From an optimization exercise on the open Yosys and OpenROAD flow, aimed at small area; shortcuts taken in it are not production practice.
At most, simulation tests tie the RTL to the original design; equivalence was not proved.
The series may have gaps, and a smaller design here may also do less where the tests do not look.
For runs 3 to 5 and 10, only the layout was checked, not whether the RTL still works.
Power is estimated from default activity; no workload was simulated.

## design/flow/config.mk

```make
export PLATFORM = sky130hd
export DESIGN_NAME = magnitude_wrapper
export DESIGN_NICKNAME = magnitude_wrapper
export VERILOG_FILES = /design/flow/design.v
export SDC_FILE = /design/flow/constraint.sdc
export NUM_CORES = 4
export LEC_CHECK = 0
export CAP_MARGIN = 20
export CORE_MARGIN = 2
export CORE_UTILIZATION = 40
export SLEW_MARGIN = 20
export SYNTH_HIERARCHICAL = 1
export SYNTH_MINIMUM_KEEP_SIZE = 0
```

## design/flow/design.v

```verilog
module p_fa(input a, input b, input c, output s, output co);
  assign s = a ^ b ^ c;
  assign co = (a & b) | (c & (a ^ b));
endmodule
module p_fac(input a, input b, output s, output co);
  assign s = ~(a ^ b);
  assign co = a | b;
endmodule
module p_ha(input a, input b, output s, output co);
  assign s = a ^ b;
  assign co = a & b;
endmodule
module p_nor2(input a, input b, output y);
  assign y = ~(a | b);
endmodule
module p_or2(input a, input b, output y);
  assign y = a | b;
endmodule
module p_and2(input a, input b, output y);
  assign y = a & b;
endmodule
module p_inv(input a, output y);
  assign y = ~a;
endmodule
module p_xor2(input a, input b, output y);
  assign y = a ^ b;
endmodule
module p_xnor2(input a, input b, output y);
  assign y = ~(a ^ b);
endmodule
module p_xor3(input a, input b, input c, output y);
  assign y = a ^ b ^ c;
endmodule
module p_a222oi(input a1, input a2, input b1, input b2, input c1, input c2, output y);
  assign y = ~((a1 & a2) | (b1 & b2) | (c1 & c2));
endmodule
module magnitude_wrapper(
	input aclk,
	input aresetn,
	input s_i_data_valid,
	output reg s_o_data_ready,
	input [31:0] s_i_data,
	output reg m_o_data_valid,
	input m_i_data_ready,
	output [31:0] m_o_data
    );
	reg start, ack;
	reg f1, f2, f3;
	reg [15:0] a_re, a_im;
	reg [31:0] p;         
	reg [31:0] cn;        
	reg pc_14, cnc_14;
	wire tc_14, cvc_14, cdc_14;
	reg pc_22, cnc_22;
	wire tc_22, cvc_22, cdc_22;
	wire acc = s_i_data_valid & ~ack;
	wire [15:0] xn;       
	wire [31:0] t;        
	wire [31:0] cv;       
	wire [31:0] mo;
	wire [31:0] cd;
	wire sel_re = f2;
	wire sel_im = f1 | f3;
	wire sel_pin = ~ack & ~f1;
	wire pm = f1 | (ack & ~f2);
	wire ld_t = m_i_data_ready & f3;
	wire ld_p = m_i_data_ready & ~f3;
	wire hold = ~m_i_data_ready;
	p_a222oi um0 (.a1(sel_re), .a2(a_re[0]), .b1(sel_im), .b2(a_im[0]), .c1(sel_pin), .c2(s_i_data[0]), .y(xn[0]));
	p_a222oi um1 (.a1(sel_re), .a2(a_re[1]), .b1(sel_im), .b2(a_im[1]), .c1(sel_pin), .c2(s_i_data[1]), .y(xn[1]));
	p_a222oi um2 (.a1(sel_re), .a2(a_re[2]), .b1(sel_im), .b2(a_im[2]), .c1(sel_pin), .c2(s_i_data[2]), .y(xn[2]));
	p_a222oi um3 (.a1(sel_re), .a2(a_re[3]), .b1(sel_im), .b2(a_im[3]), .c1(sel_pin), .c2(s_i_data[3]), .y(xn[3]));
	p_a222oi um4 (.a1(sel_re), .a2(a_re[4]), .b1(sel_im), .b2(a_im[4]), .c1(sel_pin), .c2(s_i_data[4]), .y(xn[4]));
	p_a222oi um5 (.a1(sel_re), .a2(a_re[5]), .b1(sel_im), .b2(a_im[5]), .c1(sel_pin), .c2(s_i_data[5]), .y(xn[5]));
	p_a222oi um6 (.a1(sel_re), .a2(a_re[6]), .b1(sel_im), .b2(a_im[6]), .c1(sel_pin), .c2(s_i_data[6]), .y(xn[6]));
	p_a222oi um7 (.a1(sel_re), .a2(a_re[7]), .b1(sel_im), .b2(a_im[7]), .c1(sel_pin), .c2(s_i_data[7]), .y(xn[7]));
	p_a222oi um8 (.a1(sel_re), .a2(a_re[8]), .b1(sel_im), .b2(a_im[8]), .c1(sel_pin), .c2(s_i_data[8]), .y(xn[8]));
	p_a222oi um9 (.a1(sel_re), .a2(a_re[9]), .b1(sel_im), .b2(a_im[9]), .c1(sel_pin), .c2(s_i_data[9]), .y(xn[9]));
	p_a222oi um10 (.a1(sel_re), .a2(a_re[10]), .b1(sel_im), .b2(a_im[10]), .c1(sel_pin), .c2(s_i_data[10]), .y(xn[10]));
	p_a222oi um11 (.a1(sel_re), .a2(a_re[11]), .b1(sel_im), .b2(a_im[11]), .c1(sel_pin), .c2(s_i_data[11]), .y(xn[11]));
	p_a222oi um12 (.a1(sel_re), .a2(a_re[12]), .b1(sel_im), .b2(a_im[12]), .c1(sel_pin), .c2(s_i_data[12]), .y(xn[12]));
	p_a222oi um13 (.a1(sel_re), .a2(a_re[13]), .b1(sel_im), .b2(a_im[13]), .c1(sel_pin), .c2(s_i_data[13]), .y(xn[13]));
	p_a222oi um14 (.a1(sel_re), .a2(a_re[14]), .b1(sel_im), .b2(a_im[14]), .c1(sel_pin), .c2(s_i_data[14]), .y(xn[14]));
	p_a222oi um15 (.a1(sel_re), .a2(a_re[15]), .b1(sel_im), .b2(a_im[15]), .c1(sel_pin), .c2(s_i_data[15]), .y(xn[15]));
	assign t[0] = s_733;
	assign t[1] = s_736;
	assign t[2] = s_739;
	assign t[3] = s_742;
	assign t[4] = s_745;
	assign t[5] = s_748;
	assign t[6] = s_751;
	assign t[7] = s_754;
	assign t[8] = s_757;
	assign t[9] = s_760;
	assign t[10] = s_763;
	assign t[11] = s_766;
	assign t[12] = s_769;
	assign t[13] = s_772;
	assign t[14] = s_775;
	assign t[15] = s_778;
	assign t[16] = s_781;
	assign t[17] = s_784;
	assign t[18] = s_787;
	assign t[19] = s_790;
	assign t[20] = s_793;
	assign t[21] = s_796;
	assign t[22] = s_799;
	assign t[23] = s_802;
	assign t[24] = s_805;
	assign t[25] = s_808;
	assign t[26] = s_811;
	assign t[27] = s_814;
	assign t[28] = s_817;
	assign t[29] = s_820;
	assign t[30] = s_823;
	assign t[31] = s_826;
	assign tc_14 = c_773;
	assign tc_22 = c_797;
	p_a222oi uc0 (.a1(ld_t), .a2(t[0]), .b1(ld_p), .b2(p[0]), .c1(hold), .c2(cv[0]), .y(cd[0]));
	p_inv ui0 (.a(cn[0]), .y(cv[0]));
	p_a222oi uc1 (.a1(ld_t), .a2(t[1]), .b1(ld_p), .b2(p[1]), .c1(hold), .c2(cv[1]), .y(cd[1]));
	p_inv ui1 (.a(cn[1]), .y(cv[1]));
	p_a222oi uc2 (.a1(ld_t), .a2(t[2]), .b1(ld_p), .b2(p[2]), .c1(hold), .c2(cv[2]), .y(cd[2]));
	p_inv ui2 (.a(cn[2]), .y(cv[2]));
	p_a222oi uc3 (.a1(ld_t), .a2(t[3]), .b1(ld_p), .b2(p[3]), .c1(hold), .c2(cv[3]), .y(cd[3]));
	p_inv ui3 (.a(cn[3]), .y(cv[3]));
	p_a222oi uc4 (.a1(ld_t), .a2(t[4]), .b1(ld_p), .b2(p[4]), .c1(hold), .c2(cv[4]), .y(cd[4]));
	p_inv ui4 (.a(cn[4]), .y(cv[4]));
	p_a222oi uc5 (.a1(ld_t), .a2(t[5]), .b1(ld_p), .b2(p[5]), .c1(hold), .c2(cv[5]), .y(cd[5]));
	p_inv ui5 (.a(cn[5]), .y(cv[5]));
	p_a222oi uc6 (.a1(ld_t), .a2(t[6]), .b1(ld_p), .b2(p[6]), .c1(hold), .c2(cv[6]), .y(cd[6]));
	p_inv ui6 (.a(cn[6]), .y(cv[6]));
	p_a222oi uc7 (.a1(ld_t), .a2(t[7]), .b1(ld_p), .b2(p[7]), .c1(hold), .c2(cv[7]), .y(cd[7]));
	p_inv ui7 (.a(cn[7]), .y(cv[7]));
	p_a222oi uc8 (.a1(ld_t), .a2(t[8]), .b1(ld_p), .b2(p[8]), .c1(hold), .c2(cv[8]), .y(cd[8]));
	p_inv ui8 (.a(cn[8]), .y(cv[8]));
	p_a222oi uc9 (.a1(ld_t), .a2(t[9]), .b1(ld_p), .b2(p[9]), .c1(hold), .c2(cv[9]), .y(cd[9]));
	p_inv ui9 (.a(cn[9]), .y(cv[9]));
	p_a222oi uc10 (.a1(ld_t), .a2(t[10]), .b1(ld_p), .b2(p[10]), .c1(hold), .c2(cv[10]), .y(cd[10]));
	p_inv ui10 (.a(cn[10]), .y(cv[10]));
	p_a222oi uc11 (.a1(ld_t), .a2(t[11]), .b1(ld_p), .b2(p[11]), .c1(hold), .c2(cv[11]), .y(cd[11]));
	p_inv ui11 (.a(cn[11]), .y(cv[11]));
	p_a222oi uc12 (.a1(ld_t), .a2(t[12]), .b1(ld_p), .b2(p[12]), .c1(hold), .c2(cv[12]), .y(cd[12]));
	p_inv ui12 (.a(cn[12]), .y(cv[12]));
	p_a222oi uc13 (.a1(ld_t), .a2(t[13]), .b1(ld_p), .b2(p[13]), .c1(hold), .c2(cv[13]), .y(cd[13]));
	p_inv ui13 (.a(cn[13]), .y(cv[13]));
	p_a222oi uc14 (.a1(ld_t), .a2(t[14]), .b1(ld_p), .b2(p[14]), .c1(hold), .c2(cv[14]), .y(cd[14]));
	p_inv ui14 (.a(cn[14]), .y(cv[14]));
	p_a222oi uc15 (.a1(ld_t), .a2(t[15]), .b1(ld_p), .b2(p[15]), .c1(hold), .c2(cv[15]), .y(cd[15]));
	p_inv ui15 (.a(cn[15]), .y(cv[15]));
	p_a222oi uc16 (.a1(ld_t), .a2(t[16]), .b1(ld_p), .b2(p[16]), .c1(hold), .c2(cv[16]), .y(cd[16]));
	p_inv ui16 (.a(cn[16]), .y(cv[16]));
	p_a222oi uc17 (.a1(ld_t), .a2(t[17]), .b1(ld_p), .b2(p[17]), .c1(hold), .c2(cv[17]), .y(cd[17]));
	p_inv ui17 (.a(cn[17]), .y(cv[17]));
	p_a222oi uc18 (.a1(ld_t), .a2(t[18]), .b1(ld_p), .b2(p[18]), .c1(hold), .c2(cv[18]), .y(cd[18]));
	p_inv ui18 (.a(cn[18]), .y(cv[18]));
	p_a222oi uc19 (.a1(ld_t), .a2(t[19]), .b1(ld_p), .b2(p[19]), .c1(hold), .c2(cv[19]), .y(cd[19]));
	p_inv ui19 (.a(cn[19]), .y(cv[19]));
	p_a222oi uc20 (.a1(ld_t), .a2(t[20]), .b1(ld_p), .b2(p[20]), .c1(hold), .c2(cv[20]), .y(cd[20]));
	p_inv ui20 (.a(cn[20]), .y(cv[20]));
	p_a222oi uc21 (.a1(ld_t), .a2(t[21]), .b1(ld_p), .b2(p[21]), .c1(hold), .c2(cv[21]), .y(cd[21]));
	p_inv ui21 (.a(cn[21]), .y(cv[21]));
	p_a222oi uc22 (.a1(ld_t), .a2(t[22]), .b1(ld_p), .b2(p[22]), .c1(hold), .c2(cv[22]), .y(cd[22]));
	p_inv ui22 (.a(cn[22]), .y(cv[22]));
	p_a222oi uc23 (.a1(ld_t), .a2(t[23]), .b1(ld_p), .b2(p[23]), .c1(hold), .c2(cv[23]), .y(cd[23]));
	p_inv ui23 (.a(cn[23]), .y(cv[23]));
	p_a222oi uc24 (.a1(ld_t), .a2(t[24]), .b1(ld_p), .b2(p[24]), .c1(hold), .c2(cv[24]), .y(cd[24]));
	p_inv ui24 (.a(cn[24]), .y(cv[24]));
	p_a222oi uc25 (.a1(ld_t), .a2(t[25]), .b1(ld_p), .b2(p[25]), .c1(hold), .c2(cv[25]), .y(cd[25]));
	p_inv ui25 (.a(cn[25]), .y(cv[25]));
	p_a222oi uc26 (.a1(ld_t), .a2(t[26]), .b1(ld_p), .b2(p[26]), .c1(hold), .c2(cv[26]), .y(cd[26]));
	p_inv ui26 (.a(cn[26]), .y(cv[26]));
	p_a222oi uc27 (.a1(ld_t), .a2(t[27]), .b1(ld_p), .b2(p[27]), .c1(hold), .c2(cv[27]), .y(cd[27]));
	p_inv ui27 (.a(cn[27]), .y(cv[27]));
	p_a222oi uc28 (.a1(ld_t), .a2(t[28]), .b1(ld_p), .b2(p[28]), .c1(hold), .c2(cv[28]), .y(cd[28]));
	p_inv ui28 (.a(cn[28]), .y(cv[28]));
	p_a222oi uc29 (.a1(ld_t), .a2(t[29]), .b1(ld_p), .b2(p[29]), .c1(hold), .c2(cv[29]), .y(cd[29]));
	p_inv ui29 (.a(cn[29]), .y(cv[29]));
	p_a222oi uc30 (.a1(ld_t), .a2(t[30]), .b1(ld_p), .b2(p[30]), .c1(hold), .c2(cv[30]), .y(cd[30]));
	p_inv ui30 (.a(cn[30]), .y(cv[30]));
	p_a222oi uc31 (.a1(ld_t), .a2(t[31]), .b1(ld_p), .b2(p[31]), .c1(hold), .c2(cv[31]), .y(cd[31]));
	p_inv ui31 (.a(cn[31]), .y(cv[31]));
	p_a222oi ucc14 (.a1(ld_t), .a2(tc_14), .b1(ld_p), .b2(pc_14), .c1(hold), .c2(cvc_14), .y(cdc_14));
	p_inv uic14 (.a(cnc_14), .y(cvc_14));
	p_a222oi ucc22 (.a1(ld_t), .a2(tc_22), .b1(ld_p), .b2(pc_22), .c1(hold), .c2(cvc_22), .y(cdc_22));
	p_inv uic22 (.a(cnc_22), .y(cvc_22));
	assign mo[0] = cv[0];
	assign mo[1] = cv[1];
	assign mo[2] = cv[2];
	assign mo[3] = cv[3];
	assign mo[4] = cv[4];
	assign mo[5] = cv[5];
	assign mo[6] = cv[6];
	assign mo[7] = cv[7];
	assign mo[8] = cv[8];
	assign mo[9] = cv[9];
	assign mo[10] = cv[10];
	assign mo[11] = cv[11];
	assign mo[12] = cv[12];
	assign mo[13] = cv[13];
	assign m_o_data = mo;
	wire dg_1;
	wire pp_3;
	wire pp_5;
	wire pp_7;
	wire pp_9;
	wire pp_11;
	wire pp_13;
	wire pp_15;
	wire pp_17;
	wire pp_19;
	wire pp_21;
	wire pp_23;
	wire pp_25;
	wire pp_27;
	wire pp_29;
	wire pp_31;
	wire dg_33;
	wire pp_35;
	wire pp_37;
	wire pp_39;
	wire pp_41;
	wire pp_43;
	wire pp_45;
	wire pp_47;
	wire pp_49;
	wire pp_51;
	wire pp_53;
	wire pp_55;
	wire pp_57;
	wire pp_59;
	wire pp_61;
	wire dg_63;
	wire pp_65;
	wire pp_67;
	wire pp_69;
	wire pp_71;
	wire pp_73;
	wire pp_75;
	wire pp_77;
	wire pp_79;
	wire pp_81;
	wire pp_83;
	wire pp_85;
	wire pp_87;
	wire pp_89;
	wire dg_91;
	wire pp_93;
	wire pp_95;
	wire pp_97;
	wire pp_99;
	wire pp_101;
	wire pp_103;
	wire pp_105;
	wire pp_107;
	wire pp_109;
	wire pp_111;
	wire pp_113;
	wire pp_115;
	wire dg_117;
	wire pp_119;
	wire pp_121;
	wire pp_123;
	wire pp_125;
	wire pp_127;
	wire pp_129;
	wire pp_131;
	wire pp_133;
	wire pp_135;
	wire pp_137;
	wire pp_139;
	wire dg_141;
	wire pp_143;
	wire pp_145;
	wire pp_147;
	wire pp_149;
	wire pp_151;
	wire pp_153;
	wire pp_155;
	wire pp_157;
	wire pp_159;
	wire pp_161;
	wire dg_163;
	wire pp_165;
	wire pp_167;
	wire pp_169;
	wire pp_171;
	wire pp_173;
	wire pp_175;
	wire pp_177;
	wire pp_179;
	wire pp_181;
	wire dg_183;
	wire pp_185;
	wire pp_187;
	wire pp_189;
	wire pp_191;
	wire pp_193;
	wire pp_195;
	wire pp_197;
	wire pp_199;
	wire dg_201;
	wire pp_203;
	wire pp_205;
	wire pp_207;
	wire pp_209;
	wire pp_211;
	wire pp_213;
	wire pp_215;
	wire dg_217;
	wire pp_219;
	wire pp_221;
	wire pp_223;
	wire pp_225;
	wire pp_227;
	wire pp_229;
	wire dg_231;
	wire pp_233;
	wire pp_235;
	wire pp_237;
	wire pp_239;
	wire pp_241;
	wire dg_243;
	wire pp_245;
	wire pp_247;
	wire pp_249;
	wire pp_251;
	wire dg_253;
	wire pp_255;
	wire pp_257;
	wire pp_259;
	wire dg_261;
	wire pp_263;
	wire pp_265;
	wire dg_267;
	wire pp_269;
	wire dg_271;
	wire pm_273;
	wire pm_275;
	wire pm_277;
	wire pm_279;
	wire pm_281;
	wire pm_283;
	wire pm_285;
	wire pm_287;
	wire pm_289;
	wire pm_291;
	wire pm_293;
	wire pm_295;
	wire pm_297;
	wire pm_299;
	wire pm_301;
	wire pm_303;
	wire pm_305;
	wire pm_307;
	wire pm_309;
	wire pm_311;
	wire pm_313;
	wire pm_315;
	wire pm_317;
	wire pm_319;
	wire pm_321;
	wire pm_323;
	wire pm_325;
	wire pm_327;
	wire pm_329;
	wire pm_331;
	wire pm_333;
	wire pm_335;
	wire pmc_337;
	wire pmc_339;
	wire s_341;
	wire c_342;
	wire s_344;
	wire c_345;
	wire s_347;
	wire c_348;
	wire s_350;
	wire c_351;
	wire s_353;
	wire c_354;
	wire s_356;
	wire c_357;
	wire s_359;
	wire c_360;
	wire s_362;
	wire c_363;
	wire s_365;
	wire c_366;
	wire s_368;
	wire c_369;
	wire s_371;
	wire c_372;
	wire s_374;
	wire c_375;
	wire s_377;
	wire c_378;
	wire s_380;
	wire c_381;
	wire s_383;
	wire c_384;
	wire s_386;
	wire c_387;
	wire s_389;
	wire c_390;
	wire s_392;
	wire c_393;
	wire s_395;
	wire c_396;
	wire s_398;
	wire c_399;
	wire s_401;
	wire c_402;
	wire s_404;
	wire c_405;
	wire s_407;
	wire c_408;
	wire s_410;
	wire c_411;
	wire s_413;
	wire c_414;
	wire s_416;
	wire c_417;
	wire s_419;
	wire c_420;
	wire s_422;
	wire c_423;
	wire s_425;
	wire c_426;
	wire s_428;
	wire c_429;
	wire s_431;
	wire c_432;
	wire s_434;
	wire c_435;
	wire s_437;
	wire c_438;
	wire s_440;
	wire c_441;
	wire s_443;
	wire c_444;
	wire s_446;
	wire c_447;
	wire s_449;
	wire c_450;
	wire s_452;
	wire c_453;
	wire s_455;
	wire c_456;
	wire s_458;
	wire c_459;
	wire s_461;
	wire c_462;
	wire s_464;
	wire c_465;
	wire s_467;
	wire c_468;
	wire s_470;
	wire c_471;
	wire s_473;
	wire c_474;
	wire s_476;
	wire c_477;
	wire s_479;
	wire c_480;
	wire s_482;
	wire c_483;
	wire s_485;
	wire c_486;
	wire s_488;
	wire c_489;
	wire s_491;
	wire c_492;
	wire s_494;
	wire c_495;
	wire s_497;
	wire c_498;
	wire s_500;
	wire c_501;
	wire s_503;
	wire c_504;
	wire s_506;
	wire c_507;
	wire s_509;
	wire c_510;
	wire s_512;
	wire c_513;
	wire s_515;
	wire c_516;
	wire s_518;
	wire c_519;
	wire s_521;
	wire c_522;
	wire s_524;
	wire c_525;
	wire s_527;
	wire c_528;
	wire s_530;
	wire c_531;
	wire s_533;
	wire c_534;
	wire s_536;
	wire c_537;
	wire s_539;
	wire c_540;
	wire s_542;
	wire c_543;
	wire s_545;
	wire c_546;
	wire s_548;
	wire c_549;
	wire s_551;
	wire c_552;
	wire s_554;
	wire c_555;
	wire s_557;
	wire c_558;
	wire s_560;
	wire c_561;
	wire s_563;
	wire c_564;
	wire s_566;
	wire c_567;
	wire s_569;
	wire c_570;
	wire s_572;
	wire c_573;
	wire s_575;
	wire c_576;
	wire s_578;
	wire c_579;
	wire s_581;
	wire c_582;
	wire s_584;
	wire c_585;
	wire s_587;
	wire c_588;
	wire s_590;
	wire c_591;
	wire s_593;
	wire c_594;
	wire s_596;
	wire c_597;
	wire s_599;
	wire c_600;
	wire s_602;
	wire c_603;
	wire s_605;
	wire c_606;
	wire s_608;
	wire c_609;
	wire s_611;
	wire c_612;
	wire s_614;
	wire c_615;
	wire s_617;
	wire c_618;
	wire s_620;
	wire c_621;
	wire s_623;
	wire c_624;
	wire s_626;
	wire c_627;
	wire s_629;
	wire c_630;
	wire s_632;
	wire c_633;
	wire s_635;
	wire c_636;
	wire s_638;
	wire c_639;
	wire s_641;
	wire c_642;
	wire s_644;
	wire c_645;
	wire s_647;
	wire c_648;
	wire s_650;
	wire c_651;
	wire s_653;
	wire c_654;
	wire s_656;
	wire c_657;
	wire s_659;
	wire c_660;
	wire s_662;
	wire c_663;
	wire s_665;
	wire c_666;
	wire s_668;
	wire c_669;
	wire s_671;
	wire c_672;
	wire s_674;
	wire c_675;
	wire s_677;
	wire c_678;
	wire s_680;
	wire c_681;
	wire s_683;
	wire c_684;
	wire s_686;
	wire c_687;
	wire s_689;
	wire c_690;
	wire s_692;
	wire c_693;
	wire s_695;
	wire c_696;
	wire s_698;
	wire c_699;
	wire s_701;
	wire c_702;
	wire s_704;
	wire c_705;
	wire s_707;
	wire c_708;
	wire s_710;
	wire c_711;
	wire s_713;
	wire c_714;
	wire s_716;
	wire c_717;
	wire s_719;
	wire c_720;
	wire s_722;
	wire c_723;
	wire s_725;
	wire c_726;
	wire s_728;
	wire c_729;
	wire s_731;
	wire s_733;
	wire c_734;
	wire s_736;
	wire c_737;
	wire s_739;
	wire c_740;
	wire s_742;
	wire c_743;
	wire s_745;
	wire c_746;
	wire s_748;
	wire c_749;
	wire s_751;
	wire c_752;
	wire s_754;
	wire c_755;
	wire s_757;
	wire c_758;
	wire s_760;
	wire c_761;
	wire s_763;
	wire c_764;
	wire s_766;
	wire c_767;
	wire s_769;
	wire c_770;
	wire s_772;
	wire c_773;
	wire s_775;
	wire c_776;
	wire s_778;
	wire c_779;
	wire s_781;
	wire c_782;
	wire s_784;
	wire c_785;
	wire s_787;
	wire c_788;
	wire s_790;
	wire c_791;
	wire s_793;
	wire c_794;
	wire s_796;
	wire c_797;
	wire s_799;
	wire c_800;
	wire s_802;
	wire c_803;
	wire s_805;
	wire c_806;
	wire s_808;
	wire c_809;
	wire s_811;
	wire c_812;
	wire s_814;
	wire c_815;
	wire s_817;
	wire c_818;
	wire s_820;
	wire c_821;
	wire s_823;
	wire c_824;
	wire s_826;
	wire e_828;
	wire e_830;
	wire e_832;
	wire e_834;
	wire e_836;
	wire e_838;
	wire e_840;
	wire e_842;
	wire e_844;
	wire e_846;
	wire e_848;
	wire e_850;
	wire e_852;
	wire e_854;
	wire e_856;
	wire e_858;
	wire e_860;
  p_inv u2 (.a(xn[0]), .y(dg_1));
  p_nor2 u4 (.a(xn[0]), .b(xn[1]), .y(pp_3));
  p_nor2 u6 (.a(xn[0]), .b(xn[2]), .y(pp_5));
  p_nor2 u8 (.a(xn[0]), .b(xn[3]), .y(pp_7));
  p_nor2 u10 (.a(xn[0]), .b(xn[4]), .y(pp_9));
  p_nor2 u12 (.a(xn[0]), .b(xn[5]), .y(pp_11));
  p_nor2 u14 (.a(xn[0]), .b(xn[6]), .y(pp_13));
  p_nor2 u16 (.a(xn[0]), .b(xn[7]), .y(pp_15));
  p_nor2 u18 (.a(xn[0]), .b(xn[8]), .y(pp_17));
  p_nor2 u20 (.a(xn[0]), .b(xn[9]), .y(pp_19));
  p_nor2 u22 (.a(xn[0]), .b(xn[10]), .y(pp_21));
  p_nor2 u24 (.a(xn[0]), .b(xn[11]), .y(pp_23));
  p_nor2 u26 (.a(xn[0]), .b(xn[12]), .y(pp_25));
  p_nor2 u28 (.a(xn[0]), .b(xn[13]), .y(pp_27));
  p_nor2 u30 (.a(xn[0]), .b(xn[14]), .y(pp_29));
  p_or2 u32 (.a(xn[0]), .b(xn[15]), .y(pp_31));
  p_inv u34 (.a(xn[1]), .y(dg_33));
  p_nor2 u36 (.a(xn[1]), .b(xn[2]), .y(pp_35));
  p_nor2 u38 (.a(xn[1]), .b(xn[3]), .y(pp_37));
  p_nor2 u40 (.a(xn[1]), .b(xn[4]), .y(pp_39));
  p_nor2 u42 (.a(xn[1]), .b(xn[5]), .y(pp_41));
  p_nor2 u44 (.a(xn[1]), .b(xn[6]), .y(pp_43));
  p_nor2 u46 (.a(xn[1]), .b(xn[7]), .y(pp_45));
  p_nor2 u48 (.a(xn[1]), .b(xn[8]), .y(pp_47));
  p_nor2 u50 (.a(xn[1]), .b(xn[9]), .y(pp_49));
  p_nor2 u52 (.a(xn[1]), .b(xn[10]), .y(pp_51));
  p_nor2 u54 (.a(xn[1]), .b(xn[11]), .y(pp_53));
  p_nor2 u56 (.a(xn[1]), .b(xn[12]), .y(pp_55));
  p_nor2 u58 (.a(xn[1]), .b(xn[13]), .y(pp_57));
  p_nor2 u60 (.a(xn[1]), .b(xn[14]), .y(pp_59));
  p_or2 u62 (.a(xn[1]), .b(xn[15]), .y(pp_61));
  p_inv u64 (.a(xn[2]), .y(dg_63));
  p_nor2 u66 (.a(xn[2]), .b(xn[3]), .y(pp_65));
  p_nor2 u68 (.a(xn[2]), .b(xn[4]), .y(pp_67));
  p_nor2 u70 (.a(xn[2]), .b(xn[5]), .y(pp_69));
  p_nor2 u72 (.a(xn[2]), .b(xn[6]), .y(pp_71));
  p_nor2 u74 (.a(xn[2]), .b(xn[7]), .y(pp_73));
  p_nor2 u76 (.a(xn[2]), .b(xn[8]), .y(pp_75));
  p_nor2 u78 (.a(xn[2]), .b(xn[9]), .y(pp_77));
  p_nor2 u80 (.a(xn[2]), .b(xn[10]), .y(pp_79));
  p_nor2 u82 (.a(xn[2]), .b(xn[11]), .y(pp_81));
  p_nor2 u84 (.a(xn[2]), .b(xn[12]), .y(pp_83));
  p_nor2 u86 (.a(xn[2]), .b(xn[13]), .y(pp_85));
  p_nor2 u88 (.a(xn[2]), .b(xn[14]), .y(pp_87));
  p_or2 u90 (.a(xn[2]), .b(xn[15]), .y(pp_89));
  p_inv u92 (.a(xn[3]), .y(dg_91));
  p_nor2 u94 (.a(xn[3]), .b(xn[4]), .y(pp_93));
  p_nor2 u96 (.a(xn[3]), .b(xn[5]), .y(pp_95));
  p_nor2 u98 (.a(xn[3]), .b(xn[6]), .y(pp_97));
  p_nor2 u100 (.a(xn[3]), .b(xn[7]), .y(pp_99));
  p_nor2 u102 (.a(xn[3]), .b(xn[8]), .y(pp_101));
  p_nor2 u104 (.a(xn[3]), .b(xn[9]), .y(pp_103));
  p_nor2 u106 (.a(xn[3]), .b(xn[10]), .y(pp_105));
  p_nor2 u108 (.a(xn[3]), .b(xn[11]), .y(pp_107));
  p_nor2 u110 (.a(xn[3]), .b(xn[12]), .y(pp_109));
  p_nor2 u112 (.a(xn[3]), .b(xn[13]), .y(pp_111));
  p_nor2 u114 (.a(xn[3]), .b(xn[14]), .y(pp_113));
  p_or2 u116 (.a(xn[3]), .b(xn[15]), .y(pp_115));
  p_inv u118 (.a(xn[4]), .y(dg_117));
  p_nor2 u120 (.a(xn[4]), .b(xn[5]), .y(pp_119));
  p_nor2 u122 (.a(xn[4]), .b(xn[6]), .y(pp_121));
  p_nor2 u124 (.a(xn[4]), .b(xn[7]), .y(pp_123));
  p_nor2 u126 (.a(xn[4]), .b(xn[8]), .y(pp_125));
  p_nor2 u128 (.a(xn[4]), .b(xn[9]), .y(pp_127));
  p_nor2 u130 (.a(xn[4]), .b(xn[10]), .y(pp_129));
  p_nor2 u132 (.a(xn[4]), .b(xn[11]), .y(pp_131));
  p_nor2 u134 (.a(xn[4]), .b(xn[12]), .y(pp_133));
  p_nor2 u136 (.a(xn[4]), .b(xn[13]), .y(pp_135));
  p_nor2 u138 (.a(xn[4]), .b(xn[14]), .y(pp_137));
  p_or2 u140 (.a(xn[4]), .b(xn[15]), .y(pp_139));
  p_inv u142 (.a(xn[5]), .y(dg_141));
  p_nor2 u144 (.a(xn[5]), .b(xn[6]), .y(pp_143));
  p_nor2 u146 (.a(xn[5]), .b(xn[7]), .y(pp_145));
  p_nor2 u148 (.a(xn[5]), .b(xn[8]), .y(pp_147));
  p_nor2 u150 (.a(xn[5]), .b(xn[9]), .y(pp_149));
  p_nor2 u152 (.a(xn[5]), .b(xn[10]), .y(pp_151));
  p_nor2 u154 (.a(xn[5]), .b(xn[11]), .y(pp_153));
  p_nor2 u156 (.a(xn[5]), .b(xn[12]), .y(pp_155));
  p_nor2 u158 (.a(xn[5]), .b(xn[13]), .y(pp_157));
  p_nor2 u160 (.a(xn[5]), .b(xn[14]), .y(pp_159));
  p_or2 u162 (.a(xn[5]), .b(xn[15]), .y(pp_161));
  p_inv u164 (.a(xn[6]), .y(dg_163));
  p_nor2 u166 (.a(xn[6]), .b(xn[7]), .y(pp_165));
  p_nor2 u168 (.a(xn[6]), .b(xn[8]), .y(pp_167));
  p_nor2 u170 (.a(xn[6]), .b(xn[9]), .y(pp_169));
  p_nor2 u172 (.a(xn[6]), .b(xn[10]), .y(pp_171));
  p_nor2 u174 (.a(xn[6]), .b(xn[11]), .y(pp_173));
  p_nor2 u176 (.a(xn[6]), .b(xn[12]), .y(pp_175));
  p_nor2 u178 (.a(xn[6]), .b(xn[13]), .y(pp_177));
  p_nor2 u180 (.a(xn[6]), .b(xn[14]), .y(pp_179));
  p_or2 u182 (.a(xn[6]), .b(xn[15]), .y(pp_181));
  p_inv u184 (.a(xn[7]), .y(dg_183));
  p_nor2 u186 (.a(xn[7]), .b(xn[8]), .y(pp_185));
  p_nor2 u188 (.a(xn[7]), .b(xn[9]), .y(pp_187));
  p_nor2 u190 (.a(xn[7]), .b(xn[10]), .y(pp_189));
  p_nor2 u192 (.a(xn[7]), .b(xn[11]), .y(pp_191));
  p_nor2 u194 (.a(xn[7]), .b(xn[12]), .y(pp_193));
  p_nor2 u196 (.a(xn[7]), .b(xn[13]), .y(pp_195));
  p_nor2 u198 (.a(xn[7]), .b(xn[14]), .y(pp_197));
  p_or2 u200 (.a(xn[7]), .b(xn[15]), .y(pp_199));
  p_inv u202 (.a(xn[8]), .y(dg_201));
  p_nor2 u204 (.a(xn[8]), .b(xn[9]), .y(pp_203));
  p_nor2 u206 (.a(xn[8]), .b(xn[10]), .y(pp_205));
  p_nor2 u208 (.a(xn[8]), .b(xn[11]), .y(pp_207));
  p_nor2 u210 (.a(xn[8]), .b(xn[12]), .y(pp_209));
  p_nor2 u212 (.a(xn[8]), .b(xn[13]), .y(pp_211));
  p_nor2 u214 (.a(xn[8]), .b(xn[14]), .y(pp_213));
  p_or2 u216 (.a(xn[8]), .b(xn[15]), .y(pp_215));
  p_inv u218 (.a(xn[9]), .y(dg_217));
  p_nor2 u220 (.a(xn[9]), .b(xn[10]), .y(pp_219));
  p_nor2 u222 (.a(xn[9]), .b(xn[11]), .y(pp_221));
  p_nor2 u224 (.a(xn[9]), .b(xn[12]), .y(pp_223));
  p_nor2 u226 (.a(xn[9]), .b(xn[13]), .y(pp_225));
  p_nor2 u228 (.a(xn[9]), .b(xn[14]), .y(pp_227));
  p_or2 u230 (.a(xn[9]), .b(xn[15]), .y(pp_229));
  p_inv u232 (.a(xn[10]), .y(dg_231));
  p_nor2 u234 (.a(xn[10]), .b(xn[11]), .y(pp_233));
  p_nor2 u236 (.a(xn[10]), .b(xn[12]), .y(pp_235));
  p_nor2 u238 (.a(xn[10]), .b(xn[13]), .y(pp_237));
  p_nor2 u240 (.a(xn[10]), .b(xn[14]), .y(pp_239));
  p_or2 u242 (.a(xn[10]), .b(xn[15]), .y(pp_241));
  p_inv u244 (.a(xn[11]), .y(dg_243));
  p_nor2 u246 (.a(xn[11]), .b(xn[12]), .y(pp_245));
  p_nor2 u248 (.a(xn[11]), .b(xn[13]), .y(pp_247));
  p_nor2 u250 (.a(xn[11]), .b(xn[14]), .y(pp_249));
  p_or2 u252 (.a(xn[11]), .b(xn[15]), .y(pp_251));
  p_inv u254 (.a(xn[12]), .y(dg_253));
  p_nor2 u256 (.a(xn[12]), .b(xn[13]), .y(pp_255));
  p_nor2 u258 (.a(xn[12]), .b(xn[14]), .y(pp_257));
  p_or2 u260 (.a(xn[12]), .b(xn[15]), .y(pp_259));
  p_inv u262 (.a(xn[13]), .y(dg_261));
  p_nor2 u264 (.a(xn[13]), .b(xn[14]), .y(pp_263));
  p_or2 u266 (.a(xn[13]), .b(xn[15]), .y(pp_265));
  p_inv u268 (.a(xn[14]), .y(dg_267));
  p_or2 u270 (.a(xn[14]), .b(xn[15]), .y(pp_269));
  p_inv u272 (.a(xn[15]), .y(dg_271));
  p_and2 u274 (.a(p[0]), .b(pm), .y(pm_273));
  p_and2 u276 (.a(p[1]), .b(pm), .y(pm_275));
  p_and2 u278 (.a(p[2]), .b(pm), .y(pm_277));
  p_and2 u280 (.a(p[3]), .b(pm), .y(pm_279));
  p_and2 u282 (.a(p[4]), .b(pm), .y(pm_281));
  p_and2 u284 (.a(p[5]), .b(pm), .y(pm_283));
  p_and2 u286 (.a(p[6]), .b(pm), .y(pm_285));
  p_and2 u288 (.a(p[7]), .b(pm), .y(pm_287));
  p_and2 u290 (.a(p[8]), .b(pm), .y(pm_289));
  p_and2 u292 (.a(p[9]), .b(pm), .y(pm_291));
  p_and2 u294 (.a(p[10]), .b(pm), .y(pm_293));
  p_and2 u296 (.a(p[11]), .b(pm), .y(pm_295));
  p_and2 u298 (.a(p[12]), .b(pm), .y(pm_297));
  p_and2 u300 (.a(p[13]), .b(pm), .y(pm_299));
  p_and2 u302 (.a(p[14]), .b(pm), .y(pm_301));
  p_and2 u304 (.a(p[15]), .b(pm), .y(pm_303));
  p_and2 u306 (.a(p[16]), .b(pm), .y(pm_305));
  p_and2 u308 (.a(p[17]), .b(pm), .y(pm_307));
  p_and2 u310 (.a(p[18]), .b(pm), .y(pm_309));
  p_and2 u312 (.a(p[19]), .b(pm), .y(pm_311));
  p_and2 u314 (.a(p[20]), .b(pm), .y(pm_313));
  p_and2 u316 (.a(p[21]), .b(pm), .y(pm_315));
  p_and2 u318 (.a(p[22]), .b(pm), .y(pm_317));
  p_and2 u320 (.a(p[23]), .b(pm), .y(pm_319));
  p_and2 u322 (.a(p[24]), .b(pm), .y(pm_321));
  p_and2 u324 (.a(p[25]), .b(pm), .y(pm_323));
  p_and2 u326 (.a(p[26]), .b(pm), .y(pm_325));
  p_and2 u328 (.a(p[27]), .b(pm), .y(pm_327));
  p_and2 u330 (.a(p[28]), .b(pm), .y(pm_329));
  p_and2 u332 (.a(p[29]), .b(pm), .y(pm_331));
  p_and2 u334 (.a(p[30]), .b(pm), .y(pm_333));
  p_and2 u336 (.a(p[31]), .b(pm), .y(pm_335));
  p_and2 u338 (.a(pc_14), .b(pm), .y(pmc_337));
  p_and2 u340 (.a(pc_22), .b(pm), .y(pmc_339));
  p_fac u343 (.a(pm_305), .b(dg_201), .s(s_341), .co(c_342));
  p_fa u346 (.a(pm_301), .b(pmc_337), .c(dg_183), .s(s_344), .co(c_345));
  p_fa u349 (.a(pm_293), .b(dg_141), .c(pp_119), .s(s_347), .co(c_348));
  p_fa u352 (.a(pm_295), .b(pp_121), .c(pp_21), .s(s_350), .co(c_351));
  p_fa u355 (.a(pm_297), .b(dg_163), .c(pp_101), .s(s_353), .co(c_354));
  p_fa u358 (.a(pp_123), .b(pp_143), .c(pp_23), .s(s_356), .co(c_357));
  p_fa u361 (.a(pm_299), .b(pp_103), .c(pp_125), .s(s_359), .co(c_360));
  p_fa u364 (.a(pp_145), .b(pp_25), .c(pp_53), .s(s_362), .co(c_363));
  p_fa u367 (.a(pp_105), .b(pp_127), .c(pp_147), .s(s_365), .co(c_366));
  p_fa u370 (.a(pp_165), .b(pp_27), .c(pp_55), .s(s_368), .co(c_369));
  p_fa u373 (.a(pm_303), .b(pp_107), .c(pp_129), .s(s_371), .co(c_372));
  p_fa u376 (.a(pp_149), .b(pp_167), .c(pp_29), .s(s_374), .co(c_375));
  p_fa u379 (.a(pp_57), .b(pp_83), .c(c_345), .s(s_377), .co(c_378));
  p_fa u382 (.a(pp_109), .b(pp_131), .c(pp_151), .s(s_380), .co(c_381));
  p_fa u385 (.a(pp_169), .b(pp_185), .c(pp_31), .s(s_383), .co(c_384));
  p_fa u388 (.a(pp_59), .b(pp_85), .c(s_341), .s(s_386), .co(c_387));
  p_fa u391 (.a(pm_307), .b(pp_111), .c(pp_133), .s(s_389), .co(c_390));
  p_fa u394 (.a(pp_153), .b(pp_171), .c(pp_187), .s(s_392), .co(c_393));
  p_fa u397 (.a(pp_61), .b(pp_87), .c(c_342), .s(s_395), .co(c_396));
  p_fa u400 (.a(pm_309), .b(dg_217), .c(pp_113), .s(s_398), .co(c_399));
  p_fa u403 (.a(pp_135), .b(pp_155), .c(pp_173), .s(s_401), .co(c_402));
  p_fa u406 (.a(pp_189), .b(pp_203), .c(pp_89), .s(s_404), .co(c_405));
  p_fa u409 (.a(pm_311), .b(pp_115), .c(pp_137), .s(s_407), .co(c_408));
  p_fa u412 (.a(pp_157), .b(pp_175), .c(pp_191), .s(s_410), .co(c_411));
  p_fa u415 (.a(pm_313), .b(dg_231), .c(pp_139), .s(s_413), .co(c_414));
  p_fa u418 (.a(pp_159), .b(pp_177), .c(pp_193), .s(s_416), .co(c_417));
  p_fa u421 (.a(pm_315), .b(pp_161), .c(pp_179), .s(s_419), .co(c_420));
  p_fa u424 (.a(pm_317), .b(pmc_339), .c(dg_243), .s(s_422), .co(c_423));
  p_fa u427 (.a(pp_181), .b(pp_197), .c(pp_211), .s(s_425), .co(c_426));
  p_fa u430 (.a(pm_319), .b(pp_199), .c(pp_213), .s(s_428), .co(c_429));
  p_fa u433 (.a(pm_321), .b(dg_253), .c(pp_215), .s(s_431), .co(c_432));
  p_fa u436 (.a(pm_285), .b(dg_91), .c(pp_11), .s(s_434), .co(c_435));
  p_fa u439 (.a(pm_287), .b(pp_13), .c(pp_41), .s(s_437), .co(c_438));
  p_fa u442 (.a(pm_289), .b(dg_117), .c(pp_15), .s(s_440), .co(c_441));
  p_fa u445 (.a(pp_43), .b(pp_69), .c(pp_93), .s(s_443), .co(c_444));
  p_fa u448 (.a(pm_291), .b(pp_17), .c(pp_45), .s(s_446), .co(c_447));
  p_ha u451 (.a(pp_71), .b(pp_95), .s(s_449), .co(c_450));
  p_fa u454 (.a(pp_19), .b(pp_47), .c(pp_73), .s(s_452), .co(c_453));
  p_ha u457 (.a(pp_97), .b(s_347), .s(s_455), .co(c_456));
  p_fa u460 (.a(pp_49), .b(pp_75), .c(pp_99), .s(s_458), .co(c_459));
  p_ha u463 (.a(c_348), .b(s_350), .s(s_461), .co(c_462));
  p_fa u466 (.a(pp_51), .b(pp_77), .c(c_351), .s(s_464), .co(c_465));
  p_ha u469 (.a(s_353), .b(s_356), .s(s_467), .co(c_468));
  p_fa u472 (.a(pp_79), .b(c_354), .c(c_357), .s(s_470), .co(c_471));
  p_ha u475 (.a(s_359), .b(s_362), .s(s_473), .co(c_474));
  p_fa u478 (.a(pp_81), .b(c_360), .c(s_344), .s(s_476), .co(c_477));
  p_fa u481 (.a(c_363), .b(s_365), .c(s_368), .s(s_479), .co(c_480));
  p_fa u484 (.a(c_366), .b(c_369), .c(s_371), .s(s_482), .co(c_483));
  p_ha u487 (.a(s_374), .b(s_377), .s(s_485), .co(c_486));
  p_fa u490 (.a(c_372), .b(c_375), .c(s_380), .s(s_488), .co(c_489));
  p_fa u493 (.a(s_383), .b(c_378), .c(s_386), .s(s_491), .co(c_492));
  p_fa u496 (.a(c_381), .b(c_384), .c(s_389), .s(s_494), .co(c_495));
  p_fa u499 (.a(s_392), .b(c_387), .c(s_395), .s(s_497), .co(c_498));
  p_fa u502 (.a(c_390), .b(c_393), .c(s_398), .s(s_500), .co(c_501));
  p_fa u505 (.a(s_401), .b(s_404), .c(c_396), .s(s_503), .co(c_504));
  p_fa u508 (.a(pp_205), .b(c_399), .c(c_402), .s(s_506), .co(c_507));
  p_fa u511 (.a(c_405), .b(s_407), .c(s_410), .s(s_509), .co(c_510));
  p_fa u514 (.a(pp_207), .b(pp_219), .c(c_408), .s(s_512), .co(c_513));
  p_fa u517 (.a(c_411), .b(s_413), .c(s_416), .s(s_515), .co(c_516));
  p_fa u520 (.a(pp_195), .b(pp_209), .c(pp_221), .s(s_518), .co(c_519));
  p_fa u523 (.a(c_414), .b(c_417), .c(s_419), .s(s_521), .co(c_522));
  p_fa u526 (.a(pp_223), .b(pp_233), .c(c_420), .s(s_524), .co(c_525));
  p_ha u529 (.a(s_422), .b(s_425), .s(s_527), .co(c_528));
  p_fa u532 (.a(pp_225), .b(pp_235), .c(c_423), .s(s_530), .co(c_531));
  p_ha u535 (.a(c_426), .b(s_428), .s(s_533), .co(c_534));
  p_fa u538 (.a(pp_227), .b(pp_237), .c(pp_245), .s(s_536), .co(c_537));
  p_ha u541 (.a(c_429), .b(s_431), .s(s_539), .co(c_540));
  p_fa u544 (.a(pm_323), .b(pp_229), .c(pp_239), .s(s_542), .co(c_543));
  p_ha u547 (.a(pp_247), .b(c_432), .s(s_545), .co(c_546));
  p_fa u550 (.a(pm_325), .b(dg_261), .c(pp_241), .s(s_548), .co(c_549));
  p_ha u553 (.a(pp_249), .b(pp_255), .s(s_551), .co(c_552));
  p_fa u556 (.a(pm_327), .b(pp_251), .c(pp_257), .s(s_554), .co(c_555));
  p_fa u559 (.a(pm_329), .b(dg_267), .c(pp_259), .s(s_557), .co(c_558));
  p_fa u562 (.a(pm_281), .b(dg_63), .c(pp_35), .s(s_560), .co(c_561));
  p_fa u565 (.a(pm_283), .b(pp_37), .c(pp_9), .s(s_563), .co(c_564));
  p_fa u568 (.a(pp_39), .b(pp_65), .c(s_434), .s(s_566), .co(c_567));
  p_fa u571 (.a(pp_67), .b(c_435), .c(s_437), .s(s_569), .co(c_570));
  p_fa u574 (.a(c_438), .b(s_440), .c(s_443), .s(s_572), .co(c_573));
  p_fa u577 (.a(s_449), .b(c_441), .c(c_444), .s(s_575), .co(c_576));
  p_fa u580 (.a(c_450), .b(c_447), .c(s_452), .s(s_578), .co(c_579));
  p_fa u583 (.a(c_453), .b(s_458), .c(c_456), .s(s_581), .co(c_582));
  p_fa u586 (.a(c_459), .b(c_462), .c(s_467), .s(s_584), .co(c_585));
  p_fa u589 (.a(c_468), .b(c_465), .c(s_473), .s(s_587), .co(c_588));
  p_fa u592 (.a(c_474), .b(c_471), .c(s_476), .s(s_590), .co(c_591));
  p_fa u595 (.a(c_477), .b(c_480), .c(s_482), .s(s_593), .co(c_594));
  p_fa u598 (.a(c_483), .b(s_488), .c(c_486), .s(s_596), .co(c_597));
  p_fa u601 (.a(c_489), .b(s_494), .c(c_492), .s(s_599), .co(c_600));
  p_fa u604 (.a(c_495), .b(s_500), .c(c_498), .s(s_602), .co(c_603));
  p_fa u607 (.a(c_501), .b(s_506), .c(c_504), .s(s_605), .co(c_606));
  p_fa u610 (.a(c_507), .b(s_512), .c(c_510), .s(s_608), .co(c_609));
  p_fa u613 (.a(s_518), .b(c_513), .c(c_516), .s(s_611), .co(c_612));
  p_fa u616 (.a(c_519), .b(s_527), .c(c_522), .s(s_614), .co(c_615));
  p_fa u619 (.a(c_528), .b(c_525), .c(s_533), .s(s_617), .co(c_618));
  p_fa u622 (.a(s_536), .b(c_534), .c(c_531), .s(s_620), .co(c_621));
  p_fa u625 (.a(c_537), .b(s_542), .c(c_540), .s(s_623), .co(c_624));
  p_fa u628 (.a(s_551), .b(c_543), .c(s_548), .s(s_626), .co(c_627));
  p_fa u631 (.a(c_552), .b(c_549), .c(s_554), .s(s_629), .co(c_630));
  p_fa u634 (.a(pp_263), .b(c_555), .c(s_557), .s(s_632), .co(c_633));
  p_fa u637 (.a(pm_331), .b(pp_265), .c(c_558), .s(s_635), .co(c_636));
  p_fa u640 (.a(pm_333), .b(dg_271), .c(pp_269), .s(s_638), .co(c_639));
  p_fa u643 (.a(pm_277), .b(dg_33), .c(pp_3), .s(s_641), .co(c_642));
  p_ha u646 (.a(pm_279), .b(pp_5), .s(s_644), .co(c_645));
  p_ha u649 (.a(pp_7), .b(s_560), .s(s_647), .co(c_648));
  p_ha u652 (.a(c_561), .b(s_563), .s(s_650), .co(c_651));
  p_ha u655 (.a(c_564), .b(s_566), .s(s_653), .co(c_654));
  p_ha u658 (.a(c_567), .b(s_569), .s(s_656), .co(c_657));
  p_ha u661 (.a(c_570), .b(s_572), .s(s_659), .co(c_660));
  p_fa u664 (.a(s_446), .b(c_573), .c(s_575), .s(s_662), .co(c_663));
  p_fa u667 (.a(s_455), .b(c_576), .c(s_578), .s(s_665), .co(c_666));
  p_fa u670 (.a(s_461), .b(c_579), .c(s_581), .s(s_668), .co(c_669));
  p_fa u673 (.a(s_464), .b(c_582), .c(s_584), .s(s_671), .co(c_672));
  p_fa u676 (.a(s_470), .b(c_585), .c(s_587), .s(s_674), .co(c_675));
  p_fa u679 (.a(s_479), .b(c_588), .c(s_590), .s(s_677), .co(c_678));
  p_fa u682 (.a(s_485), .b(c_591), .c(s_593), .s(s_680), .co(c_681));
  p_fa u685 (.a(s_491), .b(c_594), .c(s_596), .s(s_683), .co(c_684));
  p_fa u688 (.a(s_497), .b(c_597), .c(s_599), .s(s_686), .co(c_687));
  p_fa u691 (.a(s_503), .b(c_600), .c(s_602), .s(s_689), .co(c_690));
  p_fa u694 (.a(s_509), .b(c_603), .c(s_605), .s(s_692), .co(c_693));
  p_fa u697 (.a(s_515), .b(c_606), .c(s_608), .s(s_695), .co(c_696));
  p_fa u700 (.a(s_521), .b(c_609), .c(s_611), .s(s_698), .co(c_699));
  p_fa u703 (.a(s_524), .b(c_612), .c(s_614), .s(s_701), .co(c_702));
  p_fa u706 (.a(s_530), .b(c_615), .c(s_617), .s(s_704), .co(c_705));
  p_fa u709 (.a(s_539), .b(s_620), .c(c_618), .s(s_707), .co(c_708));
  p_fa u712 (.a(s_545), .b(c_621), .c(s_623), .s(s_710), .co(c_711));
  p_fa u715 (.a(c_546), .b(s_626), .c(c_624), .s(s_713), .co(c_714));
  p_ha u718 (.a(c_627), .b(s_629), .s(s_716), .co(c_717));
  p_ha u721 (.a(c_630), .b(s_632), .s(s_719), .co(c_720));
  p_ha u724 (.a(c_633), .b(s_635), .s(s_722), .co(c_723));
  p_ha u727 (.a(s_638), .b(c_636), .s(s_725), .co(c_726));
  p_ha u730 (.a(pm_335), .b(c_639), .s(s_728), .co(c_729));
  p_xor2 u732 (.a(s_728), .b(c_726), .y(s_731));
  p_ha u735 (.a(pm_273), .b(dg_1), .s(s_733), .co(c_734));
  p_ha u738 (.a(pm_275), .b(c_734), .s(s_736), .co(c_737));
  p_ha u741 (.a(c_737), .b(s_641), .s(s_739), .co(c_740));
  p_fa u744 (.a(s_644), .b(c_642), .c(c_740), .s(s_742), .co(c_743));
  p_fa u747 (.a(c_645), .b(s_647), .c(c_743), .s(s_745), .co(c_746));
  p_fa u750 (.a(c_648), .b(s_650), .c(c_746), .s(s_748), .co(c_749));
  p_fa u753 (.a(c_651), .b(s_653), .c(c_749), .s(s_751), .co(c_752));
  p_fa u756 (.a(c_654), .b(s_656), .c(c_752), .s(s_754), .co(c_755));
  p_fa u759 (.a(c_657), .b(s_659), .c(c_755), .s(s_757), .co(c_758));
  p_fa u762 (.a(c_660), .b(s_662), .c(c_758), .s(s_760), .co(c_761));
  p_fa u765 (.a(c_663), .b(s_665), .c(c_761), .s(s_763), .co(c_764));
  p_fa u768 (.a(c_666), .b(s_668), .c(c_764), .s(s_766), .co(c_767));
  p_fa u771 (.a(c_669), .b(s_671), .c(c_767), .s(s_769), .co(c_770));
  p_fa u774 (.a(c_672), .b(s_674), .c(c_770), .s(s_772), .co(c_773));
  p_ha u777 (.a(c_675), .b(s_677), .s(s_775), .co(c_776));
  p_fa u780 (.a(c_678), .b(s_680), .c(c_776), .s(s_778), .co(c_779));
  p_fa u783 (.a(c_681), .b(s_683), .c(c_779), .s(s_781), .co(c_782));
  p_fa u786 (.a(c_684), .b(s_686), .c(c_782), .s(s_784), .co(c_785));
  p_fa u789 (.a(c_687), .b(s_689), .c(c_785), .s(s_787), .co(c_788));
  p_fa u792 (.a(c_690), .b(s_692), .c(c_788), .s(s_790), .co(c_791));
  p_fa u795 (.a(s_695), .b(c_693), .c(c_791), .s(s_793), .co(c_794));
  p_fa u798 (.a(c_696), .b(s_698), .c(c_794), .s(s_796), .co(c_797));
  p_ha u801 (.a(c_699), .b(s_701), .s(s_799), .co(c_800));
  p_fa u804 (.a(c_702), .b(s_704), .c(c_800), .s(s_802), .co(c_803));
  p_fa u807 (.a(c_705), .b(s_707), .c(c_803), .s(s_805), .co(c_806));
  p_fa u810 (.a(c_708), .b(s_710), .c(c_806), .s(s_808), .co(c_809));
  p_fa u813 (.a(c_711), .b(s_713), .c(c_809), .s(s_811), .co(c_812));
  p_fa u816 (.a(s_716), .b(c_714), .c(c_812), .s(s_814), .co(c_815));
  p_fa u819 (.a(c_717), .b(s_719), .c(c_815), .s(s_817), .co(c_818));
  p_fa u822 (.a(c_720), .b(s_722), .c(c_818), .s(s_820), .co(c_821));
  p_fa u825 (.a(c_723), .b(s_725), .c(c_821), .s(s_823), .co(c_824));
  p_xnor2 u827 (.a(s_731), .b(c_824), .y(s_826));
  p_ha u829 (.a(cv[14]), .b(cvc_14), .s(mo[14]), .co(e_828));
  p_ha u831 (.a(cv[15]), .b(e_828), .s(mo[15]), .co(e_830));
  p_ha u833 (.a(cv[16]), .b(e_830), .s(mo[16]), .co(e_832));
  p_ha u835 (.a(cv[17]), .b(e_832), .s(mo[17]), .co(e_834));
  p_ha u837 (.a(cv[18]), .b(e_834), .s(mo[18]), .co(e_836));
  p_ha u839 (.a(cv[19]), .b(e_836), .s(mo[19]), .co(e_838));
  p_ha u841 (.a(cv[20]), .b(e_838), .s(mo[20]), .co(e_840));
  p_ha u843 (.a(cv[21]), .b(e_840), .s(mo[21]), .co(e_842));
  p_fa u845 (.a(cv[22]), .b(cvc_22), .c(e_842), .s(mo[22]), .co(e_844));
  p_ha u847 (.a(cv[23]), .b(e_844), .s(mo[23]), .co(e_846));
  p_ha u849 (.a(cv[24]), .b(e_846), .s(mo[24]), .co(e_848));
  p_ha u851 (.a(cv[25]), .b(e_848), .s(mo[25]), .co(e_850));
  p_ha u853 (.a(cv[26]), .b(e_850), .s(mo[26]), .co(e_852));
  p_ha u855 (.a(cv[27]), .b(e_852), .s(mo[27]), .co(e_854));
  p_ha u857 (.a(cv[28]), .b(e_854), .s(mo[28]), .co(e_856));
  p_ha u859 (.a(cv[29]), .b(e_856), .s(mo[29]), .co(e_858));
  p_ha u861 (.a(cv[30]), .b(e_858), .s(mo[30]), .co(e_860));
  p_xor2 u862 (.a(cv[31]), .b(e_860), .y(mo[31]));
	always @(posedge aclk) begin
		start <= acc | (start & ~ack & aresetn);
		s_o_data_ready <= acc | (s_o_data_ready & aresetn);
		ack <= start;
		f1 <= acc & ~start;
		f2 <= acc & start;
		f3 <= f2;
		if (m_i_data_ready) m_o_data_valid <= ack;
		else if (!aresetn) m_o_data_valid <= 1'b0;
		a_re <= s_i_data[15:0];
		if (acc) a_im <= s_i_data[31:16];
		p <= t;
		cn <= cd;
		pc_14 <= tc_14;
		cnc_14 <= cdc_14;
		pc_22 <= tc_22;
		cnc_22 <= cdc_22;
	end
endmodule
```

## design/flow/constraint.sdc

```tcl
create_clock -name core_clock -period 10.0 [get_ports {aclk}]
set_input_delay 2.0000 -clock core_clock [delete_from_list [all_inputs] [get_ports {aclk}]]
set_output_delay 2.0000 -clock core_clock [all_outputs]
set_load 0.01 [all_outputs]
```

## design/flow/standard.sh

```bash
#!/bin/bash
# synth_recipe.tcl (not shown) runs the flow's synth.tcl, then flattens the netlist and writes it again
# the make line also repeats each setting of config.mk as NAME=value (left out here)
make -C /OpenROAD-flow-scripts/flow DESIGN_CONFIG=/design/flow/config.mk WORK_HOME=/design/flow/orfs CLKGATE_MAP_FILE= SYNTH_SCRIPT=/design/flow/synth_recipe.tcl "${@:-finish}"
```

## design/flow/flow/run.sh

```bash
#!/bin/bash
# Standard layout, but the port buffers are the smallest plain buffer and
# the clock tree uses smaller buffers without dummy loads.
set -euo pipefail
export BUFFER_PORTS_ARGS="-buffer_cell sky130_fd_sc_hd__buf_1"
export CTS_ARGS="-sink_clustering_enable -repair_clock_nets -dont_use_dummy_load -buf_list sky130_fd_sc_hd__clkbuf_8"
bash standard.sh finish > standard_flow.log 2>&1
```

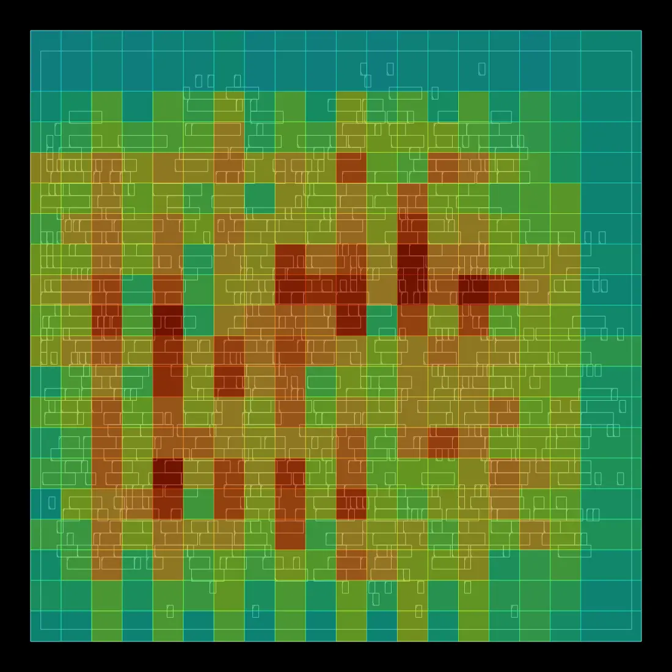
(run_1/congestion.png)
GR Util met3: 3.801%
grt peak-use layer: met2
met2 GRT Util: 32.76%
total track usage: 18.73%
met1 Track Usage GR: 23.71%

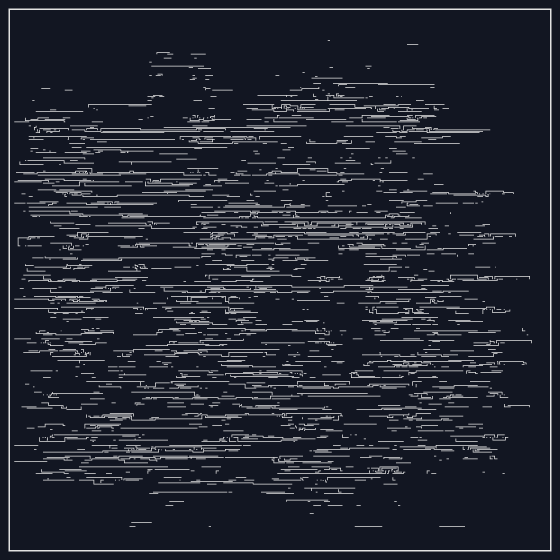
(run_1/layer_met1.png)
longest straight run	37.3 um
share of all routed wire	43%
nets with wire on the layer	783
via count: 4672
Total Wirelength: 16070 um

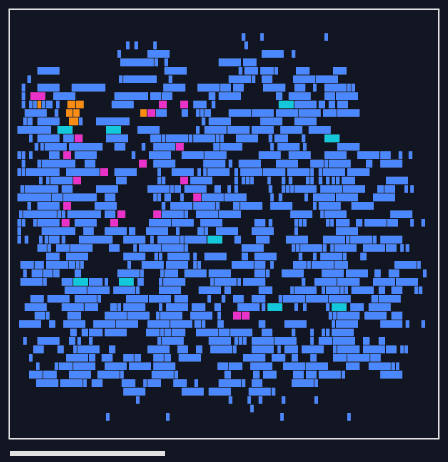
(run_1/sizes.png)
Bar = 50 um.
color	size	cells	share
blue	_0 and _1 cells	624	95%
cyan	_6 and larger	9	1.4%
magenta	_3 and _4 cells	19	2.9%
orange	_2 cells	7	1.1%
Buffers, non-clock: 87
Area Overhead vs Synth: 9.770%
design area: 7873 um^2
Final WS setup: 1.801 ns

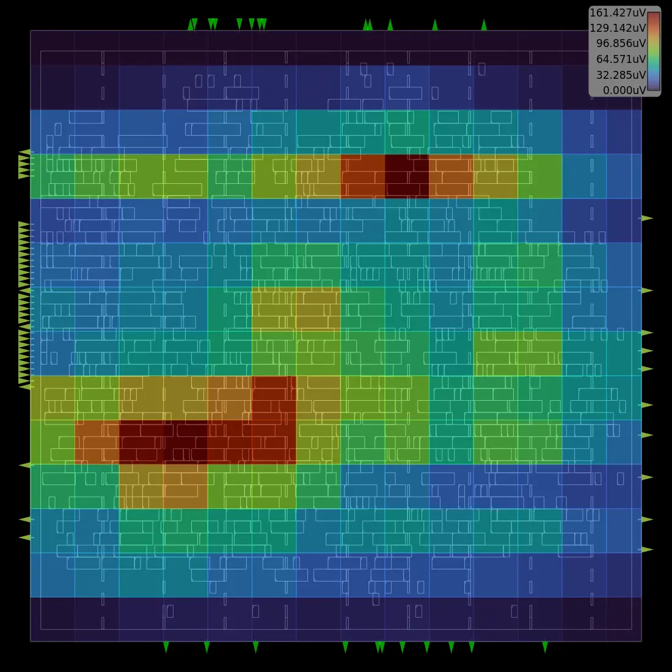
(run_1/ir_drop.png)
cell internal pwr: 1.665 mW
Pwr Total: 2.973 mW

==> impl_metrics.tcl, run 1 <==
set metrics [dict create \
    ctsLongestPathBuffers 2 \
    cts_resized 0 \
    maxCapViolCount 0 \
    nClkBuffers 9 \
    largest_cell_class "multi-input combinational cells" \
    final-seq-area_um2 2312 \
    hold_buffers 0 \
    mostFrequentLayoutCells "134 x fa_1, 107 x nor2_1, 90 x dfxtp_1" \
    remaining_drc_errors 0 \
    fin_cells 884 \
    syn-mean-instance-area_um2 12.43 \
    fin_skew_ns 0.03085 \
    pwr-share-seq_pct 23.4 \
    die_area_um2 19020 \
    synth_top_cells_by_count "134 x fa_1, 109 x nor2_1, 90 x dfxtp_1, 56 x inv_1, 50 x a222oi_1" \
    cp_top_family "adder cells" \
    synth-compound-area-share_pct 7.170 \
    final.period_utilization_pct 81.99 \
    cp.buffers_inverters 1 \
    ys_async_sr_fraction_pct 0 \
    final_common_cell "fa_1" \
    dpl_worst_slack_ns 1.377 \
    r2r_start "ack" \
    drtAntennaViolNets 0 \
    antenna_found_initial 0 \
    nWellTaps 225 \
    diodes 0 \
    viasPerCell 5.285 \
    yosys.cell_count.top_type "fa_1" \
    synthMuxAreaShare_pct 0 \
    worst_slew_pin_slew_ns 0.8767 \
    critPathSlowestCell "a222oi_1" \
    holdPathStages 0 \
    start_kind "input pin" \
    critPathKind "input pin to flip-flop" \
    wl_met1_um 6852 \
    required_ns 10.26 \
    cts_sinks 107 \
    p_leak_nw 3.616 \
    grt_pass1_vias 5331 \
    synth_xor_area_share_pct 0.3664 \
    end_kind "flip-flop" \
    path_clk_slew_ns 0.11 \
    slew_violations 0 \
    maxPowerGroup "combinational logic" \
    synth_edf_count 17 \
    clockRootBuffer "clkbuf_8" \
    die_x_um 137.9 \
    cpMostUsedCell "fa_1" \
    yosysTopAreaCell "fa_1" \
    seq-power_uw 694 \
    inverters 57 \
    routed-wl-met3_um 872 \
    top_regs "cn x32, p x32" \
    pwr-share-clk_pct 7.3 \
    yosys.cell_types.count 19 \
    combPwrFrac_pct 69.4 \
    start_util_pct 41.18 \
    top_layer_used "met4" \
    path_max_fanout 3 \
    synthTopCellsByArea "fa_1 37%, dfxtp_1 25%, ha_1 7.7%, edfxtp_1 7.1%, a222oi_1 7.0%" \
    crit_arrival_ns 8.46 \
    grt_pass1_wl_um 27140 \
    pin_count 70 \
    syn_area_um2 7172 \
    clk_share_pct 1.573 \
    cts_tree "done" \
    core_um2 17420 \
    place_congestion 0.8142 \
    nMultiInputCombCells 399 \
    r2r-end "cn[31]" \
    fin_util_pct 45.20 \
    switching_share_pct 43.99 \
    setup_viol 0 \
    drt-initial-drc-count 458 \
    clk-power_uw 217 \
    rr_worst_depth 19 \
    critical_path.cell_chain "buf_1 -> a222oi_1 -> nor2_1 -> fa_1 -> ha_1 -> fa_1 -> fa_1 -> fa_1 -> fa_1 -> fa_1 -> fa_1 -> fa_1 -> fa_1 -> fa_1 -> fa_1 -> fa_1 -> a222oi_1" \
    hold_path_class "flip-flop to flip-flop" \
    detail_route.wl_per_cell_um 18.17 \
    nonClkBufAreaFrac_pct 5.006 \
    hp-start "start" \
    max_stage_delay_ns 0.74 \
    dp_cells 875 \
    nNetsFinal 875 \
    status "finished clean" \
    synth-simple-area-share_pct 10.69 \
    portBuffers 69 \
    ys_warn_count 7 \
    powerDensity_nw_per_um2 377.7 \
    grt-ovfl-total 0 \
    ys_seq_area_share_pct 32.24 \
    synth-main-ff-cell "dfxtp_1" \
    seq-cell-share_pct 29.37 \
    hold_viol 0 \
    peakVddDrop_v 0.0002405 \
    tns_ns 0 \
    post-cts-setup-buffers 0 \
    yosys.area_share.adder_pct 45.08 \
    pg_comb_mw 2.06 \
    p_sw_mw 1.308 \
    htree_levels 3 \
    grt_max_degree 35 \
    hold_end "ack" \
    cts_buffers 9 \
    rsz0062_at_grt "no" \
    fmax_mhz 122.0 \
    multi_input_area_share_pct 57.76 \
    slew_headroom_pct 41.55 \
    synthCells 577 \
    r2r_slack_ns 2.69 \
    postPlaceCellArea_um2 7746 \
    finalHoldWorstSlack_ns 0.3877 \
    n_fill_cell 1650 \
    first_pass_iters 8 \
]
--- run 2 (diff from run 1) ---
--- a/design/flow/config.mk
+++ b/design/flow/config.mk
@@ -9,4 +9,5 @@
 export CORE_MARGIN = 2
 export CORE_UTILIZATION = 40
+export GPL_TIMING_DRIVEN = 0
 export SLEW_MARGIN = 20
 export SYNTH_HIERARCHICAL = 1
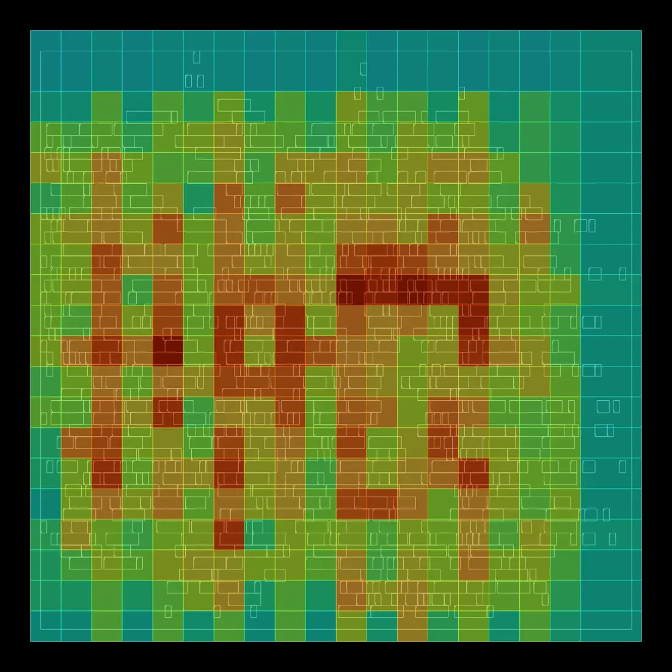
(run_2/congestion.png)
met1 Track Usage GR: 24.46%
total track usage: 18.93%
DR WL/cell: 17.29 um
Final Util: 46.97%
met2 GRT Util: 32.92%

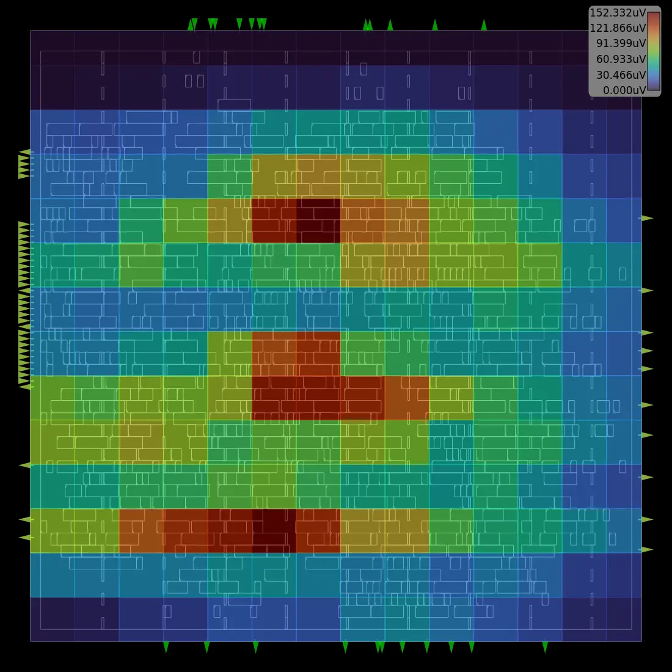
(run_2/ir_drop.png)
Power Dens Cells: 368.7 nW/um^2
cell internal pwr: 1.705 mW

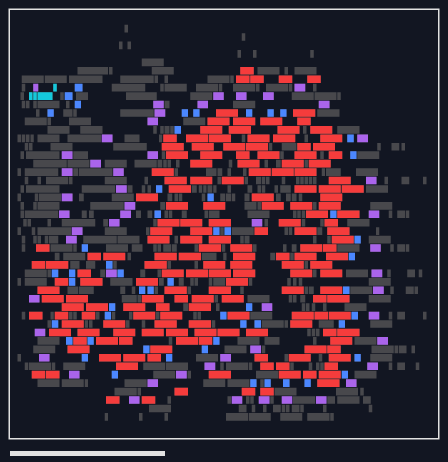
(run_2/logic_types.png)
Bar = 50 um.
color	family	cells
red	adder and majority cells	178
purple	inverting AOI/OAI gates	51
blue	AND and OR gates	53
cyan	NAND gates	4
fin cells: 930
most common cell after layout, fill and taps aside: fa_1
fraction of area in multi-input gates: 55.61%

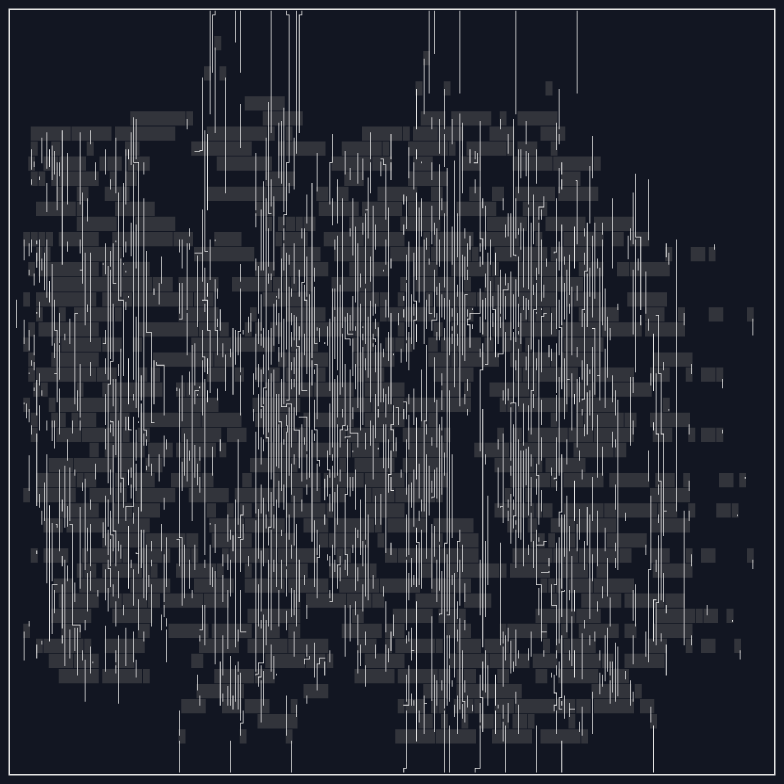
(run_2/layer_met2.png)
Cells faint in the background.
longest straight run	67.7 um
share of all routed wire	51%
main direction	vertical
wire length on this layer	8240 um
Total Wirelength: 16080 um
via count: 4822

==> impl_metrics.tcl, run 2 <==
set metrics [dict create \
    hp-start "start" \
    top_usage_layer "met2" \
    yosysTopAreaCell "fa_1" \
    critPathKind "input pin to flip-flop" \
    worst_slew_pin_slew_ns 1.104 \
    postPlaceCellArea_um2 8056 \
    portBuffers 69 \
    ys_async_sr_fraction_pct 0 \
    grt-ovfl-total 0 \
    top_regs "cn x32, p x32" \
    cts_buffers 9 \
    nonClkBufAreaFrac_pct 8.550 \
    ys_warn_count 7 \
    critPathSlowestCell "a222oi_1" \
    buffers 133 \
    seq-power_uw 696 \
    largest_cell_class "multi-input combinational cells" \
    synth-compound-area-share_pct 7.170 \
    fmax_mhz 113.7 \
    pwr-share-clk_pct 7.1 \
    top_layer_used "met4" \
    clk-power_uw 215 \
    peakVddDrop_v 0.0002359 \
    die_area_um2 19020 \
    synth-simple-area-share_pct 10.69 \
    max_stage_delay_ns 0.78 \
    tns_ns 0 \
    grt_pass1_wl_um 27590 \
    dpl_worst_slack_ns 0.8043 \
    remaining_drc_errors 0 \
    end_kind "flip-flop" \
    nWellTaps 225 \
    cp.buffers_inverters 4 \
    seq-cell-share_pct 28.27 \
    pin_count 70 \
    cts_resized 0 \
    pg_comb_mw 2.11 \
    viasPerCell 5.185 \
    combPwrFrac_pct 69.8 \
    clk_share_pct 1.514 \
    place_congestion 0.8004 \
    yosys.cell_count.top_type "fa_1" \
    htree_levels 3 \
    core_um2 17420 \
    pwr-share-seq_pct 23.1 \
    status "finished clean" \
    nClkBuffers 9 \
    cp_top_family "adder cells" \
    final.period_utilization_pct 87.98 \
    yosys.cell_types.count 19 \
    use_met3_pct 3.582 \
    wl_met1_um 6758 \
    holdPathStages 0 \
    slew_violations 0 \
    synth_top_cells_by_count "134 x fa_1, 109 x nor2_1, 90 x dfxtp_1, 56 x inv_1, 50 x a222oi_1" \
    crit_arrival_ns 9.08 \
    syn_area_um2 7172 \
    nMultiInputCombCells 399 \
    required_ns 10.29 \
    first_pass_iters 7 \
    cpMostUsedCell "fa_1" \
    syn-mean-instance-area_um2 12.43 \
    grt_max_degree 37 \
    hold_buffers 0 \
    switching_share_pct 43.46 \
    drive_gt1_share_pct 11.49 \
    maxCapViolCount 0 \
    clockRootBuffer "clkbuf_8" \
    drtAntennaViolNets 0 \
    final_cell_area_um2 8180 \
    hold_viol 0 \
    maxPowerGroup "combinational logic" \
    synth_xor_area_share_pct 0.3664 \
    setup_viol 0 \
    inverters 57 \
    routed-wl-met3_um 858 \
    fin_skew_ns 0.04034 \
    start_util_pct 41.18 \
    p_sw_mw 1.311 \
    ctsLongestPathBuffers 2 \
    finalHoldWorstSlack_ns 0.3900 \
    yosys.area_share.adder_pct 45.08 \
    p_leak_nw 3.809 \
    final-seq-area_um2 2312 \
    total_power_mw 3.016 \
    critical_path.cell_chain "buf_1 -> a222oi_1 -> clkdlybuf4s18_2 -> buf_2 -> inv_1 -> fa_1 -> fa_1 -> fa_1 -> fa_1 -> ha_1 -> fa_1 -> fa_1 -> fa_1 -> fa_1 -> fa_1 -> fa_1 -> fa_1 -> fa_1 -> xnor2_1 -> a222oi_1" \
    drt-initial-drc-count 394 \
    start_kind "input pin" \
    slew_headroom_pct 26.12 \
    synth-main-ff-cell "dfxtp_1" \
    die_x_um 137.9 \
    dp_cells 921 \
    antenna_found_initial 0 \
    r2r_start "ack" \
    synthMuxAreaShare_pct 0 \
    rr_worst_depth 21 \
    synthToLayoutAreaGrowth_pct 14.06 \
    synthTopCellsByArea "fa_1 37%, dfxtp_1 25%, ha_1 7.7%, edfxtp_1 7.1%, a222oi_1 7.0%" \
    rsz0062_at_grt "no" \
]
## Run 3: files that changed since run 2, shown whole
==> design/flow/design.v <==
module p_fa(input a, input b, input c, output s, output co);
  assign s = a ^ b ^ c;
  assign co = (a & b) | (c & (a ^ b));
endmodule
module p_fac(input a, input b, output s, output co);
  assign s = ~(a ^ b);
  assign co = a | b;
endmodule
module p_ha(input a, input b, output s, output co);
  assign s = a ^ b;
  assign co = a & b;
endmodule
module p_nor2(input a, input b, output y);
  assign y = ~(a | b);
endmodule
module p_or2(input a, input b, output y);
  assign y = a | b;
endmodule
module p_and2(input a, input b, output y);
  assign y = a & b;
endmodule
module p_inv(input a, output y);
  assign y = ~a;
endmodule
module p_xor2(input a, input b, output y);
  assign y = a ^ b;
endmodule
module p_xnor2(input a, input b, output y);
  assign y = ~(a ^ b);
endmodule
module p_xor3(input a, input b, input c, output y);
  assign y = a ^ b ^ c;
endmodule
module p_a222oi(input a1, input a2, input b1, input b2, input c1, input c2, output y);
  assign y = ~((a1 & a2) | (b1 & b2) | (c1 & c2));
endmodule
module magnitude_wrapper(
	input aclk,
	input aresetn,
	input s_i_data_valid,
	output reg s_o_data_ready,
	input [31:0] s_i_data,
	output reg m_o_data_valid,
	input m_i_data_ready,
	output [31:0] m_o_data
    );
	reg start, ack;
	reg f1, f2, f3;
	reg [15:0] a_re, a_im;
	reg [31:0] p;         
	reg [31:0] cn;        
	reg pc_11, cnc_11;
	wire tc_11, cvc_11, cdc_11;
	reg pc_19, cnc_19;
	wire tc_19, cvc_19, cdc_19;
	reg pc_26, cnc_26;
	wire tc_26, cvc_26, cdc_26;
	wire acc = s_i_data_valid & ~ack;
	wire [15:0] xn;       
	wire [31:0] t;        
	wire [31:0] cv;       
	wire [31:0] mo;
	wire [31:0] cd;
	wire sel_re = f2;
	wire sel_im = f1 | f3;
	wire sel_pin = ~ack & ~f1;
	wire pm = f1 | (ack & ~f2);
	wire ld_t = m_i_data_ready & f3;
	wire ld_p = m_i_data_ready & ~f3;
	wire hold = ~m_i_data_ready;
	p_a222oi um0 (.a1(sel_re), .a2(a_re[0]), .b1(sel_im), .b2(a_im[0]), .c1(sel_pin), .c2(s_i_data[0]), .y(xn[0]));
	p_a222oi um1 (.a1(sel_re), .a2(a_re[1]), .b1(sel_im), .b2(a_im[1]), .c1(sel_pin), .c2(s_i_data[1]), .y(xn[1]));
	p_a222oi um2 (.a1(sel_re), .a2(a_re[2]), .b1(sel_im), .b2(a_im[2]), .c1(sel_pin), .c2(s_i_data[2]), .y(xn[2]));
	p_a222oi um3 (.a1(sel_re), .a2(a_re[3]), .b1(sel_im), .b2(a_im[3]), .c1(sel_pin), .c2(s_i_data[3]), .y(xn[3]));
	p_a222oi um4 (.a1(sel_re), .a2(a_re[4]), .b1(sel_im), .b2(a_im[4]), .c1(sel_pin), .c2(s_i_data[4]), .y(xn[4]));
	p_a222oi um5 (.a1(sel_re), .a2(a_re[5]), .b1(sel_im), .b2(a_im[5]), .c1(sel_pin), .c2(s_i_data[5]), .y(xn[5]));
	p_a222oi um6 (.a1(sel_re), .a2(a_re[6]), .b1(sel_im), .b2(a_im[6]), .c1(sel_pin), .c2(s_i_data[6]), .y(xn[6]));
	p_a222oi um7 (.a1(sel_re), .a2(a_re[7]), .b1(sel_im), .b2(a_im[7]), .c1(sel_pin), .c2(s_i_data[7]), .y(xn[7]));
	p_a222oi um8 (.a1(sel_re), .a2(a_re[8]), .b1(sel_im), .b2(a_im[8]), .c1(sel_pin), .c2(s_i_data[8]), .y(xn[8]));
	p_a222oi um9 (.a1(sel_re), .a2(a_re[9]), .b1(sel_im), .b2(a_im[9]), .c1(sel_pin), .c2(s_i_data[9]), .y(xn[9]));
	p_a222oi um10 (.a1(sel_re), .a2(a_re[10]), .b1(sel_im), .b2(a_im[10]), .c1(sel_pin), .c2(s_i_data[10]), .y(xn[10]));
	p_a222oi um11 (.a1(sel_re), .a2(a_re[11]), .b1(sel_im), .b2(a_im[11]), .c1(sel_pin), .c2(s_i_data[11]), .y(xn[11]));
	p_a222oi um12 (.a1(sel_re), .a2(a_re[12]), .b1(sel_im), .b2(a_im[12]), .c1(sel_pin), .c2(s_i_data[12]), .y(xn[12]));
	p_a222oi um13 (.a1(sel_re), .a2(a_re[13]), .b1(sel_im), .b2(a_im[13]), .c1(sel_pin), .c2(s_i_data[13]), .y(xn[13]));
	p_a222oi um14 (.a1(sel_re), .a2(a_re[14]), .b1(sel_im), .b2(a_im[14]), .c1(sel_pin), .c2(s_i_data[14]), .y(xn[14]));
	p_a222oi um15 (.a1(sel_re), .a2(a_re[15]), .b1(sel_im), .b2(a_im[15]), .c1(sel_pin), .c2(s_i_data[15]), .y(xn[15]));
	assign t[0] = s_739;
	assign t[1] = s_742;
	assign t[2] = s_745;
	assign t[3] = s_748;
	assign t[4] = s_751;
	assign t[5] = s_754;
	assign t[6] = s_757;
	assign t[7] = s_760;
	assign t[8] = s_763;
	assign t[9] = s_766;
	assign t[10] = s_769;
	assign t[11] = s_772;
	assign t[12] = s_775;
	assign t[13] = s_778;
	assign t[14] = s_781;
	assign t[15] = s_784;
	assign t[16] = s_787;
	assign t[17] = s_790;
	assign t[18] = s_793;
	assign t[19] = s_595;
	assign t[20] = s_616;
	assign t[21] = s_634;
	assign t[22] = s_652;
	assign t[23] = s_667;
	assign t[24] = s_682;
	assign t[25] = s_694;
	assign t[26] = s_796;
	assign t[27] = s_799;
	assign t[28] = s_802;
	assign t[29] = s_805;
	assign t[30] = s_808;
	assign t[31] = s_817;
	assign tc_11 = c_770;
	assign tc_19 = c_794;
	assign tc_26 = 1'b0;
	p_a222oi uc0 (.a1(ld_t), .a2(t[0]), .b1(ld_p), .b2(p[0]), .c1(hold), .c2(cv[0]), .y(cd[0]));
	p_inv ui0 (.a(cn[0]), .y(cv[0]));
	p_a222oi uc1 (.a1(ld_t), .a2(t[1]), .b1(ld_p), .b2(p[1]), .c1(hold), .c2(cv[1]), .y(cd[1]));
	p_inv ui1 (.a(cn[1]), .y(cv[1]));
	p_a222oi uc2 (.a1(ld_t), .a2(t[2]), .b1(ld_p), .b2(p[2]), .c1(hold), .c2(cv[2]), .y(cd[2]));
	p_inv ui2 (.a(cn[2]), .y(cv[2]));
	p_a222oi uc3 (.a1(ld_t), .a2(t[3]), .b1(ld_p), .b2(p[3]), .c1(hold), .c2(cv[3]), .y(cd[3]));
	p_inv ui3 (.a(cn[3]), .y(cv[3]));
	p_a222oi uc4 (.a1(ld_t), .a2(t[4]), .b1(ld_p), .b2(p[4]), .c1(hold), .c2(cv[4]), .y(cd[4]));
	p_inv ui4 (.a(cn[4]), .y(cv[4]));
	p_a222oi uc5 (.a1(ld_t), .a2(t[5]), .b1(ld_p), .b2(p[5]), .c1(hold), .c2(cv[5]), .y(cd[5]));
	p_inv ui5 (.a(cn[5]), .y(cv[5]));
	p_a222oi uc6 (.a1(ld_t), .a2(t[6]), .b1(ld_p), .b2(p[6]), .c1(hold), .c2(cv[6]), .y(cd[6]));
	p_inv ui6 (.a(cn[6]), .y(cv[6]));
	p_a222oi uc7 (.a1(ld_t), .a2(t[7]), .b1(ld_p), .b2(p[7]), .c1(hold), .c2(cv[7]), .y(cd[7]));
	p_inv ui7 (.a(cn[7]), .y(cv[7]));
	p_a222oi uc8 (.a1(ld_t), .a2(t[8]), .b1(ld_p), .b2(p[8]), .c1(hold), .c2(cv[8]), .y(cd[8]));
	p_inv ui8 (.a(cn[8]), .y(cv[8]));
	p_a222oi uc9 (.a1(ld_t), .a2(t[9]), .b1(ld_p), .b2(p[9]), .c1(hold), .c2(cv[9]), .y(cd[9]));
	p_inv ui9 (.a(cn[9]), .y(cv[9]));
	p_a222oi uc10 (.a1(ld_t), .a2(t[10]), .b1(ld_p), .b2(p[10]), .c1(hold), .c2(cv[10]), .y(cd[10]));
	p_inv ui10 (.a(cn[10]), .y(cv[10]));
	p_a222oi uc11 (.a1(ld_t), .a2(t[11]), .b1(ld_p), .b2(p[11]), .c1(hold), .c2(cv[11]), .y(cd[11]));
	p_inv ui11 (.a(cn[11]), .y(cv[11]));
	p_a222oi uc12 (.a1(ld_t), .a2(t[12]), .b1(ld_p), .b2(p[12]), .c1(hold), .c2(cv[12]), .y(cd[12]));
	p_inv ui12 (.a(cn[12]), .y(cv[12]));
	p_a222oi uc13 (.a1(ld_t), .a2(t[13]), .b1(ld_p), .b2(p[13]), .c1(hold), .c2(cv[13]), .y(cd[13]));
	p_inv ui13 (.a(cn[13]), .y(cv[13]));
	p_a222oi uc14 (.a1(ld_t), .a2(t[14]), .b1(ld_p), .b2(p[14]), .c1(hold), .c2(cv[14]), .y(cd[14]));
	p_inv ui14 (.a(cn[14]), .y(cv[14]));
	p_a222oi uc15 (.a1(ld_t), .a2(t[15]), .b1(ld_p), .b2(p[15]), .c1(hold), .c2(cv[15]), .y(cd[15]));
	p_inv ui15 (.a(cn[15]), .y(cv[15]));
	p_a222oi uc16 (.a1(ld_t), .a2(t[16]), .b1(ld_p), .b2(p[16]), .c1(hold), .c2(cv[16]), .y(cd[16]));
	p_inv ui16 (.a(cn[16]), .y(cv[16]));
	p_a222oi uc17 (.a1(ld_t), .a2(t[17]), .b1(ld_p), .b2(p[17]), .c1(hold), .c2(cv[17]), .y(cd[17]));
	p_inv ui17 (.a(cn[17]), .y(cv[17]));
	p_a222oi uc18 (.a1(ld_t), .a2(t[18]), .b1(ld_p), .b2(p[18]), .c1(hold), .c2(cv[18]), .y(cd[18]));
	p_inv ui18 (.a(cn[18]), .y(cv[18]));
	p_a222oi uc19 (.a1(ld_t), .a2(t[19]), .b1(ld_p), .b2(p[19]), .c1(hold), .c2(cv[19]), .y(cd[19]));
	p_inv ui19 (.a(cn[19]), .y(cv[19]));
	p_a222oi uc20 (.a1(ld_t), .a2(t[20]), .b1(ld_p), .b2(p[20]), .c1(hold), .c2(cv[20]), .y(cd[20]));
	p_inv ui20 (.a(cn[20]), .y(cv[20]));
	p_a222oi uc21 (.a1(ld_t), .a2(t[21]), .b1(ld_p), .b2(p[21]), .c1(hold), .c2(cv[21]), .y(cd[21]));
	p_inv ui21 (.a(cn[21]), .y(cv[21]));
	p_a222oi uc22 (.a1(ld_t), .a2(t[22]), .b1(ld_p), .b2(p[22]), .c1(hold), .c2(cv[22]), .y(cd[22]));
	p_inv ui22 (.a(cn[22]), .y(cv[22]));
	p_a222oi uc23 (.a1(ld_t), .a2(t[23]), .b1(ld_p), .b2(p[23]), .c1(hold), .c2(cv[23]), .y(cd[23]));
	p_inv ui23 (.a(cn[23]), .y(cv[23]));
	p_a222oi uc24 (.a1(ld_t), .a2(t[24]), .b1(ld_p), .b2(p[24]), .c1(hold), .c2(cv[24]), .y(cd[24]));
	p_inv ui24 (.a(cn[24]), .y(cv[24]));
	p_a222oi uc25 (.a1(ld_t), .a2(t[25]), .b1(ld_p), .b2(p[25]), .c1(hold), .c2(cv[25]), .y(cd[25]));
	p_inv ui25 (.a(cn[25]), .y(cv[25]));
	p_a222oi uc26 (.a1(ld_t), .a2(t[26]), .b1(ld_p), .b2(p[26]), .c1(hold), .c2(cv[26]), .y(cd[26]));
	p_inv ui26 (.a(cn[26]), .y(cv[26]));
	p_a222oi uc27 (.a1(ld_t), .a2(t[27]), .b1(ld_p), .b2(p[27]), .c1(hold), .c2(cv[27]), .y(cd[27]));
	p_inv ui27 (.a(cn[27]), .y(cv[27]));
	p_a222oi uc28 (.a1(ld_t), .a2(t[28]), .b1(ld_p), .b2(p[28]), .c1(hold), .c2(cv[28]), .y(cd[28]));
	p_inv ui28 (.a(cn[28]), .y(cv[28]));
	p_a222oi uc29 (.a1(ld_t), .a2(t[29]), .b1(ld_p), .b2(p[29]), .c1(hold), .c2(cv[29]), .y(cd[29]));
	p_inv ui29 (.a(cn[29]), .y(cv[29]));
	p_a222oi uc30 (.a1(ld_t), .a2(t[30]), .b1(ld_p), .b2(p[30]), .c1(hold), .c2(cv[30]), .y(cd[30]));
	p_inv ui30 (.a(cn[30]), .y(cv[30]));
	p_a222oi uc31 (.a1(ld_t), .a2(t[31]), .b1(ld_p), .b2(p[31]), .c1(hold), .c2(cv[31]), .y(cd[31]));
	p_inv ui31 (.a(cn[31]), .y(cv[31]));
	p_a222oi ucc11 (.a1(ld_t), .a2(tc_11), .b1(ld_p), .b2(pc_11), .c1(hold), .c2(cvc_11), .y(cdc_11));
	p_inv uic11 (.a(cnc_11), .y(cvc_11));
	p_a222oi ucc19 (.a1(ld_t), .a2(tc_19), .b1(ld_p), .b2(pc_19), .c1(hold), .c2(cvc_19), .y(cdc_19));
	p_inv uic19 (.a(cnc_19), .y(cvc_19));
	p_a222oi ucc26 (.a1(ld_t), .a2(tc_26), .b1(ld_p), .b2(pc_26), .c1(hold), .c2(cvc_26), .y(cdc_26));
	p_inv uic26 (.a(cnc_26), .y(cvc_26));
	assign mo[0] = cv[0];
	assign mo[1] = cv[1];
	assign mo[2] = cv[2];
	assign mo[3] = cv[3];
	assign mo[4] = cv[4];
	assign mo[5] = cv[5];
	assign mo[6] = cv[6];
	assign mo[7] = cv[7];
	assign mo[8] = cv[8];
	assign mo[9] = cv[9];
	assign mo[10] = cv[10];
	assign m_o_data = mo;
	wire dg_1;
	wire pp_3;
	wire pp_5;
	wire pp_7;
	wire pp_9;
	wire pp_11;
	wire pp_13;
	wire pp_15;
	wire pp_17;
	wire pp_19;
	wire pp_21;
	wire pp_23;
	wire pp_25;
	wire pp_27;
	wire pp_29;
	wire pp_31;
	wire dg_33;
	wire pp_35;
	wire pp_37;
	wire pp_39;
	wire pp_41;
	wire pp_43;
	wire pp_45;
	wire pp_47;
	wire pp_49;
	wire pp_51;
	wire pp_53;
	wire pp_55;
	wire pp_57;
	wire pp_59;
	wire pp_61;
	wire dg_63;
	wire pp_65;
	wire pp_67;
	wire pp_69;
	wire pp_71;
	wire pp_73;
	wire pp_75;
	wire pp_77;
	wire pp_79;
	wire pp_81;
	wire pp_83;
	wire pp_85;
	wire pp_87;
	wire pp_89;
	wire dg_91;
	wire pp_93;
	wire pp_95;
	wire pp_97;
	wire pp_99;
	wire pp_101;
	wire pp_103;
	wire pp_105;
	wire pp_107;
	wire pp_109;
	wire pp_111;
	wire pp_113;
	wire pp_115;
	wire dg_117;
	wire pp_119;
	wire pp_121;
	wire pp_123;
	wire pp_125;
	wire pp_127;
	wire pp_129;
	wire pp_131;
	wire pp_133;
	wire pp_135;
	wire pp_137;
	wire pp_139;
	wire dg_141;
	wire pp_143;
	wire pp_145;
	wire pp_147;
	wire pp_149;
	wire pp_151;
	wire pp_153;
	wire pp_155;
	wire pp_157;
	wire pp_159;
	wire pp_161;
	wire dg_163;
	wire pp_165;
	wire pp_167;
	wire pp_169;
	wire pp_171;
	wire pp_173;
	wire pp_175;
	wire pp_177;
	wire pp_179;
	wire pp_181;
	wire dg_183;
	wire pp_185;
	wire pp_187;
	wire pp_189;
	wire pp_191;
	wire pp_193;
	wire pp_195;
	wire pp_197;
	wire pp_199;
	wire dg_201;
	wire pp_203;
	wire pp_205;
	wire pp_207;
	wire pp_209;
	wire pp_211;
	wire pp_213;
	wire pp_215;
	wire dg_217;
	wire pp_219;
	wire pp_221;
	wire pp_223;
	wire pp_225;
	wire pp_227;
	wire pp_229;
	wire dg_231;
	wire pp_233;
	wire pp_235;
	wire pp_237;
	wire pp_239;
	wire pp_241;
	wire dg_243;
	wire pp_245;
	wire pp_247;
	wire pp_249;
	wire pp_251;
	wire dg_253;
	wire pp_255;
	wire pp_257;
	wire pp_259;
	wire dg_261;
	wire pp_263;
	wire pp_265;
	wire dg_267;
	wire pp_269;
	wire dg_271;
	wire pm_273;
	wire pm_275;
	wire pm_277;
	wire pm_279;
	wire pm_281;
	wire pm_283;
	wire pm_285;
	wire pm_287;
	wire pm_289;
	wire pm_291;
	wire pm_293;
	wire pm_295;
	wire pm_297;
	wire pm_299;
	wire pm_301;
	wire pm_303;
	wire pm_305;
	wire pm_307;
	wire pm_309;
	wire pm_311;
	wire pm_313;
	wire pm_315;
	wire pm_317;
	wire pm_319;
	wire pm_321;
	wire pm_323;
	wire pm_325;
	wire pm_327;
	wire pm_329;
	wire pm_331;
	wire pm_333;
	wire pm_335;
	wire pmc_337;
	wire pmc_339;
	wire pmc_341;
	wire s_343;
	wire c_344;
	wire s_346;
	wire c_347;
	wire s_349;
	wire c_350;
	wire s_352;
	wire c_353;
	wire s_355;
	wire c_356;
	wire s_358;
	wire c_359;
	wire s_361;
	wire c_362;
	wire s_364;
	wire c_365;
	wire s_367;
	wire c_368;
	wire s_370;
	wire c_371;
	wire s_373;
	wire c_374;
	wire s_376;
	wire c_377;
	wire s_379;
	wire c_380;
	wire s_382;
	wire c_383;
	wire s_385;
	wire c_386;
	wire s_388;
	wire c_389;
	wire s_391;
	wire c_392;
	wire s_394;
	wire c_395;
	wire s_397;
	wire c_398;
	wire s_400;
	wire c_401;
	wire s_403;
	wire c_404;
	wire s_406;
	wire c_407;
	wire s_409;
	wire c_410;
	wire s_412;
	wire c_413;
	wire s_415;
	wire c_416;
	wire s_418;
	wire c_419;
	wire s_421;
	wire c_422;
	wire s_424;
	wire c_425;
	wire s_427;
	wire c_428;
	wire s_430;
	wire c_431;
	wire s_433;
	wire c_434;
	wire s_436;
	wire c_437;
	wire s_439;
	wire c_440;
	wire s_442;
	wire c_443;
	wire s_445;
	wire c_446;
	wire s_448;
	wire c_449;
	wire s_451;
	wire c_452;
	wire s_454;
	wire c_455;
	wire s_457;
	wire c_458;
	wire s_460;
	wire c_461;
	wire s_463;
	wire c_464;
	wire s_466;
	wire c_467;
	wire s_469;
	wire c_470;
	wire s_472;
	wire c_473;
	wire s_475;
	wire c_476;
	wire s_478;
	wire c_479;
	wire s_481;
	wire c_482;
	wire s_484;
	wire c_485;
	wire s_487;
	wire c_488;
	wire s_490;
	wire c_491;
	wire s_493;
	wire c_494;
	wire s_496;
	wire c_497;
	wire s_499;
	wire c_500;
	wire s_502;
	wire c_503;
	wire s_505;
	wire c_506;
	wire s_508;
	wire c_509;
	wire s_511;
	wire c_512;
	wire s_514;
	wire c_515;
	wire s_517;
	wire c_518;
	wire s_520;
	wire c_521;
	wire s_523;
	wire c_524;
	wire s_526;
	wire c_527;
	wire s_529;
	wire c_530;
	wire s_532;
	wire c_533;
	wire s_535;
	wire c_536;
	wire s_538;
	wire c_539;
	wire s_541;
	wire c_542;
	wire s_544;
	wire c_545;
	wire s_547;
	wire c_548;
	wire s_550;
	wire c_551;
	wire s_553;
	wire c_554;
	wire s_556;
	wire c_557;
	wire s_559;
	wire c_560;
	wire s_562;
	wire c_563;
	wire s_565;
	wire c_566;
	wire s_568;
	wire c_569;
	wire s_571;
	wire c_572;
	wire s_574;
	wire c_575;
	wire s_577;
	wire c_578;
	wire s_580;
	wire c_581;
	wire s_583;
	wire c_584;
	wire s_586;
	wire c_587;
	wire s_589;
	wire c_590;
	wire s_592;
	wire c_593;
	wire s_595;
	wire c_596;
	wire s_598;
	wire c_599;
	wire s_601;
	wire c_602;
	wire s_604;
	wire c_605;
	wire s_607;
	wire c_608;
	wire s_610;
	wire c_611;
	wire s_613;
	wire c_614;
	wire s_616;
	wire c_617;
	wire s_619;
	wire c_620;
	wire s_622;
	wire c_623;
	wire s_625;
	wire c_626;
	wire s_628;
	wire c_629;
	wire s_631;
	wire c_632;
	wire s_634;
	wire c_635;
	wire s_637;
	wire c_638;
	wire s_640;
	wire c_641;
	wire s_643;
	wire c_644;
	wire s_646;
	wire c_647;
	wire s_649;
	wire c_650;
	wire s_652;
	wire c_653;
	wire s_655;
	wire c_656;
	wire s_658;
	wire c_659;
	wire s_661;
	wire c_662;
	wire s_664;
	wire c_665;
	wire s_667;
	wire c_668;
	wire s_670;
	wire c_671;
	wire s_673;
	wire c_674;
	wire s_676;
	wire c_677;
	wire s_679;
	wire c_680;
	wire s_682;
	wire c_683;
	wire s_685;
	wire c_686;
	wire s_688;
	wire c_689;
	wire s_691;
	wire c_692;
	wire s_694;
	wire c_695;
	wire s_697;
	wire c_698;
	wire s_700;
	wire c_701;
	wire s_703;
	wire c_704;
	wire s_706;
	wire c_707;
	wire s_709;
	wire c_710;
	wire s_712;
	wire c_713;
	wire s_715;
	wire c_716;
	wire s_718;
	wire c_719;
	wire s_721;
	wire c_722;
	wire s_724;
	wire c_725;
	wire s_727;
	wire c_728;
	wire s_730;
	wire c_731;
	wire s_733;
	wire c_734;
	wire s_736;
	wire c_737;
	wire s_739;
	wire c_740;
	wire s_742;
	wire c_743;
	wire s_745;
	wire c_746;
	wire s_748;
	wire c_749;
	wire s_751;
	wire c_752;
	wire s_754;
	wire c_755;
	wire s_757;
	wire c_758;
	wire s_760;
	wire c_761;
	wire s_763;
	wire c_764;
	wire s_766;
	wire c_767;
	wire s_769;
	wire c_770;
	wire s_772;
	wire c_773;
	wire s_775;
	wire c_776;
	wire s_778;
	wire c_779;
	wire s_781;
	wire c_782;
	wire s_784;
	wire c_785;
	wire s_787;
	wire c_788;
	wire s_790;
	wire c_791;
	wire s_793;
	wire c_794;
	wire s_796;
	wire c_797;
	wire s_799;
	wire c_800;
	wire s_802;
	wire c_803;
	wire s_805;
	wire c_806;
	wire s_808;
	wire c_809;
	wire s_811;
	wire s_813;
	wire s_815;
	wire s_817;
	wire e_819;
	wire e_821;
	wire e_823;
	wire e_825;
	wire e_827;
	wire e_829;
	wire e_831;
	wire e_833;
	wire e_835;
	wire e_837;
	wire e_839;
	wire e_841;
	wire e_843;
	wire e_845;
	wire e_847;
	wire e_849;
	wire e_851;
	wire e_853;
	wire e_855;
	wire e_857;
  p_inv u2 (.a(xn[0]), .y(dg_1));
  p_nor2 u4 (.a(xn[0]), .b(xn[1]), .y(pp_3));
  p_nor2 u6 (.a(xn[0]), .b(xn[2]), .y(pp_5));
  p_nor2 u8 (.a(xn[0]), .b(xn[3]), .y(pp_7));
  p_nor2 u10 (.a(xn[0]), .b(xn[4]), .y(pp_9));
  p_nor2 u12 (.a(xn[0]), .b(xn[5]), .y(pp_11));
  p_nor2 u14 (.a(xn[0]), .b(xn[6]), .y(pp_13));
  p_nor2 u16 (.a(xn[0]), .b(xn[7]), .y(pp_15));
  p_nor2 u18 (.a(xn[0]), .b(xn[8]), .y(pp_17));
  p_nor2 u20 (.a(xn[0]), .b(xn[9]), .y(pp_19));
  p_nor2 u22 (.a(xn[0]), .b(xn[10]), .y(pp_21));
  p_nor2 u24 (.a(xn[0]), .b(xn[11]), .y(pp_23));
  p_nor2 u26 (.a(xn[0]), .b(xn[12]), .y(pp_25));
  p_nor2 u28 (.a(xn[0]), .b(xn[13]), .y(pp_27));
  p_nor2 u30 (.a(xn[0]), .b(xn[14]), .y(pp_29));
  p_or2 u32 (.a(xn[0]), .b(xn[15]), .y(pp_31));
  p_inv u34 (.a(xn[1]), .y(dg_33));
  p_nor2 u36 (.a(xn[1]), .b(xn[2]), .y(pp_35));
  p_nor2 u38 (.a(xn[1]), .b(xn[3]), .y(pp_37));
  p_nor2 u40 (.a(xn[1]), .b(xn[4]), .y(pp_39));
  p_nor2 u42 (.a(xn[1]), .b(xn[5]), .y(pp_41));
  p_nor2 u44 (.a(xn[1]), .b(xn[6]), .y(pp_43));
  p_nor2 u46 (.a(xn[1]), .b(xn[7]), .y(pp_45));
  p_nor2 u48 (.a(xn[1]), .b(xn[8]), .y(pp_47));
  p_nor2 u50 (.a(xn[1]), .b(xn[9]), .y(pp_49));
  p_nor2 u52 (.a(xn[1]), .b(xn[10]), .y(pp_51));
  p_nor2 u54 (.a(xn[1]), .b(xn[11]), .y(pp_53));
  p_nor2 u56 (.a(xn[1]), .b(xn[12]), .y(pp_55));
  p_nor2 u58 (.a(xn[1]), .b(xn[13]), .y(pp_57));
  p_nor2 u60 (.a(xn[1]), .b(xn[14]), .y(pp_59));
  p_or2 u62 (.a(xn[1]), .b(xn[15]), .y(pp_61));
  p_inv u64 (.a(xn[2]), .y(dg_63));
  p_nor2 u66 (.a(xn[2]), .b(xn[3]), .y(pp_65));
  p_nor2 u68 (.a(xn[2]), .b(xn[4]), .y(pp_67));
  p_nor2 u70 (.a(xn[2]), .b(xn[5]), .y(pp_69));
  p_nor2 u72 (.a(xn[2]), .b(xn[6]), .y(pp_71));
  p_nor2 u74 (.a(xn[2]), .b(xn[7]), .y(pp_73));
  p_nor2 u76 (.a(xn[2]), .b(xn[8]), .y(pp_75));
  p_nor2 u78 (.a(xn[2]), .b(xn[9]), .y(pp_77));
  p_nor2 u80 (.a(xn[2]), .b(xn[10]), .y(pp_79));
  p_nor2 u82 (.a(xn[2]), .b(xn[11]), .y(pp_81));
  p_nor2 u84 (.a(xn[2]), .b(xn[12]), .y(pp_83));
  p_nor2 u86 (.a(xn[2]), .b(xn[13]), .y(pp_85));
  p_nor2 u88 (.a(xn[2]), .b(xn[14]), .y(pp_87));
  p_or2 u90 (.a(xn[2]), .b(xn[15]), .y(pp_89));
  p_inv u92 (.a(xn[3]), .y(dg_91));
  p_nor2 u94 (.a(xn[3]), .b(xn[4]), .y(pp_93));
  p_nor2 u96 (.a(xn[3]), .b(xn[5]), .y(pp_95));
  p_nor2 u98 (.a(xn[3]), .b(xn[6]), .y(pp_97));
  p_nor2 u100 (.a(xn[3]), .b(xn[7]), .y(pp_99));
  p_nor2 u102 (.a(xn[3]), .b(xn[8]), .y(pp_101));
  p_nor2 u104 (.a(xn[3]), .b(xn[9]), .y(pp_103));
  p_nor2 u106 (.a(xn[3]), .b(xn[10]), .y(pp_105));
  p_nor2 u108 (.a(xn[3]), .b(xn[11]), .y(pp_107));
  p_nor2 u110 (.a(xn[3]), .b(xn[12]), .y(pp_109));
  p_nor2 u112 (.a(xn[3]), .b(xn[13]), .y(pp_111));
  p_nor2 u114 (.a(xn[3]), .b(xn[14]), .y(pp_113));
  p_or2 u116 (.a(xn[3]), .b(xn[15]), .y(pp_115));
  p_inv u118 (.a(xn[4]), .y(dg_117));
  p_nor2 u120 (.a(xn[4]), .b(xn[5]), .y(pp_119));
  p_nor2 u122 (.a(xn[4]), .b(xn[6]), .y(pp_121));
  p_nor2 u124 (.a(xn[4]), .b(xn[7]), .y(pp_123));
  p_nor2 u126 (.a(xn[4]), .b(xn[8]), .y(pp_125));
  p_nor2 u128 (.a(xn[4]), .b(xn[9]), .y(pp_127));
  p_nor2 u130 (.a(xn[4]), .b(xn[10]), .y(pp_129));
  p_nor2 u132 (.a(xn[4]), .b(xn[11]), .y(pp_131));
  p_nor2 u134 (.a(xn[4]), .b(xn[12]), .y(pp_133));
  p_nor2 u136 (.a(xn[4]), .b(xn[13]), .y(pp_135));
  p_nor2 u138 (.a(xn[4]), .b(xn[14]), .y(pp_137));
  p_or2 u140 (.a(xn[4]), .b(xn[15]), .y(pp_139));
  p_inv u142 (.a(xn[5]), .y(dg_141));
  p_nor2 u144 (.a(xn[5]), .b(xn[6]), .y(pp_143));
  p_nor2 u146 (.a(xn[5]), .b(xn[7]), .y(pp_145));
  p_nor2 u148 (.a(xn[5]), .b(xn[8]), .y(pp_147));
  p_nor2 u150 (.a(xn[5]), .b(xn[9]), .y(pp_149));
  p_nor2 u152 (.a(xn[5]), .b(xn[10]), .y(pp_151));
  p_nor2 u154 (.a(xn[5]), .b(xn[11]), .y(pp_153));
  p_nor2 u156 (.a(xn[5]), .b(xn[12]), .y(pp_155));
  p_nor2 u158 (.a(xn[5]), .b(xn[13]), .y(pp_157));
  p_nor2 u160 (.a(xn[5]), .b(xn[14]), .y(pp_159));
  p_or2 u162 (.a(xn[5]), .b(xn[15]), .y(pp_161));
  p_inv u164 (.a(xn[6]), .y(dg_163));
  p_nor2 u166 (.a(xn[6]), .b(xn[7]), .y(pp_165));
  p_nor2 u168 (.a(xn[6]), .b(xn[8]), .y(pp_167));
  p_nor2 u170 (.a(xn[6]), .b(xn[9]), .y(pp_169));
  p_nor2 u172 (.a(xn[6]), .b(xn[10]), .y(pp_171));
  p_nor2 u174 (.a(xn[6]), .b(xn[11]), .y(pp_173));
  p_nor2 u176 (.a(xn[6]), .b(xn[12]), .y(pp_175));
  p_nor2 u178 (.a(xn[6]), .b(xn[13]), .y(pp_177));
  p_nor2 u180 (.a(xn[6]), .b(xn[14]), .y(pp_179));
  p_or2 u182 (.a(xn[6]), .b(xn[15]), .y(pp_181));
  p_inv u184 (.a(xn[7]), .y(dg_183));
  p_nor2 u186 (.a(xn[7]), .b(xn[8]), .y(pp_185));
  p_nor2 u188 (.a(xn[7]), .b(xn[9]), .y(pp_187));
  p_nor2 u190 (.a(xn[7]), .b(xn[10]), .y(pp_189));
  p_nor2 u192 (.a(xn[7]), .b(xn[11]), .y(pp_191));
  p_nor2 u194 (.a(xn[7]), .b(xn[12]), .y(pp_193));
  p_nor2 u196 (.a(xn[7]), .b(xn[13]), .y(pp_195));
  p_nor2 u198 (.a(xn[7]), .b(xn[14]), .y(pp_197));
  p_or2 u200 (.a(xn[7]), .b(xn[15]), .y(pp_199));
  p_inv u202 (.a(xn[8]), .y(dg_201));
  p_nor2 u204 (.a(xn[8]), .b(xn[9]), .y(pp_203));
  p_nor2 u206 (.a(xn[8]), .b(xn[10]), .y(pp_205));
  p_nor2 u208 (.a(xn[8]), .b(xn[11]), .y(pp_207));
  p_nor2 u210 (.a(xn[8]), .b(xn[12]), .y(pp_209));
  p_nor2 u212 (.a(xn[8]), .b(xn[13]), .y(pp_211));
  p_nor2 u214 (.a(xn[8]), .b(xn[14]), .y(pp_213));
  p_or2 u216 (.a(xn[8]), .b(xn[15]), .y(pp_215));
  p_inv u218 (.a(xn[9]), .y(dg_217));
  p_nor2 u220 (.a(xn[9]), .b(xn[10]), .y(pp_219));
  p_nor2 u222 (.a(xn[9]), .b(xn[11]), .y(pp_221));
  p_nor2 u224 (.a(xn[9]), .b(xn[12]), .y(pp_223));
  p_nor2 u226 (.a(xn[9]), .b(xn[13]), .y(pp_225));
  p_nor2 u228 (.a(xn[9]), .b(xn[14]), .y(pp_227));
  p_or2 u230 (.a(xn[9]), .b(xn[15]), .y(pp_229));
  p_inv u232 (.a(xn[10]), .y(dg_231));
  p_nor2 u234 (.a(xn[10]), .b(xn[11]), .y(pp_233));
  p_nor2 u236 (.a(xn[10]), .b(xn[12]), .y(pp_235));
  p_nor2 u238 (.a(xn[10]), .b(xn[13]), .y(pp_237));
  p_nor2 u240 (.a(xn[10]), .b(xn[14]), .y(pp_239));
  p_or2 u242 (.a(xn[10]), .b(xn[15]), .y(pp_241));
  p_inv u244 (.a(xn[11]), .y(dg_243));
  p_nor2 u246 (.a(xn[11]), .b(xn[12]), .y(pp_245));
  p_nor2 u248 (.a(xn[11]), .b(xn[13]), .y(pp_247));
  p_nor2 u250 (.a(xn[11]), .b(xn[14]), .y(pp_249));
  p_or2 u252 (.a(xn[11]), .b(xn[15]), .y(pp_251));
  p_inv u254 (.a(xn[12]), .y(dg_253));
  p_nor2 u256 (.a(xn[12]), .b(xn[13]), .y(pp_255));
  p_nor2 u258 (.a(xn[12]), .b(xn[14]), .y(pp_257));
  p_or2 u260 (.a(xn[12]), .b(xn[15]), .y(pp_259));
  p_inv u262 (.a(xn[13]), .y(dg_261));
  p_nor2 u264 (.a(xn[13]), .b(xn[14]), .y(pp_263));
  p_or2 u266 (.a(xn[13]), .b(xn[15]), .y(pp_265));
  p_inv u268 (.a(xn[14]), .y(dg_267));
  p_or2 u270 (.a(xn[14]), .b(xn[15]), .y(pp_269));
  p_inv u272 (.a(xn[15]), .y(dg_271));
  p_and2 u274 (.a(p[0]), .b(pm), .y(pm_273));
  p_and2 u276 (.a(p[1]), .b(pm), .y(pm_275));
  p_and2 u278 (.a(p[2]), .b(pm), .y(pm_277));
  p_and2 u280 (.a(p[3]), .b(pm), .y(pm_279));
  p_and2 u282 (.a(p[4]), .b(pm), .y(pm_281));
  p_and2 u284 (.a(p[5]), .b(pm), .y(pm_283));
  p_and2 u286 (.a(p[6]), .b(pm), .y(pm_285));
  p_and2 u288 (.a(p[7]), .b(pm), .y(pm_287));
  p_and2 u290 (.a(p[8]), .b(pm), .y(pm_289));
  p_and2 u292 (.a(p[9]), .b(pm), .y(pm_291));
  p_and2 u294 (.a(p[10]), .b(pm), .y(pm_293));
  p_and2 u296 (.a(p[11]), .b(pm), .y(pm_295));
  p_and2 u298 (.a(p[12]), .b(pm), .y(pm_297));
  p_and2 u300 (.a(p[13]), .b(pm), .y(pm_299));
  p_and2 u302 (.a(p[14]), .b(pm), .y(pm_301));
  p_and2 u304 (.a(p[15]), .b(pm), .y(pm_303));
  p_and2 u306 (.a(p[16]), .b(pm), .y(pm_305));
  p_and2 u308 (.a(p[17]), .b(pm), .y(pm_307));
  p_and2 u310 (.a(p[18]), .b(pm), .y(pm_309));
  p_and2 u312 (.a(p[19]), .b(pm), .y(pm_311));
  p_and2 u314 (.a(p[20]), .b(pm), .y(pm_313));
  p_and2 u316 (.a(p[21]), .b(pm), .y(pm_315));
  p_and2 u318 (.a(p[22]), .b(pm), .y(pm_317));
  p_and2 u320 (.a(p[23]), .b(pm), .y(pm_319));
  p_and2 u322 (.a(p[24]), .b(pm), .y(pm_321));
  p_and2 u324 (.a(p[25]), .b(pm), .y(pm_323));
  p_and2 u326 (.a(p[26]), .b(pm), .y(pm_325));
  p_and2 u328 (.a(p[27]), .b(pm), .y(pm_327));
  p_and2 u330 (.a(p[28]), .b(pm), .y(pm_329));
  p_and2 u332 (.a(p[29]), .b(pm), .y(pm_331));
  p_and2 u334 (.a(p[30]), .b(pm), .y(pm_333));
  p_and2 u336 (.a(p[31]), .b(pm), .y(pm_335));
  p_and2 u338 (.a(pc_11), .b(pm), .y(pmc_337));
  p_and2 u340 (.a(pc_19), .b(pm), .y(pmc_339));
  p_and2 u342 (.a(pc_26), .b(pm), .y(pmc_341));
  p_fac u345 (.a(pm_305), .b(dg_201), .s(s_343), .co(c_344));
  p_fa u348 (.a(pm_277), .b(dg_33), .c(pp_3), .s(s_346), .co(c_347));
  p_fa u351 (.a(pm_279), .b(pp_5), .c(c_347), .s(s_349), .co(c_350));
  p_fa u354 (.a(pm_281), .b(dg_63), .c(pp_35), .s(s_352), .co(c_353));
  p_fa u357 (.a(pp_7), .b(s_352), .c(c_350), .s(s_355), .co(c_356));
  p_fa u360 (.a(pm_283), .b(pp_37), .c(pp_9), .s(s_358), .co(c_359));
  p_fa u363 (.a(c_353), .b(s_358), .c(c_356), .s(s_361), .co(c_362));
  p_fa u366 (.a(pm_285), .b(dg_91), .c(pp_11), .s(s_364), .co(c_365));
  p_fa u369 (.a(pp_39), .b(pp_65), .c(c_359), .s(s_367), .co(c_368));
  p_fa u372 (.a(s_364), .b(s_367), .c(c_362), .s(s_370), .co(c_371));
  p_fa u375 (.a(pm_287), .b(pp_13), .c(pp_41), .s(s_373), .co(c_374));
  p_fa u378 (.a(pp_67), .b(c_365), .c(s_373), .s(s_376), .co(c_377));
  p_fa u381 (.a(c_368), .b(s_376), .c(c_371), .s(s_379), .co(c_380));
  p_fa u384 (.a(pm_289), .b(dg_117), .c(pp_15), .s(s_382), .co(c_383));
  p_fa u387 (.a(pp_43), .b(pp_69), .c(pp_93), .s(s_385), .co(c_386));
  p_fa u390 (.a(c_374), .b(s_382), .c(s_385), .s(s_388), .co(c_389));
  p_fa u393 (.a(c_377), .b(s_388), .c(c_380), .s(s_391), .co(c_392));
  p_fa u396 (.a(pm_291), .b(pp_17), .c(pp_45), .s(s_394), .co(c_395));
  p_fa u399 (.a(pp_71), .b(pp_95), .c(c_383), .s(s_397), .co(c_398));
  p_fa u402 (.a(c_386), .b(s_394), .c(s_397), .s(s_400), .co(c_401));
  p_fa u405 (.a(c_389), .b(s_400), .c(c_392), .s(s_403), .co(c_404));
  p_fa u408 (.a(pm_293), .b(dg_141), .c(pp_119), .s(s_406), .co(c_407));
  p_fa u411 (.a(pp_19), .b(pp_47), .c(pp_73), .s(s_409), .co(c_410));
  p_fa u414 (.a(pp_97), .b(c_395), .c(s_406), .s(s_412), .co(c_413));
  p_fa u417 (.a(s_409), .b(c_398), .c(s_412), .s(s_415), .co(c_416));
  p_fa u420 (.a(c_401), .b(s_415), .c(c_404), .s(s_418), .co(c_419));
  p_fa u423 (.a(pm_295), .b(pmc_337), .c(pp_121), .s(s_421), .co(c_422));
  p_fa u426 (.a(pp_21), .b(pp_49), .c(pp_75), .s(s_424), .co(c_425));
  p_fa u429 (.a(pp_99), .b(c_407), .c(c_410), .s(s_427), .co(c_428));
  p_fa u432 (.a(s_421), .b(s_424), .c(c_413), .s(s_430), .co(c_431));
  p_fa u435 (.a(s_427), .b(c_416), .c(s_430), .s(s_433), .co(c_434));
  p_fa u438 (.a(pm_297), .b(dg_163), .c(pp_101), .s(s_436), .co(c_437));
  p_fa u441 (.a(pp_123), .b(pp_143), .c(pp_23), .s(s_439), .co(c_440));
  p_fa u444 (.a(pp_51), .b(pp_77), .c(c_422), .s(s_442), .co(c_443));
  p_fa u447 (.a(c_425), .b(s_436), .c(s_439), .s(s_445), .co(c_446));
  p_fa u450 (.a(c_428), .b(s_442), .c(s_445), .s(s_448), .co(c_449));
  p_fa u453 (.a(c_431), .b(s_448), .c(c_434), .s(s_451), .co(c_452));
  p_fa u456 (.a(pm_299), .b(pp_103), .c(pp_125), .s(s_454), .co(c_455));
  p_fa u459 (.a(pp_145), .b(pp_25), .c(pp_53), .s(s_457), .co(c_458));
  p_fa u462 (.a(pp_79), .b(c_437), .c(c_440), .s(s_460), .co(c_461));
  p_fa u465 (.a(s_454), .b(s_457), .c(c_443), .s(s_463), .co(c_464));
  p_fa u468 (.a(c_446), .b(s_460), .c(s_463), .s(s_466), .co(c_467));
  p_fa u471 (.a(c_449), .b(s_466), .c(c_452), .s(s_469), .co(c_470));
  p_fa u474 (.a(pm_301), .b(dg_183), .c(pp_105), .s(s_472), .co(c_473));
  p_fa u477 (.a(pp_127), .b(pp_147), .c(pp_165), .s(s_475), .co(c_476));
  p_fa u480 (.a(pp_27), .b(pp_55), .c(pp_81), .s(s_478), .co(c_479));
  p_fa u483 (.a(c_455), .b(c_458), .c(s_472), .s(s_481), .co(c_482));
  p_fa u486 (.a(s_475), .b(s_478), .c(c_461), .s(s_484), .co(c_485));
  p_fa u489 (.a(s_481), .b(c_464), .c(s_484), .s(s_487), .co(c_488));
  p_fa u492 (.a(c_467), .b(s_487), .c(c_470), .s(s_490), .co(c_491));
  p_fa u495 (.a(pm_303), .b(pp_107), .c(pp_129), .s(s_493), .co(c_494));
  p_fa u498 (.a(pp_149), .b(pp_167), .c(pp_29), .s(s_496), .co(c_497));
  p_fa u501 (.a(pp_57), .b(pp_83), .c(c_473), .s(s_499), .co(c_500));
  p_fa u504 (.a(c_476), .b(c_479), .c(s_493), .s(s_502), .co(c_503));
  p_fa u507 (.a(s_496), .b(c_482), .c(s_499), .s(s_505), .co(c_506));
  p_fa u510 (.a(s_502), .b(c_485), .c(s_505), .s(s_508), .co(c_509));
  p_fa u513 (.a(c_488), .b(s_508), .c(c_491), .s(s_511), .co(c_512));
  p_fa u516 (.a(pp_109), .b(pp_131), .c(pp_151), .s(s_514), .co(c_515));
  p_fa u519 (.a(pp_169), .b(pp_185), .c(pp_31), .s(s_517), .co(c_518));
  p_fa u522 (.a(pp_59), .b(pp_85), .c(s_343), .s(s_520), .co(c_521));
  p_fa u525 (.a(c_494), .b(c_497), .c(s_514), .s(s_523), .co(c_524));
  p_fa u528 (.a(s_517), .b(s_520), .c(c_500), .s(s_526), .co(c_527));
  p_fa u531 (.a(c_503), .b(s_523), .c(s_526), .s(s_529), .co(c_530));
  p_fa u534 (.a(c_506), .b(s_529), .c(c_509), .s(s_532), .co(c_533));
  p_fa u537 (.a(pm_307), .b(pp_111), .c(pp_133), .s(s_535), .co(c_536));
  p_fa u540 (.a(pp_153), .b(pp_171), .c(pp_187), .s(s_538), .co(c_539));
  p_fa u543 (.a(pp_61), .b(pp_87), .c(c_344), .s(s_541), .co(c_542));
  p_fa u546 (.a(c_515), .b(c_518), .c(s_535), .s(s_544), .co(c_545));
  p_fa u549 (.a(s_538), .b(c_521), .c(s_541), .s(s_547), .co(c_548));
  p_fa u552 (.a(c_524), .b(s_544), .c(s_547), .s(s_550), .co(c_551));
  p_fa u555 (.a(c_527), .b(s_550), .c(c_530), .s(s_553), .co(c_554));
  p_fa u558 (.a(pm_309), .b(dg_217), .c(pp_113), .s(s_556), .co(c_557));
  p_fa u561 (.a(pp_135), .b(pp_155), .c(pp_173), .s(s_559), .co(c_560));
  p_fa u564 (.a(pp_189), .b(pp_203), .c(pp_89), .s(s_562), .co(c_563));
  p_fa u567 (.a(c_536), .b(c_539), .c(s_556), .s(s_565), .co(c_566));
  p_fa u570 (.a(s_559), .b(s_562), .c(c_542), .s(s_568), .co(c_569));
  p_fa u573 (.a(c_545), .b(s_565), .c(c_548), .s(s_571), .co(c_572));
  p_fa u576 (.a(s_568), .b(c_551), .c(s_571), .s(s_574), .co(c_575));
  p_fa u579 (.a(pm_311), .b(pmc_339), .c(pp_115), .s(s_577), .co(c_578));
  p_fa u582 (.a(pp_137), .b(pp_157), .c(pp_175), .s(s_580), .co(c_581));
  p_fa u585 (.a(pp_191), .b(pp_205), .c(c_557), .s(s_583), .co(c_584));
  p_fa u588 (.a(c_560), .b(c_563), .c(s_577), .s(s_586), .co(c_587));
  p_fa u591 (.a(s_580), .b(c_566), .c(s_583), .s(s_589), .co(c_590));
  p_fa u594 (.a(s_586), .b(c_569), .c(s_589), .s(s_592), .co(c_593));
  p_fa u597 (.a(c_572), .b(s_592), .c(c_575), .s(s_595), .co(c_596));
  p_fa u600 (.a(pm_313), .b(dg_231), .c(pp_139), .s(s_598), .co(c_599));
  p_fa u603 (.a(pp_159), .b(pp_177), .c(pp_193), .s(s_601), .co(c_602));
  p_fa u606 (.a(pp_207), .b(pp_219), .c(c_578), .s(s_604), .co(c_605));
  p_fa u609 (.a(c_581), .b(s_598), .c(s_601), .s(s_607), .co(c_608));
  p_fa u612 (.a(c_584), .b(c_587), .c(s_604), .s(s_610), .co(c_611));
  p_fa u615 (.a(s_607), .b(c_590), .c(s_610), .s(s_613), .co(c_614));
  p_fa u618 (.a(c_593), .b(s_613), .c(c_596), .s(s_616), .co(c_617));
  p_fa u621 (.a(pm_315), .b(pp_161), .c(pp_179), .s(s_619), .co(c_620));
  p_fa u624 (.a(pp_195), .b(pp_209), .c(pp_221), .s(s_622), .co(c_623));
  p_fa u627 (.a(c_599), .b(c_602), .c(s_619), .s(s_625), .co(c_626));
  p_fa u630 (.a(s_622), .b(c_605), .c(c_608), .s(s_628), .co(c_629));
  p_fa u633 (.a(s_625), .b(c_611), .c(s_628), .s(s_631), .co(c_632));
  p_fa u636 (.a(c_614), .b(s_631), .c(c_617), .s(s_634), .co(c_635));
  p_fa u639 (.a(pm_317), .b(dg_243), .c(pp_181), .s(s_637), .co(c_638));
  p_fa u642 (.a(pp_197), .b(pp_211), .c(pp_223), .s(s_640), .co(c_641));
  p_fa u645 (.a(pp_233), .b(c_620), .c(c_623), .s(s_643), .co(c_644));
  p_fa u648 (.a(s_637), .b(s_640), .c(c_626), .s(s_646), .co(c_647));
  p_fa u651 (.a(s_643), .b(c_629), .c(s_646), .s(s_649), .co(c_650));
  p_fa u654 (.a(c_632), .b(s_649), .c(c_635), .s(s_652), .co(c_653));
  p_fa u657 (.a(pm_319), .b(pp_199), .c(pp_213), .s(s_655), .co(c_656));
  p_fa u660 (.a(pp_225), .b(pp_235), .c(c_638), .s(s_658), .co(c_659));
  p_fa u663 (.a(c_641), .b(s_655), .c(c_644), .s(s_661), .co(c_662));
  p_fa u666 (.a(s_658), .b(c_647), .c(s_661), .s(s_664), .co(c_665));
  p_fa u669 (.a(c_650), .b(s_664), .c(c_653), .s(s_667), .co(c_668));
  p_fa u672 (.a(pm_321), .b(dg_253), .c(pp_215), .s(s_670), .co(c_671));
  p_fa u675 (.a(pp_227), .b(pp_237), .c(pp_245), .s(s_673), .co(c_674));
  p_fa u678 (.a(c_656), .b(s_670), .c(s_673), .s(s_676), .co(c_677));
  p_fa u681 (.a(c_659), .b(s_676), .c(c_662), .s(s_679), .co(c_680));
  p_fa u684 (.a(s_679), .b(c_665), .c(c_668), .s(s_682), .co(c_683));
  p_fa u687 (.a(pm_323), .b(pp_229), .c(pp_239), .s(s_685), .co(c_686));
  p_fa u690 (.a(pp_247), .b(c_671), .c(c_674), .s(s_688), .co(c_689));
  p_fa u693 (.a(s_685), .b(c_677), .c(s_688), .s(s_691), .co(c_692));
  p_fa u696 (.a(s_691), .b(c_680), .c(c_683), .s(s_694), .co(c_695));
  p_fa u699 (.a(pm_325), .b(pmc_341), .c(dg_261), .s(s_697), .co(c_698));
  p_fa u702 (.a(pp_241), .b(pp_249), .c(pp_255), .s(s_700), .co(c_701));
  p_fa u705 (.a(c_686), .b(s_697), .c(s_700), .s(s_703), .co(c_704));
  p_fa u708 (.a(c_689), .b(s_703), .c(c_692), .s(s_706), .co(c_707));
  p_fa u711 (.a(pm_327), .b(pp_251), .c(pp_257), .s(s_709), .co(c_710));
  p_fa u714 (.a(c_698), .b(c_701), .c(s_709), .s(s_712), .co(c_713));
  p_fa u717 (.a(c_704), .b(s_712), .c(c_707), .s(s_715), .co(c_716));
  p_fa u720 (.a(pm_329), .b(dg_267), .c(pp_259), .s(s_718), .co(c_719));
  p_fa u723 (.a(pp_263), .b(c_710), .c(s_718), .s(s_721), .co(c_722));
  p_fa u726 (.a(c_713), .b(s_721), .c(c_716), .s(s_724), .co(c_725));
  p_fa u729 (.a(pm_331), .b(pp_265), .c(c_719), .s(s_727), .co(c_728));
  p_fa u732 (.a(c_722), .b(s_727), .c(c_725), .s(s_730), .co(c_731));
  p_fa u735 (.a(pm_333), .b(dg_271), .c(pp_269), .s(s_733), .co(c_734));
  p_fa u738 (.a(s_733), .b(c_728), .c(c_731), .s(s_736), .co(c_737));
  p_ha u741 (.a(pm_273), .b(dg_1), .s(s_739), .co(c_740));
  p_ha u744 (.a(pm_275), .b(c_740), .s(s_742), .co(c_743));
  p_ha u747 (.a(c_743), .b(s_346), .s(s_745), .co(c_746));
  p_ha u750 (.a(c_746), .b(s_349), .s(s_748), .co(c_749));
  p_ha u753 (.a(c_749), .b(s_355), .s(s_751), .co(c_752));
  p_ha u756 (.a(c_752), .b(s_361), .s(s_754), .co(c_755));
  p_ha u759 (.a(c_755), .b(s_370), .s(s_757), .co(c_758));
  p_ha u762 (.a(c_758), .b(s_379), .s(s_760), .co(c_761));
  p_ha u765 (.a(c_761), .b(s_391), .s(s_763), .co(c_764));
  p_ha u768 (.a(c_764), .b(s_403), .s(s_766), .co(c_767));
  p_ha u771 (.a(c_767), .b(s_418), .s(s_769), .co(c_770));
  p_ha u774 (.a(s_433), .b(c_419), .s(s_772), .co(c_773));
  p_ha u777 (.a(s_451), .b(c_773), .s(s_775), .co(c_776));
  p_ha u780 (.a(s_469), .b(c_776), .s(s_778), .co(c_779));
  p_ha u783 (.a(s_490), .b(c_779), .s(s_781), .co(c_782));
  p_ha u786 (.a(s_511), .b(c_782), .s(s_784), .co(c_785));
  p_fa u789 (.a(s_532), .b(c_512), .c(c_785), .s(s_787), .co(c_788));
  p_fa u792 (.a(s_553), .b(c_533), .c(c_788), .s(s_790), .co(c_791));
  p_fa u795 (.a(s_574), .b(c_554), .c(c_791), .s(s_793), .co(c_794));
  p_ha u798 (.a(s_706), .b(c_695), .s(s_796), .co(c_797));
  p_ha u801 (.a(s_715), .b(c_797), .s(s_799), .co(c_800));
  p_ha u804 (.a(s_724), .b(c_800), .s(s_802), .co(c_803));
  p_ha u807 (.a(s_730), .b(c_803), .s(s_805), .co(c_806));
  p_ha u810 (.a(s_736), .b(c_806), .s(s_808), .co(c_809));
  p_xor2 u812 (.a(pm_335), .b(c_734), .y(s_811));
  p_xor2 u814 (.a(s_811), .b(c_737), .y(s_813));
  p_xor2 u816 (.a(s_813), .b(c_809), .y(s_815));
  p_inv u818 (.a(s_815), .y(s_817));
  p_ha u820 (.a(cv[11]), .b(cvc_11), .s(mo[11]), .co(e_819));
  p_ha u822 (.a(cv[12]), .b(e_819), .s(mo[12]), .co(e_821));
  p_ha u824 (.a(cv[13]), .b(e_821), .s(mo[13]), .co(e_823));
  p_ha u826 (.a(cv[14]), .b(e_823), .s(mo[14]), .co(e_825));
  p_ha u828 (.a(cv[15]), .b(e_825), .s(mo[15]), .co(e_827));
  p_ha u830 (.a(cv[16]), .b(e_827), .s(mo[16]), .co(e_829));
  p_ha u832 (.a(cv[17]), .b(e_829), .s(mo[17]), .co(e_831));
  p_ha u834 (.a(cv[18]), .b(e_831), .s(mo[18]), .co(e_833));
  p_fa u836 (.a(cv[19]), .b(cvc_19), .c(e_833), .s(mo[19]), .co(e_835));
  p_ha u838 (.a(cv[20]), .b(e_835), .s(mo[20]), .co(e_837));
  p_ha u840 (.a(cv[21]), .b(e_837), .s(mo[21]), .co(e_839));
  p_ha u842 (.a(cv[22]), .b(e_839), .s(mo[22]), .co(e_841));
  p_ha u844 (.a(cv[23]), .b(e_841), .s(mo[23]), .co(e_843));
  p_ha u846 (.a(cv[24]), .b(e_843), .s(mo[24]), .co(e_845));
  p_ha u848 (.a(cv[25]), .b(e_845), .s(mo[25]), .co(e_847));
  p_fa u850 (.a(cv[26]), .b(cvc_26), .c(e_847), .s(mo[26]), .co(e_849));
  p_ha u852 (.a(cv[27]), .b(e_849), .s(mo[27]), .co(e_851));
  p_ha u854 (.a(cv[28]), .b(e_851), .s(mo[28]), .co(e_853));
  p_ha u856 (.a(cv[29]), .b(e_853), .s(mo[29]), .co(e_855));
  p_ha u858 (.a(cv[30]), .b(e_855), .s(mo[30]), .co(e_857));
  p_xor2 u859 (.a(cv[31]), .b(e_857), .y(mo[31]));
	always @(posedge aclk) begin
		start <= acc | (start & ~ack & aresetn);
		s_o_data_ready <= acc | (s_o_data_ready & aresetn);
		ack <= start;
		f1 <= acc & ~start;
		f2 <= acc & start;
		f3 <= f2;
		if (m_i_data_ready) m_o_data_valid <= ack;
		else if (!aresetn) m_o_data_valid <= 1'b0;
		a_re <= s_i_data[15:0];
		if (acc) a_im <= s_i_data[31:16];
		p <= t;
		cn <= cd;
		pc_11 <= tc_11;
		cnc_11 <= cdc_11;
		pc_19 <= tc_19;
		cnc_19 <= cdc_19;
		pc_26 <= tc_26;
		cnc_26 <= cdc_26;
	end
endmodule
==> design/flow/config.mk <==
export PLATFORM = sky130hd
export DESIGN_NAME = magnitude_wrapper
export DESIGN_NICKNAME = magnitude_wrapper
export VERILOG_FILES = /design/flow/design.v
export SDC_FILE = /design/flow/constraint.sdc
export NUM_CORES = 4
export LEC_CHECK = 0
export CAP_MARGIN = 20
export CORE_MARGIN = 2
export CORE_UTILIZATION = 40
export SLEW_MARGIN = 20
export SYNTH_HIERARCHICAL = 1
export SYNTH_MINIMUM_KEEP_SIZE = 0
==> impl_metrics.tcl, run 3 <==
set metrics [dict create \
    status "finished clean" \
    switching_share_pct 44.50 \
    critPathKind "input pin to flip-flop" \
    die_x_um 138.1 \
    synthCells 579 \
    fmax_mhz 112.6 \
    combPwrFrac_pct 69.9 \
    grt-ovfl-total 0 \
    grt_pass1_vias 5499 \
    drive_gt1_share_pct 5.255 \
    buffers 87 \
    seq_cells 108 \
    detail_route.wl_per_cell_um 18.22 \
    syn_area_um2 7196 \
    startpoint "s_i_data[3]" \
    path_clk_slew_ns 0.12 \
    nonClkBufAreaFrac_pct 4.969 \
    slew_violations 0 \
    yosysTopAreaCell "fa_1" \
    ys_async_sr_fraction_pct 0 \
    r2r_start "f1" \
    synth-compound-area-share_pct 7.286 \
    nMultiInputCombCells 403 \
    grt_max_degree 37 \
    portBuffers 69 \
    top_usage_layer "met2" \
    place_congestion 0.8604 \
    critPathSlowestCell "a222oi_1" \
    core_um2 17780 \
    final-seq-area_um2 2332 \
    clk_share_pct 1.562 \
    p_leak_nw 3.642 \
    pg_comb_mw 2.11 \
    seq-cell-share_pct 29.41 \
    ys_warn_count 7 \
    setup_viol 0 \
    dpl_worst_slack_ns 0.7356 \
    cp_top_family "adder cells" \
    r2r-end "cn[31]" \
    r2r_slack_ns 1.98 \
    multiInputGateArea_um2 4573 \
    final_cell_area_um2 7931 \
    slew_headroom_pct 32.44 \
    cp.buffers_inverters 2 \
    rsz0062_at_grt "no" \
    ctsLongestPathBuffers 2 \
    finalHoldWorstSlack_ns 0.3888 \
    yosys.area_share.adder_pct 44.79 \
    required_ns 10.26 \
    hold_viol 0 \
    pin_count 70 \
    hp-start "start" \
    peakVddDrop_v 0.0002232 \
    hold_buffers 0 \
    synth-simple-area-share_pct 10.75 \
    cts_sinks 108 \
    cts_resized 0 \
    critical_path.cell_chain "buf_1 -> a222oi_1 -> nor2_1 -> fa_1 -> fa_1 -> fa_1 -> fa_1 -> fa_1 -> fa_1 -> fa_1 -> fa_1 -> fa_1 -> fa_1 -> fa_1 -> ha_1 -> ha_1 -> ha_1 -> ha_1 -> ha_1 -> xor2_1 -> inv_1 -> a222oi_1" \
    nClkBuffers 9 \
    clockRootBuffer "clkbuf_8" \
    holdPathStages 0 \
    drtAntennaViolNets 0 \
    diodes 0 \
    clk-power_uw 216 \
    wl_met1_um 6901 \
    synth_xor_area_share_pct 0.4869 \
    ys_seq_area_share_pct 32.41 \
    drt-initial-drc-count 421 \
    dp_cells 886 \
    cts_tree "done" \
    antenna_found_initial 0 \
    top_regs "cn x32, p x32" \
    yosysTopAreaCellShare_pct 37.84 \
    first_pass_iters 8 \
    grt_pass1_wl_um 27970 \
    nWellTaps 229 \
    max_stage_delay_ns 0.83 \
    cts_buffers 9 \
    worst_slew_pin_slew_ns 1.013 \
    final.period_utilization_pct 88.83 \
    synthTopCellsByArea "fa_1 38%, dfxtp_1 25%, a222oi_1 7.1%, edfxtp_1 7.1%, ha_1 7.0%" \
    synth-main-ff-cell "dfxtp_1" \
    start_util_pct 40.47 \
    largest_cell_class "multi-input combinational cells" \
    die_y_um 138.1 \
    top_layer_used "met4" \
    final_common_cell "fa_1" \
    synthMuxAreaShare_pct 0 \
    maxPowerGroup "combinational logic" \
    seq-power_uw 694 \
    pwr-share-seq_pct 23.0 \
    htree_levels 3 \
    yosys.cell_count.top_type "fa_1" \
    syn-mean-instance-area_um2 12.43 \
    routed-wl-met3_um 894 \
    pwr-share-clk_pct 7.2 \
    die_area_um2 19080 \
    maxCapViolCount 0 \
    cpMostUsedCell "fa_1" \
    postPlaceCellArea_um2 7805 \
    synthToLayoutAreaGrowth_pct 10.22 \
    rr_worst_depth 22 \
    end_kind "flip-flop" \
    yosys.cell_types.count 19 \
    inverters 59 \
    remaining_drc_errors 0 \
    tns_ns 0 \
    fin_skew_ns 0.04286 \
    synth_top_cells_by_count "136 x fa_1, 109 x nor2_1, 91 x dfxtp_1, 58 x inv_1, 51 x a222oi_1" \
    viasPerCell 5.294 \
    start_kind "input pin" \
    crit_arrival_ns 9.15 \
]
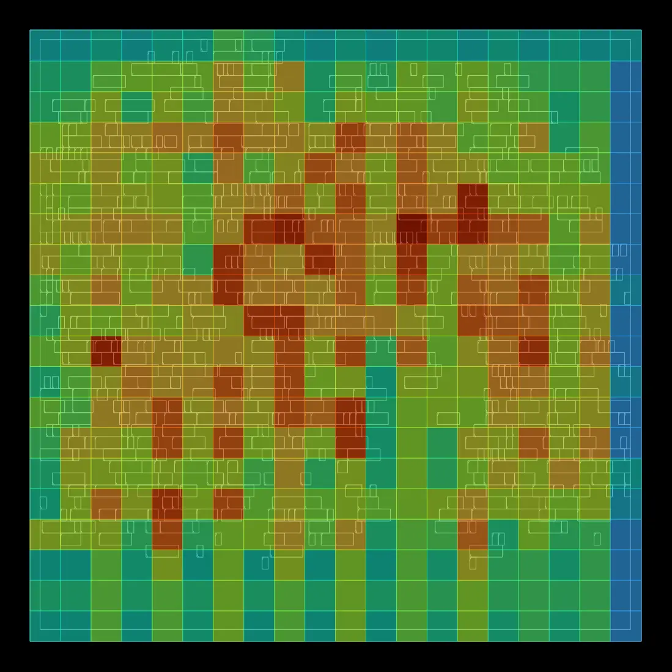
(run_3/congestion.png)
total track usage: 18.25%
met2 GRT Util: 31.61%
met1 Track Usage GR: 23.81%
GR Util met3: 3.776%
Final Util: 44.61%

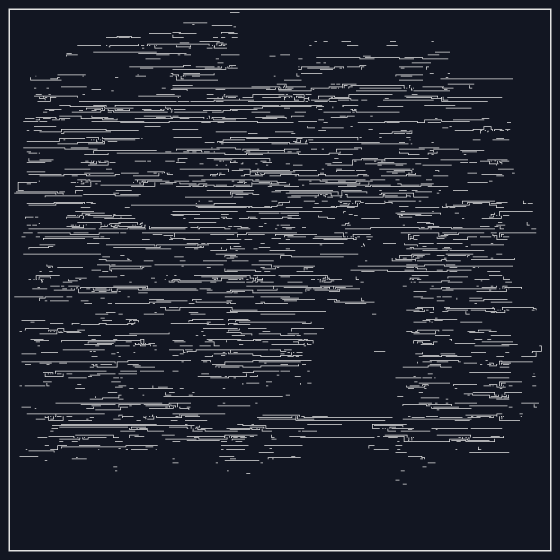
(run_3/layer_met1.png)
share of all routed wire	42%
main direction	horizontal
Total Wirelength: 16310 um
via count: 4738

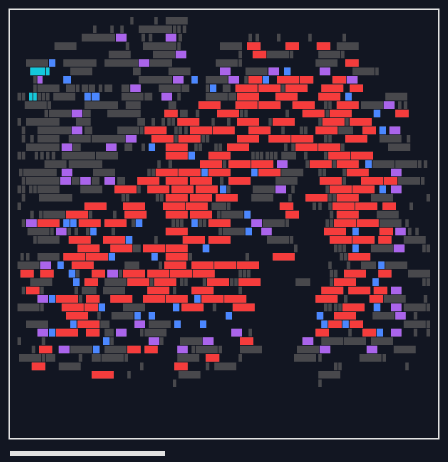
(run_3/logic_types.png)
Bar = 50 um.
color	family	cells
purple	inverting AOI/OAI gates	52
cyan	NAND gates	4
blue	AND and OR gates	54
red	adder and majority cells	176
fraction of area in multi-input gates: 57.66%
fin cells: 895

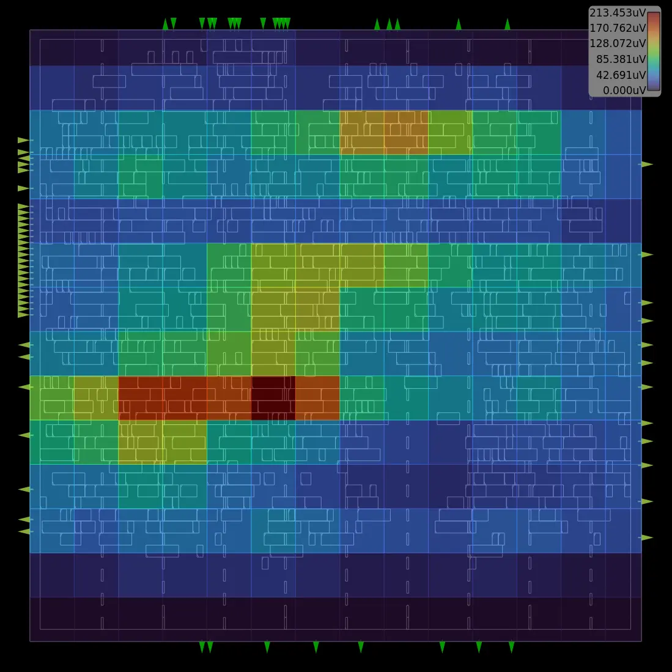
(run_3/ir_drop.png)
Net Switching: 1.344 mW
Power Dens Cells: 380.7 nW/um^2
cell internal pwr: 1.676 mW
Pwr Total: 3.020 mW

--- run 4 (diff from run 3) ---
--- a/design/flow/config.mk
+++ b/design/flow/config.mk
@@ -9,4 +9,5 @@
 export CORE_MARGIN = 2
 export CORE_UTILIZATION = 40
+export GPL_TIMING_DRIVEN = 0
 export SLEW_MARGIN = 20
 export SYNTH_HIERARCHICAL = 1
==> impl_metrics.tcl, run 4 <==
set metrics [dict create \
    setup_ws_ns 0.4950 \
    cts_resized 0 \
    htree_levels 3 \
    start_util_pct 40.47 \
    insertion_delay_ns 0.39 \
    ctsLongestPathBuffers 2 \
    die_x_um 138.1 \
    synth-compound-area-share_pct 7.286 \
    clockRootBuffer "clkbuf_8" \
    final.period_utilization_pct 95.05 \
    yosysTopAreaCellShare_pct 37.84 \
    switching_share_pct 43.67 \
    cts_buffers 9 \
    top_layer_used "met4" \
    critPathSlowestCell "a222oi_1" \
    post-cts-setup-buffers 0 \
    slew_headroom_pct 34.69 \
    die_y_um 138.1 \
    fin_skew_ns 0.03170 \
    seq-power_uw 693 \
    yosysTopAreaCell "fa_1" \
    synth_edf_count 17 \
    hp-start "start" \
    required_ns 10.26 \
    cp-endpoint "cnc_19" \
    mostFrequentLayoutCells "136 x fa_1, 107 x nor2_1, 91 x dfxtp_1" \
    critPathKind "input pin to flip-flop" \
    hold_end "ack" \
    r2r_slack_ns 1.40 \
    core_um2 17780 \
    path_max_fanout 6 \
    pin_count 70 \
    num_rows 49 \
    rsz0062_at_grt "no" \
    hold_path_class "flip-flop to flip-flop" \
    met2WireLength_um 8516 \
    ys_async_sr_fraction_pct 0 \
    top_regs "cn x32, p x32" \
    drt_wl_total_um 16180 \
    nMultiInputCombCells 403 \
    viasPerCell 5.186 \
    max_stage_delay_ns 0.82 \
    cp_num_cells 23 \
    cp.buffers_inverters 3 \
    path_clk_slew_ns 0.10 \
    cpMostUsedCell "fa_1" \
    dp_cells 929 \
    synth-simple-area-share_pct 10.75 \
    holdPathStages 0 \
    clk-power_uw 217 \
    peakVddDrop_v 0.0001980 \
    ys_seq_elements 108 \
    total_power_mw 3.002 \
    portBuffers 69 \
    end_kind "flip-flop" \
    r2r-end "cnc_19" \
    start_kind "input pin" \
    syn-mean-instance-area_um2 12.43 \
    die_area_um2 19080 \
    first_pass_iters 6 \
    critical_path.cell_chain "buf_1 -> a222oi_1 -> buf_2 -> clkdlybuf4s18_2 -> nor2_1 -> fa_1 -> fa_1 -> fa_1 -> fa_1 -> fa_1 -> fa_1 -> fa_1 -> fa_1 -> fa_1 -> ha_1 -> ha_1 -> ha_1 -> ha_1 -> ha_1 -> fa_1 -> fa_1 -> fa_1 -> a222oi_1" \
    p_leak_nw 3.825 \
    largest_cell_class "multi-input combinational cells" \
    synth-main-ff-cell "dfxtp_1" \
    nClkBuffers 9 \
    setup_viol 0 \
    diodes 0 \
    final_common_cell "fa_1" \
    synth_top_cells_by_count "136 x fa_1, 109 x nor2_1, 91 x dfxtp_1, 58 x inv_1, 51 x a222oi_1" \
    final_cell_area_um2 8232 \
    seq_cells 108 \
    grt_pass1_vias 5581 \
    hold_buffers 0 \
    inverters 59 \
    powerDensity_nw_per_um2 364.7 \
    synthMuxAreaShare_pct 0 \
    maxPowerGroup "combinational logic" \
    nonClkBufAreaFrac_pct 8.375 \
    yosys.cell_count.top_type "fa_1" \
    dp_hpwl_um 12910 \
    slew_violations 0 \
    nWellTaps 229 \
    remaining_drc_errors 0 \
    clk_share_pct 1.505 \
    tns_ns 0 \
    synth_xor_area_share_pct 0.4869 \
    finalHoldWorstSlack_ns 0.3962 \
    n_fill_cell 1658 \
    cts_tree "done" \
    multi_input_area_share_pct 55.62 \
    postPlaceCellArea_um2 8105 \
    antenna_found_initial 0 \
    r2r_start "f3" \
    place_congestion 0.8509 \
    final-seq-area_um2 2332 \
    worst_slew_pin_slew_ns 0.9796 \
    fmax_mhz 105.2 \
    drive_gt1_share_pct 11.14 \
    crit_arrival_ns 9.77 \
    nNetsFinal 923 \
    combPwrFrac_pct 69.7 \
    grt-ovfl-total 0 \
    cp_top_family "adder cells" \
    dpl_worst_slack_ns 0.2076 \
    grt_max_degree 38 \
    pwr-share-seq_pct 23.1 \
    multiInputGateArea_um2 4578 \
    wl_met1_um 6621 \
    grt_pass1_wl_um 27830 \
    top_usage_layer "met2" \
    syn_area_um2 7196 \
    yosys.area_share.adder_pct 44.79 \
    drtAntennaViolNets 0 \
    fin_cells 938 \
    synthTopCellsByArea "fa_1 38%, dfxtp_1 25%, a222oi_1 7.1%, edfxtp_1 7.1%, ha_1 7.0%" \
    pg_comb_mw 2.09 \
    pwr-share-clk_pct 7.2 \
    yosys.cell_types.count 19 \
    status "finished clean" \
    ys_seq_area_share_pct 32.41 \
    rr_worst_depth 23 \
    synthCells 579 \
    synth_top_family_by_area "adder cells" \
    seq-cell-share_pct 28.33 \
    cts_sinks 108 \
    drt-initial-drc-count 401 \
    routed-wl-met3_um 773 \
    ys_warn_count 7 \
    min_period_ns 9.505 \
    maxCapViolCount 0 \
    startpoint "s_i_data[0]" \
    hold_viol 0 \
]
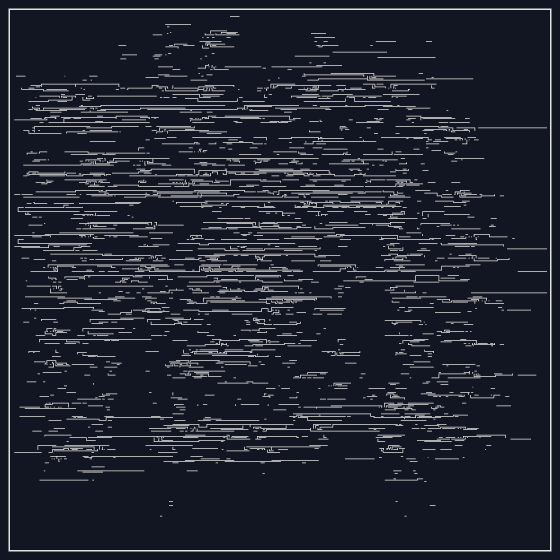
(run_4/layer_met1.png)
share of all routed wire	41%
wire length on this layer	6620 um
nets with wire on the layer	826
main direction	horizontal
met1 Track Usage GR: 22.75%
via count: 4864

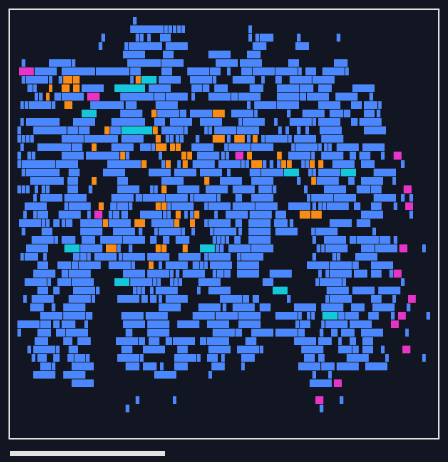
(run_4/sizes.png)
Bar = 50 um.
color	size	cells	share	most used
magenta	_3 and _4 cells	15	2.1%	buf_4
cyan	_6 and larger	11	1.6%	clkbuf_8
blue	_0 and _1 cells	630	89%	fa_1
orange	_2 cells	53	7.5%	buf_2
Area Overhead vs Synth: 14.40%
Buffers, non-clock: 130

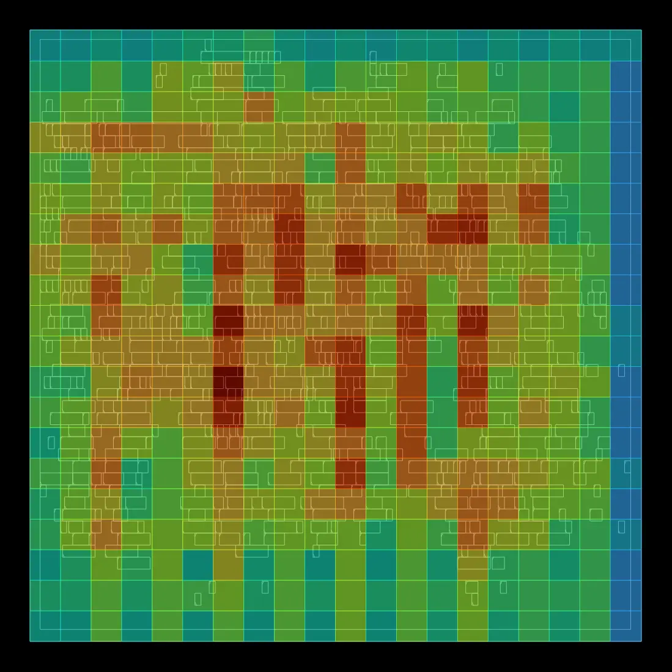
(run_4/congestion.png)
total track usage: 18.23%
GR Util met3: 3.845%
DR WL/cell: 17.25 um
Final Util: 46.30%
met2 GRT Util: 32.18%

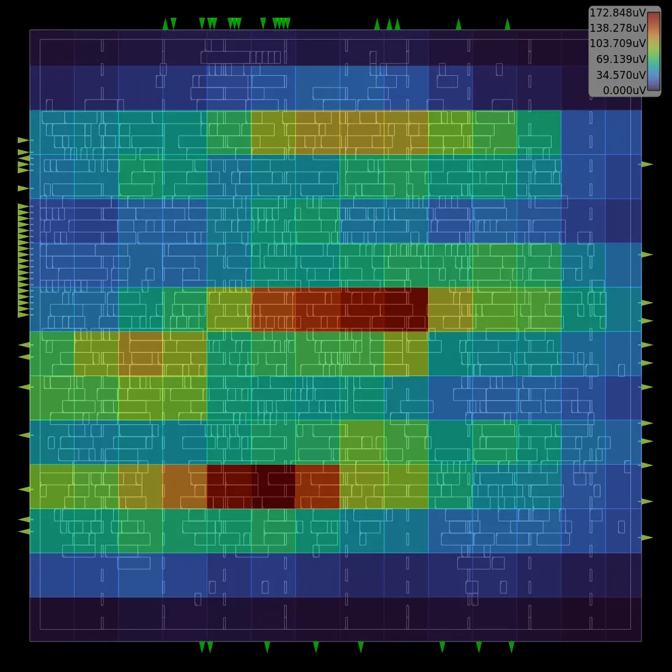
(run_4/ir_drop.png)
cell internal pwr: 1.691 mW
Net Switching: 1.311 mW

--- run 5 (changed files replaced; the others as in run 4) ---
removed: design/flow/flow/run.sh
removed: design/flow/standard.sh
==> design/flow/design.v <==
module p_fa(input a, input b, input c, output s, output co);
  assign s = a ^ b ^ c;
  assign co = (a & b) | (c & (a ^ b));
endmodule
module p_fac(input a, input b, output s, output co);
  assign s = ~(a ^ b);
  assign co = a | b;
endmodule
module p_ha(input a, input b, output s, output co);
  assign s = a ^ b;
  assign co = a & b;
endmodule
module p_nor2(input a, input b, output y);
  assign y = ~(a | b);
endmodule
module p_or2(input a, input b, output y);
  assign y = a | b;
endmodule
module p_and2(input a, input b, output y);
  assign y = a & b;
endmodule
module p_inv(input a, output y);
  assign y = ~a;
endmodule
module p_xor2(input a, input b, output y);
  assign y = a ^ b;
endmodule
module p_xnor2(input a, input b, output y);
  assign y = ~(a ^ b);
endmodule
module p_xor3(input a, input b, input c, output y);
  assign y = a ^ b ^ c;
endmodule
module p_a222oi(input a1, input a2, input b1, input b2, input c1, input c2, output y);
  assign y = ~((a1 & a2) | (b1 & b2) | (c1 & c2));
endmodule
module magnitude_wrapper(
	input aclk,
	input aresetn,
	input s_i_data_valid,
	output reg s_o_data_ready,
	input [31:0] s_i_data,
	output reg m_o_data_valid,
	input m_i_data_ready,
	output [31:0] m_o_data
    );
	reg start, ack;
	reg f1, f2, f3;
	reg [15:0] a_re, a_im;
	reg [31:0] p;         
	reg [31:0] cn;        
	reg pc_9, cnc_9;
	wire tc_9, cvc_9, cdc_9;
	reg pc_16, cnc_16;
	wire tc_16, cvc_16, cdc_16;
	reg pc_22, cnc_22;
	wire tc_22, cvc_22, cdc_22;
	reg pc_27, cnc_27;
	wire tc_27, cvc_27, cdc_27;
	wire acc = s_i_data_valid & ~ack;
	wire [15:0] xn;       
	wire [31:0] t;        
	wire [31:0] cv;       
	wire [31:0] mo;
	wire [31:0] cd;
	wire sel_re = f2;
	wire sel_im = f1 | f3;
	wire sel_pin = ~ack & ~f1;
	wire pm = f1 | (ack & ~f2);
	wire ld_t = m_i_data_ready & f3;
	wire ld_p = m_i_data_ready & ~f3;
	wire hold = ~m_i_data_ready;
	p_a222oi um0 (.a1(sel_re), .a2(a_re[0]), .b1(sel_im), .b2(a_im[0]), .c1(sel_pin), .c2(s_i_data[0]), .y(xn[0]));
	p_a222oi um1 (.a1(sel_re), .a2(a_re[1]), .b1(sel_im), .b2(a_im[1]), .c1(sel_pin), .c2(s_i_data[1]), .y(xn[1]));
	p_a222oi um2 (.a1(sel_re), .a2(a_re[2]), .b1(sel_im), .b2(a_im[2]), .c1(sel_pin), .c2(s_i_data[2]), .y(xn[2]));
	p_a222oi um3 (.a1(sel_re), .a2(a_re[3]), .b1(sel_im), .b2(a_im[3]), .c1(sel_pin), .c2(s_i_data[3]), .y(xn[3]));
	p_a222oi um4 (.a1(sel_re), .a2(a_re[4]), .b1(sel_im), .b2(a_im[4]), .c1(sel_pin), .c2(s_i_data[4]), .y(xn[4]));
	p_a222oi um5 (.a1(sel_re), .a2(a_re[5]), .b1(sel_im), .b2(a_im[5]), .c1(sel_pin), .c2(s_i_data[5]), .y(xn[5]));
	p_a222oi um6 (.a1(sel_re), .a2(a_re[6]), .b1(sel_im), .b2(a_im[6]), .c1(sel_pin), .c2(s_i_data[6]), .y(xn[6]));
	p_a222oi um7 (.a1(sel_re), .a2(a_re[7]), .b1(sel_im), .b2(a_im[7]), .c1(sel_pin), .c2(s_i_data[7]), .y(xn[7]));
	p_a222oi um8 (.a1(sel_re), .a2(a_re[8]), .b1(sel_im), .b2(a_im[8]), .c1(sel_pin), .c2(s_i_data[8]), .y(xn[8]));
	p_a222oi um9 (.a1(sel_re), .a2(a_re[9]), .b1(sel_im), .b2(a_im[9]), .c1(sel_pin), .c2(s_i_data[9]), .y(xn[9]));
	p_a222oi um10 (.a1(sel_re), .a2(a_re[10]), .b1(sel_im), .b2(a_im[10]), .c1(sel_pin), .c2(s_i_data[10]), .y(xn[10]));
	p_a222oi um11 (.a1(sel_re), .a2(a_re[11]), .b1(sel_im), .b2(a_im[11]), .c1(sel_pin), .c2(s_i_data[11]), .y(xn[11]));
	p_a222oi um12 (.a1(sel_re), .a2(a_re[12]), .b1(sel_im), .b2(a_im[12]), .c1(sel_pin), .c2(s_i_data[12]), .y(xn[12]));
	p_a222oi um13 (.a1(sel_re), .a2(a_re[13]), .b1(sel_im), .b2(a_im[13]), .c1(sel_pin), .c2(s_i_data[13]), .y(xn[13]));
	p_a222oi um14 (.a1(sel_re), .a2(a_re[14]), .b1(sel_im), .b2(a_im[14]), .c1(sel_pin), .c2(s_i_data[14]), .y(xn[14]));
	p_a222oi um15 (.a1(sel_re), .a2(a_re[15]), .b1(sel_im), .b2(a_im[15]), .c1(sel_pin), .c2(s_i_data[15]), .y(xn[15]));
	assign t[0] = s_755;
	assign t[1] = s_758;
	assign t[2] = s_761;
	assign t[3] = s_764;
	assign t[4] = s_767;
	assign t[5] = s_770;
	assign t[6] = s_773;
	assign t[7] = s_776;
	assign t[8] = s_779;
	assign t[9] = s_782;
	assign t[10] = s_785;
	assign t[11] = s_788;
	assign t[12] = s_791;
	assign t[13] = s_794;
	assign t[14] = s_797;
	assign t[15] = s_800;
	assign t[16] = s_803;
	assign t[17] = s_806;
	assign t[18] = s_809;
	assign t[19] = s_812;
	assign t[20] = s_815;
	assign t[21] = s_818;
	assign t[22] = s_821;
	assign t[23] = s_824;
	assign t[24] = s_827;
	assign t[25] = s_830;
	assign t[26] = s_833;
	assign t[27] = s_836;
	assign t[28] = s_839;
	assign t[29] = s_842;
	assign t[30] = s_845;
	assign t[31] = s_848;
	assign tc_9 = c_780;
	assign tc_16 = c_801;
	assign tc_22 = c_819;
	assign tc_27 = c_834;
	p_a222oi uc0 (.a1(ld_t), .a2(t[0]), .b1(ld_p), .b2(p[0]), .c1(hold), .c2(cv[0]), .y(cd[0]));
	p_inv ui0 (.a(cn[0]), .y(cv[0]));
	p_a222oi uc1 (.a1(ld_t), .a2(t[1]), .b1(ld_p), .b2(p[1]), .c1(hold), .c2(cv[1]), .y(cd[1]));
	p_inv ui1 (.a(cn[1]), .y(cv[1]));
	p_a222oi uc2 (.a1(ld_t), .a2(t[2]), .b1(ld_p), .b2(p[2]), .c1(hold), .c2(cv[2]), .y(cd[2]));
	p_inv ui2 (.a(cn[2]), .y(cv[2]));
	p_a222oi uc3 (.a1(ld_t), .a2(t[3]), .b1(ld_p), .b2(p[3]), .c1(hold), .c2(cv[3]), .y(cd[3]));
	p_inv ui3 (.a(cn[3]), .y(cv[3]));
	p_a222oi uc4 (.a1(ld_t), .a2(t[4]), .b1(ld_p), .b2(p[4]), .c1(hold), .c2(cv[4]), .y(cd[4]));
	p_inv ui4 (.a(cn[4]), .y(cv[4]));
	p_a222oi uc5 (.a1(ld_t), .a2(t[5]), .b1(ld_p), .b2(p[5]), .c1(hold), .c2(cv[5]), .y(cd[5]));
	p_inv ui5 (.a(cn[5]), .y(cv[5]));
	p_a222oi uc6 (.a1(ld_t), .a2(t[6]), .b1(ld_p), .b2(p[6]), .c1(hold), .c2(cv[6]), .y(cd[6]));
	p_inv ui6 (.a(cn[6]), .y(cv[6]));
	p_a222oi uc7 (.a1(ld_t), .a2(t[7]), .b1(ld_p), .b2(p[7]), .c1(hold), .c2(cv[7]), .y(cd[7]));
	p_inv ui7 (.a(cn[7]), .y(cv[7]));
	p_a222oi uc8 (.a1(ld_t), .a2(t[8]), .b1(ld_p), .b2(p[8]), .c1(hold), .c2(cv[8]), .y(cd[8]));
	p_inv ui8 (.a(cn[8]), .y(cv[8]));
	p_a222oi uc9 (.a1(ld_t), .a2(t[9]), .b1(ld_p), .b2(p[9]), .c1(hold), .c2(cv[9]), .y(cd[9]));
	p_inv ui9 (.a(cn[9]), .y(cv[9]));
	p_a222oi uc10 (.a1(ld_t), .a2(t[10]), .b1(ld_p), .b2(p[10]), .c1(hold), .c2(cv[10]), .y(cd[10]));
	p_inv ui10 (.a(cn[10]), .y(cv[10]));
	p_a222oi uc11 (.a1(ld_t), .a2(t[11]), .b1(ld_p), .b2(p[11]), .c1(hold), .c2(cv[11]), .y(cd[11]));
	p_inv ui11 (.a(cn[11]), .y(cv[11]));
	p_a222oi uc12 (.a1(ld_t), .a2(t[12]), .b1(ld_p), .b2(p[12]), .c1(hold), .c2(cv[12]), .y(cd[12]));
	p_inv ui12 (.a(cn[12]), .y(cv[12]));
	p_a222oi uc13 (.a1(ld_t), .a2(t[13]), .b1(ld_p), .b2(p[13]), .c1(hold), .c2(cv[13]), .y(cd[13]));
	p_inv ui13 (.a(cn[13]), .y(cv[13]));
	p_a222oi uc14 (.a1(ld_t), .a2(t[14]), .b1(ld_p), .b2(p[14]), .c1(hold), .c2(cv[14]), .y(cd[14]));
	p_inv ui14 (.a(cn[14]), .y(cv[14]));
	p_a222oi uc15 (.a1(ld_t), .a2(t[15]), .b1(ld_p), .b2(p[15]), .c1(hold), .c2(cv[15]), .y(cd[15]));
	p_inv ui15 (.a(cn[15]), .y(cv[15]));
	p_a222oi uc16 (.a1(ld_t), .a2(t[16]), .b1(ld_p), .b2(p[16]), .c1(hold), .c2(cv[16]), .y(cd[16]));
	p_inv ui16 (.a(cn[16]), .y(cv[16]));
	p_a222oi uc17 (.a1(ld_t), .a2(t[17]), .b1(ld_p), .b2(p[17]), .c1(hold), .c2(cv[17]), .y(cd[17]));
	p_inv ui17 (.a(cn[17]), .y(cv[17]));
	p_a222oi uc18 (.a1(ld_t), .a2(t[18]), .b1(ld_p), .b2(p[18]), .c1(hold), .c2(cv[18]), .y(cd[18]));
	p_inv ui18 (.a(cn[18]), .y(cv[18]));
	p_a222oi uc19 (.a1(ld_t), .a2(t[19]), .b1(ld_p), .b2(p[19]), .c1(hold), .c2(cv[19]), .y(cd[19]));
	p_inv ui19 (.a(cn[19]), .y(cv[19]));
	p_a222oi uc20 (.a1(ld_t), .a2(t[20]), .b1(ld_p), .b2(p[20]), .c1(hold), .c2(cv[20]), .y(cd[20]));
	p_inv ui20 (.a(cn[20]), .y(cv[20]));
	p_a222oi uc21 (.a1(ld_t), .a2(t[21]), .b1(ld_p), .b2(p[21]), .c1(hold), .c2(cv[21]), .y(cd[21]));
	p_inv ui21 (.a(cn[21]), .y(cv[21]));
	p_a222oi uc22 (.a1(ld_t), .a2(t[22]), .b1(ld_p), .b2(p[22]), .c1(hold), .c2(cv[22]), .y(cd[22]));
	p_inv ui22 (.a(cn[22]), .y(cv[22]));
	p_a222oi uc23 (.a1(ld_t), .a2(t[23]), .b1(ld_p), .b2(p[23]), .c1(hold), .c2(cv[23]), .y(cd[23]));
	p_inv ui23 (.a(cn[23]), .y(cv[23]));
	p_a222oi uc24 (.a1(ld_t), .a2(t[24]), .b1(ld_p), .b2(p[24]), .c1(hold), .c2(cv[24]), .y(cd[24]));
	p_inv ui24 (.a(cn[24]), .y(cv[24]));
	p_a222oi uc25 (.a1(ld_t), .a2(t[25]), .b1(ld_p), .b2(p[25]), .c1(hold), .c2(cv[25]), .y(cd[25]));
	p_inv ui25 (.a(cn[25]), .y(cv[25]));
	p_a222oi uc26 (.a1(ld_t), .a2(t[26]), .b1(ld_p), .b2(p[26]), .c1(hold), .c2(cv[26]), .y(cd[26]));
	p_inv ui26 (.a(cn[26]), .y(cv[26]));
	p_a222oi uc27 (.a1(ld_t), .a2(t[27]), .b1(ld_p), .b2(p[27]), .c1(hold), .c2(cv[27]), .y(cd[27]));
	p_inv ui27 (.a(cn[27]), .y(cv[27]));
	p_a222oi uc28 (.a1(ld_t), .a2(t[28]), .b1(ld_p), .b2(p[28]), .c1(hold), .c2(cv[28]), .y(cd[28]));
	p_inv ui28 (.a(cn[28]), .y(cv[28]));
	p_a222oi uc29 (.a1(ld_t), .a2(t[29]), .b1(ld_p), .b2(p[29]), .c1(hold), .c2(cv[29]), .y(cd[29]));
	p_inv ui29 (.a(cn[29]), .y(cv[29]));
	p_a222oi uc30 (.a1(ld_t), .a2(t[30]), .b1(ld_p), .b2(p[30]), .c1(hold), .c2(cv[30]), .y(cd[30]));
	p_inv ui30 (.a(cn[30]), .y(cv[30]));
	p_a222oi uc31 (.a1(ld_t), .a2(t[31]), .b1(ld_p), .b2(p[31]), .c1(hold), .c2(cv[31]), .y(cd[31]));
	p_inv ui31 (.a(cn[31]), .y(cv[31]));
	p_a222oi ucc9 (.a1(ld_t), .a2(tc_9), .b1(ld_p), .b2(pc_9), .c1(hold), .c2(cvc_9), .y(cdc_9));
	p_inv uic9 (.a(cnc_9), .y(cvc_9));
	p_a222oi ucc16 (.a1(ld_t), .a2(tc_16), .b1(ld_p), .b2(pc_16), .c1(hold), .c2(cvc_16), .y(cdc_16));
	p_inv uic16 (.a(cnc_16), .y(cvc_16));
	p_a222oi ucc22 (.a1(ld_t), .a2(tc_22), .b1(ld_p), .b2(pc_22), .c1(hold), .c2(cvc_22), .y(cdc_22));
	p_inv uic22 (.a(cnc_22), .y(cvc_22));
	p_a222oi ucc27 (.a1(ld_t), .a2(tc_27), .b1(ld_p), .b2(pc_27), .c1(hold), .c2(cvc_27), .y(cdc_27));
	p_inv uic27 (.a(cnc_27), .y(cvc_27));
	assign mo[0] = cv[0];
	assign mo[1] = cv[1];
	assign mo[2] = cv[2];
	assign mo[3] = cv[3];
	assign mo[4] = cv[4];
	assign mo[5] = cv[5];
	assign mo[6] = cv[6];
	assign mo[7] = cv[7];
	assign mo[8] = cv[8];
	assign m_o_data = mo;
	wire dg_1;
	wire pp_3;
	wire pp_5;
	wire pp_7;
	wire pp_9;
	wire pp_11;
	wire pp_13;
	wire pp_15;
	wire pp_17;
	wire pp_19;
	wire pp_21;
	wire pp_23;
	wire pp_25;
	wire pp_27;
	wire pp_29;
	wire pp_31;
	wire dg_33;
	wire pp_35;
	wire pp_37;
	wire pp_39;
	wire pp_41;
	wire pp_43;
	wire pp_45;
	wire pp_47;
	wire pp_49;
	wire pp_51;
	wire pp_53;
	wire pp_55;
	wire pp_57;
	wire pp_59;
	wire pp_61;
	wire dg_63;
	wire pp_65;
	wire pp_67;
	wire pp_69;
	wire pp_71;
	wire pp_73;
	wire pp_75;
	wire pp_77;
	wire pp_79;
	wire pp_81;
	wire pp_83;
	wire pp_85;
	wire pp_87;
	wire pp_89;
	wire dg_91;
	wire pp_93;
	wire pp_95;
	wire pp_97;
	wire pp_99;
	wire pp_101;
	wire pp_103;
	wire pp_105;
	wire pp_107;
	wire pp_109;
	wire pp_111;
	wire pp_113;
	wire pp_115;
	wire dg_117;
	wire pp_119;
	wire pp_121;
	wire pp_123;
	wire pp_125;
	wire pp_127;
	wire pp_129;
	wire pp_131;
	wire pp_133;
	wire pp_135;
	wire pp_137;
	wire pp_139;
	wire dg_141;
	wire pp_143;
	wire pp_145;
	wire pp_147;
	wire pp_149;
	wire pp_151;
	wire pp_153;
	wire pp_155;
	wire pp_157;
	wire pp_159;
	wire pp_161;
	wire dg_163;
	wire pp_165;
	wire pp_167;
	wire pp_169;
	wire pp_171;
	wire pp_173;
	wire pp_175;
	wire pp_177;
	wire pp_179;
	wire pp_181;
	wire dg_183;
	wire pp_185;
	wire pp_187;
	wire pp_189;
	wire pp_191;
	wire pp_193;
	wire pp_195;
	wire pp_197;
	wire pp_199;
	wire dg_201;
	wire pp_203;
	wire pp_205;
	wire pp_207;
	wire pp_209;
	wire pp_211;
	wire pp_213;
	wire pp_215;
	wire dg_217;
	wire pp_219;
	wire pp_221;
	wire pp_223;
	wire pp_225;
	wire pp_227;
	wire pp_229;
	wire dg_231;
	wire pp_233;
	wire pp_235;
	wire pp_237;
	wire pp_239;
	wire pp_241;
	wire dg_243;
	wire pp_245;
	wire pp_247;
	wire pp_249;
	wire pp_251;
	wire dg_253;
	wire pp_255;
	wire pp_257;
	wire pp_259;
	wire dg_261;
	wire pp_263;
	wire pp_265;
	wire dg_267;
	wire pp_269;
	wire dg_271;
	wire pm_273;
	wire pm_275;
	wire pm_277;
	wire pm_279;
	wire pm_281;
	wire pm_283;
	wire pm_285;
	wire pm_287;
	wire pm_289;
	wire pm_291;
	wire pm_293;
	wire pm_295;
	wire pm_297;
	wire pm_299;
	wire pm_301;
	wire pm_303;
	wire pm_305;
	wire pm_307;
	wire pm_309;
	wire pm_311;
	wire pm_313;
	wire pm_315;
	wire pm_317;
	wire pm_319;
	wire pm_321;
	wire pm_323;
	wire pm_325;
	wire pm_327;
	wire pm_329;
	wire pm_331;
	wire pm_333;
	wire pm_335;
	wire pmc_337;
	wire pmc_339;
	wire pmc_341;
	wire pmc_343;
	wire s_345;
	wire c_346;
	wire s_348;
	wire c_349;
	wire s_351;
	wire c_352;
	wire s_354;
	wire c_355;
	wire s_357;
	wire c_358;
	wire s_360;
	wire c_361;
	wire s_363;
	wire c_364;
	wire s_366;
	wire c_367;
	wire s_369;
	wire c_370;
	wire s_372;
	wire c_373;
	wire s_375;
	wire c_376;
	wire s_378;
	wire c_379;
	wire s_381;
	wire c_382;
	wire s_384;
	wire c_385;
	wire s_387;
	wire c_388;
	wire s_390;
	wire c_391;
	wire s_393;
	wire c_394;
	wire s_396;
	wire c_397;
	wire s_399;
	wire c_400;
	wire s_402;
	wire c_403;
	wire s_405;
	wire c_406;
	wire s_408;
	wire c_409;
	wire s_411;
	wire c_412;
	wire s_414;
	wire c_415;
	wire s_417;
	wire c_418;
	wire s_420;
	wire c_421;
	wire s_423;
	wire c_424;
	wire s_426;
	wire c_427;
	wire s_429;
	wire c_430;
	wire s_432;
	wire c_433;
	wire s_435;
	wire c_436;
	wire s_438;
	wire c_439;
	wire s_441;
	wire c_442;
	wire s_444;
	wire c_445;
	wire s_447;
	wire c_448;
	wire s_450;
	wire c_451;
	wire s_453;
	wire c_454;
	wire s_456;
	wire c_457;
	wire s_459;
	wire c_460;
	wire s_462;
	wire c_463;
	wire s_465;
	wire c_466;
	wire s_468;
	wire c_469;
	wire s_471;
	wire c_472;
	wire s_474;
	wire c_475;
	wire s_477;
	wire c_478;
	wire s_480;
	wire c_481;
	wire s_483;
	wire c_484;
	wire s_486;
	wire c_487;
	wire s_489;
	wire c_490;
	wire s_492;
	wire c_493;
	wire s_495;
	wire c_496;
	wire s_498;
	wire c_499;
	wire s_501;
	wire c_502;
	wire s_504;
	wire c_505;
	wire s_507;
	wire c_508;
	wire s_510;
	wire c_511;
	wire s_513;
	wire c_514;
	wire s_516;
	wire c_517;
	wire s_519;
	wire c_520;
	wire s_522;
	wire c_523;
	wire s_525;
	wire c_526;
	wire s_528;
	wire c_529;
	wire s_531;
	wire c_532;
	wire s_534;
	wire c_535;
	wire s_537;
	wire c_538;
	wire s_540;
	wire c_541;
	wire s_543;
	wire c_544;
	wire s_546;
	wire c_547;
	wire s_549;
	wire c_550;
	wire s_552;
	wire c_553;
	wire s_555;
	wire c_556;
	wire s_558;
	wire c_559;
	wire s_561;
	wire c_562;
	wire s_564;
	wire c_565;
	wire s_567;
	wire c_568;
	wire s_570;
	wire c_571;
	wire s_573;
	wire c_574;
	wire s_576;
	wire c_577;
	wire s_579;
	wire c_580;
	wire s_582;
	wire c_583;
	wire s_585;
	wire c_586;
	wire s_588;
	wire c_589;
	wire s_591;
	wire c_592;
	wire s_594;
	wire c_595;
	wire s_597;
	wire c_598;
	wire s_600;
	wire c_601;
	wire s_603;
	wire c_604;
	wire s_606;
	wire c_607;
	wire s_609;
	wire c_610;
	wire s_612;
	wire c_613;
	wire s_615;
	wire c_616;
	wire s_618;
	wire c_619;
	wire s_621;
	wire c_622;
	wire s_624;
	wire c_625;
	wire s_627;
	wire c_628;
	wire s_630;
	wire c_631;
	wire s_633;
	wire c_634;
	wire s_636;
	wire c_637;
	wire s_639;
	wire c_640;
	wire s_642;
	wire c_643;
	wire s_645;
	wire c_646;
	wire s_648;
	wire c_649;
	wire s_651;
	wire c_652;
	wire s_654;
	wire c_655;
	wire s_657;
	wire c_658;
	wire s_660;
	wire c_661;
	wire s_663;
	wire c_664;
	wire s_666;
	wire c_667;
	wire s_669;
	wire c_670;
	wire s_672;
	wire c_673;
	wire s_675;
	wire c_676;
	wire s_678;
	wire c_679;
	wire s_681;
	wire c_682;
	wire s_684;
	wire c_685;
	wire s_687;
	wire c_688;
	wire s_690;
	wire c_691;
	wire s_693;
	wire c_694;
	wire s_696;
	wire c_697;
	wire s_699;
	wire c_700;
	wire s_702;
	wire c_703;
	wire s_705;
	wire c_706;
	wire s_708;
	wire c_709;
	wire s_711;
	wire c_712;
	wire s_714;
	wire c_715;
	wire s_717;
	wire c_718;
	wire s_720;
	wire c_721;
	wire s_723;
	wire c_724;
	wire s_726;
	wire c_727;
	wire s_729;
	wire c_730;
	wire s_732;
	wire c_733;
	wire s_735;
	wire c_736;
	wire s_738;
	wire c_739;
	wire s_741;
	wire c_742;
	wire s_744;
	wire c_745;
	wire s_747;
	wire c_748;
	wire s_750;
	wire c_751;
	wire s_753;
	wire s_755;
	wire c_756;
	wire s_758;
	wire c_759;
	wire s_761;
	wire c_762;
	wire s_764;
	wire c_765;
	wire s_767;
	wire c_768;
	wire s_770;
	wire c_771;
	wire s_773;
	wire c_774;
	wire s_776;
	wire c_777;
	wire s_779;
	wire c_780;
	wire s_782;
	wire c_783;
	wire s_785;
	wire c_786;
	wire s_788;
	wire c_789;
	wire s_791;
	wire c_792;
	wire s_794;
	wire c_795;
	wire s_797;
	wire c_798;
	wire s_800;
	wire c_801;
	wire s_803;
	wire c_804;
	wire s_806;
	wire c_807;
	wire s_809;
	wire c_810;
	wire s_812;
	wire c_813;
	wire s_815;
	wire c_816;
	wire s_818;
	wire c_819;
	wire s_821;
	wire c_822;
	wire s_824;
	wire c_825;
	wire s_827;
	wire c_828;
	wire s_830;
	wire c_831;
	wire s_833;
	wire c_834;
	wire s_836;
	wire c_837;
	wire s_839;
	wire c_840;
	wire s_842;
	wire c_843;
	wire s_845;
	wire c_846;
	wire s_848;
	wire e_850;
	wire e_852;
	wire e_854;
	wire e_856;
	wire e_858;
	wire e_860;
	wire e_862;
	wire e_864;
	wire e_866;
	wire e_868;
	wire e_870;
	wire e_872;
	wire e_874;
	wire e_876;
	wire e_878;
	wire e_880;
	wire e_882;
	wire e_884;
	wire e_886;
	wire e_888;
	wire e_890;
	wire e_892;
  p_inv u2 (.a(xn[0]), .y(dg_1));
  p_nor2 u4 (.a(xn[0]), .b(xn[1]), .y(pp_3));
  p_nor2 u6 (.a(xn[0]), .b(xn[2]), .y(pp_5));
  p_nor2 u8 (.a(xn[0]), .b(xn[3]), .y(pp_7));
  p_nor2 u10 (.a(xn[0]), .b(xn[4]), .y(pp_9));
  p_nor2 u12 (.a(xn[0]), .b(xn[5]), .y(pp_11));
  p_nor2 u14 (.a(xn[0]), .b(xn[6]), .y(pp_13));
  p_nor2 u16 (.a(xn[0]), .b(xn[7]), .y(pp_15));
  p_nor2 u18 (.a(xn[0]), .b(xn[8]), .y(pp_17));
  p_nor2 u20 (.a(xn[0]), .b(xn[9]), .y(pp_19));
  p_nor2 u22 (.a(xn[0]), .b(xn[10]), .y(pp_21));
  p_nor2 u24 (.a(xn[0]), .b(xn[11]), .y(pp_23));
  p_nor2 u26 (.a(xn[0]), .b(xn[12]), .y(pp_25));
  p_nor2 u28 (.a(xn[0]), .b(xn[13]), .y(pp_27));
  p_nor2 u30 (.a(xn[0]), .b(xn[14]), .y(pp_29));
  p_or2 u32 (.a(xn[0]), .b(xn[15]), .y(pp_31));
  p_inv u34 (.a(xn[1]), .y(dg_33));
  p_nor2 u36 (.a(xn[1]), .b(xn[2]), .y(pp_35));
  p_nor2 u38 (.a(xn[1]), .b(xn[3]), .y(pp_37));
  p_nor2 u40 (.a(xn[1]), .b(xn[4]), .y(pp_39));
  p_nor2 u42 (.a(xn[1]), .b(xn[5]), .y(pp_41));
  p_nor2 u44 (.a(xn[1]), .b(xn[6]), .y(pp_43));
  p_nor2 u46 (.a(xn[1]), .b(xn[7]), .y(pp_45));
  p_nor2 u48 (.a(xn[1]), .b(xn[8]), .y(pp_47));
  p_nor2 u50 (.a(xn[1]), .b(xn[9]), .y(pp_49));
  p_nor2 u52 (.a(xn[1]), .b(xn[10]), .y(pp_51));
  p_nor2 u54 (.a(xn[1]), .b(xn[11]), .y(pp_53));
  p_nor2 u56 (.a(xn[1]), .b(xn[12]), .y(pp_55));
  p_nor2 u58 (.a(xn[1]), .b(xn[13]), .y(pp_57));
  p_nor2 u60 (.a(xn[1]), .b(xn[14]), .y(pp_59));
  p_or2 u62 (.a(xn[1]), .b(xn[15]), .y(pp_61));
  p_inv u64 (.a(xn[2]), .y(dg_63));
  p_nor2 u66 (.a(xn[2]), .b(xn[3]), .y(pp_65));
  p_nor2 u68 (.a(xn[2]), .b(xn[4]), .y(pp_67));
  p_nor2 u70 (.a(xn[2]), .b(xn[5]), .y(pp_69));
  p_nor2 u72 (.a(xn[2]), .b(xn[6]), .y(pp_71));
  p_nor2 u74 (.a(xn[2]), .b(xn[7]), .y(pp_73));
  p_nor2 u76 (.a(xn[2]), .b(xn[8]), .y(pp_75));
  p_nor2 u78 (.a(xn[2]), .b(xn[9]), .y(pp_77));
  p_nor2 u80 (.a(xn[2]), .b(xn[10]), .y(pp_79));
  p_nor2 u82 (.a(xn[2]), .b(xn[11]), .y(pp_81));
  p_nor2 u84 (.a(xn[2]), .b(xn[12]), .y(pp_83));
  p_nor2 u86 (.a(xn[2]), .b(xn[13]), .y(pp_85));
  p_nor2 u88 (.a(xn[2]), .b(xn[14]), .y(pp_87));
  p_or2 u90 (.a(xn[2]), .b(xn[15]), .y(pp_89));
  p_inv u92 (.a(xn[3]), .y(dg_91));
  p_nor2 u94 (.a(xn[3]), .b(xn[4]), .y(pp_93));
  p_nor2 u96 (.a(xn[3]), .b(xn[5]), .y(pp_95));
  p_nor2 u98 (.a(xn[3]), .b(xn[6]), .y(pp_97));
  p_nor2 u100 (.a(xn[3]), .b(xn[7]), .y(pp_99));
  p_nor2 u102 (.a(xn[3]), .b(xn[8]), .y(pp_101));
  p_nor2 u104 (.a(xn[3]), .b(xn[9]), .y(pp_103));
  p_nor2 u106 (.a(xn[3]), .b(xn[10]), .y(pp_105));
  p_nor2 u108 (.a(xn[3]), .b(xn[11]), .y(pp_107));
  p_nor2 u110 (.a(xn[3]), .b(xn[12]), .y(pp_109));
  p_nor2 u112 (.a(xn[3]), .b(xn[13]), .y(pp_111));
  p_nor2 u114 (.a(xn[3]), .b(xn[14]), .y(pp_113));
  p_or2 u116 (.a(xn[3]), .b(xn[15]), .y(pp_115));
  p_inv u118 (.a(xn[4]), .y(dg_117));
  p_nor2 u120 (.a(xn[4]), .b(xn[5]), .y(pp_119));
  p_nor2 u122 (.a(xn[4]), .b(xn[6]), .y(pp_121));
  p_nor2 u124 (.a(xn[4]), .b(xn[7]), .y(pp_123));
  p_nor2 u126 (.a(xn[4]), .b(xn[8]), .y(pp_125));
  p_nor2 u128 (.a(xn[4]), .b(xn[9]), .y(pp_127));
  p_nor2 u130 (.a(xn[4]), .b(xn[10]), .y(pp_129));
  p_nor2 u132 (.a(xn[4]), .b(xn[11]), .y(pp_131));
  p_nor2 u134 (.a(xn[4]), .b(xn[12]), .y(pp_133));
  p_nor2 u136 (.a(xn[4]), .b(xn[13]), .y(pp_135));
  p_nor2 u138 (.a(xn[4]), .b(xn[14]), .y(pp_137));
  p_or2 u140 (.a(xn[4]), .b(xn[15]), .y(pp_139));
  p_inv u142 (.a(xn[5]), .y(dg_141));
  p_nor2 u144 (.a(xn[5]), .b(xn[6]), .y(pp_143));
  p_nor2 u146 (.a(xn[5]), .b(xn[7]), .y(pp_145));
  p_nor2 u148 (.a(xn[5]), .b(xn[8]), .y(pp_147));
  p_nor2 u150 (.a(xn[5]), .b(xn[9]), .y(pp_149));
  p_nor2 u152 (.a(xn[5]), .b(xn[10]), .y(pp_151));
  p_nor2 u154 (.a(xn[5]), .b(xn[11]), .y(pp_153));
  p_nor2 u156 (.a(xn[5]), .b(xn[12]), .y(pp_155));
  p_nor2 u158 (.a(xn[5]), .b(xn[13]), .y(pp_157));
  p_nor2 u160 (.a(xn[5]), .b(xn[14]), .y(pp_159));
  p_or2 u162 (.a(xn[5]), .b(xn[15]), .y(pp_161));
  p_inv u164 (.a(xn[6]), .y(dg_163));
  p_nor2 u166 (.a(xn[6]), .b(xn[7]), .y(pp_165));
  p_nor2 u168 (.a(xn[6]), .b(xn[8]), .y(pp_167));
  p_nor2 u170 (.a(xn[6]), .b(xn[9]), .y(pp_169));
  p_nor2 u172 (.a(xn[6]), .b(xn[10]), .y(pp_171));
  p_nor2 u174 (.a(xn[6]), .b(xn[11]), .y(pp_173));
  p_nor2 u176 (.a(xn[6]), .b(xn[12]), .y(pp_175));
  p_nor2 u178 (.a(xn[6]), .b(xn[13]), .y(pp_177));
  p_nor2 u180 (.a(xn[6]), .b(xn[14]), .y(pp_179));
  p_or2 u182 (.a(xn[6]), .b(xn[15]), .y(pp_181));
  p_inv u184 (.a(xn[7]), .y(dg_183));
  p_nor2 u186 (.a(xn[7]), .b(xn[8]), .y(pp_185));
  p_nor2 u188 (.a(xn[7]), .b(xn[9]), .y(pp_187));
  p_nor2 u190 (.a(xn[7]), .b(xn[10]), .y(pp_189));
  p_nor2 u192 (.a(xn[7]), .b(xn[11]), .y(pp_191));
  p_nor2 u194 (.a(xn[7]), .b(xn[12]), .y(pp_193));
  p_nor2 u196 (.a(xn[7]), .b(xn[13]), .y(pp_195));
  p_nor2 u198 (.a(xn[7]), .b(xn[14]), .y(pp_197));
  p_or2 u200 (.a(xn[7]), .b(xn[15]), .y(pp_199));
  p_inv u202 (.a(xn[8]), .y(dg_201));
  p_nor2 u204 (.a(xn[8]), .b(xn[9]), .y(pp_203));
  p_nor2 u206 (.a(xn[8]), .b(xn[10]), .y(pp_205));
  p_nor2 u208 (.a(xn[8]), .b(xn[11]), .y(pp_207));
  p_nor2 u210 (.a(xn[8]), .b(xn[12]), .y(pp_209));
  p_nor2 u212 (.a(xn[8]), .b(xn[13]), .y(pp_211));
  p_nor2 u214 (.a(xn[8]), .b(xn[14]), .y(pp_213));
  p_or2 u216 (.a(xn[8]), .b(xn[15]), .y(pp_215));
  p_inv u218 (.a(xn[9]), .y(dg_217));
  p_nor2 u220 (.a(xn[9]), .b(xn[10]), .y(pp_219));
  p_nor2 u222 (.a(xn[9]), .b(xn[11]), .y(pp_221));
  p_nor2 u224 (.a(xn[9]), .b(xn[12]), .y(pp_223));
  p_nor2 u226 (.a(xn[9]), .b(xn[13]), .y(pp_225));
  p_nor2 u228 (.a(xn[9]), .b(xn[14]), .y(pp_227));
  p_or2 u230 (.a(xn[9]), .b(xn[15]), .y(pp_229));
  p_inv u232 (.a(xn[10]), .y(dg_231));
  p_nor2 u234 (.a(xn[10]), .b(xn[11]), .y(pp_233));
  p_nor2 u236 (.a(xn[10]), .b(xn[12]), .y(pp_235));
  p_nor2 u238 (.a(xn[10]), .b(xn[13]), .y(pp_237));
  p_nor2 u240 (.a(xn[10]), .b(xn[14]), .y(pp_239));
  p_or2 u242 (.a(xn[10]), .b(xn[15]), .y(pp_241));
  p_inv u244 (.a(xn[11]), .y(dg_243));
  p_nor2 u246 (.a(xn[11]), .b(xn[12]), .y(pp_245));
  p_nor2 u248 (.a(xn[11]), .b(xn[13]), .y(pp_247));
  p_nor2 u250 (.a(xn[11]), .b(xn[14]), .y(pp_249));
  p_or2 u252 (.a(xn[11]), .b(xn[15]), .y(pp_251));
  p_inv u254 (.a(xn[12]), .y(dg_253));
  p_nor2 u256 (.a(xn[12]), .b(xn[13]), .y(pp_255));
  p_nor2 u258 (.a(xn[12]), .b(xn[14]), .y(pp_257));
  p_or2 u260 (.a(xn[12]), .b(xn[15]), .y(pp_259));
  p_inv u262 (.a(xn[13]), .y(dg_261));
  p_nor2 u264 (.a(xn[13]), .b(xn[14]), .y(pp_263));
  p_or2 u266 (.a(xn[13]), .b(xn[15]), .y(pp_265));
  p_inv u268 (.a(xn[14]), .y(dg_267));
  p_or2 u270 (.a(xn[14]), .b(xn[15]), .y(pp_269));
  p_inv u272 (.a(xn[15]), .y(dg_271));
  p_and2 u274 (.a(p[0]), .b(pm), .y(pm_273));
  p_and2 u276 (.a(p[1]), .b(pm), .y(pm_275));
  p_and2 u278 (.a(p[2]), .b(pm), .y(pm_277));
  p_and2 u280 (.a(p[3]), .b(pm), .y(pm_279));
  p_and2 u282 (.a(p[4]), .b(pm), .y(pm_281));
  p_and2 u284 (.a(p[5]), .b(pm), .y(pm_283));
  p_and2 u286 (.a(p[6]), .b(pm), .y(pm_285));
  p_and2 u288 (.a(p[7]), .b(pm), .y(pm_287));
  p_and2 u290 (.a(p[8]), .b(pm), .y(pm_289));
  p_and2 u292 (.a(p[9]), .b(pm), .y(pm_291));
  p_and2 u294 (.a(p[10]), .b(pm), .y(pm_293));
  p_and2 u296 (.a(p[11]), .b(pm), .y(pm_295));
  p_and2 u298 (.a(p[12]), .b(pm), .y(pm_297));
  p_and2 u300 (.a(p[13]), .b(pm), .y(pm_299));
  p_and2 u302 (.a(p[14]), .b(pm), .y(pm_301));
  p_and2 u304 (.a(p[15]), .b(pm), .y(pm_303));
  p_and2 u306 (.a(p[16]), .b(pm), .y(pm_305));
  p_and2 u308 (.a(p[17]), .b(pm), .y(pm_307));
  p_and2 u310 (.a(p[18]), .b(pm), .y(pm_309));
  p_and2 u312 (.a(p[19]), .b(pm), .y(pm_311));
  p_and2 u314 (.a(p[20]), .b(pm), .y(pm_313));
  p_and2 u316 (.a(p[21]), .b(pm), .y(pm_315));
  p_and2 u318 (.a(p[22]), .b(pm), .y(pm_317));
  p_and2 u320 (.a(p[23]), .b(pm), .y(pm_319));
  p_and2 u322 (.a(p[24]), .b(pm), .y(pm_321));
  p_and2 u324 (.a(p[25]), .b(pm), .y(pm_323));
  p_and2 u326 (.a(p[26]), .b(pm), .y(pm_325));
  p_and2 u328 (.a(p[27]), .b(pm), .y(pm_327));
  p_and2 u330 (.a(p[28]), .b(pm), .y(pm_329));
  p_and2 u332 (.a(p[29]), .b(pm), .y(pm_331));
  p_and2 u334 (.a(p[30]), .b(pm), .y(pm_333));
  p_and2 u336 (.a(p[31]), .b(pm), .y(pm_335));
  p_and2 u338 (.a(pc_9), .b(pm), .y(pmc_337));
  p_and2 u340 (.a(pc_16), .b(pm), .y(pmc_339));
  p_and2 u342 (.a(pc_22), .b(pm), .y(pmc_341));
  p_and2 u344 (.a(pc_27), .b(pm), .y(pmc_343));
  p_fac u347 (.a(pm_305), .b(pmc_339), .s(s_345), .co(c_346));
  p_ha u350 (.a(s_345), .b(dg_201), .s(s_348), .co(c_349));
  p_ha u353 (.a(pm_307), .b(c_346), .s(s_351), .co(c_352));
  p_ha u356 (.a(pm_309), .b(dg_217), .s(s_354), .co(c_355));
  p_ha u359 (.a(pm_293), .b(dg_141), .s(s_357), .co(c_358));
  p_ha u362 (.a(pm_295), .b(pp_121), .s(s_360), .co(c_361));
  p_fa u365 (.a(pm_297), .b(dg_163), .c(pp_101), .s(s_363), .co(c_364));
  p_ha u368 (.a(pp_123), .b(pp_143), .s(s_366), .co(c_367));
  p_fa u371 (.a(pm_299), .b(pp_103), .c(pp_125), .s(s_369), .co(c_370));
  p_ha u374 (.a(pp_145), .b(pp_25), .s(s_372), .co(c_373));
  p_fa u377 (.a(pm_301), .b(dg_183), .c(pp_105), .s(s_375), .co(c_376));
  p_fa u380 (.a(pp_127), .b(pp_147), .c(pp_165), .s(s_378), .co(c_379));
  p_ha u383 (.a(pp_27), .b(pp_55), .s(s_381), .co(c_382));
  p_fa u386 (.a(pm_303), .b(pp_107), .c(pp_129), .s(s_384), .co(c_385));
  p_fa u389 (.a(pp_149), .b(pp_167), .c(pp_29), .s(s_387), .co(c_388));
  p_ha u392 (.a(pp_57), .b(pp_83), .s(s_390), .co(c_391));
  p_fa u395 (.a(pp_109), .b(pp_131), .c(pp_151), .s(s_393), .co(c_394));
  p_fa u398 (.a(pp_169), .b(pp_185), .c(pp_31), .s(s_396), .co(c_397));
  p_fa u401 (.a(pp_59), .b(pp_85), .c(s_348), .s(s_399), .co(c_400));
  p_fa u404 (.a(s_351), .b(pp_111), .c(pp_133), .s(s_402), .co(c_403));
  p_fa u407 (.a(pp_153), .b(pp_171), .c(pp_187), .s(s_405), .co(c_406));
  p_fa u410 (.a(pp_61), .b(pp_87), .c(c_349), .s(s_408), .co(c_409));
  p_fa u413 (.a(c_352), .b(pp_113), .c(pp_135), .s(s_411), .co(c_412));
  p_fa u416 (.a(pp_155), .b(pp_173), .c(pp_189), .s(s_414), .co(c_415));
  p_fa u419 (.a(pp_203), .b(pp_89), .c(s_354), .s(s_417), .co(c_418));
  p_fa u422 (.a(pm_311), .b(pp_115), .c(pp_137), .s(s_420), .co(c_421));
  p_fa u425 (.a(pp_157), .b(pp_175), .c(pp_191), .s(s_423), .co(c_424));
  p_ha u428 (.a(pp_205), .b(c_355), .s(s_426), .co(c_427));
  p_fa u431 (.a(pm_313), .b(dg_231), .c(pp_139), .s(s_429), .co(c_430));
  p_fa u434 (.a(pp_159), .b(pp_177), .c(pp_193), .s(s_432), .co(c_433));
  p_ha u437 (.a(pp_207), .b(pp_219), .s(s_435), .co(c_436));
  p_fa u440 (.a(pm_315), .b(pp_161), .c(pp_179), .s(s_438), .co(c_439));
  p_ha u443 (.a(pp_195), .b(pp_209), .s(s_441), .co(c_442));
  p_fa u446 (.a(pm_317), .b(pmc_341), .c(dg_243), .s(s_444), .co(c_445));
  p_fa u449 (.a(pp_181), .b(pp_197), .c(pp_211), .s(s_447), .co(c_448));
  p_ha u452 (.a(pm_319), .b(pp_199), .s(s_450), .co(c_451));
  p_ha u455 (.a(pm_321), .b(dg_253), .s(s_453), .co(c_454));
  p_ha u458 (.a(pm_285), .b(dg_91), .s(s_456), .co(c_457));
  p_ha u461 (.a(pm_287), .b(pp_13), .s(s_459), .co(c_460));
  p_fa u464 (.a(pm_289), .b(dg_117), .c(pp_15), .s(s_462), .co(c_463));
  p_ha u467 (.a(pp_43), .b(pp_69), .s(s_465), .co(c_466));
  p_fa u470 (.a(pm_291), .b(pmc_337), .c(pp_17), .s(s_468), .co(c_469));
  p_fa u473 (.a(pp_45), .b(pp_71), .c(pp_95), .s(s_471), .co(c_472));
  p_fa u476 (.a(pp_119), .b(pp_19), .c(pp_47), .s(s_474), .co(c_475));
  p_fa u479 (.a(pp_73), .b(pp_97), .c(s_357), .s(s_477), .co(c_478));
  p_fa u482 (.a(pp_21), .b(pp_49), .c(pp_75), .s(s_480), .co(c_481));
  p_fa u485 (.a(pp_99), .b(c_358), .c(s_360), .s(s_483), .co(c_484));
  p_fa u488 (.a(pp_23), .b(pp_51), .c(pp_77), .s(s_486), .co(c_487));
  p_fa u491 (.a(c_361), .b(s_366), .c(s_363), .s(s_489), .co(c_490));
  p_fa u494 (.a(pp_53), .b(pp_79), .c(c_367), .s(s_492), .co(c_493));
  p_fa u497 (.a(s_372), .b(c_364), .c(s_369), .s(s_495), .co(c_496));
  p_fa u500 (.a(pp_81), .b(c_373), .c(s_381), .s(s_498), .co(c_499));
  p_fa u503 (.a(c_370), .b(s_375), .c(s_378), .s(s_501), .co(c_502));
  p_fa u506 (.a(c_382), .b(s_390), .c(c_376), .s(s_504), .co(c_505));
  p_fa u509 (.a(c_379), .b(s_384), .c(s_387), .s(s_507), .co(c_508));
  p_fa u512 (.a(c_391), .b(c_385), .c(c_388), .s(s_510), .co(c_511));
  p_fa u515 (.a(s_393), .b(s_396), .c(s_399), .s(s_513), .co(c_514));
  p_fa u518 (.a(c_394), .b(c_397), .c(s_402), .s(s_516), .co(c_517));
  p_fa u521 (.a(s_405), .b(c_400), .c(s_408), .s(s_519), .co(c_520));
  p_fa u524 (.a(c_403), .b(c_406), .c(s_411), .s(s_522), .co(c_523));
  p_fa u527 (.a(s_414), .b(c_409), .c(s_417), .s(s_525), .co(c_526));
  p_fa u530 (.a(c_412), .b(c_415), .c(s_420), .s(s_528), .co(c_529));
  p_fa u533 (.a(s_423), .b(s_426), .c(c_418), .s(s_531), .co(c_532));
  p_fa u536 (.a(s_435), .b(c_421), .c(c_424), .s(s_534), .co(c_535));
  p_fa u539 (.a(c_427), .b(s_429), .c(s_432), .s(s_537), .co(c_538));
  p_fa u542 (.a(pp_221), .b(c_436), .c(s_441), .s(s_540), .co(c_541));
  p_fa u545 (.a(c_430), .b(c_433), .c(s_438), .s(s_543), .co(c_544));
  p_fa u548 (.a(pp_223), .b(pp_233), .c(c_442), .s(s_546), .co(c_547));
  p_fa u551 (.a(c_439), .b(s_444), .c(s_447), .s(s_549), .co(c_550));
  p_fa u554 (.a(pp_213), .b(pp_225), .c(pp_235), .s(s_552), .co(c_553));
  p_fa u557 (.a(s_450), .b(c_445), .c(c_448), .s(s_555), .co(c_556));
  p_fa u560 (.a(pp_215), .b(pp_227), .c(pp_237), .s(s_558), .co(c_559));
  p_fa u563 (.a(pp_245), .b(c_451), .c(s_453), .s(s_561), .co(c_562));
  p_fa u566 (.a(pm_323), .b(pp_229), .c(pp_239), .s(s_564), .co(c_565));
  p_ha u569 (.a(pp_247), .b(c_454), .s(s_567), .co(c_568));
  p_fa u572 (.a(pm_325), .b(dg_261), .c(pp_241), .s(s_570), .co(c_571));
  p_ha u575 (.a(pp_249), .b(pp_255), .s(s_573), .co(c_574));
  p_fa u578 (.a(pm_327), .b(pmc_343), .c(pp_251), .s(s_576), .co(c_577));
  p_ha u581 (.a(pm_329), .b(dg_267), .s(s_579), .co(c_580));
  p_ha u584 (.a(pm_281), .b(dg_63), .s(s_582), .co(c_583));
  p_ha u587 (.a(pm_283), .b(pp_37), .s(s_585), .co(c_586));
  p_fa u590 (.a(pp_11), .b(pp_39), .c(pp_65), .s(s_588), .co(c_589));
  p_fa u593 (.a(pp_41), .b(pp_67), .c(c_457), .s(s_591), .co(c_592));
  p_fa u596 (.a(pp_93), .b(c_460), .c(s_465), .s(s_594), .co(c_595));
  p_fa u599 (.a(c_466), .b(c_463), .c(s_468), .s(s_597), .co(c_598));
  p_fa u602 (.a(c_469), .b(c_472), .c(s_474), .s(s_600), .co(c_601));
  p_fa u605 (.a(c_475), .b(s_480), .c(c_478), .s(s_603), .co(c_604));
  p_fa u608 (.a(c_481), .b(s_486), .c(c_484), .s(s_606), .co(c_607));
  p_fa u611 (.a(c_487), .b(s_492), .c(c_490), .s(s_609), .co(c_610));
  p_fa u614 (.a(c_493), .b(s_498), .c(c_496), .s(s_612), .co(c_613));
  p_fa u617 (.a(c_499), .b(s_504), .c(c_502), .s(s_615), .co(c_616));
  p_fa u620 (.a(c_505), .b(s_510), .c(c_508), .s(s_618), .co(c_619));
  p_fa u623 (.a(c_511), .b(s_516), .c(c_514), .s(s_621), .co(c_622));
  p_fa u626 (.a(c_517), .b(s_522), .c(c_520), .s(s_624), .co(c_625));
  p_fa u629 (.a(c_523), .b(s_528), .c(c_526), .s(s_627), .co(c_628));
  p_fa u632 (.a(c_529), .b(s_534), .c(s_537), .s(s_630), .co(c_631));
  p_fa u635 (.a(s_540), .b(c_535), .c(c_538), .s(s_633), .co(c_634));
  p_fa u638 (.a(c_541), .b(s_546), .c(c_544), .s(s_636), .co(c_637));
  p_fa u641 (.a(s_552), .b(c_547), .c(c_550), .s(s_639), .co(c_640));
  p_fa u644 (.a(c_553), .b(s_558), .c(s_561), .s(s_642), .co(c_643));
  p_fa u647 (.a(c_559), .b(s_564), .c(s_567), .s(s_645), .co(c_646));
  p_fa u650 (.a(s_573), .b(c_565), .c(c_568), .s(s_648), .co(c_649));
  p_fa u653 (.a(pp_257), .b(c_574), .c(c_571), .s(s_651), .co(c_652));
  p_fa u656 (.a(pp_259), .b(pp_263), .c(s_579), .s(s_654), .co(c_655));
  p_ha u659 (.a(pm_331), .b(pp_265), .s(s_657), .co(c_658));
  p_ha u662 (.a(pm_333), .b(dg_271), .s(s_660), .co(c_661));
  p_ha u665 (.a(pm_277), .b(dg_33), .s(s_663), .co(c_664));
  p_ha u668 (.a(pm_279), .b(pp_5), .s(s_666), .co(c_667));
  p_fa u671 (.a(pp_35), .b(pp_7), .c(s_582), .s(s_669), .co(c_670));
  p_fa u674 (.a(pp_9), .b(c_583), .c(s_585), .s(s_672), .co(c_673));
  p_fa u677 (.a(c_586), .b(s_456), .c(s_588), .s(s_675), .co(c_676));
  p_fa u680 (.a(s_459), .b(c_589), .c(s_591), .s(s_678), .co(c_679));
  p_fa u683 (.a(s_462), .b(c_592), .c(s_594), .s(s_681), .co(c_682));
  p_fa u686 (.a(s_471), .b(c_595), .c(s_597), .s(s_684), .co(c_685));
  p_fa u689 (.a(s_477), .b(c_598), .c(s_600), .s(s_687), .co(c_688));
  p_fa u692 (.a(s_483), .b(c_601), .c(s_603), .s(s_690), .co(c_691));
  p_fa u695 (.a(s_489), .b(c_604), .c(s_606), .s(s_693), .co(c_694));
  p_fa u698 (.a(s_495), .b(c_607), .c(s_609), .s(s_696), .co(c_697));
  p_fa u701 (.a(s_501), .b(c_610), .c(s_612), .s(s_699), .co(c_700));
  p_fa u704 (.a(s_507), .b(c_613), .c(s_615), .s(s_702), .co(c_703));
  p_fa u707 (.a(s_513), .b(c_616), .c(s_618), .s(s_705), .co(c_706));
  p_fa u710 (.a(s_519), .b(c_619), .c(s_621), .s(s_708), .co(c_709));
  p_fa u713 (.a(s_525), .b(c_622), .c(s_624), .s(s_711), .co(c_712));
  p_fa u716 (.a(s_531), .b(c_625), .c(s_627), .s(s_714), .co(c_715));
  p_fa u719 (.a(c_532), .b(s_630), .c(c_628), .s(s_717), .co(c_718));
  p_fa u722 (.a(s_543), .b(c_631), .c(s_633), .s(s_720), .co(c_721));
  p_fa u725 (.a(s_549), .b(c_634), .c(s_636), .s(s_723), .co(c_724));
  p_fa u728 (.a(s_555), .b(c_637), .c(s_639), .s(s_726), .co(c_727));
  p_fa u731 (.a(c_556), .b(s_642), .c(c_640), .s(s_729), .co(c_730));
  p_fa u734 (.a(c_562), .b(s_645), .c(c_643), .s(s_732), .co(c_733));
  p_fa u737 (.a(s_570), .b(c_646), .c(s_648), .s(s_735), .co(c_736));
  p_fa u740 (.a(s_576), .b(c_649), .c(s_651), .s(s_738), .co(c_739));
  p_fa u743 (.a(c_577), .b(c_652), .c(s_654), .s(s_741), .co(c_742));
  p_fa u746 (.a(c_580), .b(s_657), .c(c_655), .s(s_744), .co(c_745));
  p_fa u749 (.a(pp_269), .b(c_658), .c(s_660), .s(s_747), .co(c_748));
  p_ha u752 (.a(pm_335), .b(c_661), .s(s_750), .co(c_751));
  p_xor2 u754 (.a(s_750), .b(c_748), .y(s_753));
  p_ha u757 (.a(pm_273), .b(dg_1), .s(s_755), .co(c_756));
  p_ha u760 (.a(pm_275), .b(c_756), .s(s_758), .co(c_759));
  p_fa u763 (.a(pp_3), .b(s_663), .c(c_759), .s(s_761), .co(c_762));
  p_fa u766 (.a(c_664), .b(s_666), .c(c_762), .s(s_764), .co(c_765));
  p_fa u769 (.a(c_667), .b(s_669), .c(c_765), .s(s_767), .co(c_768));
  p_fa u772 (.a(c_670), .b(s_672), .c(c_768), .s(s_770), .co(c_771));
  p_fa u775 (.a(c_673), .b(s_675), .c(c_771), .s(s_773), .co(c_774));
  p_fa u778 (.a(c_676), .b(s_678), .c(c_774), .s(s_776), .co(c_777));
  p_fa u781 (.a(c_679), .b(s_681), .c(c_777), .s(s_779), .co(c_780));
  p_ha u784 (.a(c_682), .b(s_684), .s(s_782), .co(c_783));
  p_fa u787 (.a(c_685), .b(s_687), .c(c_783), .s(s_785), .co(c_786));
  p_fa u790 (.a(c_688), .b(s_690), .c(c_786), .s(s_788), .co(c_789));
  p_fa u793 (.a(c_691), .b(s_693), .c(c_789), .s(s_791), .co(c_792));
  p_fa u796 (.a(c_694), .b(s_696), .c(c_792), .s(s_794), .co(c_795));
  p_fa u799 (.a(c_697), .b(s_699), .c(c_795), .s(s_797), .co(c_798));
  p_fa u802 (.a(c_700), .b(s_702), .c(c_798), .s(s_800), .co(c_801));
  p_ha u805 (.a(c_703), .b(s_705), .s(s_803), .co(c_804));
  p_fa u808 (.a(c_706), .b(s_708), .c(c_804), .s(s_806), .co(c_807));
  p_fa u811 (.a(c_709), .b(s_711), .c(c_807), .s(s_809), .co(c_810));
  p_fa u814 (.a(c_712), .b(s_714), .c(c_810), .s(s_812), .co(c_813));
  p_fa u817 (.a(c_715), .b(s_717), .c(c_813), .s(s_815), .co(c_816));
  p_fa u820 (.a(s_720), .b(c_718), .c(c_816), .s(s_818), .co(c_819));
  p_ha u823 (.a(c_721), .b(s_723), .s(s_821), .co(c_822));
  p_fa u826 (.a(c_724), .b(s_726), .c(c_822), .s(s_824), .co(c_825));
  p_fa u829 (.a(c_727), .b(s_729), .c(c_825), .s(s_827), .co(c_828));
  p_fa u832 (.a(s_732), .b(c_730), .c(c_828), .s(s_830), .co(c_831));
  p_fa u835 (.a(s_735), .b(c_733), .c(c_831), .s(s_833), .co(c_834));
  p_ha u838 (.a(c_736), .b(s_738), .s(s_836), .co(c_837));
  p_fa u841 (.a(c_739), .b(s_741), .c(c_837), .s(s_839), .co(c_840));
  p_fa u844 (.a(s_744), .b(c_742), .c(c_840), .s(s_842), .co(c_843));
  p_fa u847 (.a(s_747), .b(c_745), .c(c_843), .s(s_845), .co(c_846));
  p_xnor2 u849 (.a(s_753), .b(c_846), .y(s_848));
  p_ha u851 (.a(cv[9]), .b(cvc_9), .s(mo[9]), .co(e_850));
  p_ha u853 (.a(cv[10]), .b(e_850), .s(mo[10]), .co(e_852));
  p_ha u855 (.a(cv[11]), .b(e_852), .s(mo[11]), .co(e_854));
  p_ha u857 (.a(cv[12]), .b(e_854), .s(mo[12]), .co(e_856));
  p_ha u859 (.a(cv[13]), .b(e_856), .s(mo[13]), .co(e_858));
  p_ha u861 (.a(cv[14]), .b(e_858), .s(mo[14]), .co(e_860));
  p_ha u863 (.a(cv[15]), .b(e_860), .s(mo[15]), .co(e_862));
  p_fa u865 (.a(cv[16]), .b(cvc_16), .c(e_862), .s(mo[16]), .co(e_864));
  p_ha u867 (.a(cv[17]), .b(e_864), .s(mo[17]), .co(e_866));
  p_ha u869 (.a(cv[18]), .b(e_866), .s(mo[18]), .co(e_868));
  p_ha u871 (.a(cv[19]), .b(e_868), .s(mo[19]), .co(e_870));
  p_ha u873 (.a(cv[20]), .b(e_870), .s(mo[20]), .co(e_872));
  p_ha u875 (.a(cv[21]), .b(e_872), .s(mo[21]), .co(e_874));
  p_fa u877 (.a(cv[22]), .b(cvc_22), .c(e_874), .s(mo[22]), .co(e_876));
  p_ha u879 (.a(cv[23]), .b(e_876), .s(mo[23]), .co(e_878));
  p_ha u881 (.a(cv[24]), .b(e_878), .s(mo[24]), .co(e_880));
  p_ha u883 (.a(cv[25]), .b(e_880), .s(mo[25]), .co(e_882));
  p_ha u885 (.a(cv[26]), .b(e_882), .s(mo[26]), .co(e_884));
  p_fa u887 (.a(cv[27]), .b(cvc_27), .c(e_884), .s(mo[27]), .co(e_886));
  p_ha u889 (.a(cv[28]), .b(e_886), .s(mo[28]), .co(e_888));
  p_ha u891 (.a(cv[29]), .b(e_888), .s(mo[29]), .co(e_890));
  p_ha u893 (.a(cv[30]), .b(e_890), .s(mo[30]), .co(e_892));
  p_xor2 u894 (.a(cv[31]), .b(e_892), .y(mo[31]));
	always @(posedge aclk) begin
		start <= acc | (start & ~ack & aresetn);
		s_o_data_ready <= acc | (s_o_data_ready & aresetn);
		ack <= start;
		f1 <= acc & ~start;
		f2 <= acc & start;
		f3 <= f2;
		if (m_i_data_ready) m_o_data_valid <= ack;
		else if (!aresetn) m_o_data_valid <= 1'b0;
		a_re <= s_i_data[15:0];
		if (acc) a_im <= s_i_data[31:16];
		p <= t;
		cn <= cd;
		pc_9 <= tc_9;
		cnc_9 <= cdc_9;
		pc_16 <= tc_16;
		cnc_16 <= cdc_16;
		pc_22 <= tc_22;
		cnc_22 <= cdc_22;
		pc_27 <= tc_27;
		cnc_27 <= cdc_27;
	end
endmodule
==> design/flow/run.sh <==
#!/bin/bash
# synth_recipe.tcl (not shown) runs the flow's synth.tcl, then flattens the netlist and writes it again
# the make line also repeats each setting of config.mk as NAME=value (left out here)
make -C /OpenROAD-flow-scripts/flow DESIGN_CONFIG=/design/flow/config.mk WORK_HOME=/design/flow/orfs CLKGATE_MAP_FILE= SYNTH_SCRIPT=/design/flow/synth_recipe.tcl finish
==> design/flow/config.mk <==
export PLATFORM = sky130hd
export DESIGN_NAME = magnitude_wrapper
export DESIGN_NICKNAME = magnitude_wrapper
export VERILOG_FILES = /design/flow/design.v
export SDC_FILE = /design/flow/constraint.sdc
export NUM_CORES = 4
export LEC_CHECK = 0
export CAP_MARGIN = 20
export CORE_MARGIN = 2
export CORE_UTILIZATION = 40
export SLEW_MARGIN = 20
export SYNTH_HIERARCHICAL = 1
export SYNTH_MINIMUM_KEEP_SIZE = 0
==> impl_metrics.tcl, run 5 <==
set metrics [dict create \
    seq-power_uw 721 \
    cts_resized 0 \
    final-seq-area_um2 2392 \
    synthTopCellsByArea "fa_1 37%, dfxtp_1 25%, ha_1 9.0%, a222oi_1 7.0%, edfxtp_1 6.9%" \
    synth-main-ff-cell "dfxtp_1" \
    grt_usage_pct 18.35 \
    routed-wl-met3_um 740 \
    pwr-share-seq_pct 21.2 \
    cp_top_family "adder cells" \
    path_clk_slew_ns 0.08 \
    status "finished clean" \
    rsz0062_at_grt "no" \
    crit_arrival_ns 6.22 \
    die_area_um2 19620 \
    synth-compound-area-share_pct 7.213 \
    yosys.cell_count.top_type "fa_1" \
    top_usage_layer "met2" \
    ys_async_sr_fraction_pct 0 \
    slew_violations 0 \
    cts_tree "done" \
    remaining_drc_errors 0 \
    n_fill_cell 1617 \
    wl_met1_um 7095 \
    drt-initial-drc-count 434 \
    max_stage_delay_ns 0.55 \
    viasPerCell 5.293 \
    clk_share_pct 3.825 \
    fin_util_pct 48.65 \
    final.period_utilization_pct 82.16 \
    diodes 0 \
    largest_cell_class "multi-input combinational cells" \
    dp_cells 901 \
    grt_max_degree 38 \
    hold_end "ack" \
    seq_cells 111 \
    cp-endpoint "m_o_data[31]" \
    startpoint "cn[9]" \
    multiInputGateArea_um2 4728 \
    inverters 59 \
    synth_edf_count 17 \
    pin_count 70 \
    place_congestion 0.8155 \
    min_period_ns 8.216 \
    synth-simple-area-share_pct 10.52 \
    drive_gt1_share_pct 5.959 \
    dpl_worst_slack_ns 2.143 \
    cp.buffers_inverters 2 \
    cts_buffers 9 \
    maxPowerGroup "combinational logic" \
    hold_buffers 0 \
    synth_top_family_by_area "adder cells" \
    synthCells 593 \
    insertion_delay_ns 0.37 \
    nNetsFinal 908 \
    critPathKind "flip-flop to output port" \
    num_rows 49 \
    finalHoldWorstSlack_ns 0.3864 \
    die_y_um 140.1 \
    holdPathStages 0 \
    postPlaceCellArea_um2 8462 \
    ys_warn_count 7 \
    r2r_start "f2" \
    nMultiInputCombCells 414 \
    end_kind "output port" \
    p_leak_nw 4.072 \
    grt-ovfl-total 0 \
    dp_hpwl_um 11870 \
    yosys.cell_types.count 19 \
    combPwrFrac_pct 67.0 \
    yosysTopAreaCellShare_pct 36.76 \
    tns_ns 0 \
    first_pass_iters 19 \
    peakVddDrop_v 0.0003152 \
    top_regs "cn x32, p x32" \
    die_x_um 140.1 \
    ys_seq_area_share_pct 32.30 \
    clk-power_uw 399 \
    grt_pass1_wl_um 28350 \
    synth_xor_area_share_pct 0.3547 \
    start_kind "flip-flop" \
    hp-start "start" \
    syn-mean-instance-area_um2 12.49 \
    nClkBuffers 9 \
    seq-cell-share_pct 27.19 \
    worst_slew_pin_slew_ns 1.113 \
    detail_route.wl_per_cell_um 18.31 \
    nWellTaps 229 \
    critPathSlowestCell "clkdlybuf4s50_1" \
    r2r_slack_ns 3.48 \
    synth_top_cells_by_count "136 x fa_1, 109 x nor2_1, 94 x dfxtp_1, 58 x inv_1, 53 x ha_1" \
    antenna_found_initial 0 \
    grt_pass1_vias 5652 \
    ctsLongestPathBuffers 2 \
    post-cts-setup-buffers 0 \
    p_sw_mw 1.442 \
    fin_skew_ns 0.01087 \
    clockRootBuffer "clkbuf_16" \
    met2WireLength_um 8725 \
    r2r-end "cn[21]" \
    use_met3_pct 3.385 \
    total_power_mw 3.395 \
    fmax_mhz 121.7 \
    maxCapViolCount 0 \
    powerDensity_nw_per_um2 385.9 \
    final_common_cell "fa_1" \
    yosysTopAreaCell "fa_1" \
    portBuffers 69 \
    core_um2 18090 \
    mostFrequentLayoutCells "136 x fa_1, 108 x nor2_1, 94 x dfxtp_1" \
    cts_sinks 111 \
    cpMostUsedCell "ha_1" \
    rr_worst_depth 17 \
    yosys.area_share.adder_pct 45.71 \
    drtAntennaViolNets 0 \
    cp_num_cells 25 \
]
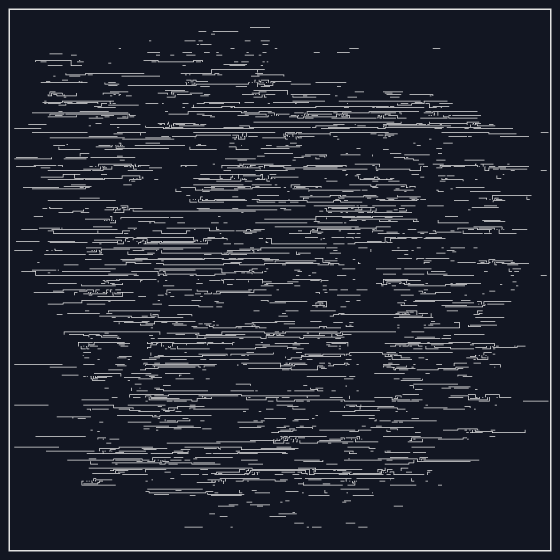
(run_5/layer_met1.png)
main direction	horizontal
share of all routed wire	42%
Total Wirelength: 16790 um
met1 Track Usage GR: 23.21%
via count: 4854

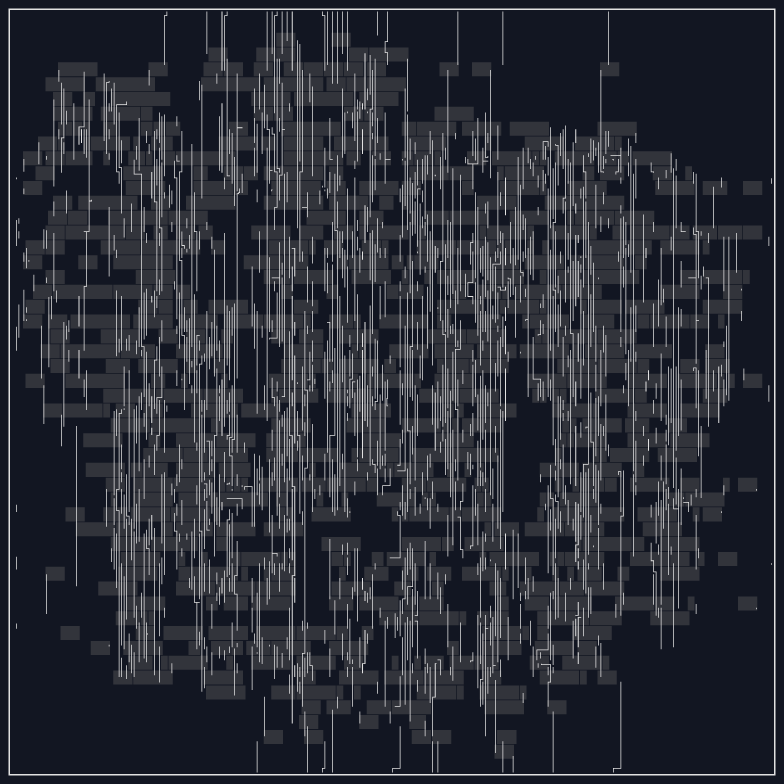
(run_5/layer_met2.png)
Cells faint in the background.
wire length on this layer	8730 um
main direction	vertical
nets with wire on the layer	805
longest straight run	58.5 um
met2 GRT Util: 32.80%

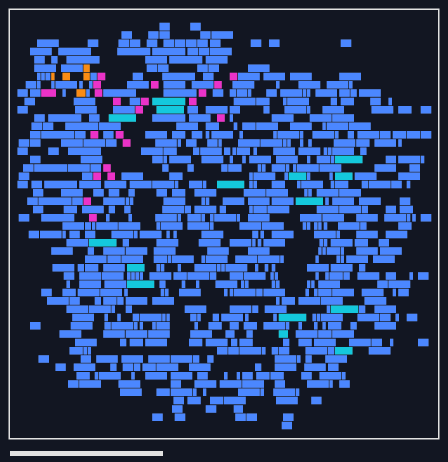
(run_5/sizes.png)
Bar = 50 um.
color	size	cells	share
blue	_0 and _1 cells	647	94%
cyan	_6 and larger	15	2.2%
orange	_2 cells	5	0.73%
magenta	_3 and _4 cells	21	3.1%
Final WS setup: 1.784 ns
Area Overhead vs Synth: 18.78%
Buffers, non-clock: 88
design area: 8798 um^2

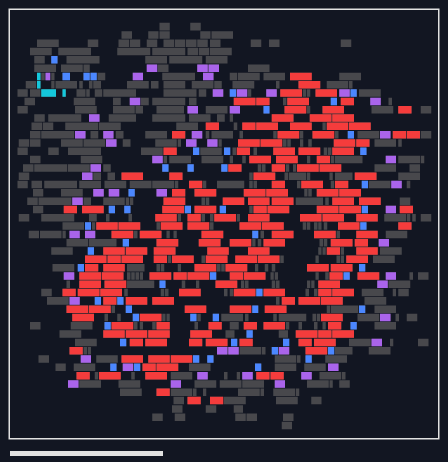
(run_5/logic_types.png)
Bar = 50 um.
color	family	cells
purple	inverting AOI/OAI gates	53
red	adder and majority cells	189
blue	AND and OR gates	55
cyan	NAND gates	4
fin cells: 917
fraction of area in multi-input gates: 53.74%

--- run 6: outline of the changes from run 5 ---
design/flow/design.v: 1123 -> 1056 lines; modules unchanged: 11
  magnitude_wrapper: edited, 1087 -> 1020 lines
==> impl_metrics.tcl, run 6 <==
set metrics [dict create \
    synth-main-ff-cell "dfxtp_1" \
    dpl_worst_slack_ns -0.01921 \
    synthCells 568 \
    core_um2 17300 \
    wl_met1_um 6749 \
    fmax_mhz 103.6 \
    start_util_pct 40.86 \
    required_ns 10.27 \
    largest_cell_class "multi-input combinational cells" \
    inverters 58 \
    r2r_start "f2" \
    synth_top_cells_by_count "135 x fa_1, 109 x nor2_1, 90 x dfxtp_1, 57 x inv_1, 50 x a222oi_1" \
    yosys.area_share.adder_pct 44.43 \
    yosys.cell_count.top_type "fa_1" \
    drive_gt1_share_pct 8.567 \
    synth-simple-area-share_pct 10.85 \
    hold_path_class "flip-flop to flip-flop" \
    grt-ovfl-total 0 \
    hold_viol 0 \
    die_area_um2 18750 \
    syn_area_um2 7068 \
    yosysTopAreaCell "fa_1" \
    antenna_found_initial 0 \
    num_rows 48 \
    nNetsFinal 878 \
    final_cell_area_um2 8547 \
    syn-mean-instance-area_um2 12.44 \
    cts_resized 0 \
    dp_hpwl_um 12040 \
    maxPowerGroup "combinational logic" \
    nonClkBufAreaFrac_pct 11.24 \
    hold_end "ack" \
    pwr-share-clk_pct 11.8 \
    mostFrequentLayoutCells "135 x fa_1, 108 x nor2_1, 90 x dfxtp_1" \
    seq-power_uw 690 \
    p_sw_mw 1.349 \
    r2r_slack_ns 1.50 \
    top_regs "cn x32, p x32" \
    nMultiInputCombCells 391 \
    fin_cells 902 \
    clk-power_uw 376 \
    switching_share_pct 42.32 \
    synthMuxAreaShare_pct 0 \
    tns_ns 0 \
    die_x_um 136.9 \
    peakVddDrop_v 0.0002429 \
    r2r-end "cn[31]" \
    ys_seq_elements 107 \
    hold_buffers 0 \
    startpoint "s_i_data[15]" \
    yosys.cell_types.count 18 \
    crit_arrival_ns 9.92 \
    start_kind "input pin" \
    nWellTaps 225 \
    path_max_fanout 4 \
    total_power_mw 3.188 \
    cp_top_family "adder cells" \
    cts_sinks 107 \
    post-cts-setup-buffers 0 \
    slew_violations 0 \
    htree_levels 3 \
    clk_share_pct 3.792 \
    grt_pass1_wl_um 26960 \
    p_leak_nw 3.911 \
    holdPathStages 0 \
    die_y_um 136.9 \
    critical_path.cell_chain "clkdlybuf4s50_1 -> a222oi_1 -> or2_1 -> fa_1 -> fa_1 -> fa_1 -> fa_1 -> fa_1 -> fa_1 -> fa_1 -> fa_1 -> fa_1 -> fa_1 -> fa_1 -> fa_1 -> fa_1 -> fa_1 -> fa_1 -> xor2_1 -> inv_1 -> a222oi_1" \
    clockRootBuffer "clkbuf_16" \
    critPathKind "input pin to flip-flop" \
    rsz0062_at_grt "no" \
    drtAntennaViolNets 0 \
    multi_input_area_share_pct 52.07 \
    slew_headroom_pct 47.22 \
    yosysTopAreaCellShare_pct 38.24 \
    rr_worst_depth 24 \
    final_common_cell "fa_1" \
    maxCapViolCount 0 \
    ctsLongestPathBuffers 2 \
    fin_skew_ns 0.01515 \
    pin_count 70 \
    met2WireLength_um 7970 \
    cp.buffers_inverters 2 \
    worst_slew_pin_slew_ns 0.7916 \
    dp_cells 886 \
    hp-start "start" \
    final.period_utilization_pct 96.49 \
    combPwrFrac_pct 66.6 \
    buffers 105 \
    cts_tree "done" \
    multiInputGateArea_um2 4451 \
    end_kind "flip-flop" \
    ys_seq_area_share_pct 32.71 \
    ys_warn_count 7 \
    seq-cell-share_pct 27.05 \
    grt_max_degree 37 \
    cp-endpoint "cn[31]" \
    postPlaceCellArea_um2 8223 \
    setup_viol 0 \
    grt_pass1_vias 5339 \
    seq_cells 107 \
    synthTopCellsByArea "fa_1 38%, dfxtp_1 25%, edfxtp_1 7.2%, a222oi_1 7.1%, ha_1 6.2%" \
    drt-initial-drc-count 475 \
    synth-compound-area-share_pct 7.276 \
    p_int_mw 1.839 \
    nClkBuffers 9 \
    finalHoldWorstSlack_ns 0.3897 \
    top_layer_used "met4" \
    viasPerCell 5.243 \
    status "finished clean" \
    max_stage_delay_ns 0.68 \
    cts_buffers 9 \
    use_met3_pct 4.074 \
    diodes 0 \
    top_usage_layer "met2" \
    portBuffers 69 \
    n_fill_cell 1558 \
    routed-wl-met3_um 1113 \
    remaining_drc_errors 0 \
    synth_top_family_by_area "adder cells" \
    pg_comb_mw 2.12 \
    cp_num_cells 21 \
    final-seq-area_um2 2312 \
    first_pass_iters 5 \
    synth_xor_area_share_pct 0.3717 \
    cpMostUsedCell "fa_1" \
    pwr-share-seq_pct 21.6 \
    place_congestion 0.8482 \
    min_period_ns 9.649 \
    insertion_delay_ns 0.37 \
    path_clk_slew_ns 0.09 \
    powerDensity_nw_per_um2 373.0 \
    critPathSlowestCell "a222oi_1" \
    synth_edf_count 17 \
    ys_async_sr_fraction_pct 0 \
]
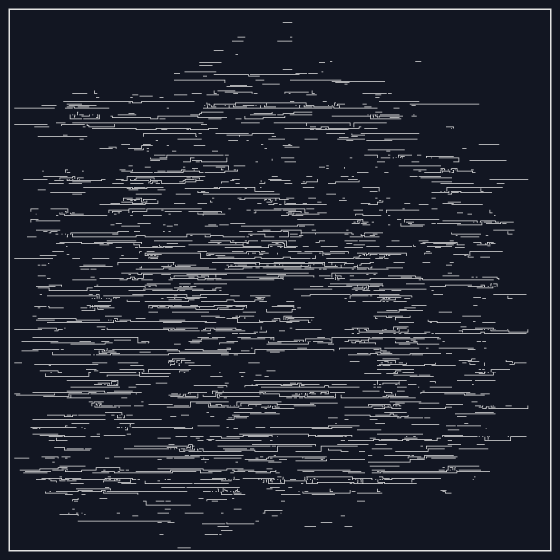
(run_6/layer_met1.png)
longest straight run	42.3 um
nets with wire on the layer	761
wire length on this layer	6750 um
Total Wirelength: 16130 um
via count: 4729
met1 Track Usage GR: 24.61%

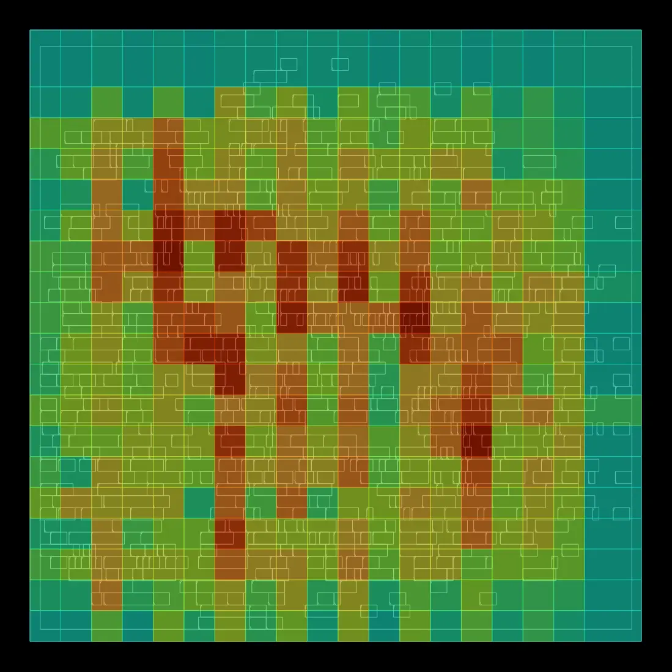
(run_6/congestion.png)
DR WL/cell: 17.88 um
total track usage: 18.79%
Final Util: 49.41%
met2 GRT Util: 31.23%

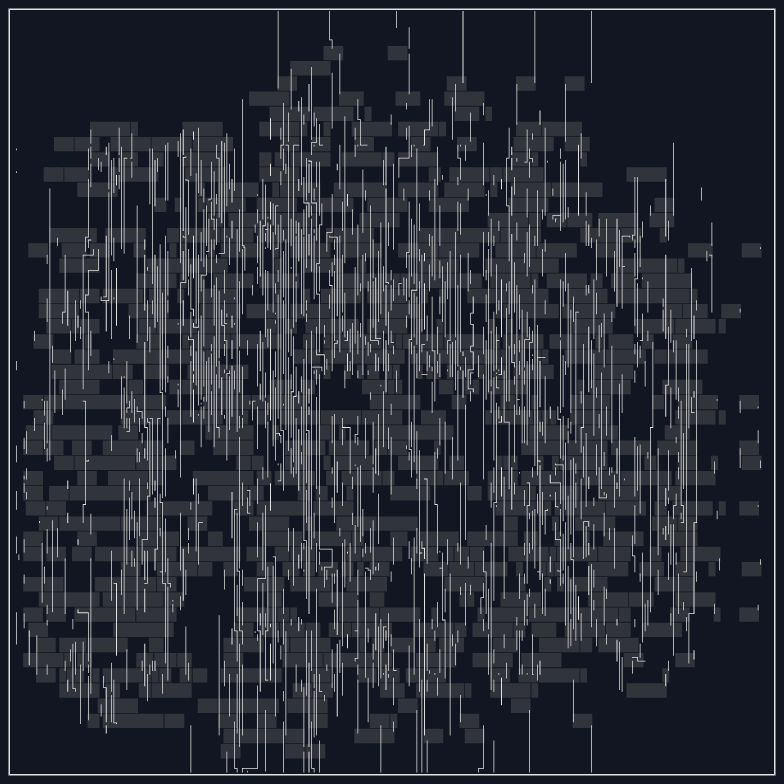
(run_6/layer_met2.png)
Cells faint in the background.

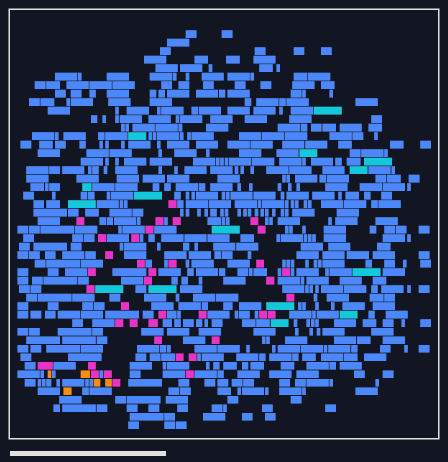
(run_6/sizes.png)
Bar = 50 um.
color	size	cells	share
orange	_2 cells	5	0.74%
cyan	_6 and larger	15	2.2%
magenta	_3 and _4 cells	38	5.6%
blue	_0 and _1 cells	619	91%
Final WS setup: 0.3512 ns
Area Overhead vs Synth: 20.92%

--- run 7 (diff from run 6) ---
==> design/flow/flow/run.sh (new file) <==
#!/bin/bash
# Standard layout, but the port buffers are the smallest plain buffer and
# the clock tree uses smaller buffers without dummy loads.
set -euo pipefail
export BUFFER_PORTS_ARGS="-buffer_cell sky130_fd_sc_hd__buf_1"
export CTS_ARGS="-sink_clustering_enable -repair_clock_nets -dont_use_dummy_load -buf_list sky130_fd_sc_hd__clkbuf_8"
bash standard.sh finish > standard_flow.log 2>&1
==> design/flow/standard.sh (new file) <==
#!/bin/bash
# synth_recipe.tcl (not shown) runs the flow's synth.tcl, then flattens the netlist and writes it again
# the make line also repeats each setting of config.mk as NAME=value (left out here)
make -C /OpenROAD-flow-scripts/flow DESIGN_CONFIG=/design/flow/config.mk WORK_HOME=/design/flow/orfs CLKGATE_MAP_FILE= SYNTH_SCRIPT=/design/flow/synth_recipe.tcl "${@:-finish}"
--- a/design/flow/config.mk
+++ b/design/flow/config.mk
@@ -9,4 +9,5 @@
 export CORE_MARGIN = 2
 export CORE_UTILIZATION = 40
+export GPL_TIMING_DRIVEN = 0
 export SLEW_MARGIN = 20
 export SYNTH_HIERARCHICAL = 1
removed: design/flow/run.sh
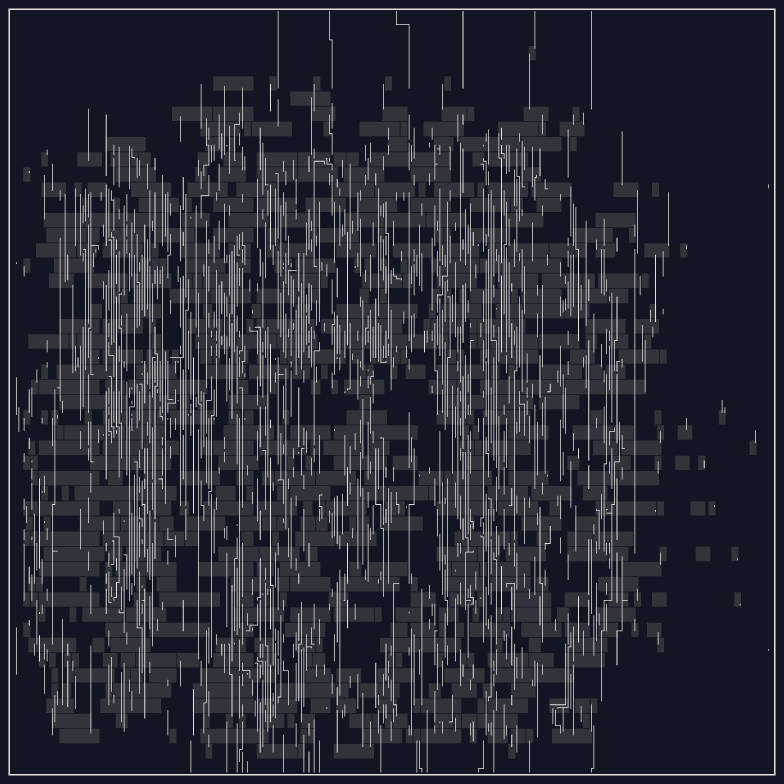
(run_7/layer_met2.png)
Cells faint in the background.
Total Wirelength: 15860 um
via count: 4845
met2 GRT Util: 29.74%

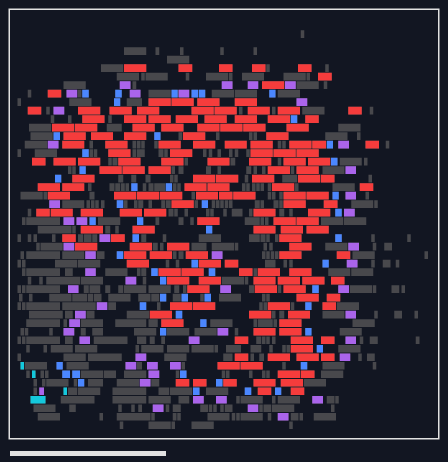
(run_7/logic_types.png)
Bar = 50 um.
color	family	cells
red	adder and majority cells	170
purple	inverting AOI/OAI gates	51
blue	AND and OR gates	53
cyan	NAND gates	4
fin cells: 935
fraction of area in multi-input gates: 54.50%

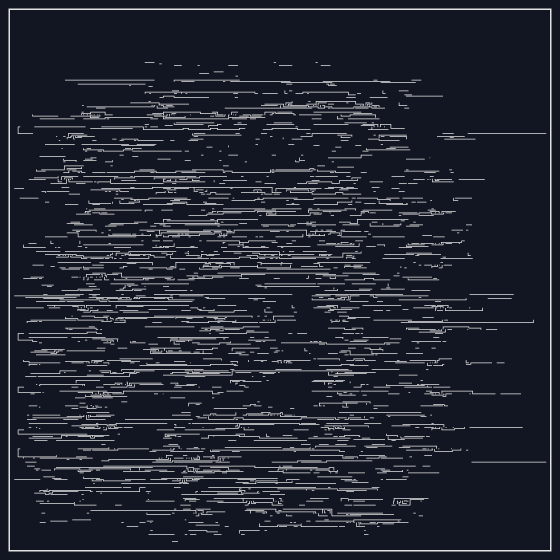
(run_7/layer_met1.png)
met1 Track Usage GR: 25.48%

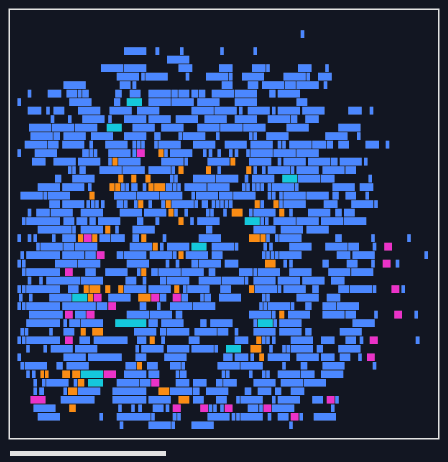
(run_7/sizes.png)
Bar = 50 um.
design area: 8183 um^2
Final WS setup: 0.3150 ns
Area Overhead vs Synth: 15.77%
Buffers, non-clock: 145

==> impl_metrics.tcl, run 7 <==
set metrics [dict create \
    dp_hpwl_um 12420 \
    fin_skew_ns 0.03435 \
    total_power_mw 2.945 \
    die_y_um 136.9 \
    tns_ns 0 \
    rr_worst_depth 24 \
    cts_sinks 107 \
    seq-cell-share_pct 28.26 \
    antenna_found_initial 0 \
    inverters 58 \
    nMultiInputCombCells 391 \
    setup_viol 0 \
    final_common_cell "fa_1" \
    insertion_delay_ns 0.40 \
    ys_seq_area_share_pct 32.71 \
    start_util_pct 40.86 \
    final-seq-area_um2 2312 \
    p_leak_nw 3.800 \
    fin_util_pct 47.31 \
    detail_route.wl_per_cell_um 16.96 \
    synthCells 568 \
    die_area_um2 18750 \
    combPwrFrac_pct 69.1 \
    clk-power_uw 220 \
    min_period_ns 9.685 \
    core_um2 17300 \
    r2r_start "ack" \
    yosys.cell_count.top_type "fa_1" \
    cts_buffers 9 \
    htree_levels 3 \
    nonClkBufAreaFrac_pct 9.633 \
    place_congestion 0.8026 \
    seq-power_uw 690 \
    hold_end "ack" \
    synth_top_cells_by_count "135 x fa_1, 109 x nor2_1, 90 x dfxtp_1, 57 x inv_1, 50 x a222oi_1" \
    worst_slew_pin_slew_ns 0.7951 \
    postPlaceCellArea_um2 7966 \
    finalHoldWorstSlack_ns 0.3949 \
    top_regs "cn x32, p x32" \
    cp.buffers_inverters 5 \
    drtAntennaViolNets 0 \
    cts_resized 0 \
    met2WireLength_um 7566 \
    multiInputGateArea_um2 4459 \
    synth_edf_count 17 \
    ctsLongestPathBuffers 2 \
    path_max_fanout 6 \
    synth-simple-area-share_pct 10.85 \
    crit_arrival_ns 9.99 \
    synth-main-ff-cell "dfxtp_1" \
    grt_usage_pct 18.65 \
    slew_headroom_pct 46.91 \
    syn-mean-instance-area_um2 12.44 \
    hp-start "start" \
    grt_pass1_vias 5301 \
    yosys.cell_types.count 18 \
    first_pass_iters 5 \
    num_rows 48 \
    critPathKind "input pin to flip-flop" \
    grt-ovfl-total 0 \
    nNetsFinal 918 \
    post-cts-setup-buffers 0 \
    slew_violations 0 \
    p_int_mw 1.668 \
    portBuffers 69 \
    hold_viol 0 \
    dp_cells 914 \
    path_clk_slew_ns 0.11 \
    switching_share_pct 43.38 \
    pin_count 70 \
    yosysTopAreaCell "fa_1" \
    critical_path.cell_chain "buf_1 -> a222oi_1 -> clkdlybuf4s18_2 -> buf_2 -> buf_2 -> or2_1 -> fa_1 -> fa_1 -> fa_1 -> fa_1 -> fa_1 -> fa_1 -> fa_1 -> fa_1 -> fa_1 -> fa_1 -> fa_1 -> fa_1 -> fa_1 -> fa_1 -> fa_1 -> xor2_1 -> inv_1 -> a222oi_1" \
    status "finished clean" \
    syn_area_um2 7068 \
    viasPerCell 5.182 \
    nWellTaps 225 \
    nClkBuffers 9 \
    cp-endpoint "cn[31]" \
    synthMuxAreaShare_pct 0 \
    start_kind "input pin" \
    fmax_mhz 103.3 \
    pg_comb_mw 2.03 \
    synth_top_family_by_area "adder cells" \
    clockRootBuffer "clkbuf_8" \
    ys_warn_count 7 \
    cp_top_family "adder cells" \
    n_fill_cell 1616 \
    pwr-share-seq_pct 23.4 \
    top_usage_layer "met2" \
    powerDensity_nw_per_um2 359.9 \
    yosys.area_share.adder_pct 44.43 \
    cts_tree "done" \
    cpMostUsedCell "fa_1" \
    hold_buffers 0 \
    maxCapViolCount 0 \
]
==> run_7/congestion.png <==
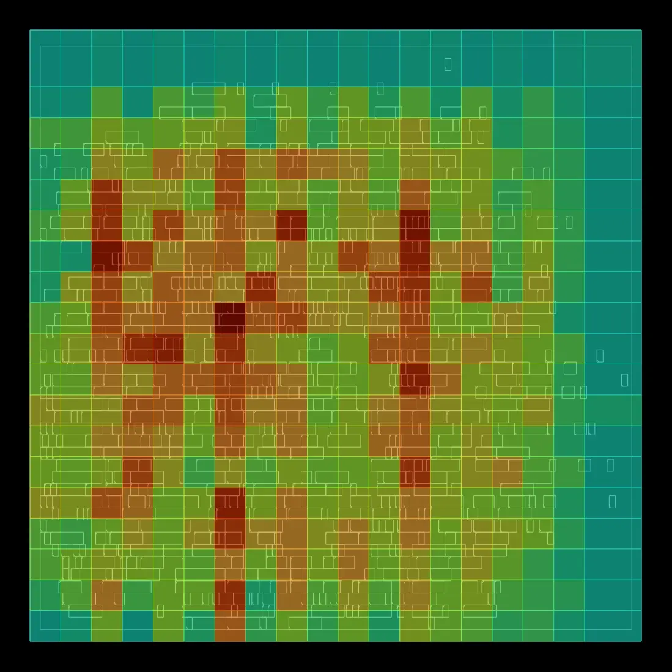

--- run 8 (diff from run 7) ---
--- a/design/flow/config.mk
+++ b/design/flow/config.mk
@@ -8,6 +8,5 @@
 export CAP_MARGIN = 20
 export CORE_MARGIN = 2
-export CORE_UTILIZATION = 40
-export GPL_TIMING_DRIVEN = 0
+export CORE_UTILIZATION = 65
 export SLEW_MARGIN = 20
 export SYNTH_HIERARCHICAL = 1
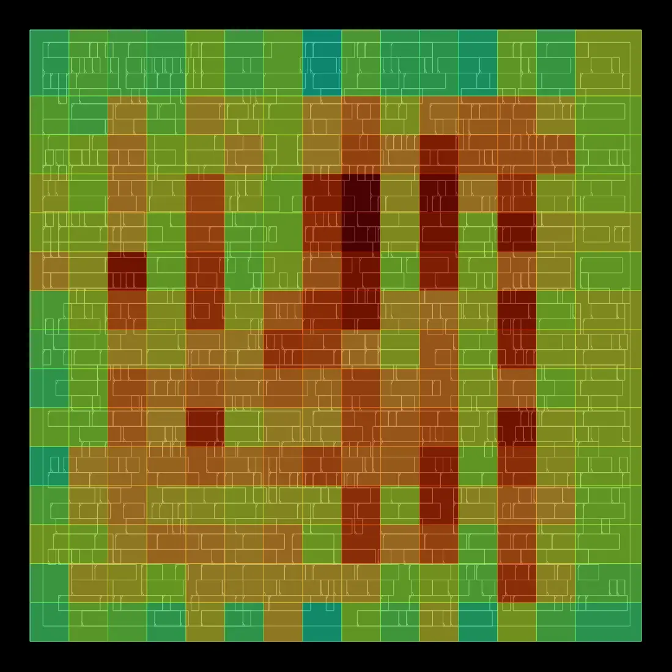
(run_8/congestion.png)
DR WL/cell: 19.09 um
GR Util met3: 7.354%
met2 GRT Util: 48.11%
Final Util: 72.46%

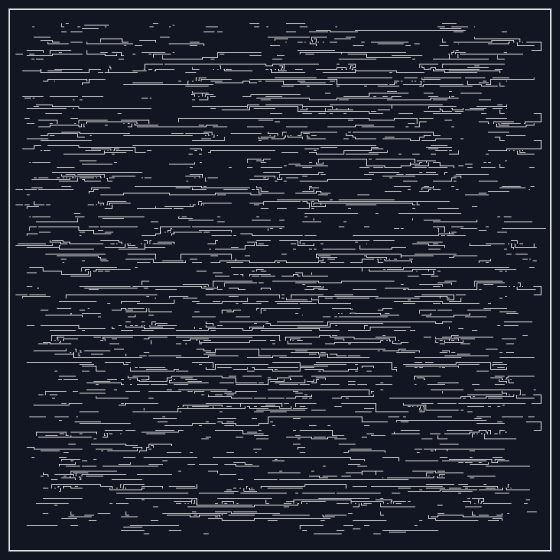
(run_8/layer_met1.png)
Total Wirelength: 15230 um
via count: 4680
met1 Track Usage GR: 36.74%

==> impl_metrics.tcl, run 8 <==
set metrics [dict create \
    status "finished clean" \
    grt_pass1_vias 5201 \
    yosys.cell_types.count 18 \
    worst_slew_pin_slew_ns 0.7806 \
    synth-main-ff-cell "dfxtp_1" \
    ctsLongestPathBuffers 2 \
    seq-power_uw 691 \
    final_common_cell "fa_1" \
    powerDensity_nw_per_um2 378.8 \
    nNetsFinal 866 \
    htree_levels 3 \
    antenna_found_initial 0 \
    dp_cells 789 \
    die_y_um 108.3 \
    grt_usage_pct 28.84 \
    cp_top_family "adder cells" \
    die_area_um2 11720 \
    rsz0062_at_grt "no" \
    multiInputGateArea_um2 4456 \
    crit_arrival_ns 9.60 \
    synth_top_cells_by_count "135 x fa_1, 109 x nor2_1, 90 x dfxtp_1, 57 x inv_1, 50 x a222oi_1" \
    clockRootBuffer "clkbuf_8" \
    buffers 93 \
    setup_ws_ns 0.6897 \
    hold_viol 0 \
    finalHoldWorstSlack_ns 0.3931 \
    first_pass_iters 6 \
    rr_worst_depth 24 \
    p_leak_nw 3.607 \
    path_clk_slew_ns 0.11 \
    synthToLayoutAreaGrowth_pct 10.16 \
    post-cts-setup-buffers 0 \
    setup_viol 0 \
    n_fill_cell 799 \
    cts_tree "done" \
    final-seq-area_um2 2312 \
    viasPerCell 5.865 \
    nMultiInputCombCells 391 \
    postPlaceCellArea_um2 7657 \
    final_cell_area_um2 7786 \
    fin_skew_ns 0.03155 \
    tns_ns 0 \
    cts_buffers 9 \
    pin_count 70 \
    syn_area_um2 7068 \
    hp-start "start" \
    path_max_fanout 16 \
    drtAntennaViolNets 0 \
    fmax_mhz 107.4 \
    grt-ovfl-total 0 \
    seq-cell-share_pct 29.70 \
    total_power_mw 2.949 \
    met2WireLength_um 7554 \
    inverters 58 \
    hold_buffers 0 \
    num_rows 38 \
    cpMostUsedCell "fa_1" \
    maxCapViolCount 0 \
    portBuffers 69 \
    ys_seq_elements 107 \
    dp_hpwl_um 10870 \
    synth_edf_count 17 \
    critPathKind "input pin to flip-flop" \
    nWellTaps 140 \
    top_regs "cn x32, p x32" \
    slew_headroom_pct 47.96 \
    ys_seq_area_share_pct 32.71 \
    min_period_ns 9.310 \
    cp.buffers_inverters 6 \
    p_int_mw 1.649 \
    cts_sinks 107 \
    cts_resized 0 \
    yosysTopAreaCell "fa_1" \
    cp-endpoint "cn[31]" \
    nClkBuffers 9 \
    start_util_pct 65.78 \
    insertion_delay_ns 0.39 \
    start_kind "input pin" \
    synth-simple-area-share_pct 10.85 \
    nonClkBufAreaFrac_pct 6.444 \
    clk-power_uw 216 \
    pg_comb_mw 2.04 \
    synthCells 568 \
    place_congestion 0.8782 \
]
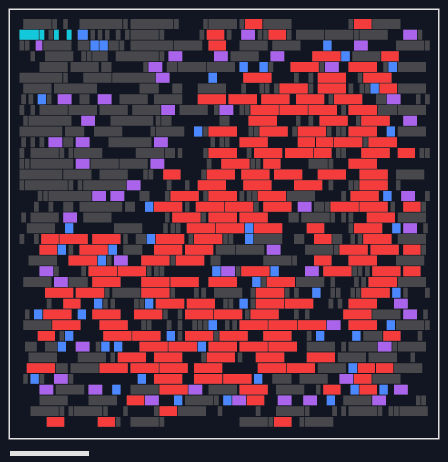
(run_8/logic_types.png)
Bar = 20 um.
color	family	cells	where
blue	AND and OR gates	53	all over the die
purple	inverting AOI/OAI gates	51	all over the die
red	adder and majority cells	170	all over the die
cyan	NAND gates	4	top left
fraction of area in multi-input gates: 57.22%
fin cells: 798

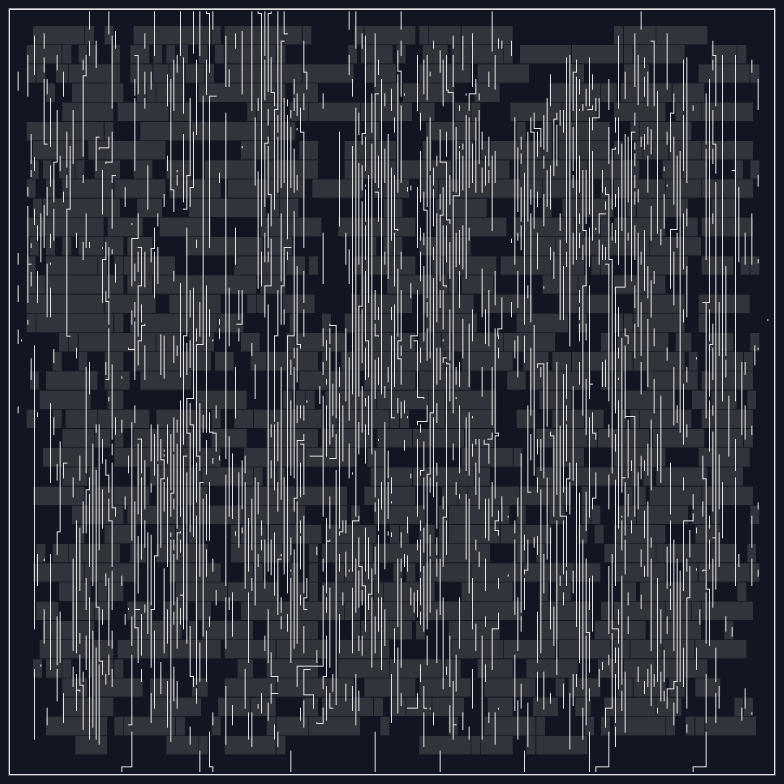
(run_8/layer_met2.png)
Cells faint in the background.
share of all routed wire	50%
nets with wire on the layer	782

--- run 9 (diff from run 8) ---
--- a/design/flow/config.mk
+++ b/design/flow/config.mk
@@ -8,5 +8,5 @@
 export CAP_MARGIN = 20
 export CORE_MARGIN = 2
-export CORE_UTILIZATION = 65
+export CORE_UTILIZATION = 40
 export SLEW_MARGIN = 20
 export SYNTH_HIERARCHICAL = 1
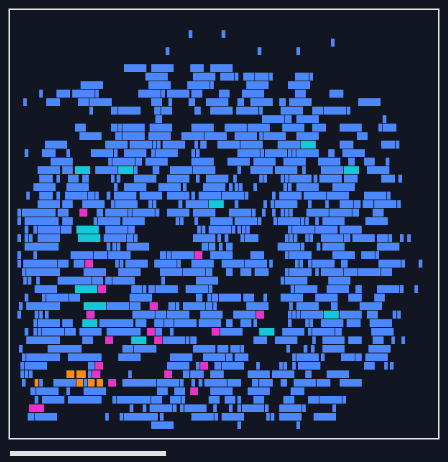
(run_9/sizes.png)
Bar = 50 um.
Area Overhead vs Synth: 11.13%
Final WS setup: 0.6878 ns
design area: 7855 um^2
Buffers, non-clock: 90

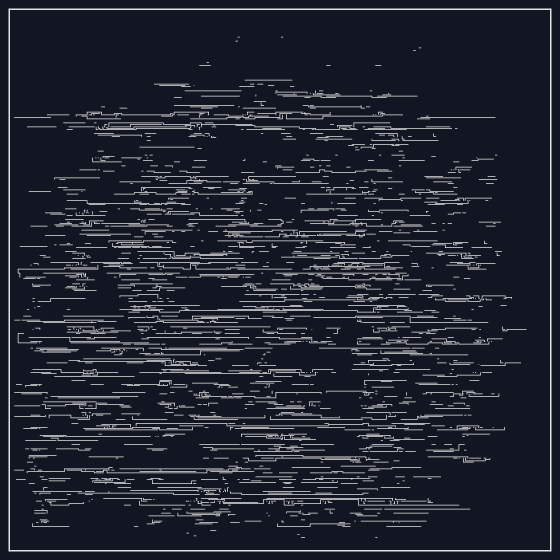
(run_9/layer_met1.png)
wire length on this layer	6860 um
share of all routed wire	44%
longest straight run	35.9 um
nets with wire on the layer	784
met1 Track Usage GR: 25.10%
Total Wirelength: 15750 um

==> impl_metrics.tcl, run 9 <==
set metrics [dict create \
    required_ns 10.29 \
    cp.buffers_inverters 3 \
    postPlaceCellArea_um2 7729 \
    synthCells 568 \
    status "finished clean" \
    end_kind "flip-flop" \
    top_regs "cn x32, p x32" \
    portBuffers 69 \
    synth-main-ff-cell "dfxtp_1" \
    synth_top_family_by_area "adder cells" \
    grt_pass1_wl_um 27530 \
    worst_slew_pin_slew_ns 0.7654 \
    rr_worst_depth 24 \
    top_usage_layer "met2" \
    largest_cell_class "multi-input combinational cells" \
    met2WireLength_um 7798 \
    grt_max_degree 37 \
    powerDensity_nw_per_um2 376.2 \
    synth-compound-area-share_pct 7.276 \
    pg_comb_mw 2.05 \
    cts_resized 0 \
    first_pass_iters 5 \
    final_common_cell "fa_1" \
    post-cts-setup-buffers 0 \
    nClkBuffers 9 \
    pin_count 70 \
    inverters 58 \
    critical_path.cell_chain "buf_1 -> a222oi_1 -> buf_4 -> or2_1 -> fa_1 -> fa_1 -> fa_1 -> fa_1 -> fa_1 -> fa_1 -> fa_1 -> fa_1 -> fa_1 -> fa_1 -> fa_1 -> fa_1 -> fa_1 -> fa_1 -> xor2_1 -> inv_1 -> a222oi_1" \
    insertion_delay_ns 0.39 \
    critPathKind "input pin to flip-flop" \
    yosys.cell_types.count 18 \
    nMultiInputCombCells 391 \
    hp-start "start" \
    p_sw_mw 1.307 \
    use_met3_pct 4.259 \
    htree_levels 3 \
    cts_tree "done" \
    ctsLongestPathBuffers 2 \
    hold_end "ack" \
    drt-initial-drc-count 320 \
    hold_buffers 0 \
    detail_route.wl_per_cell_um 17.90 \
    start_kind "input pin" \
    seq-cell-share_pct 29.44 \
    final-seq-area_um2 2312 \
    combPwrFrac_pct 69.4 \
    cts_sinks 107 \
    ys_seq_elements 107 \
    yosysTopAreaCell "fa_1" \
    peakVddDrop_v 0.0001878 \
    slew_violations 0 \
    num_rows 48 \
    nonClkBufAreaFrac_pct 5.941 \
    maxCapViolCount 0 \
    fmax_mhz 107.4 \
    multi_input_area_share_pct 56.69 \
    die_area_um2 18750 \
    cts_buffers 9 \
    r2r_slack_ns 1.48 \
    place_congestion 0.8412 \
    cp-endpoint "cn[31]" \
    clk_share_pct 1.577 \
    holdPathStages 0 \
    dp_hpwl_um 11550 \
    p_leak_nw 3.587 \
    clockRootBuffer "clkbuf_8" \
    hold_viol 0 \
    synth_xor_area_share_pct 0.3717 \
    start_util_pct 40.86 \
    tns_ns 0 \
    fin_cells 880 \
    drive_gt1_share_pct 5.649 \
    path_max_fanout 13 \
    grt_pass1_vias 5378 \
    n_fill_cell 1628 \
    die_y_um 136.9 \
    yosys.area_share.adder_pct 44.43 \
    drtAntennaViolNets 0 \
    grt_usage_pct 19.08 \
    yosysTopAreaCellShare_pct 38.24 \
    viasPerCell 5.251 \
    seq-power_uw 690 \
    pwr-share-clk_pct 7.2 \
    die_x_um 136.9 \
    syn_area_um2 7068 \
    cp_top_family "adder cells" \
    final.period_utilization_pct 93.12 \
    dp_cells 871 \
    cpMostUsedCell "fa_1" \
    nNetsFinal 863 \
    slew_headroom_pct 48.97 \
    fin_util_pct 45.41 \
    rsz0062_at_grt "no" \
    ys_seq_area_share_pct 32.71 \
    fin_skew_ns 0.03826 \
    clk-power_uw 213 \
    setup_viol 0 \
    crit_arrival_ns 9.60 \
    startpoint "s_i_data[15]" \
    ys_warn_count 7 \
    path_clk_slew_ns 0.11 \
    grt-ovfl-total 0 \
    synth_top_cells_by_count "135 x fa_1, 109 x nor2_1, 90 x dfxtp_1, 57 x inv_1, 50 x a222oi_1" \
    finalHoldWorstSlack_ns 0.3969 \
    diodes 0 \
    synth_edf_count 17 \
    antenna_found_initial 0 \
    nWellTaps 225 \
    multiInputGateArea_um2 4453 \
    min_period_ns 9.312 \
    synth-simple-area-share_pct 10.85 \
]
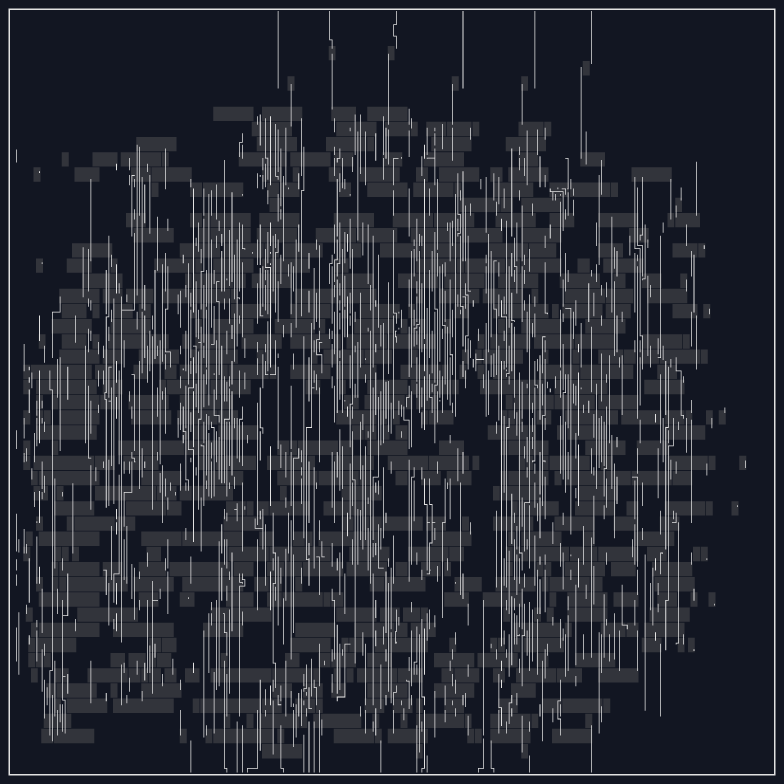
(run_9/layer_met2.png)
Cells faint in the background.
nets with wire on the layer	767
share of all routed wire	50%
met2 GRT Util: 32.03%
via count: 4621

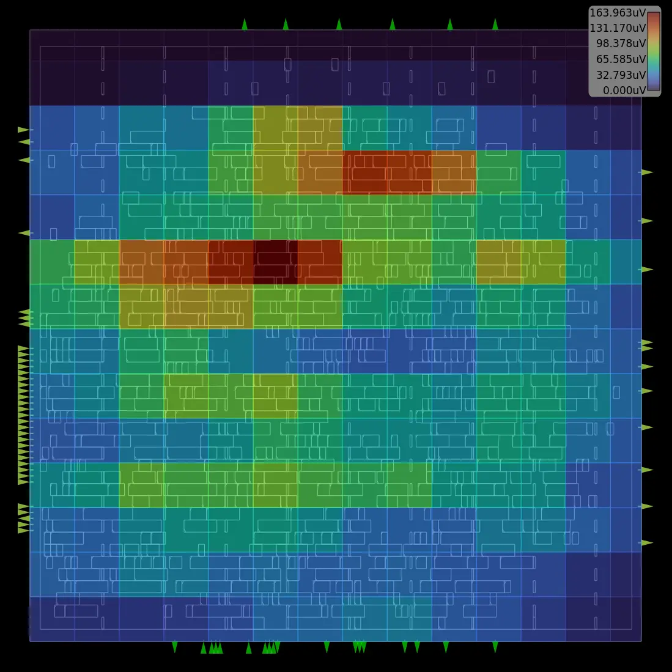
(run_9/ir_drop.png)
Pwr Total: 2.955 mW
cell internal pwr: 1.648 mW

==> run_9/logic_types.png <==
Bar = 50 um.
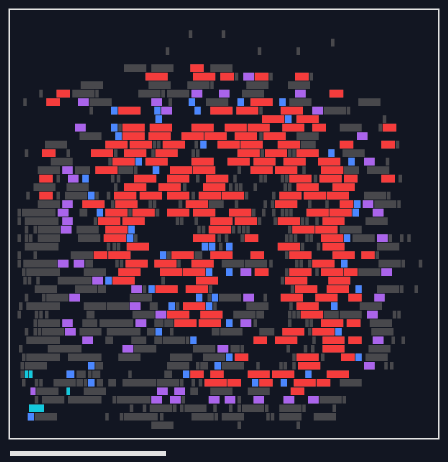

--- run 10 (diff from run 9) ---
--- a/design/flow/design.v
+++ b/design/flow/design.v
@@ -46,5 +46,5 @@
     );
 	reg start, ack;
-	reg f1, f2, f3;
+	reg f2, f3;
 	reg [15:0] a_re, a_im;
 	reg [31:0] p;         
@@ -61,6 +61,7 @@
 	wire [31:0] cd;
 	wire sel_re = f2;
+	wire f1 = start & ~ack;
 	wire sel_im = f1 | f3;
-	wire sel_pin = ~ack & ~f1;
+	wire sel_pin = ~ack & ~start;
 	wire pm = f1 | (ack & ~f2);
 	wire ld_t = m_i_data_ready & f3;
@@ -1040,5 +1041,4 @@
 		s_o_data_ready <= acc | (s_o_data_ready & aresetn);
 		ack <= start;
-		f1 <= acc & ~start;
 		f2 <= acc & start;
 		f3 <= f2;
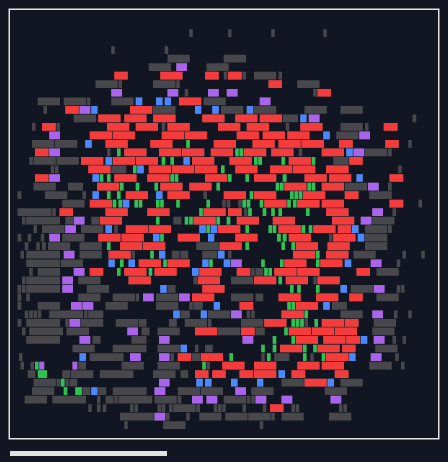
(run_10/logic_types.png)
Bar = 50 um.
fraction of area in multi-input gates: 56.46%
fin cells: 880

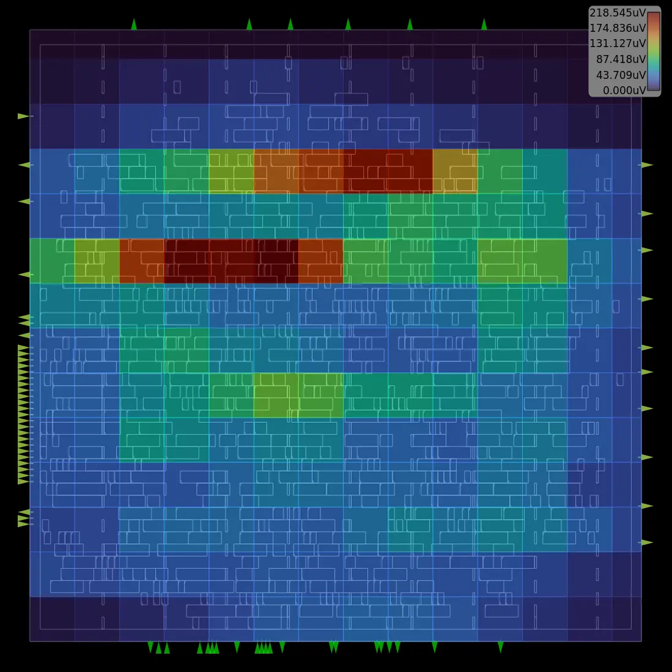
(run_10/ir_drop.png)
cell internal pwr: 1.672 mW
Pwr Total: 2.994 mW

==> impl_metrics.tcl, run 10 <==
set metrics [dict create \
    top_regs "cn x32, p x32" \
    pg_comb_mw 2.09 \
    synth-main-ff-cell "dfxtp_1" \
    powerDensity_nw_per_um2 381.1 \
    hp-start "start" \
    slew_violations 0 \
    die_y_um 136.6 \
    synth_xor_area_share_pct 0.3738 \
    cpMostUsedCell "fa_1" \
    cp-endpoint "cn[31]" \
    holdPathStages 0 \
    final_cell_area_um2 7856 \
    grt-ovfl-total 0 \
    hold_buffers 0 \
    hold_viol 0 \
    cts_sinks 106 \
    ys_seq_elements 106 \
    clockRootBuffer "clkbuf_8" \
    clk-power_uw 213 \
    die_x_um 136.6 \
    final_common_cell "fa_1" \
    synthToLayoutAreaGrowth_pct 11.77 \
    inverters 57 \
    slew_headroom_pct 46.84 \
    postPlaceCellArea_um2 7732 \
    path_clk_slew_ns 0.12 \
    fin_skew_ns 0.04163 \
    ys_seq_area_share_pct 32.61 \
    n_fill_cell 1604 \
    ctsLongestPathBuffers 2 \
    combPwrFrac_pct 69.9 \
    tns_ns 0 \
    crit_arrival_ns 9.63 \
    fmax_mhz 107.1 \
    yosys.cell_types.count 15 \
    cts_buffers 9 \
    final.period_utilization_pct 93.38 \
    first_pass_iters 6 \
    synth-compound-area-share_pct 7.476 \
    start_util_pct 40.78 \
    synth_top_cells_by_count "135 x fa_1, 109 x nor2_1, 89 x dfxtp_1, 57 x inv_1, 50 x a222oi_1" \
    worst_slew_pin_slew_ns 0.7938 \
    ys_warn_count 7 \
    nClkBuffers 9 \
    p_sw_mw 1.322 \
    cp.buffers_inverters 6 \
    seq-power_uw 688 \
    rr_worst_depth 26 \
    clk_share_pct 1.577 \
    diodes 0 \
    setup_ws_ns 0.6622 \
    detail_route.wl_per_cell_um 17.67 \
    hold_end "ack" \
    met2WireLength_um 7831 \
    place_congestion 0.8656 \
    r2r_slack_ns 1.45 \
    num_rows 48 \
    insertion_delay_ns 0.41 \
    drive_gt1_share_pct 5.496 \
    cp_top_family "adder cells" \
    synth-simple-area-share_pct 10.54 \
    buffers 94 \
    viasPerCell 5.223 \
    status "finished clean" \
    rsz0062_at_grt "no" \
    pin_count 70 \
    synth_edf_count 17 \
    nNetsFinal 863 \
    yosysTopAreaCellShare_pct 38.45 \
    die_area_um2 18650 \
    yosys.area_share.adder_pct 44.68 \
    grt_max_degree 38 \
    post-cts-setup-buffers 0 \
]
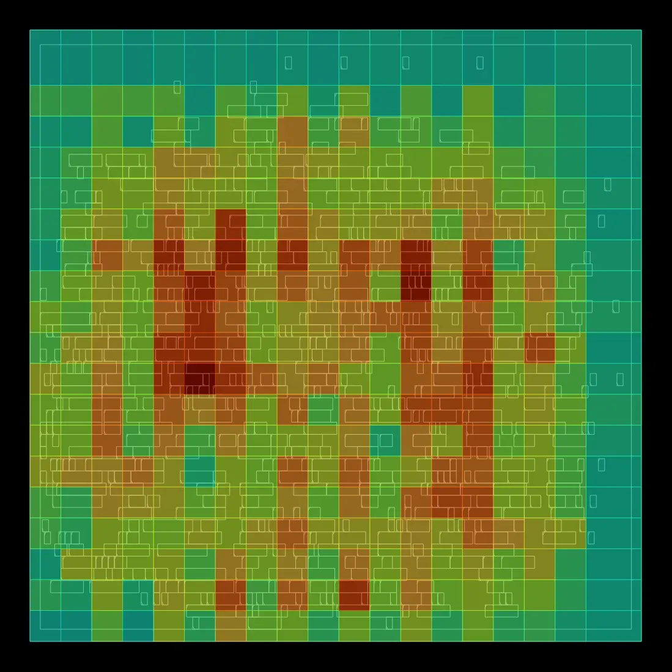
(run_10/congestion.png)
met1 Track Usage GR: 23.99%
Final Util: 45.58%
total track usage: 18.73%
met2 GRT Util: 31.78%
GR Util met3: 3.852%

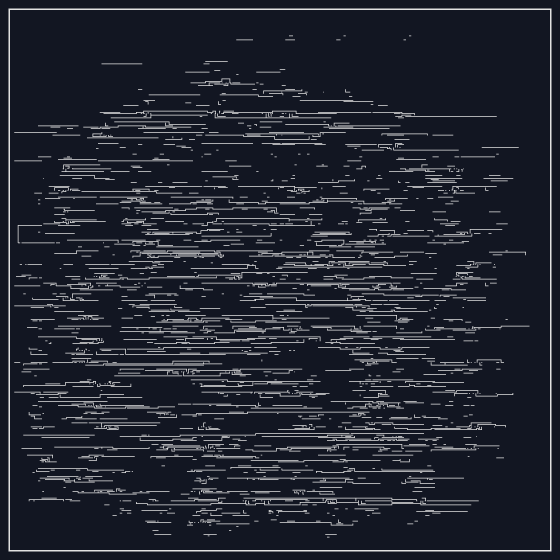
(run_10/layer_met1.png)
via count: 4596
Total Wirelength: 15550 um


==> notes/layouts.md <==
Pictures saved along the way, in no particular order.

Cells by drive strength.
panel A
Bar = 50 um.
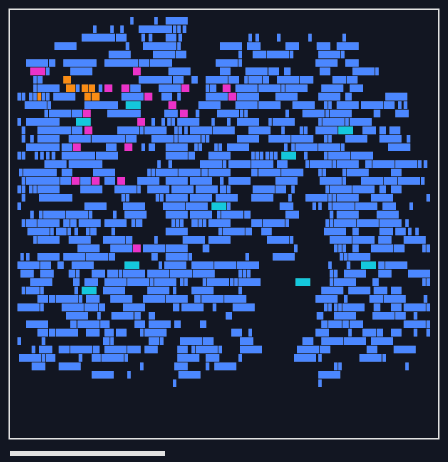
panel B
Bar = 50 um.
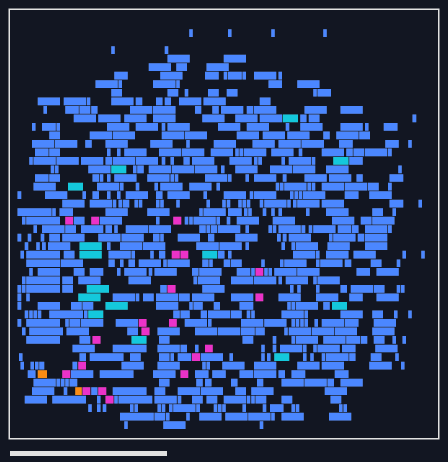
panel C
Bar = 50 um.
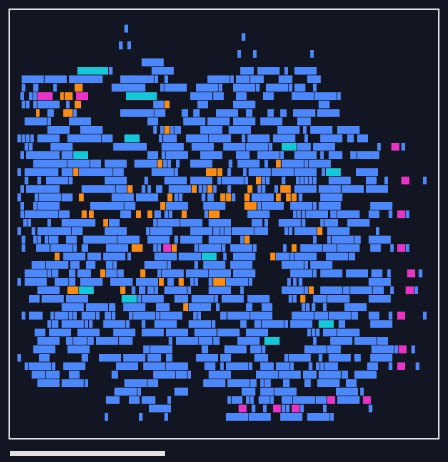
panel D
Bar = 20 um.
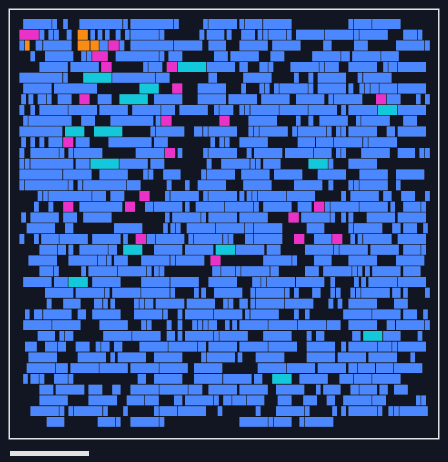
| picture | from |
|---|---|
| panel D | run 8 |
| panel B | run 10 |
| panel C | run 2 |
| panel A | run 3 |
The one with the smallest die is panel D.

static timing again, ports no longer ideal:
Ports are ideal in the flow. The routed layouts listed here were re-timed in OpenROAD. Step 1 (the two cells are an assumption about what drives the block):
set clk [get_ports {aclk}]
set_driving_cell -lib_cell sky130_fd_sc_hd__clkbuf_16 $clk
set_driving_cell -lib_cell sky130_fd_sc_hd__buf_2 [delete_from_list [all_inputs] $clk]
Step 2, shift: input delay + t, output delay - t, t = (earliest + latest rising clock arrival at the registers) / 2. This alone moves slack from input paths to output paths. Slacks: ideal / step 1 / step 2; pairs: ideal / step 1.
run	shift t [ns]	setup slack, ns	latest minus earliest clock arrival (ns)
run 1	0.413	1.801 / 1.818 / 1.405	0.031 / 0.032
run 2	0.417	1.202 / 1.211 / 0.793	0.040 / 0.041
run 3	0.413	1.117 / 1.132 / 0.718	0.043 / 0.043
run 4	0.415	0.495 / 0.507 / 0.092	0.032 / 0.032
run 5	0.398	1.784 / 1.747 / 2.145	0.011 / 0.011
run 6	0.402	0.351 / 0.370 / -0.032	0.015 / 0.015
run 7	0.416	0.315 / 0.331 / -0.085	0.034 / 0.034
run 8	0.414	0.690 / 0.703 / 0.288	0.032 / 0.031
run 9	0.408	0.688 / 0.700 / 0.292	0.038 / 0.038
run 10	0.427	0.662 / 0.683 / 0.255	0.042 / 0.041
With both steps, setup timing fails in run 6 and run 7, where it was met with ideal ports. The setup slack of run 2, which loses most, moves by +0.009 ns with the drivers and by -0.409 ns with both steps.
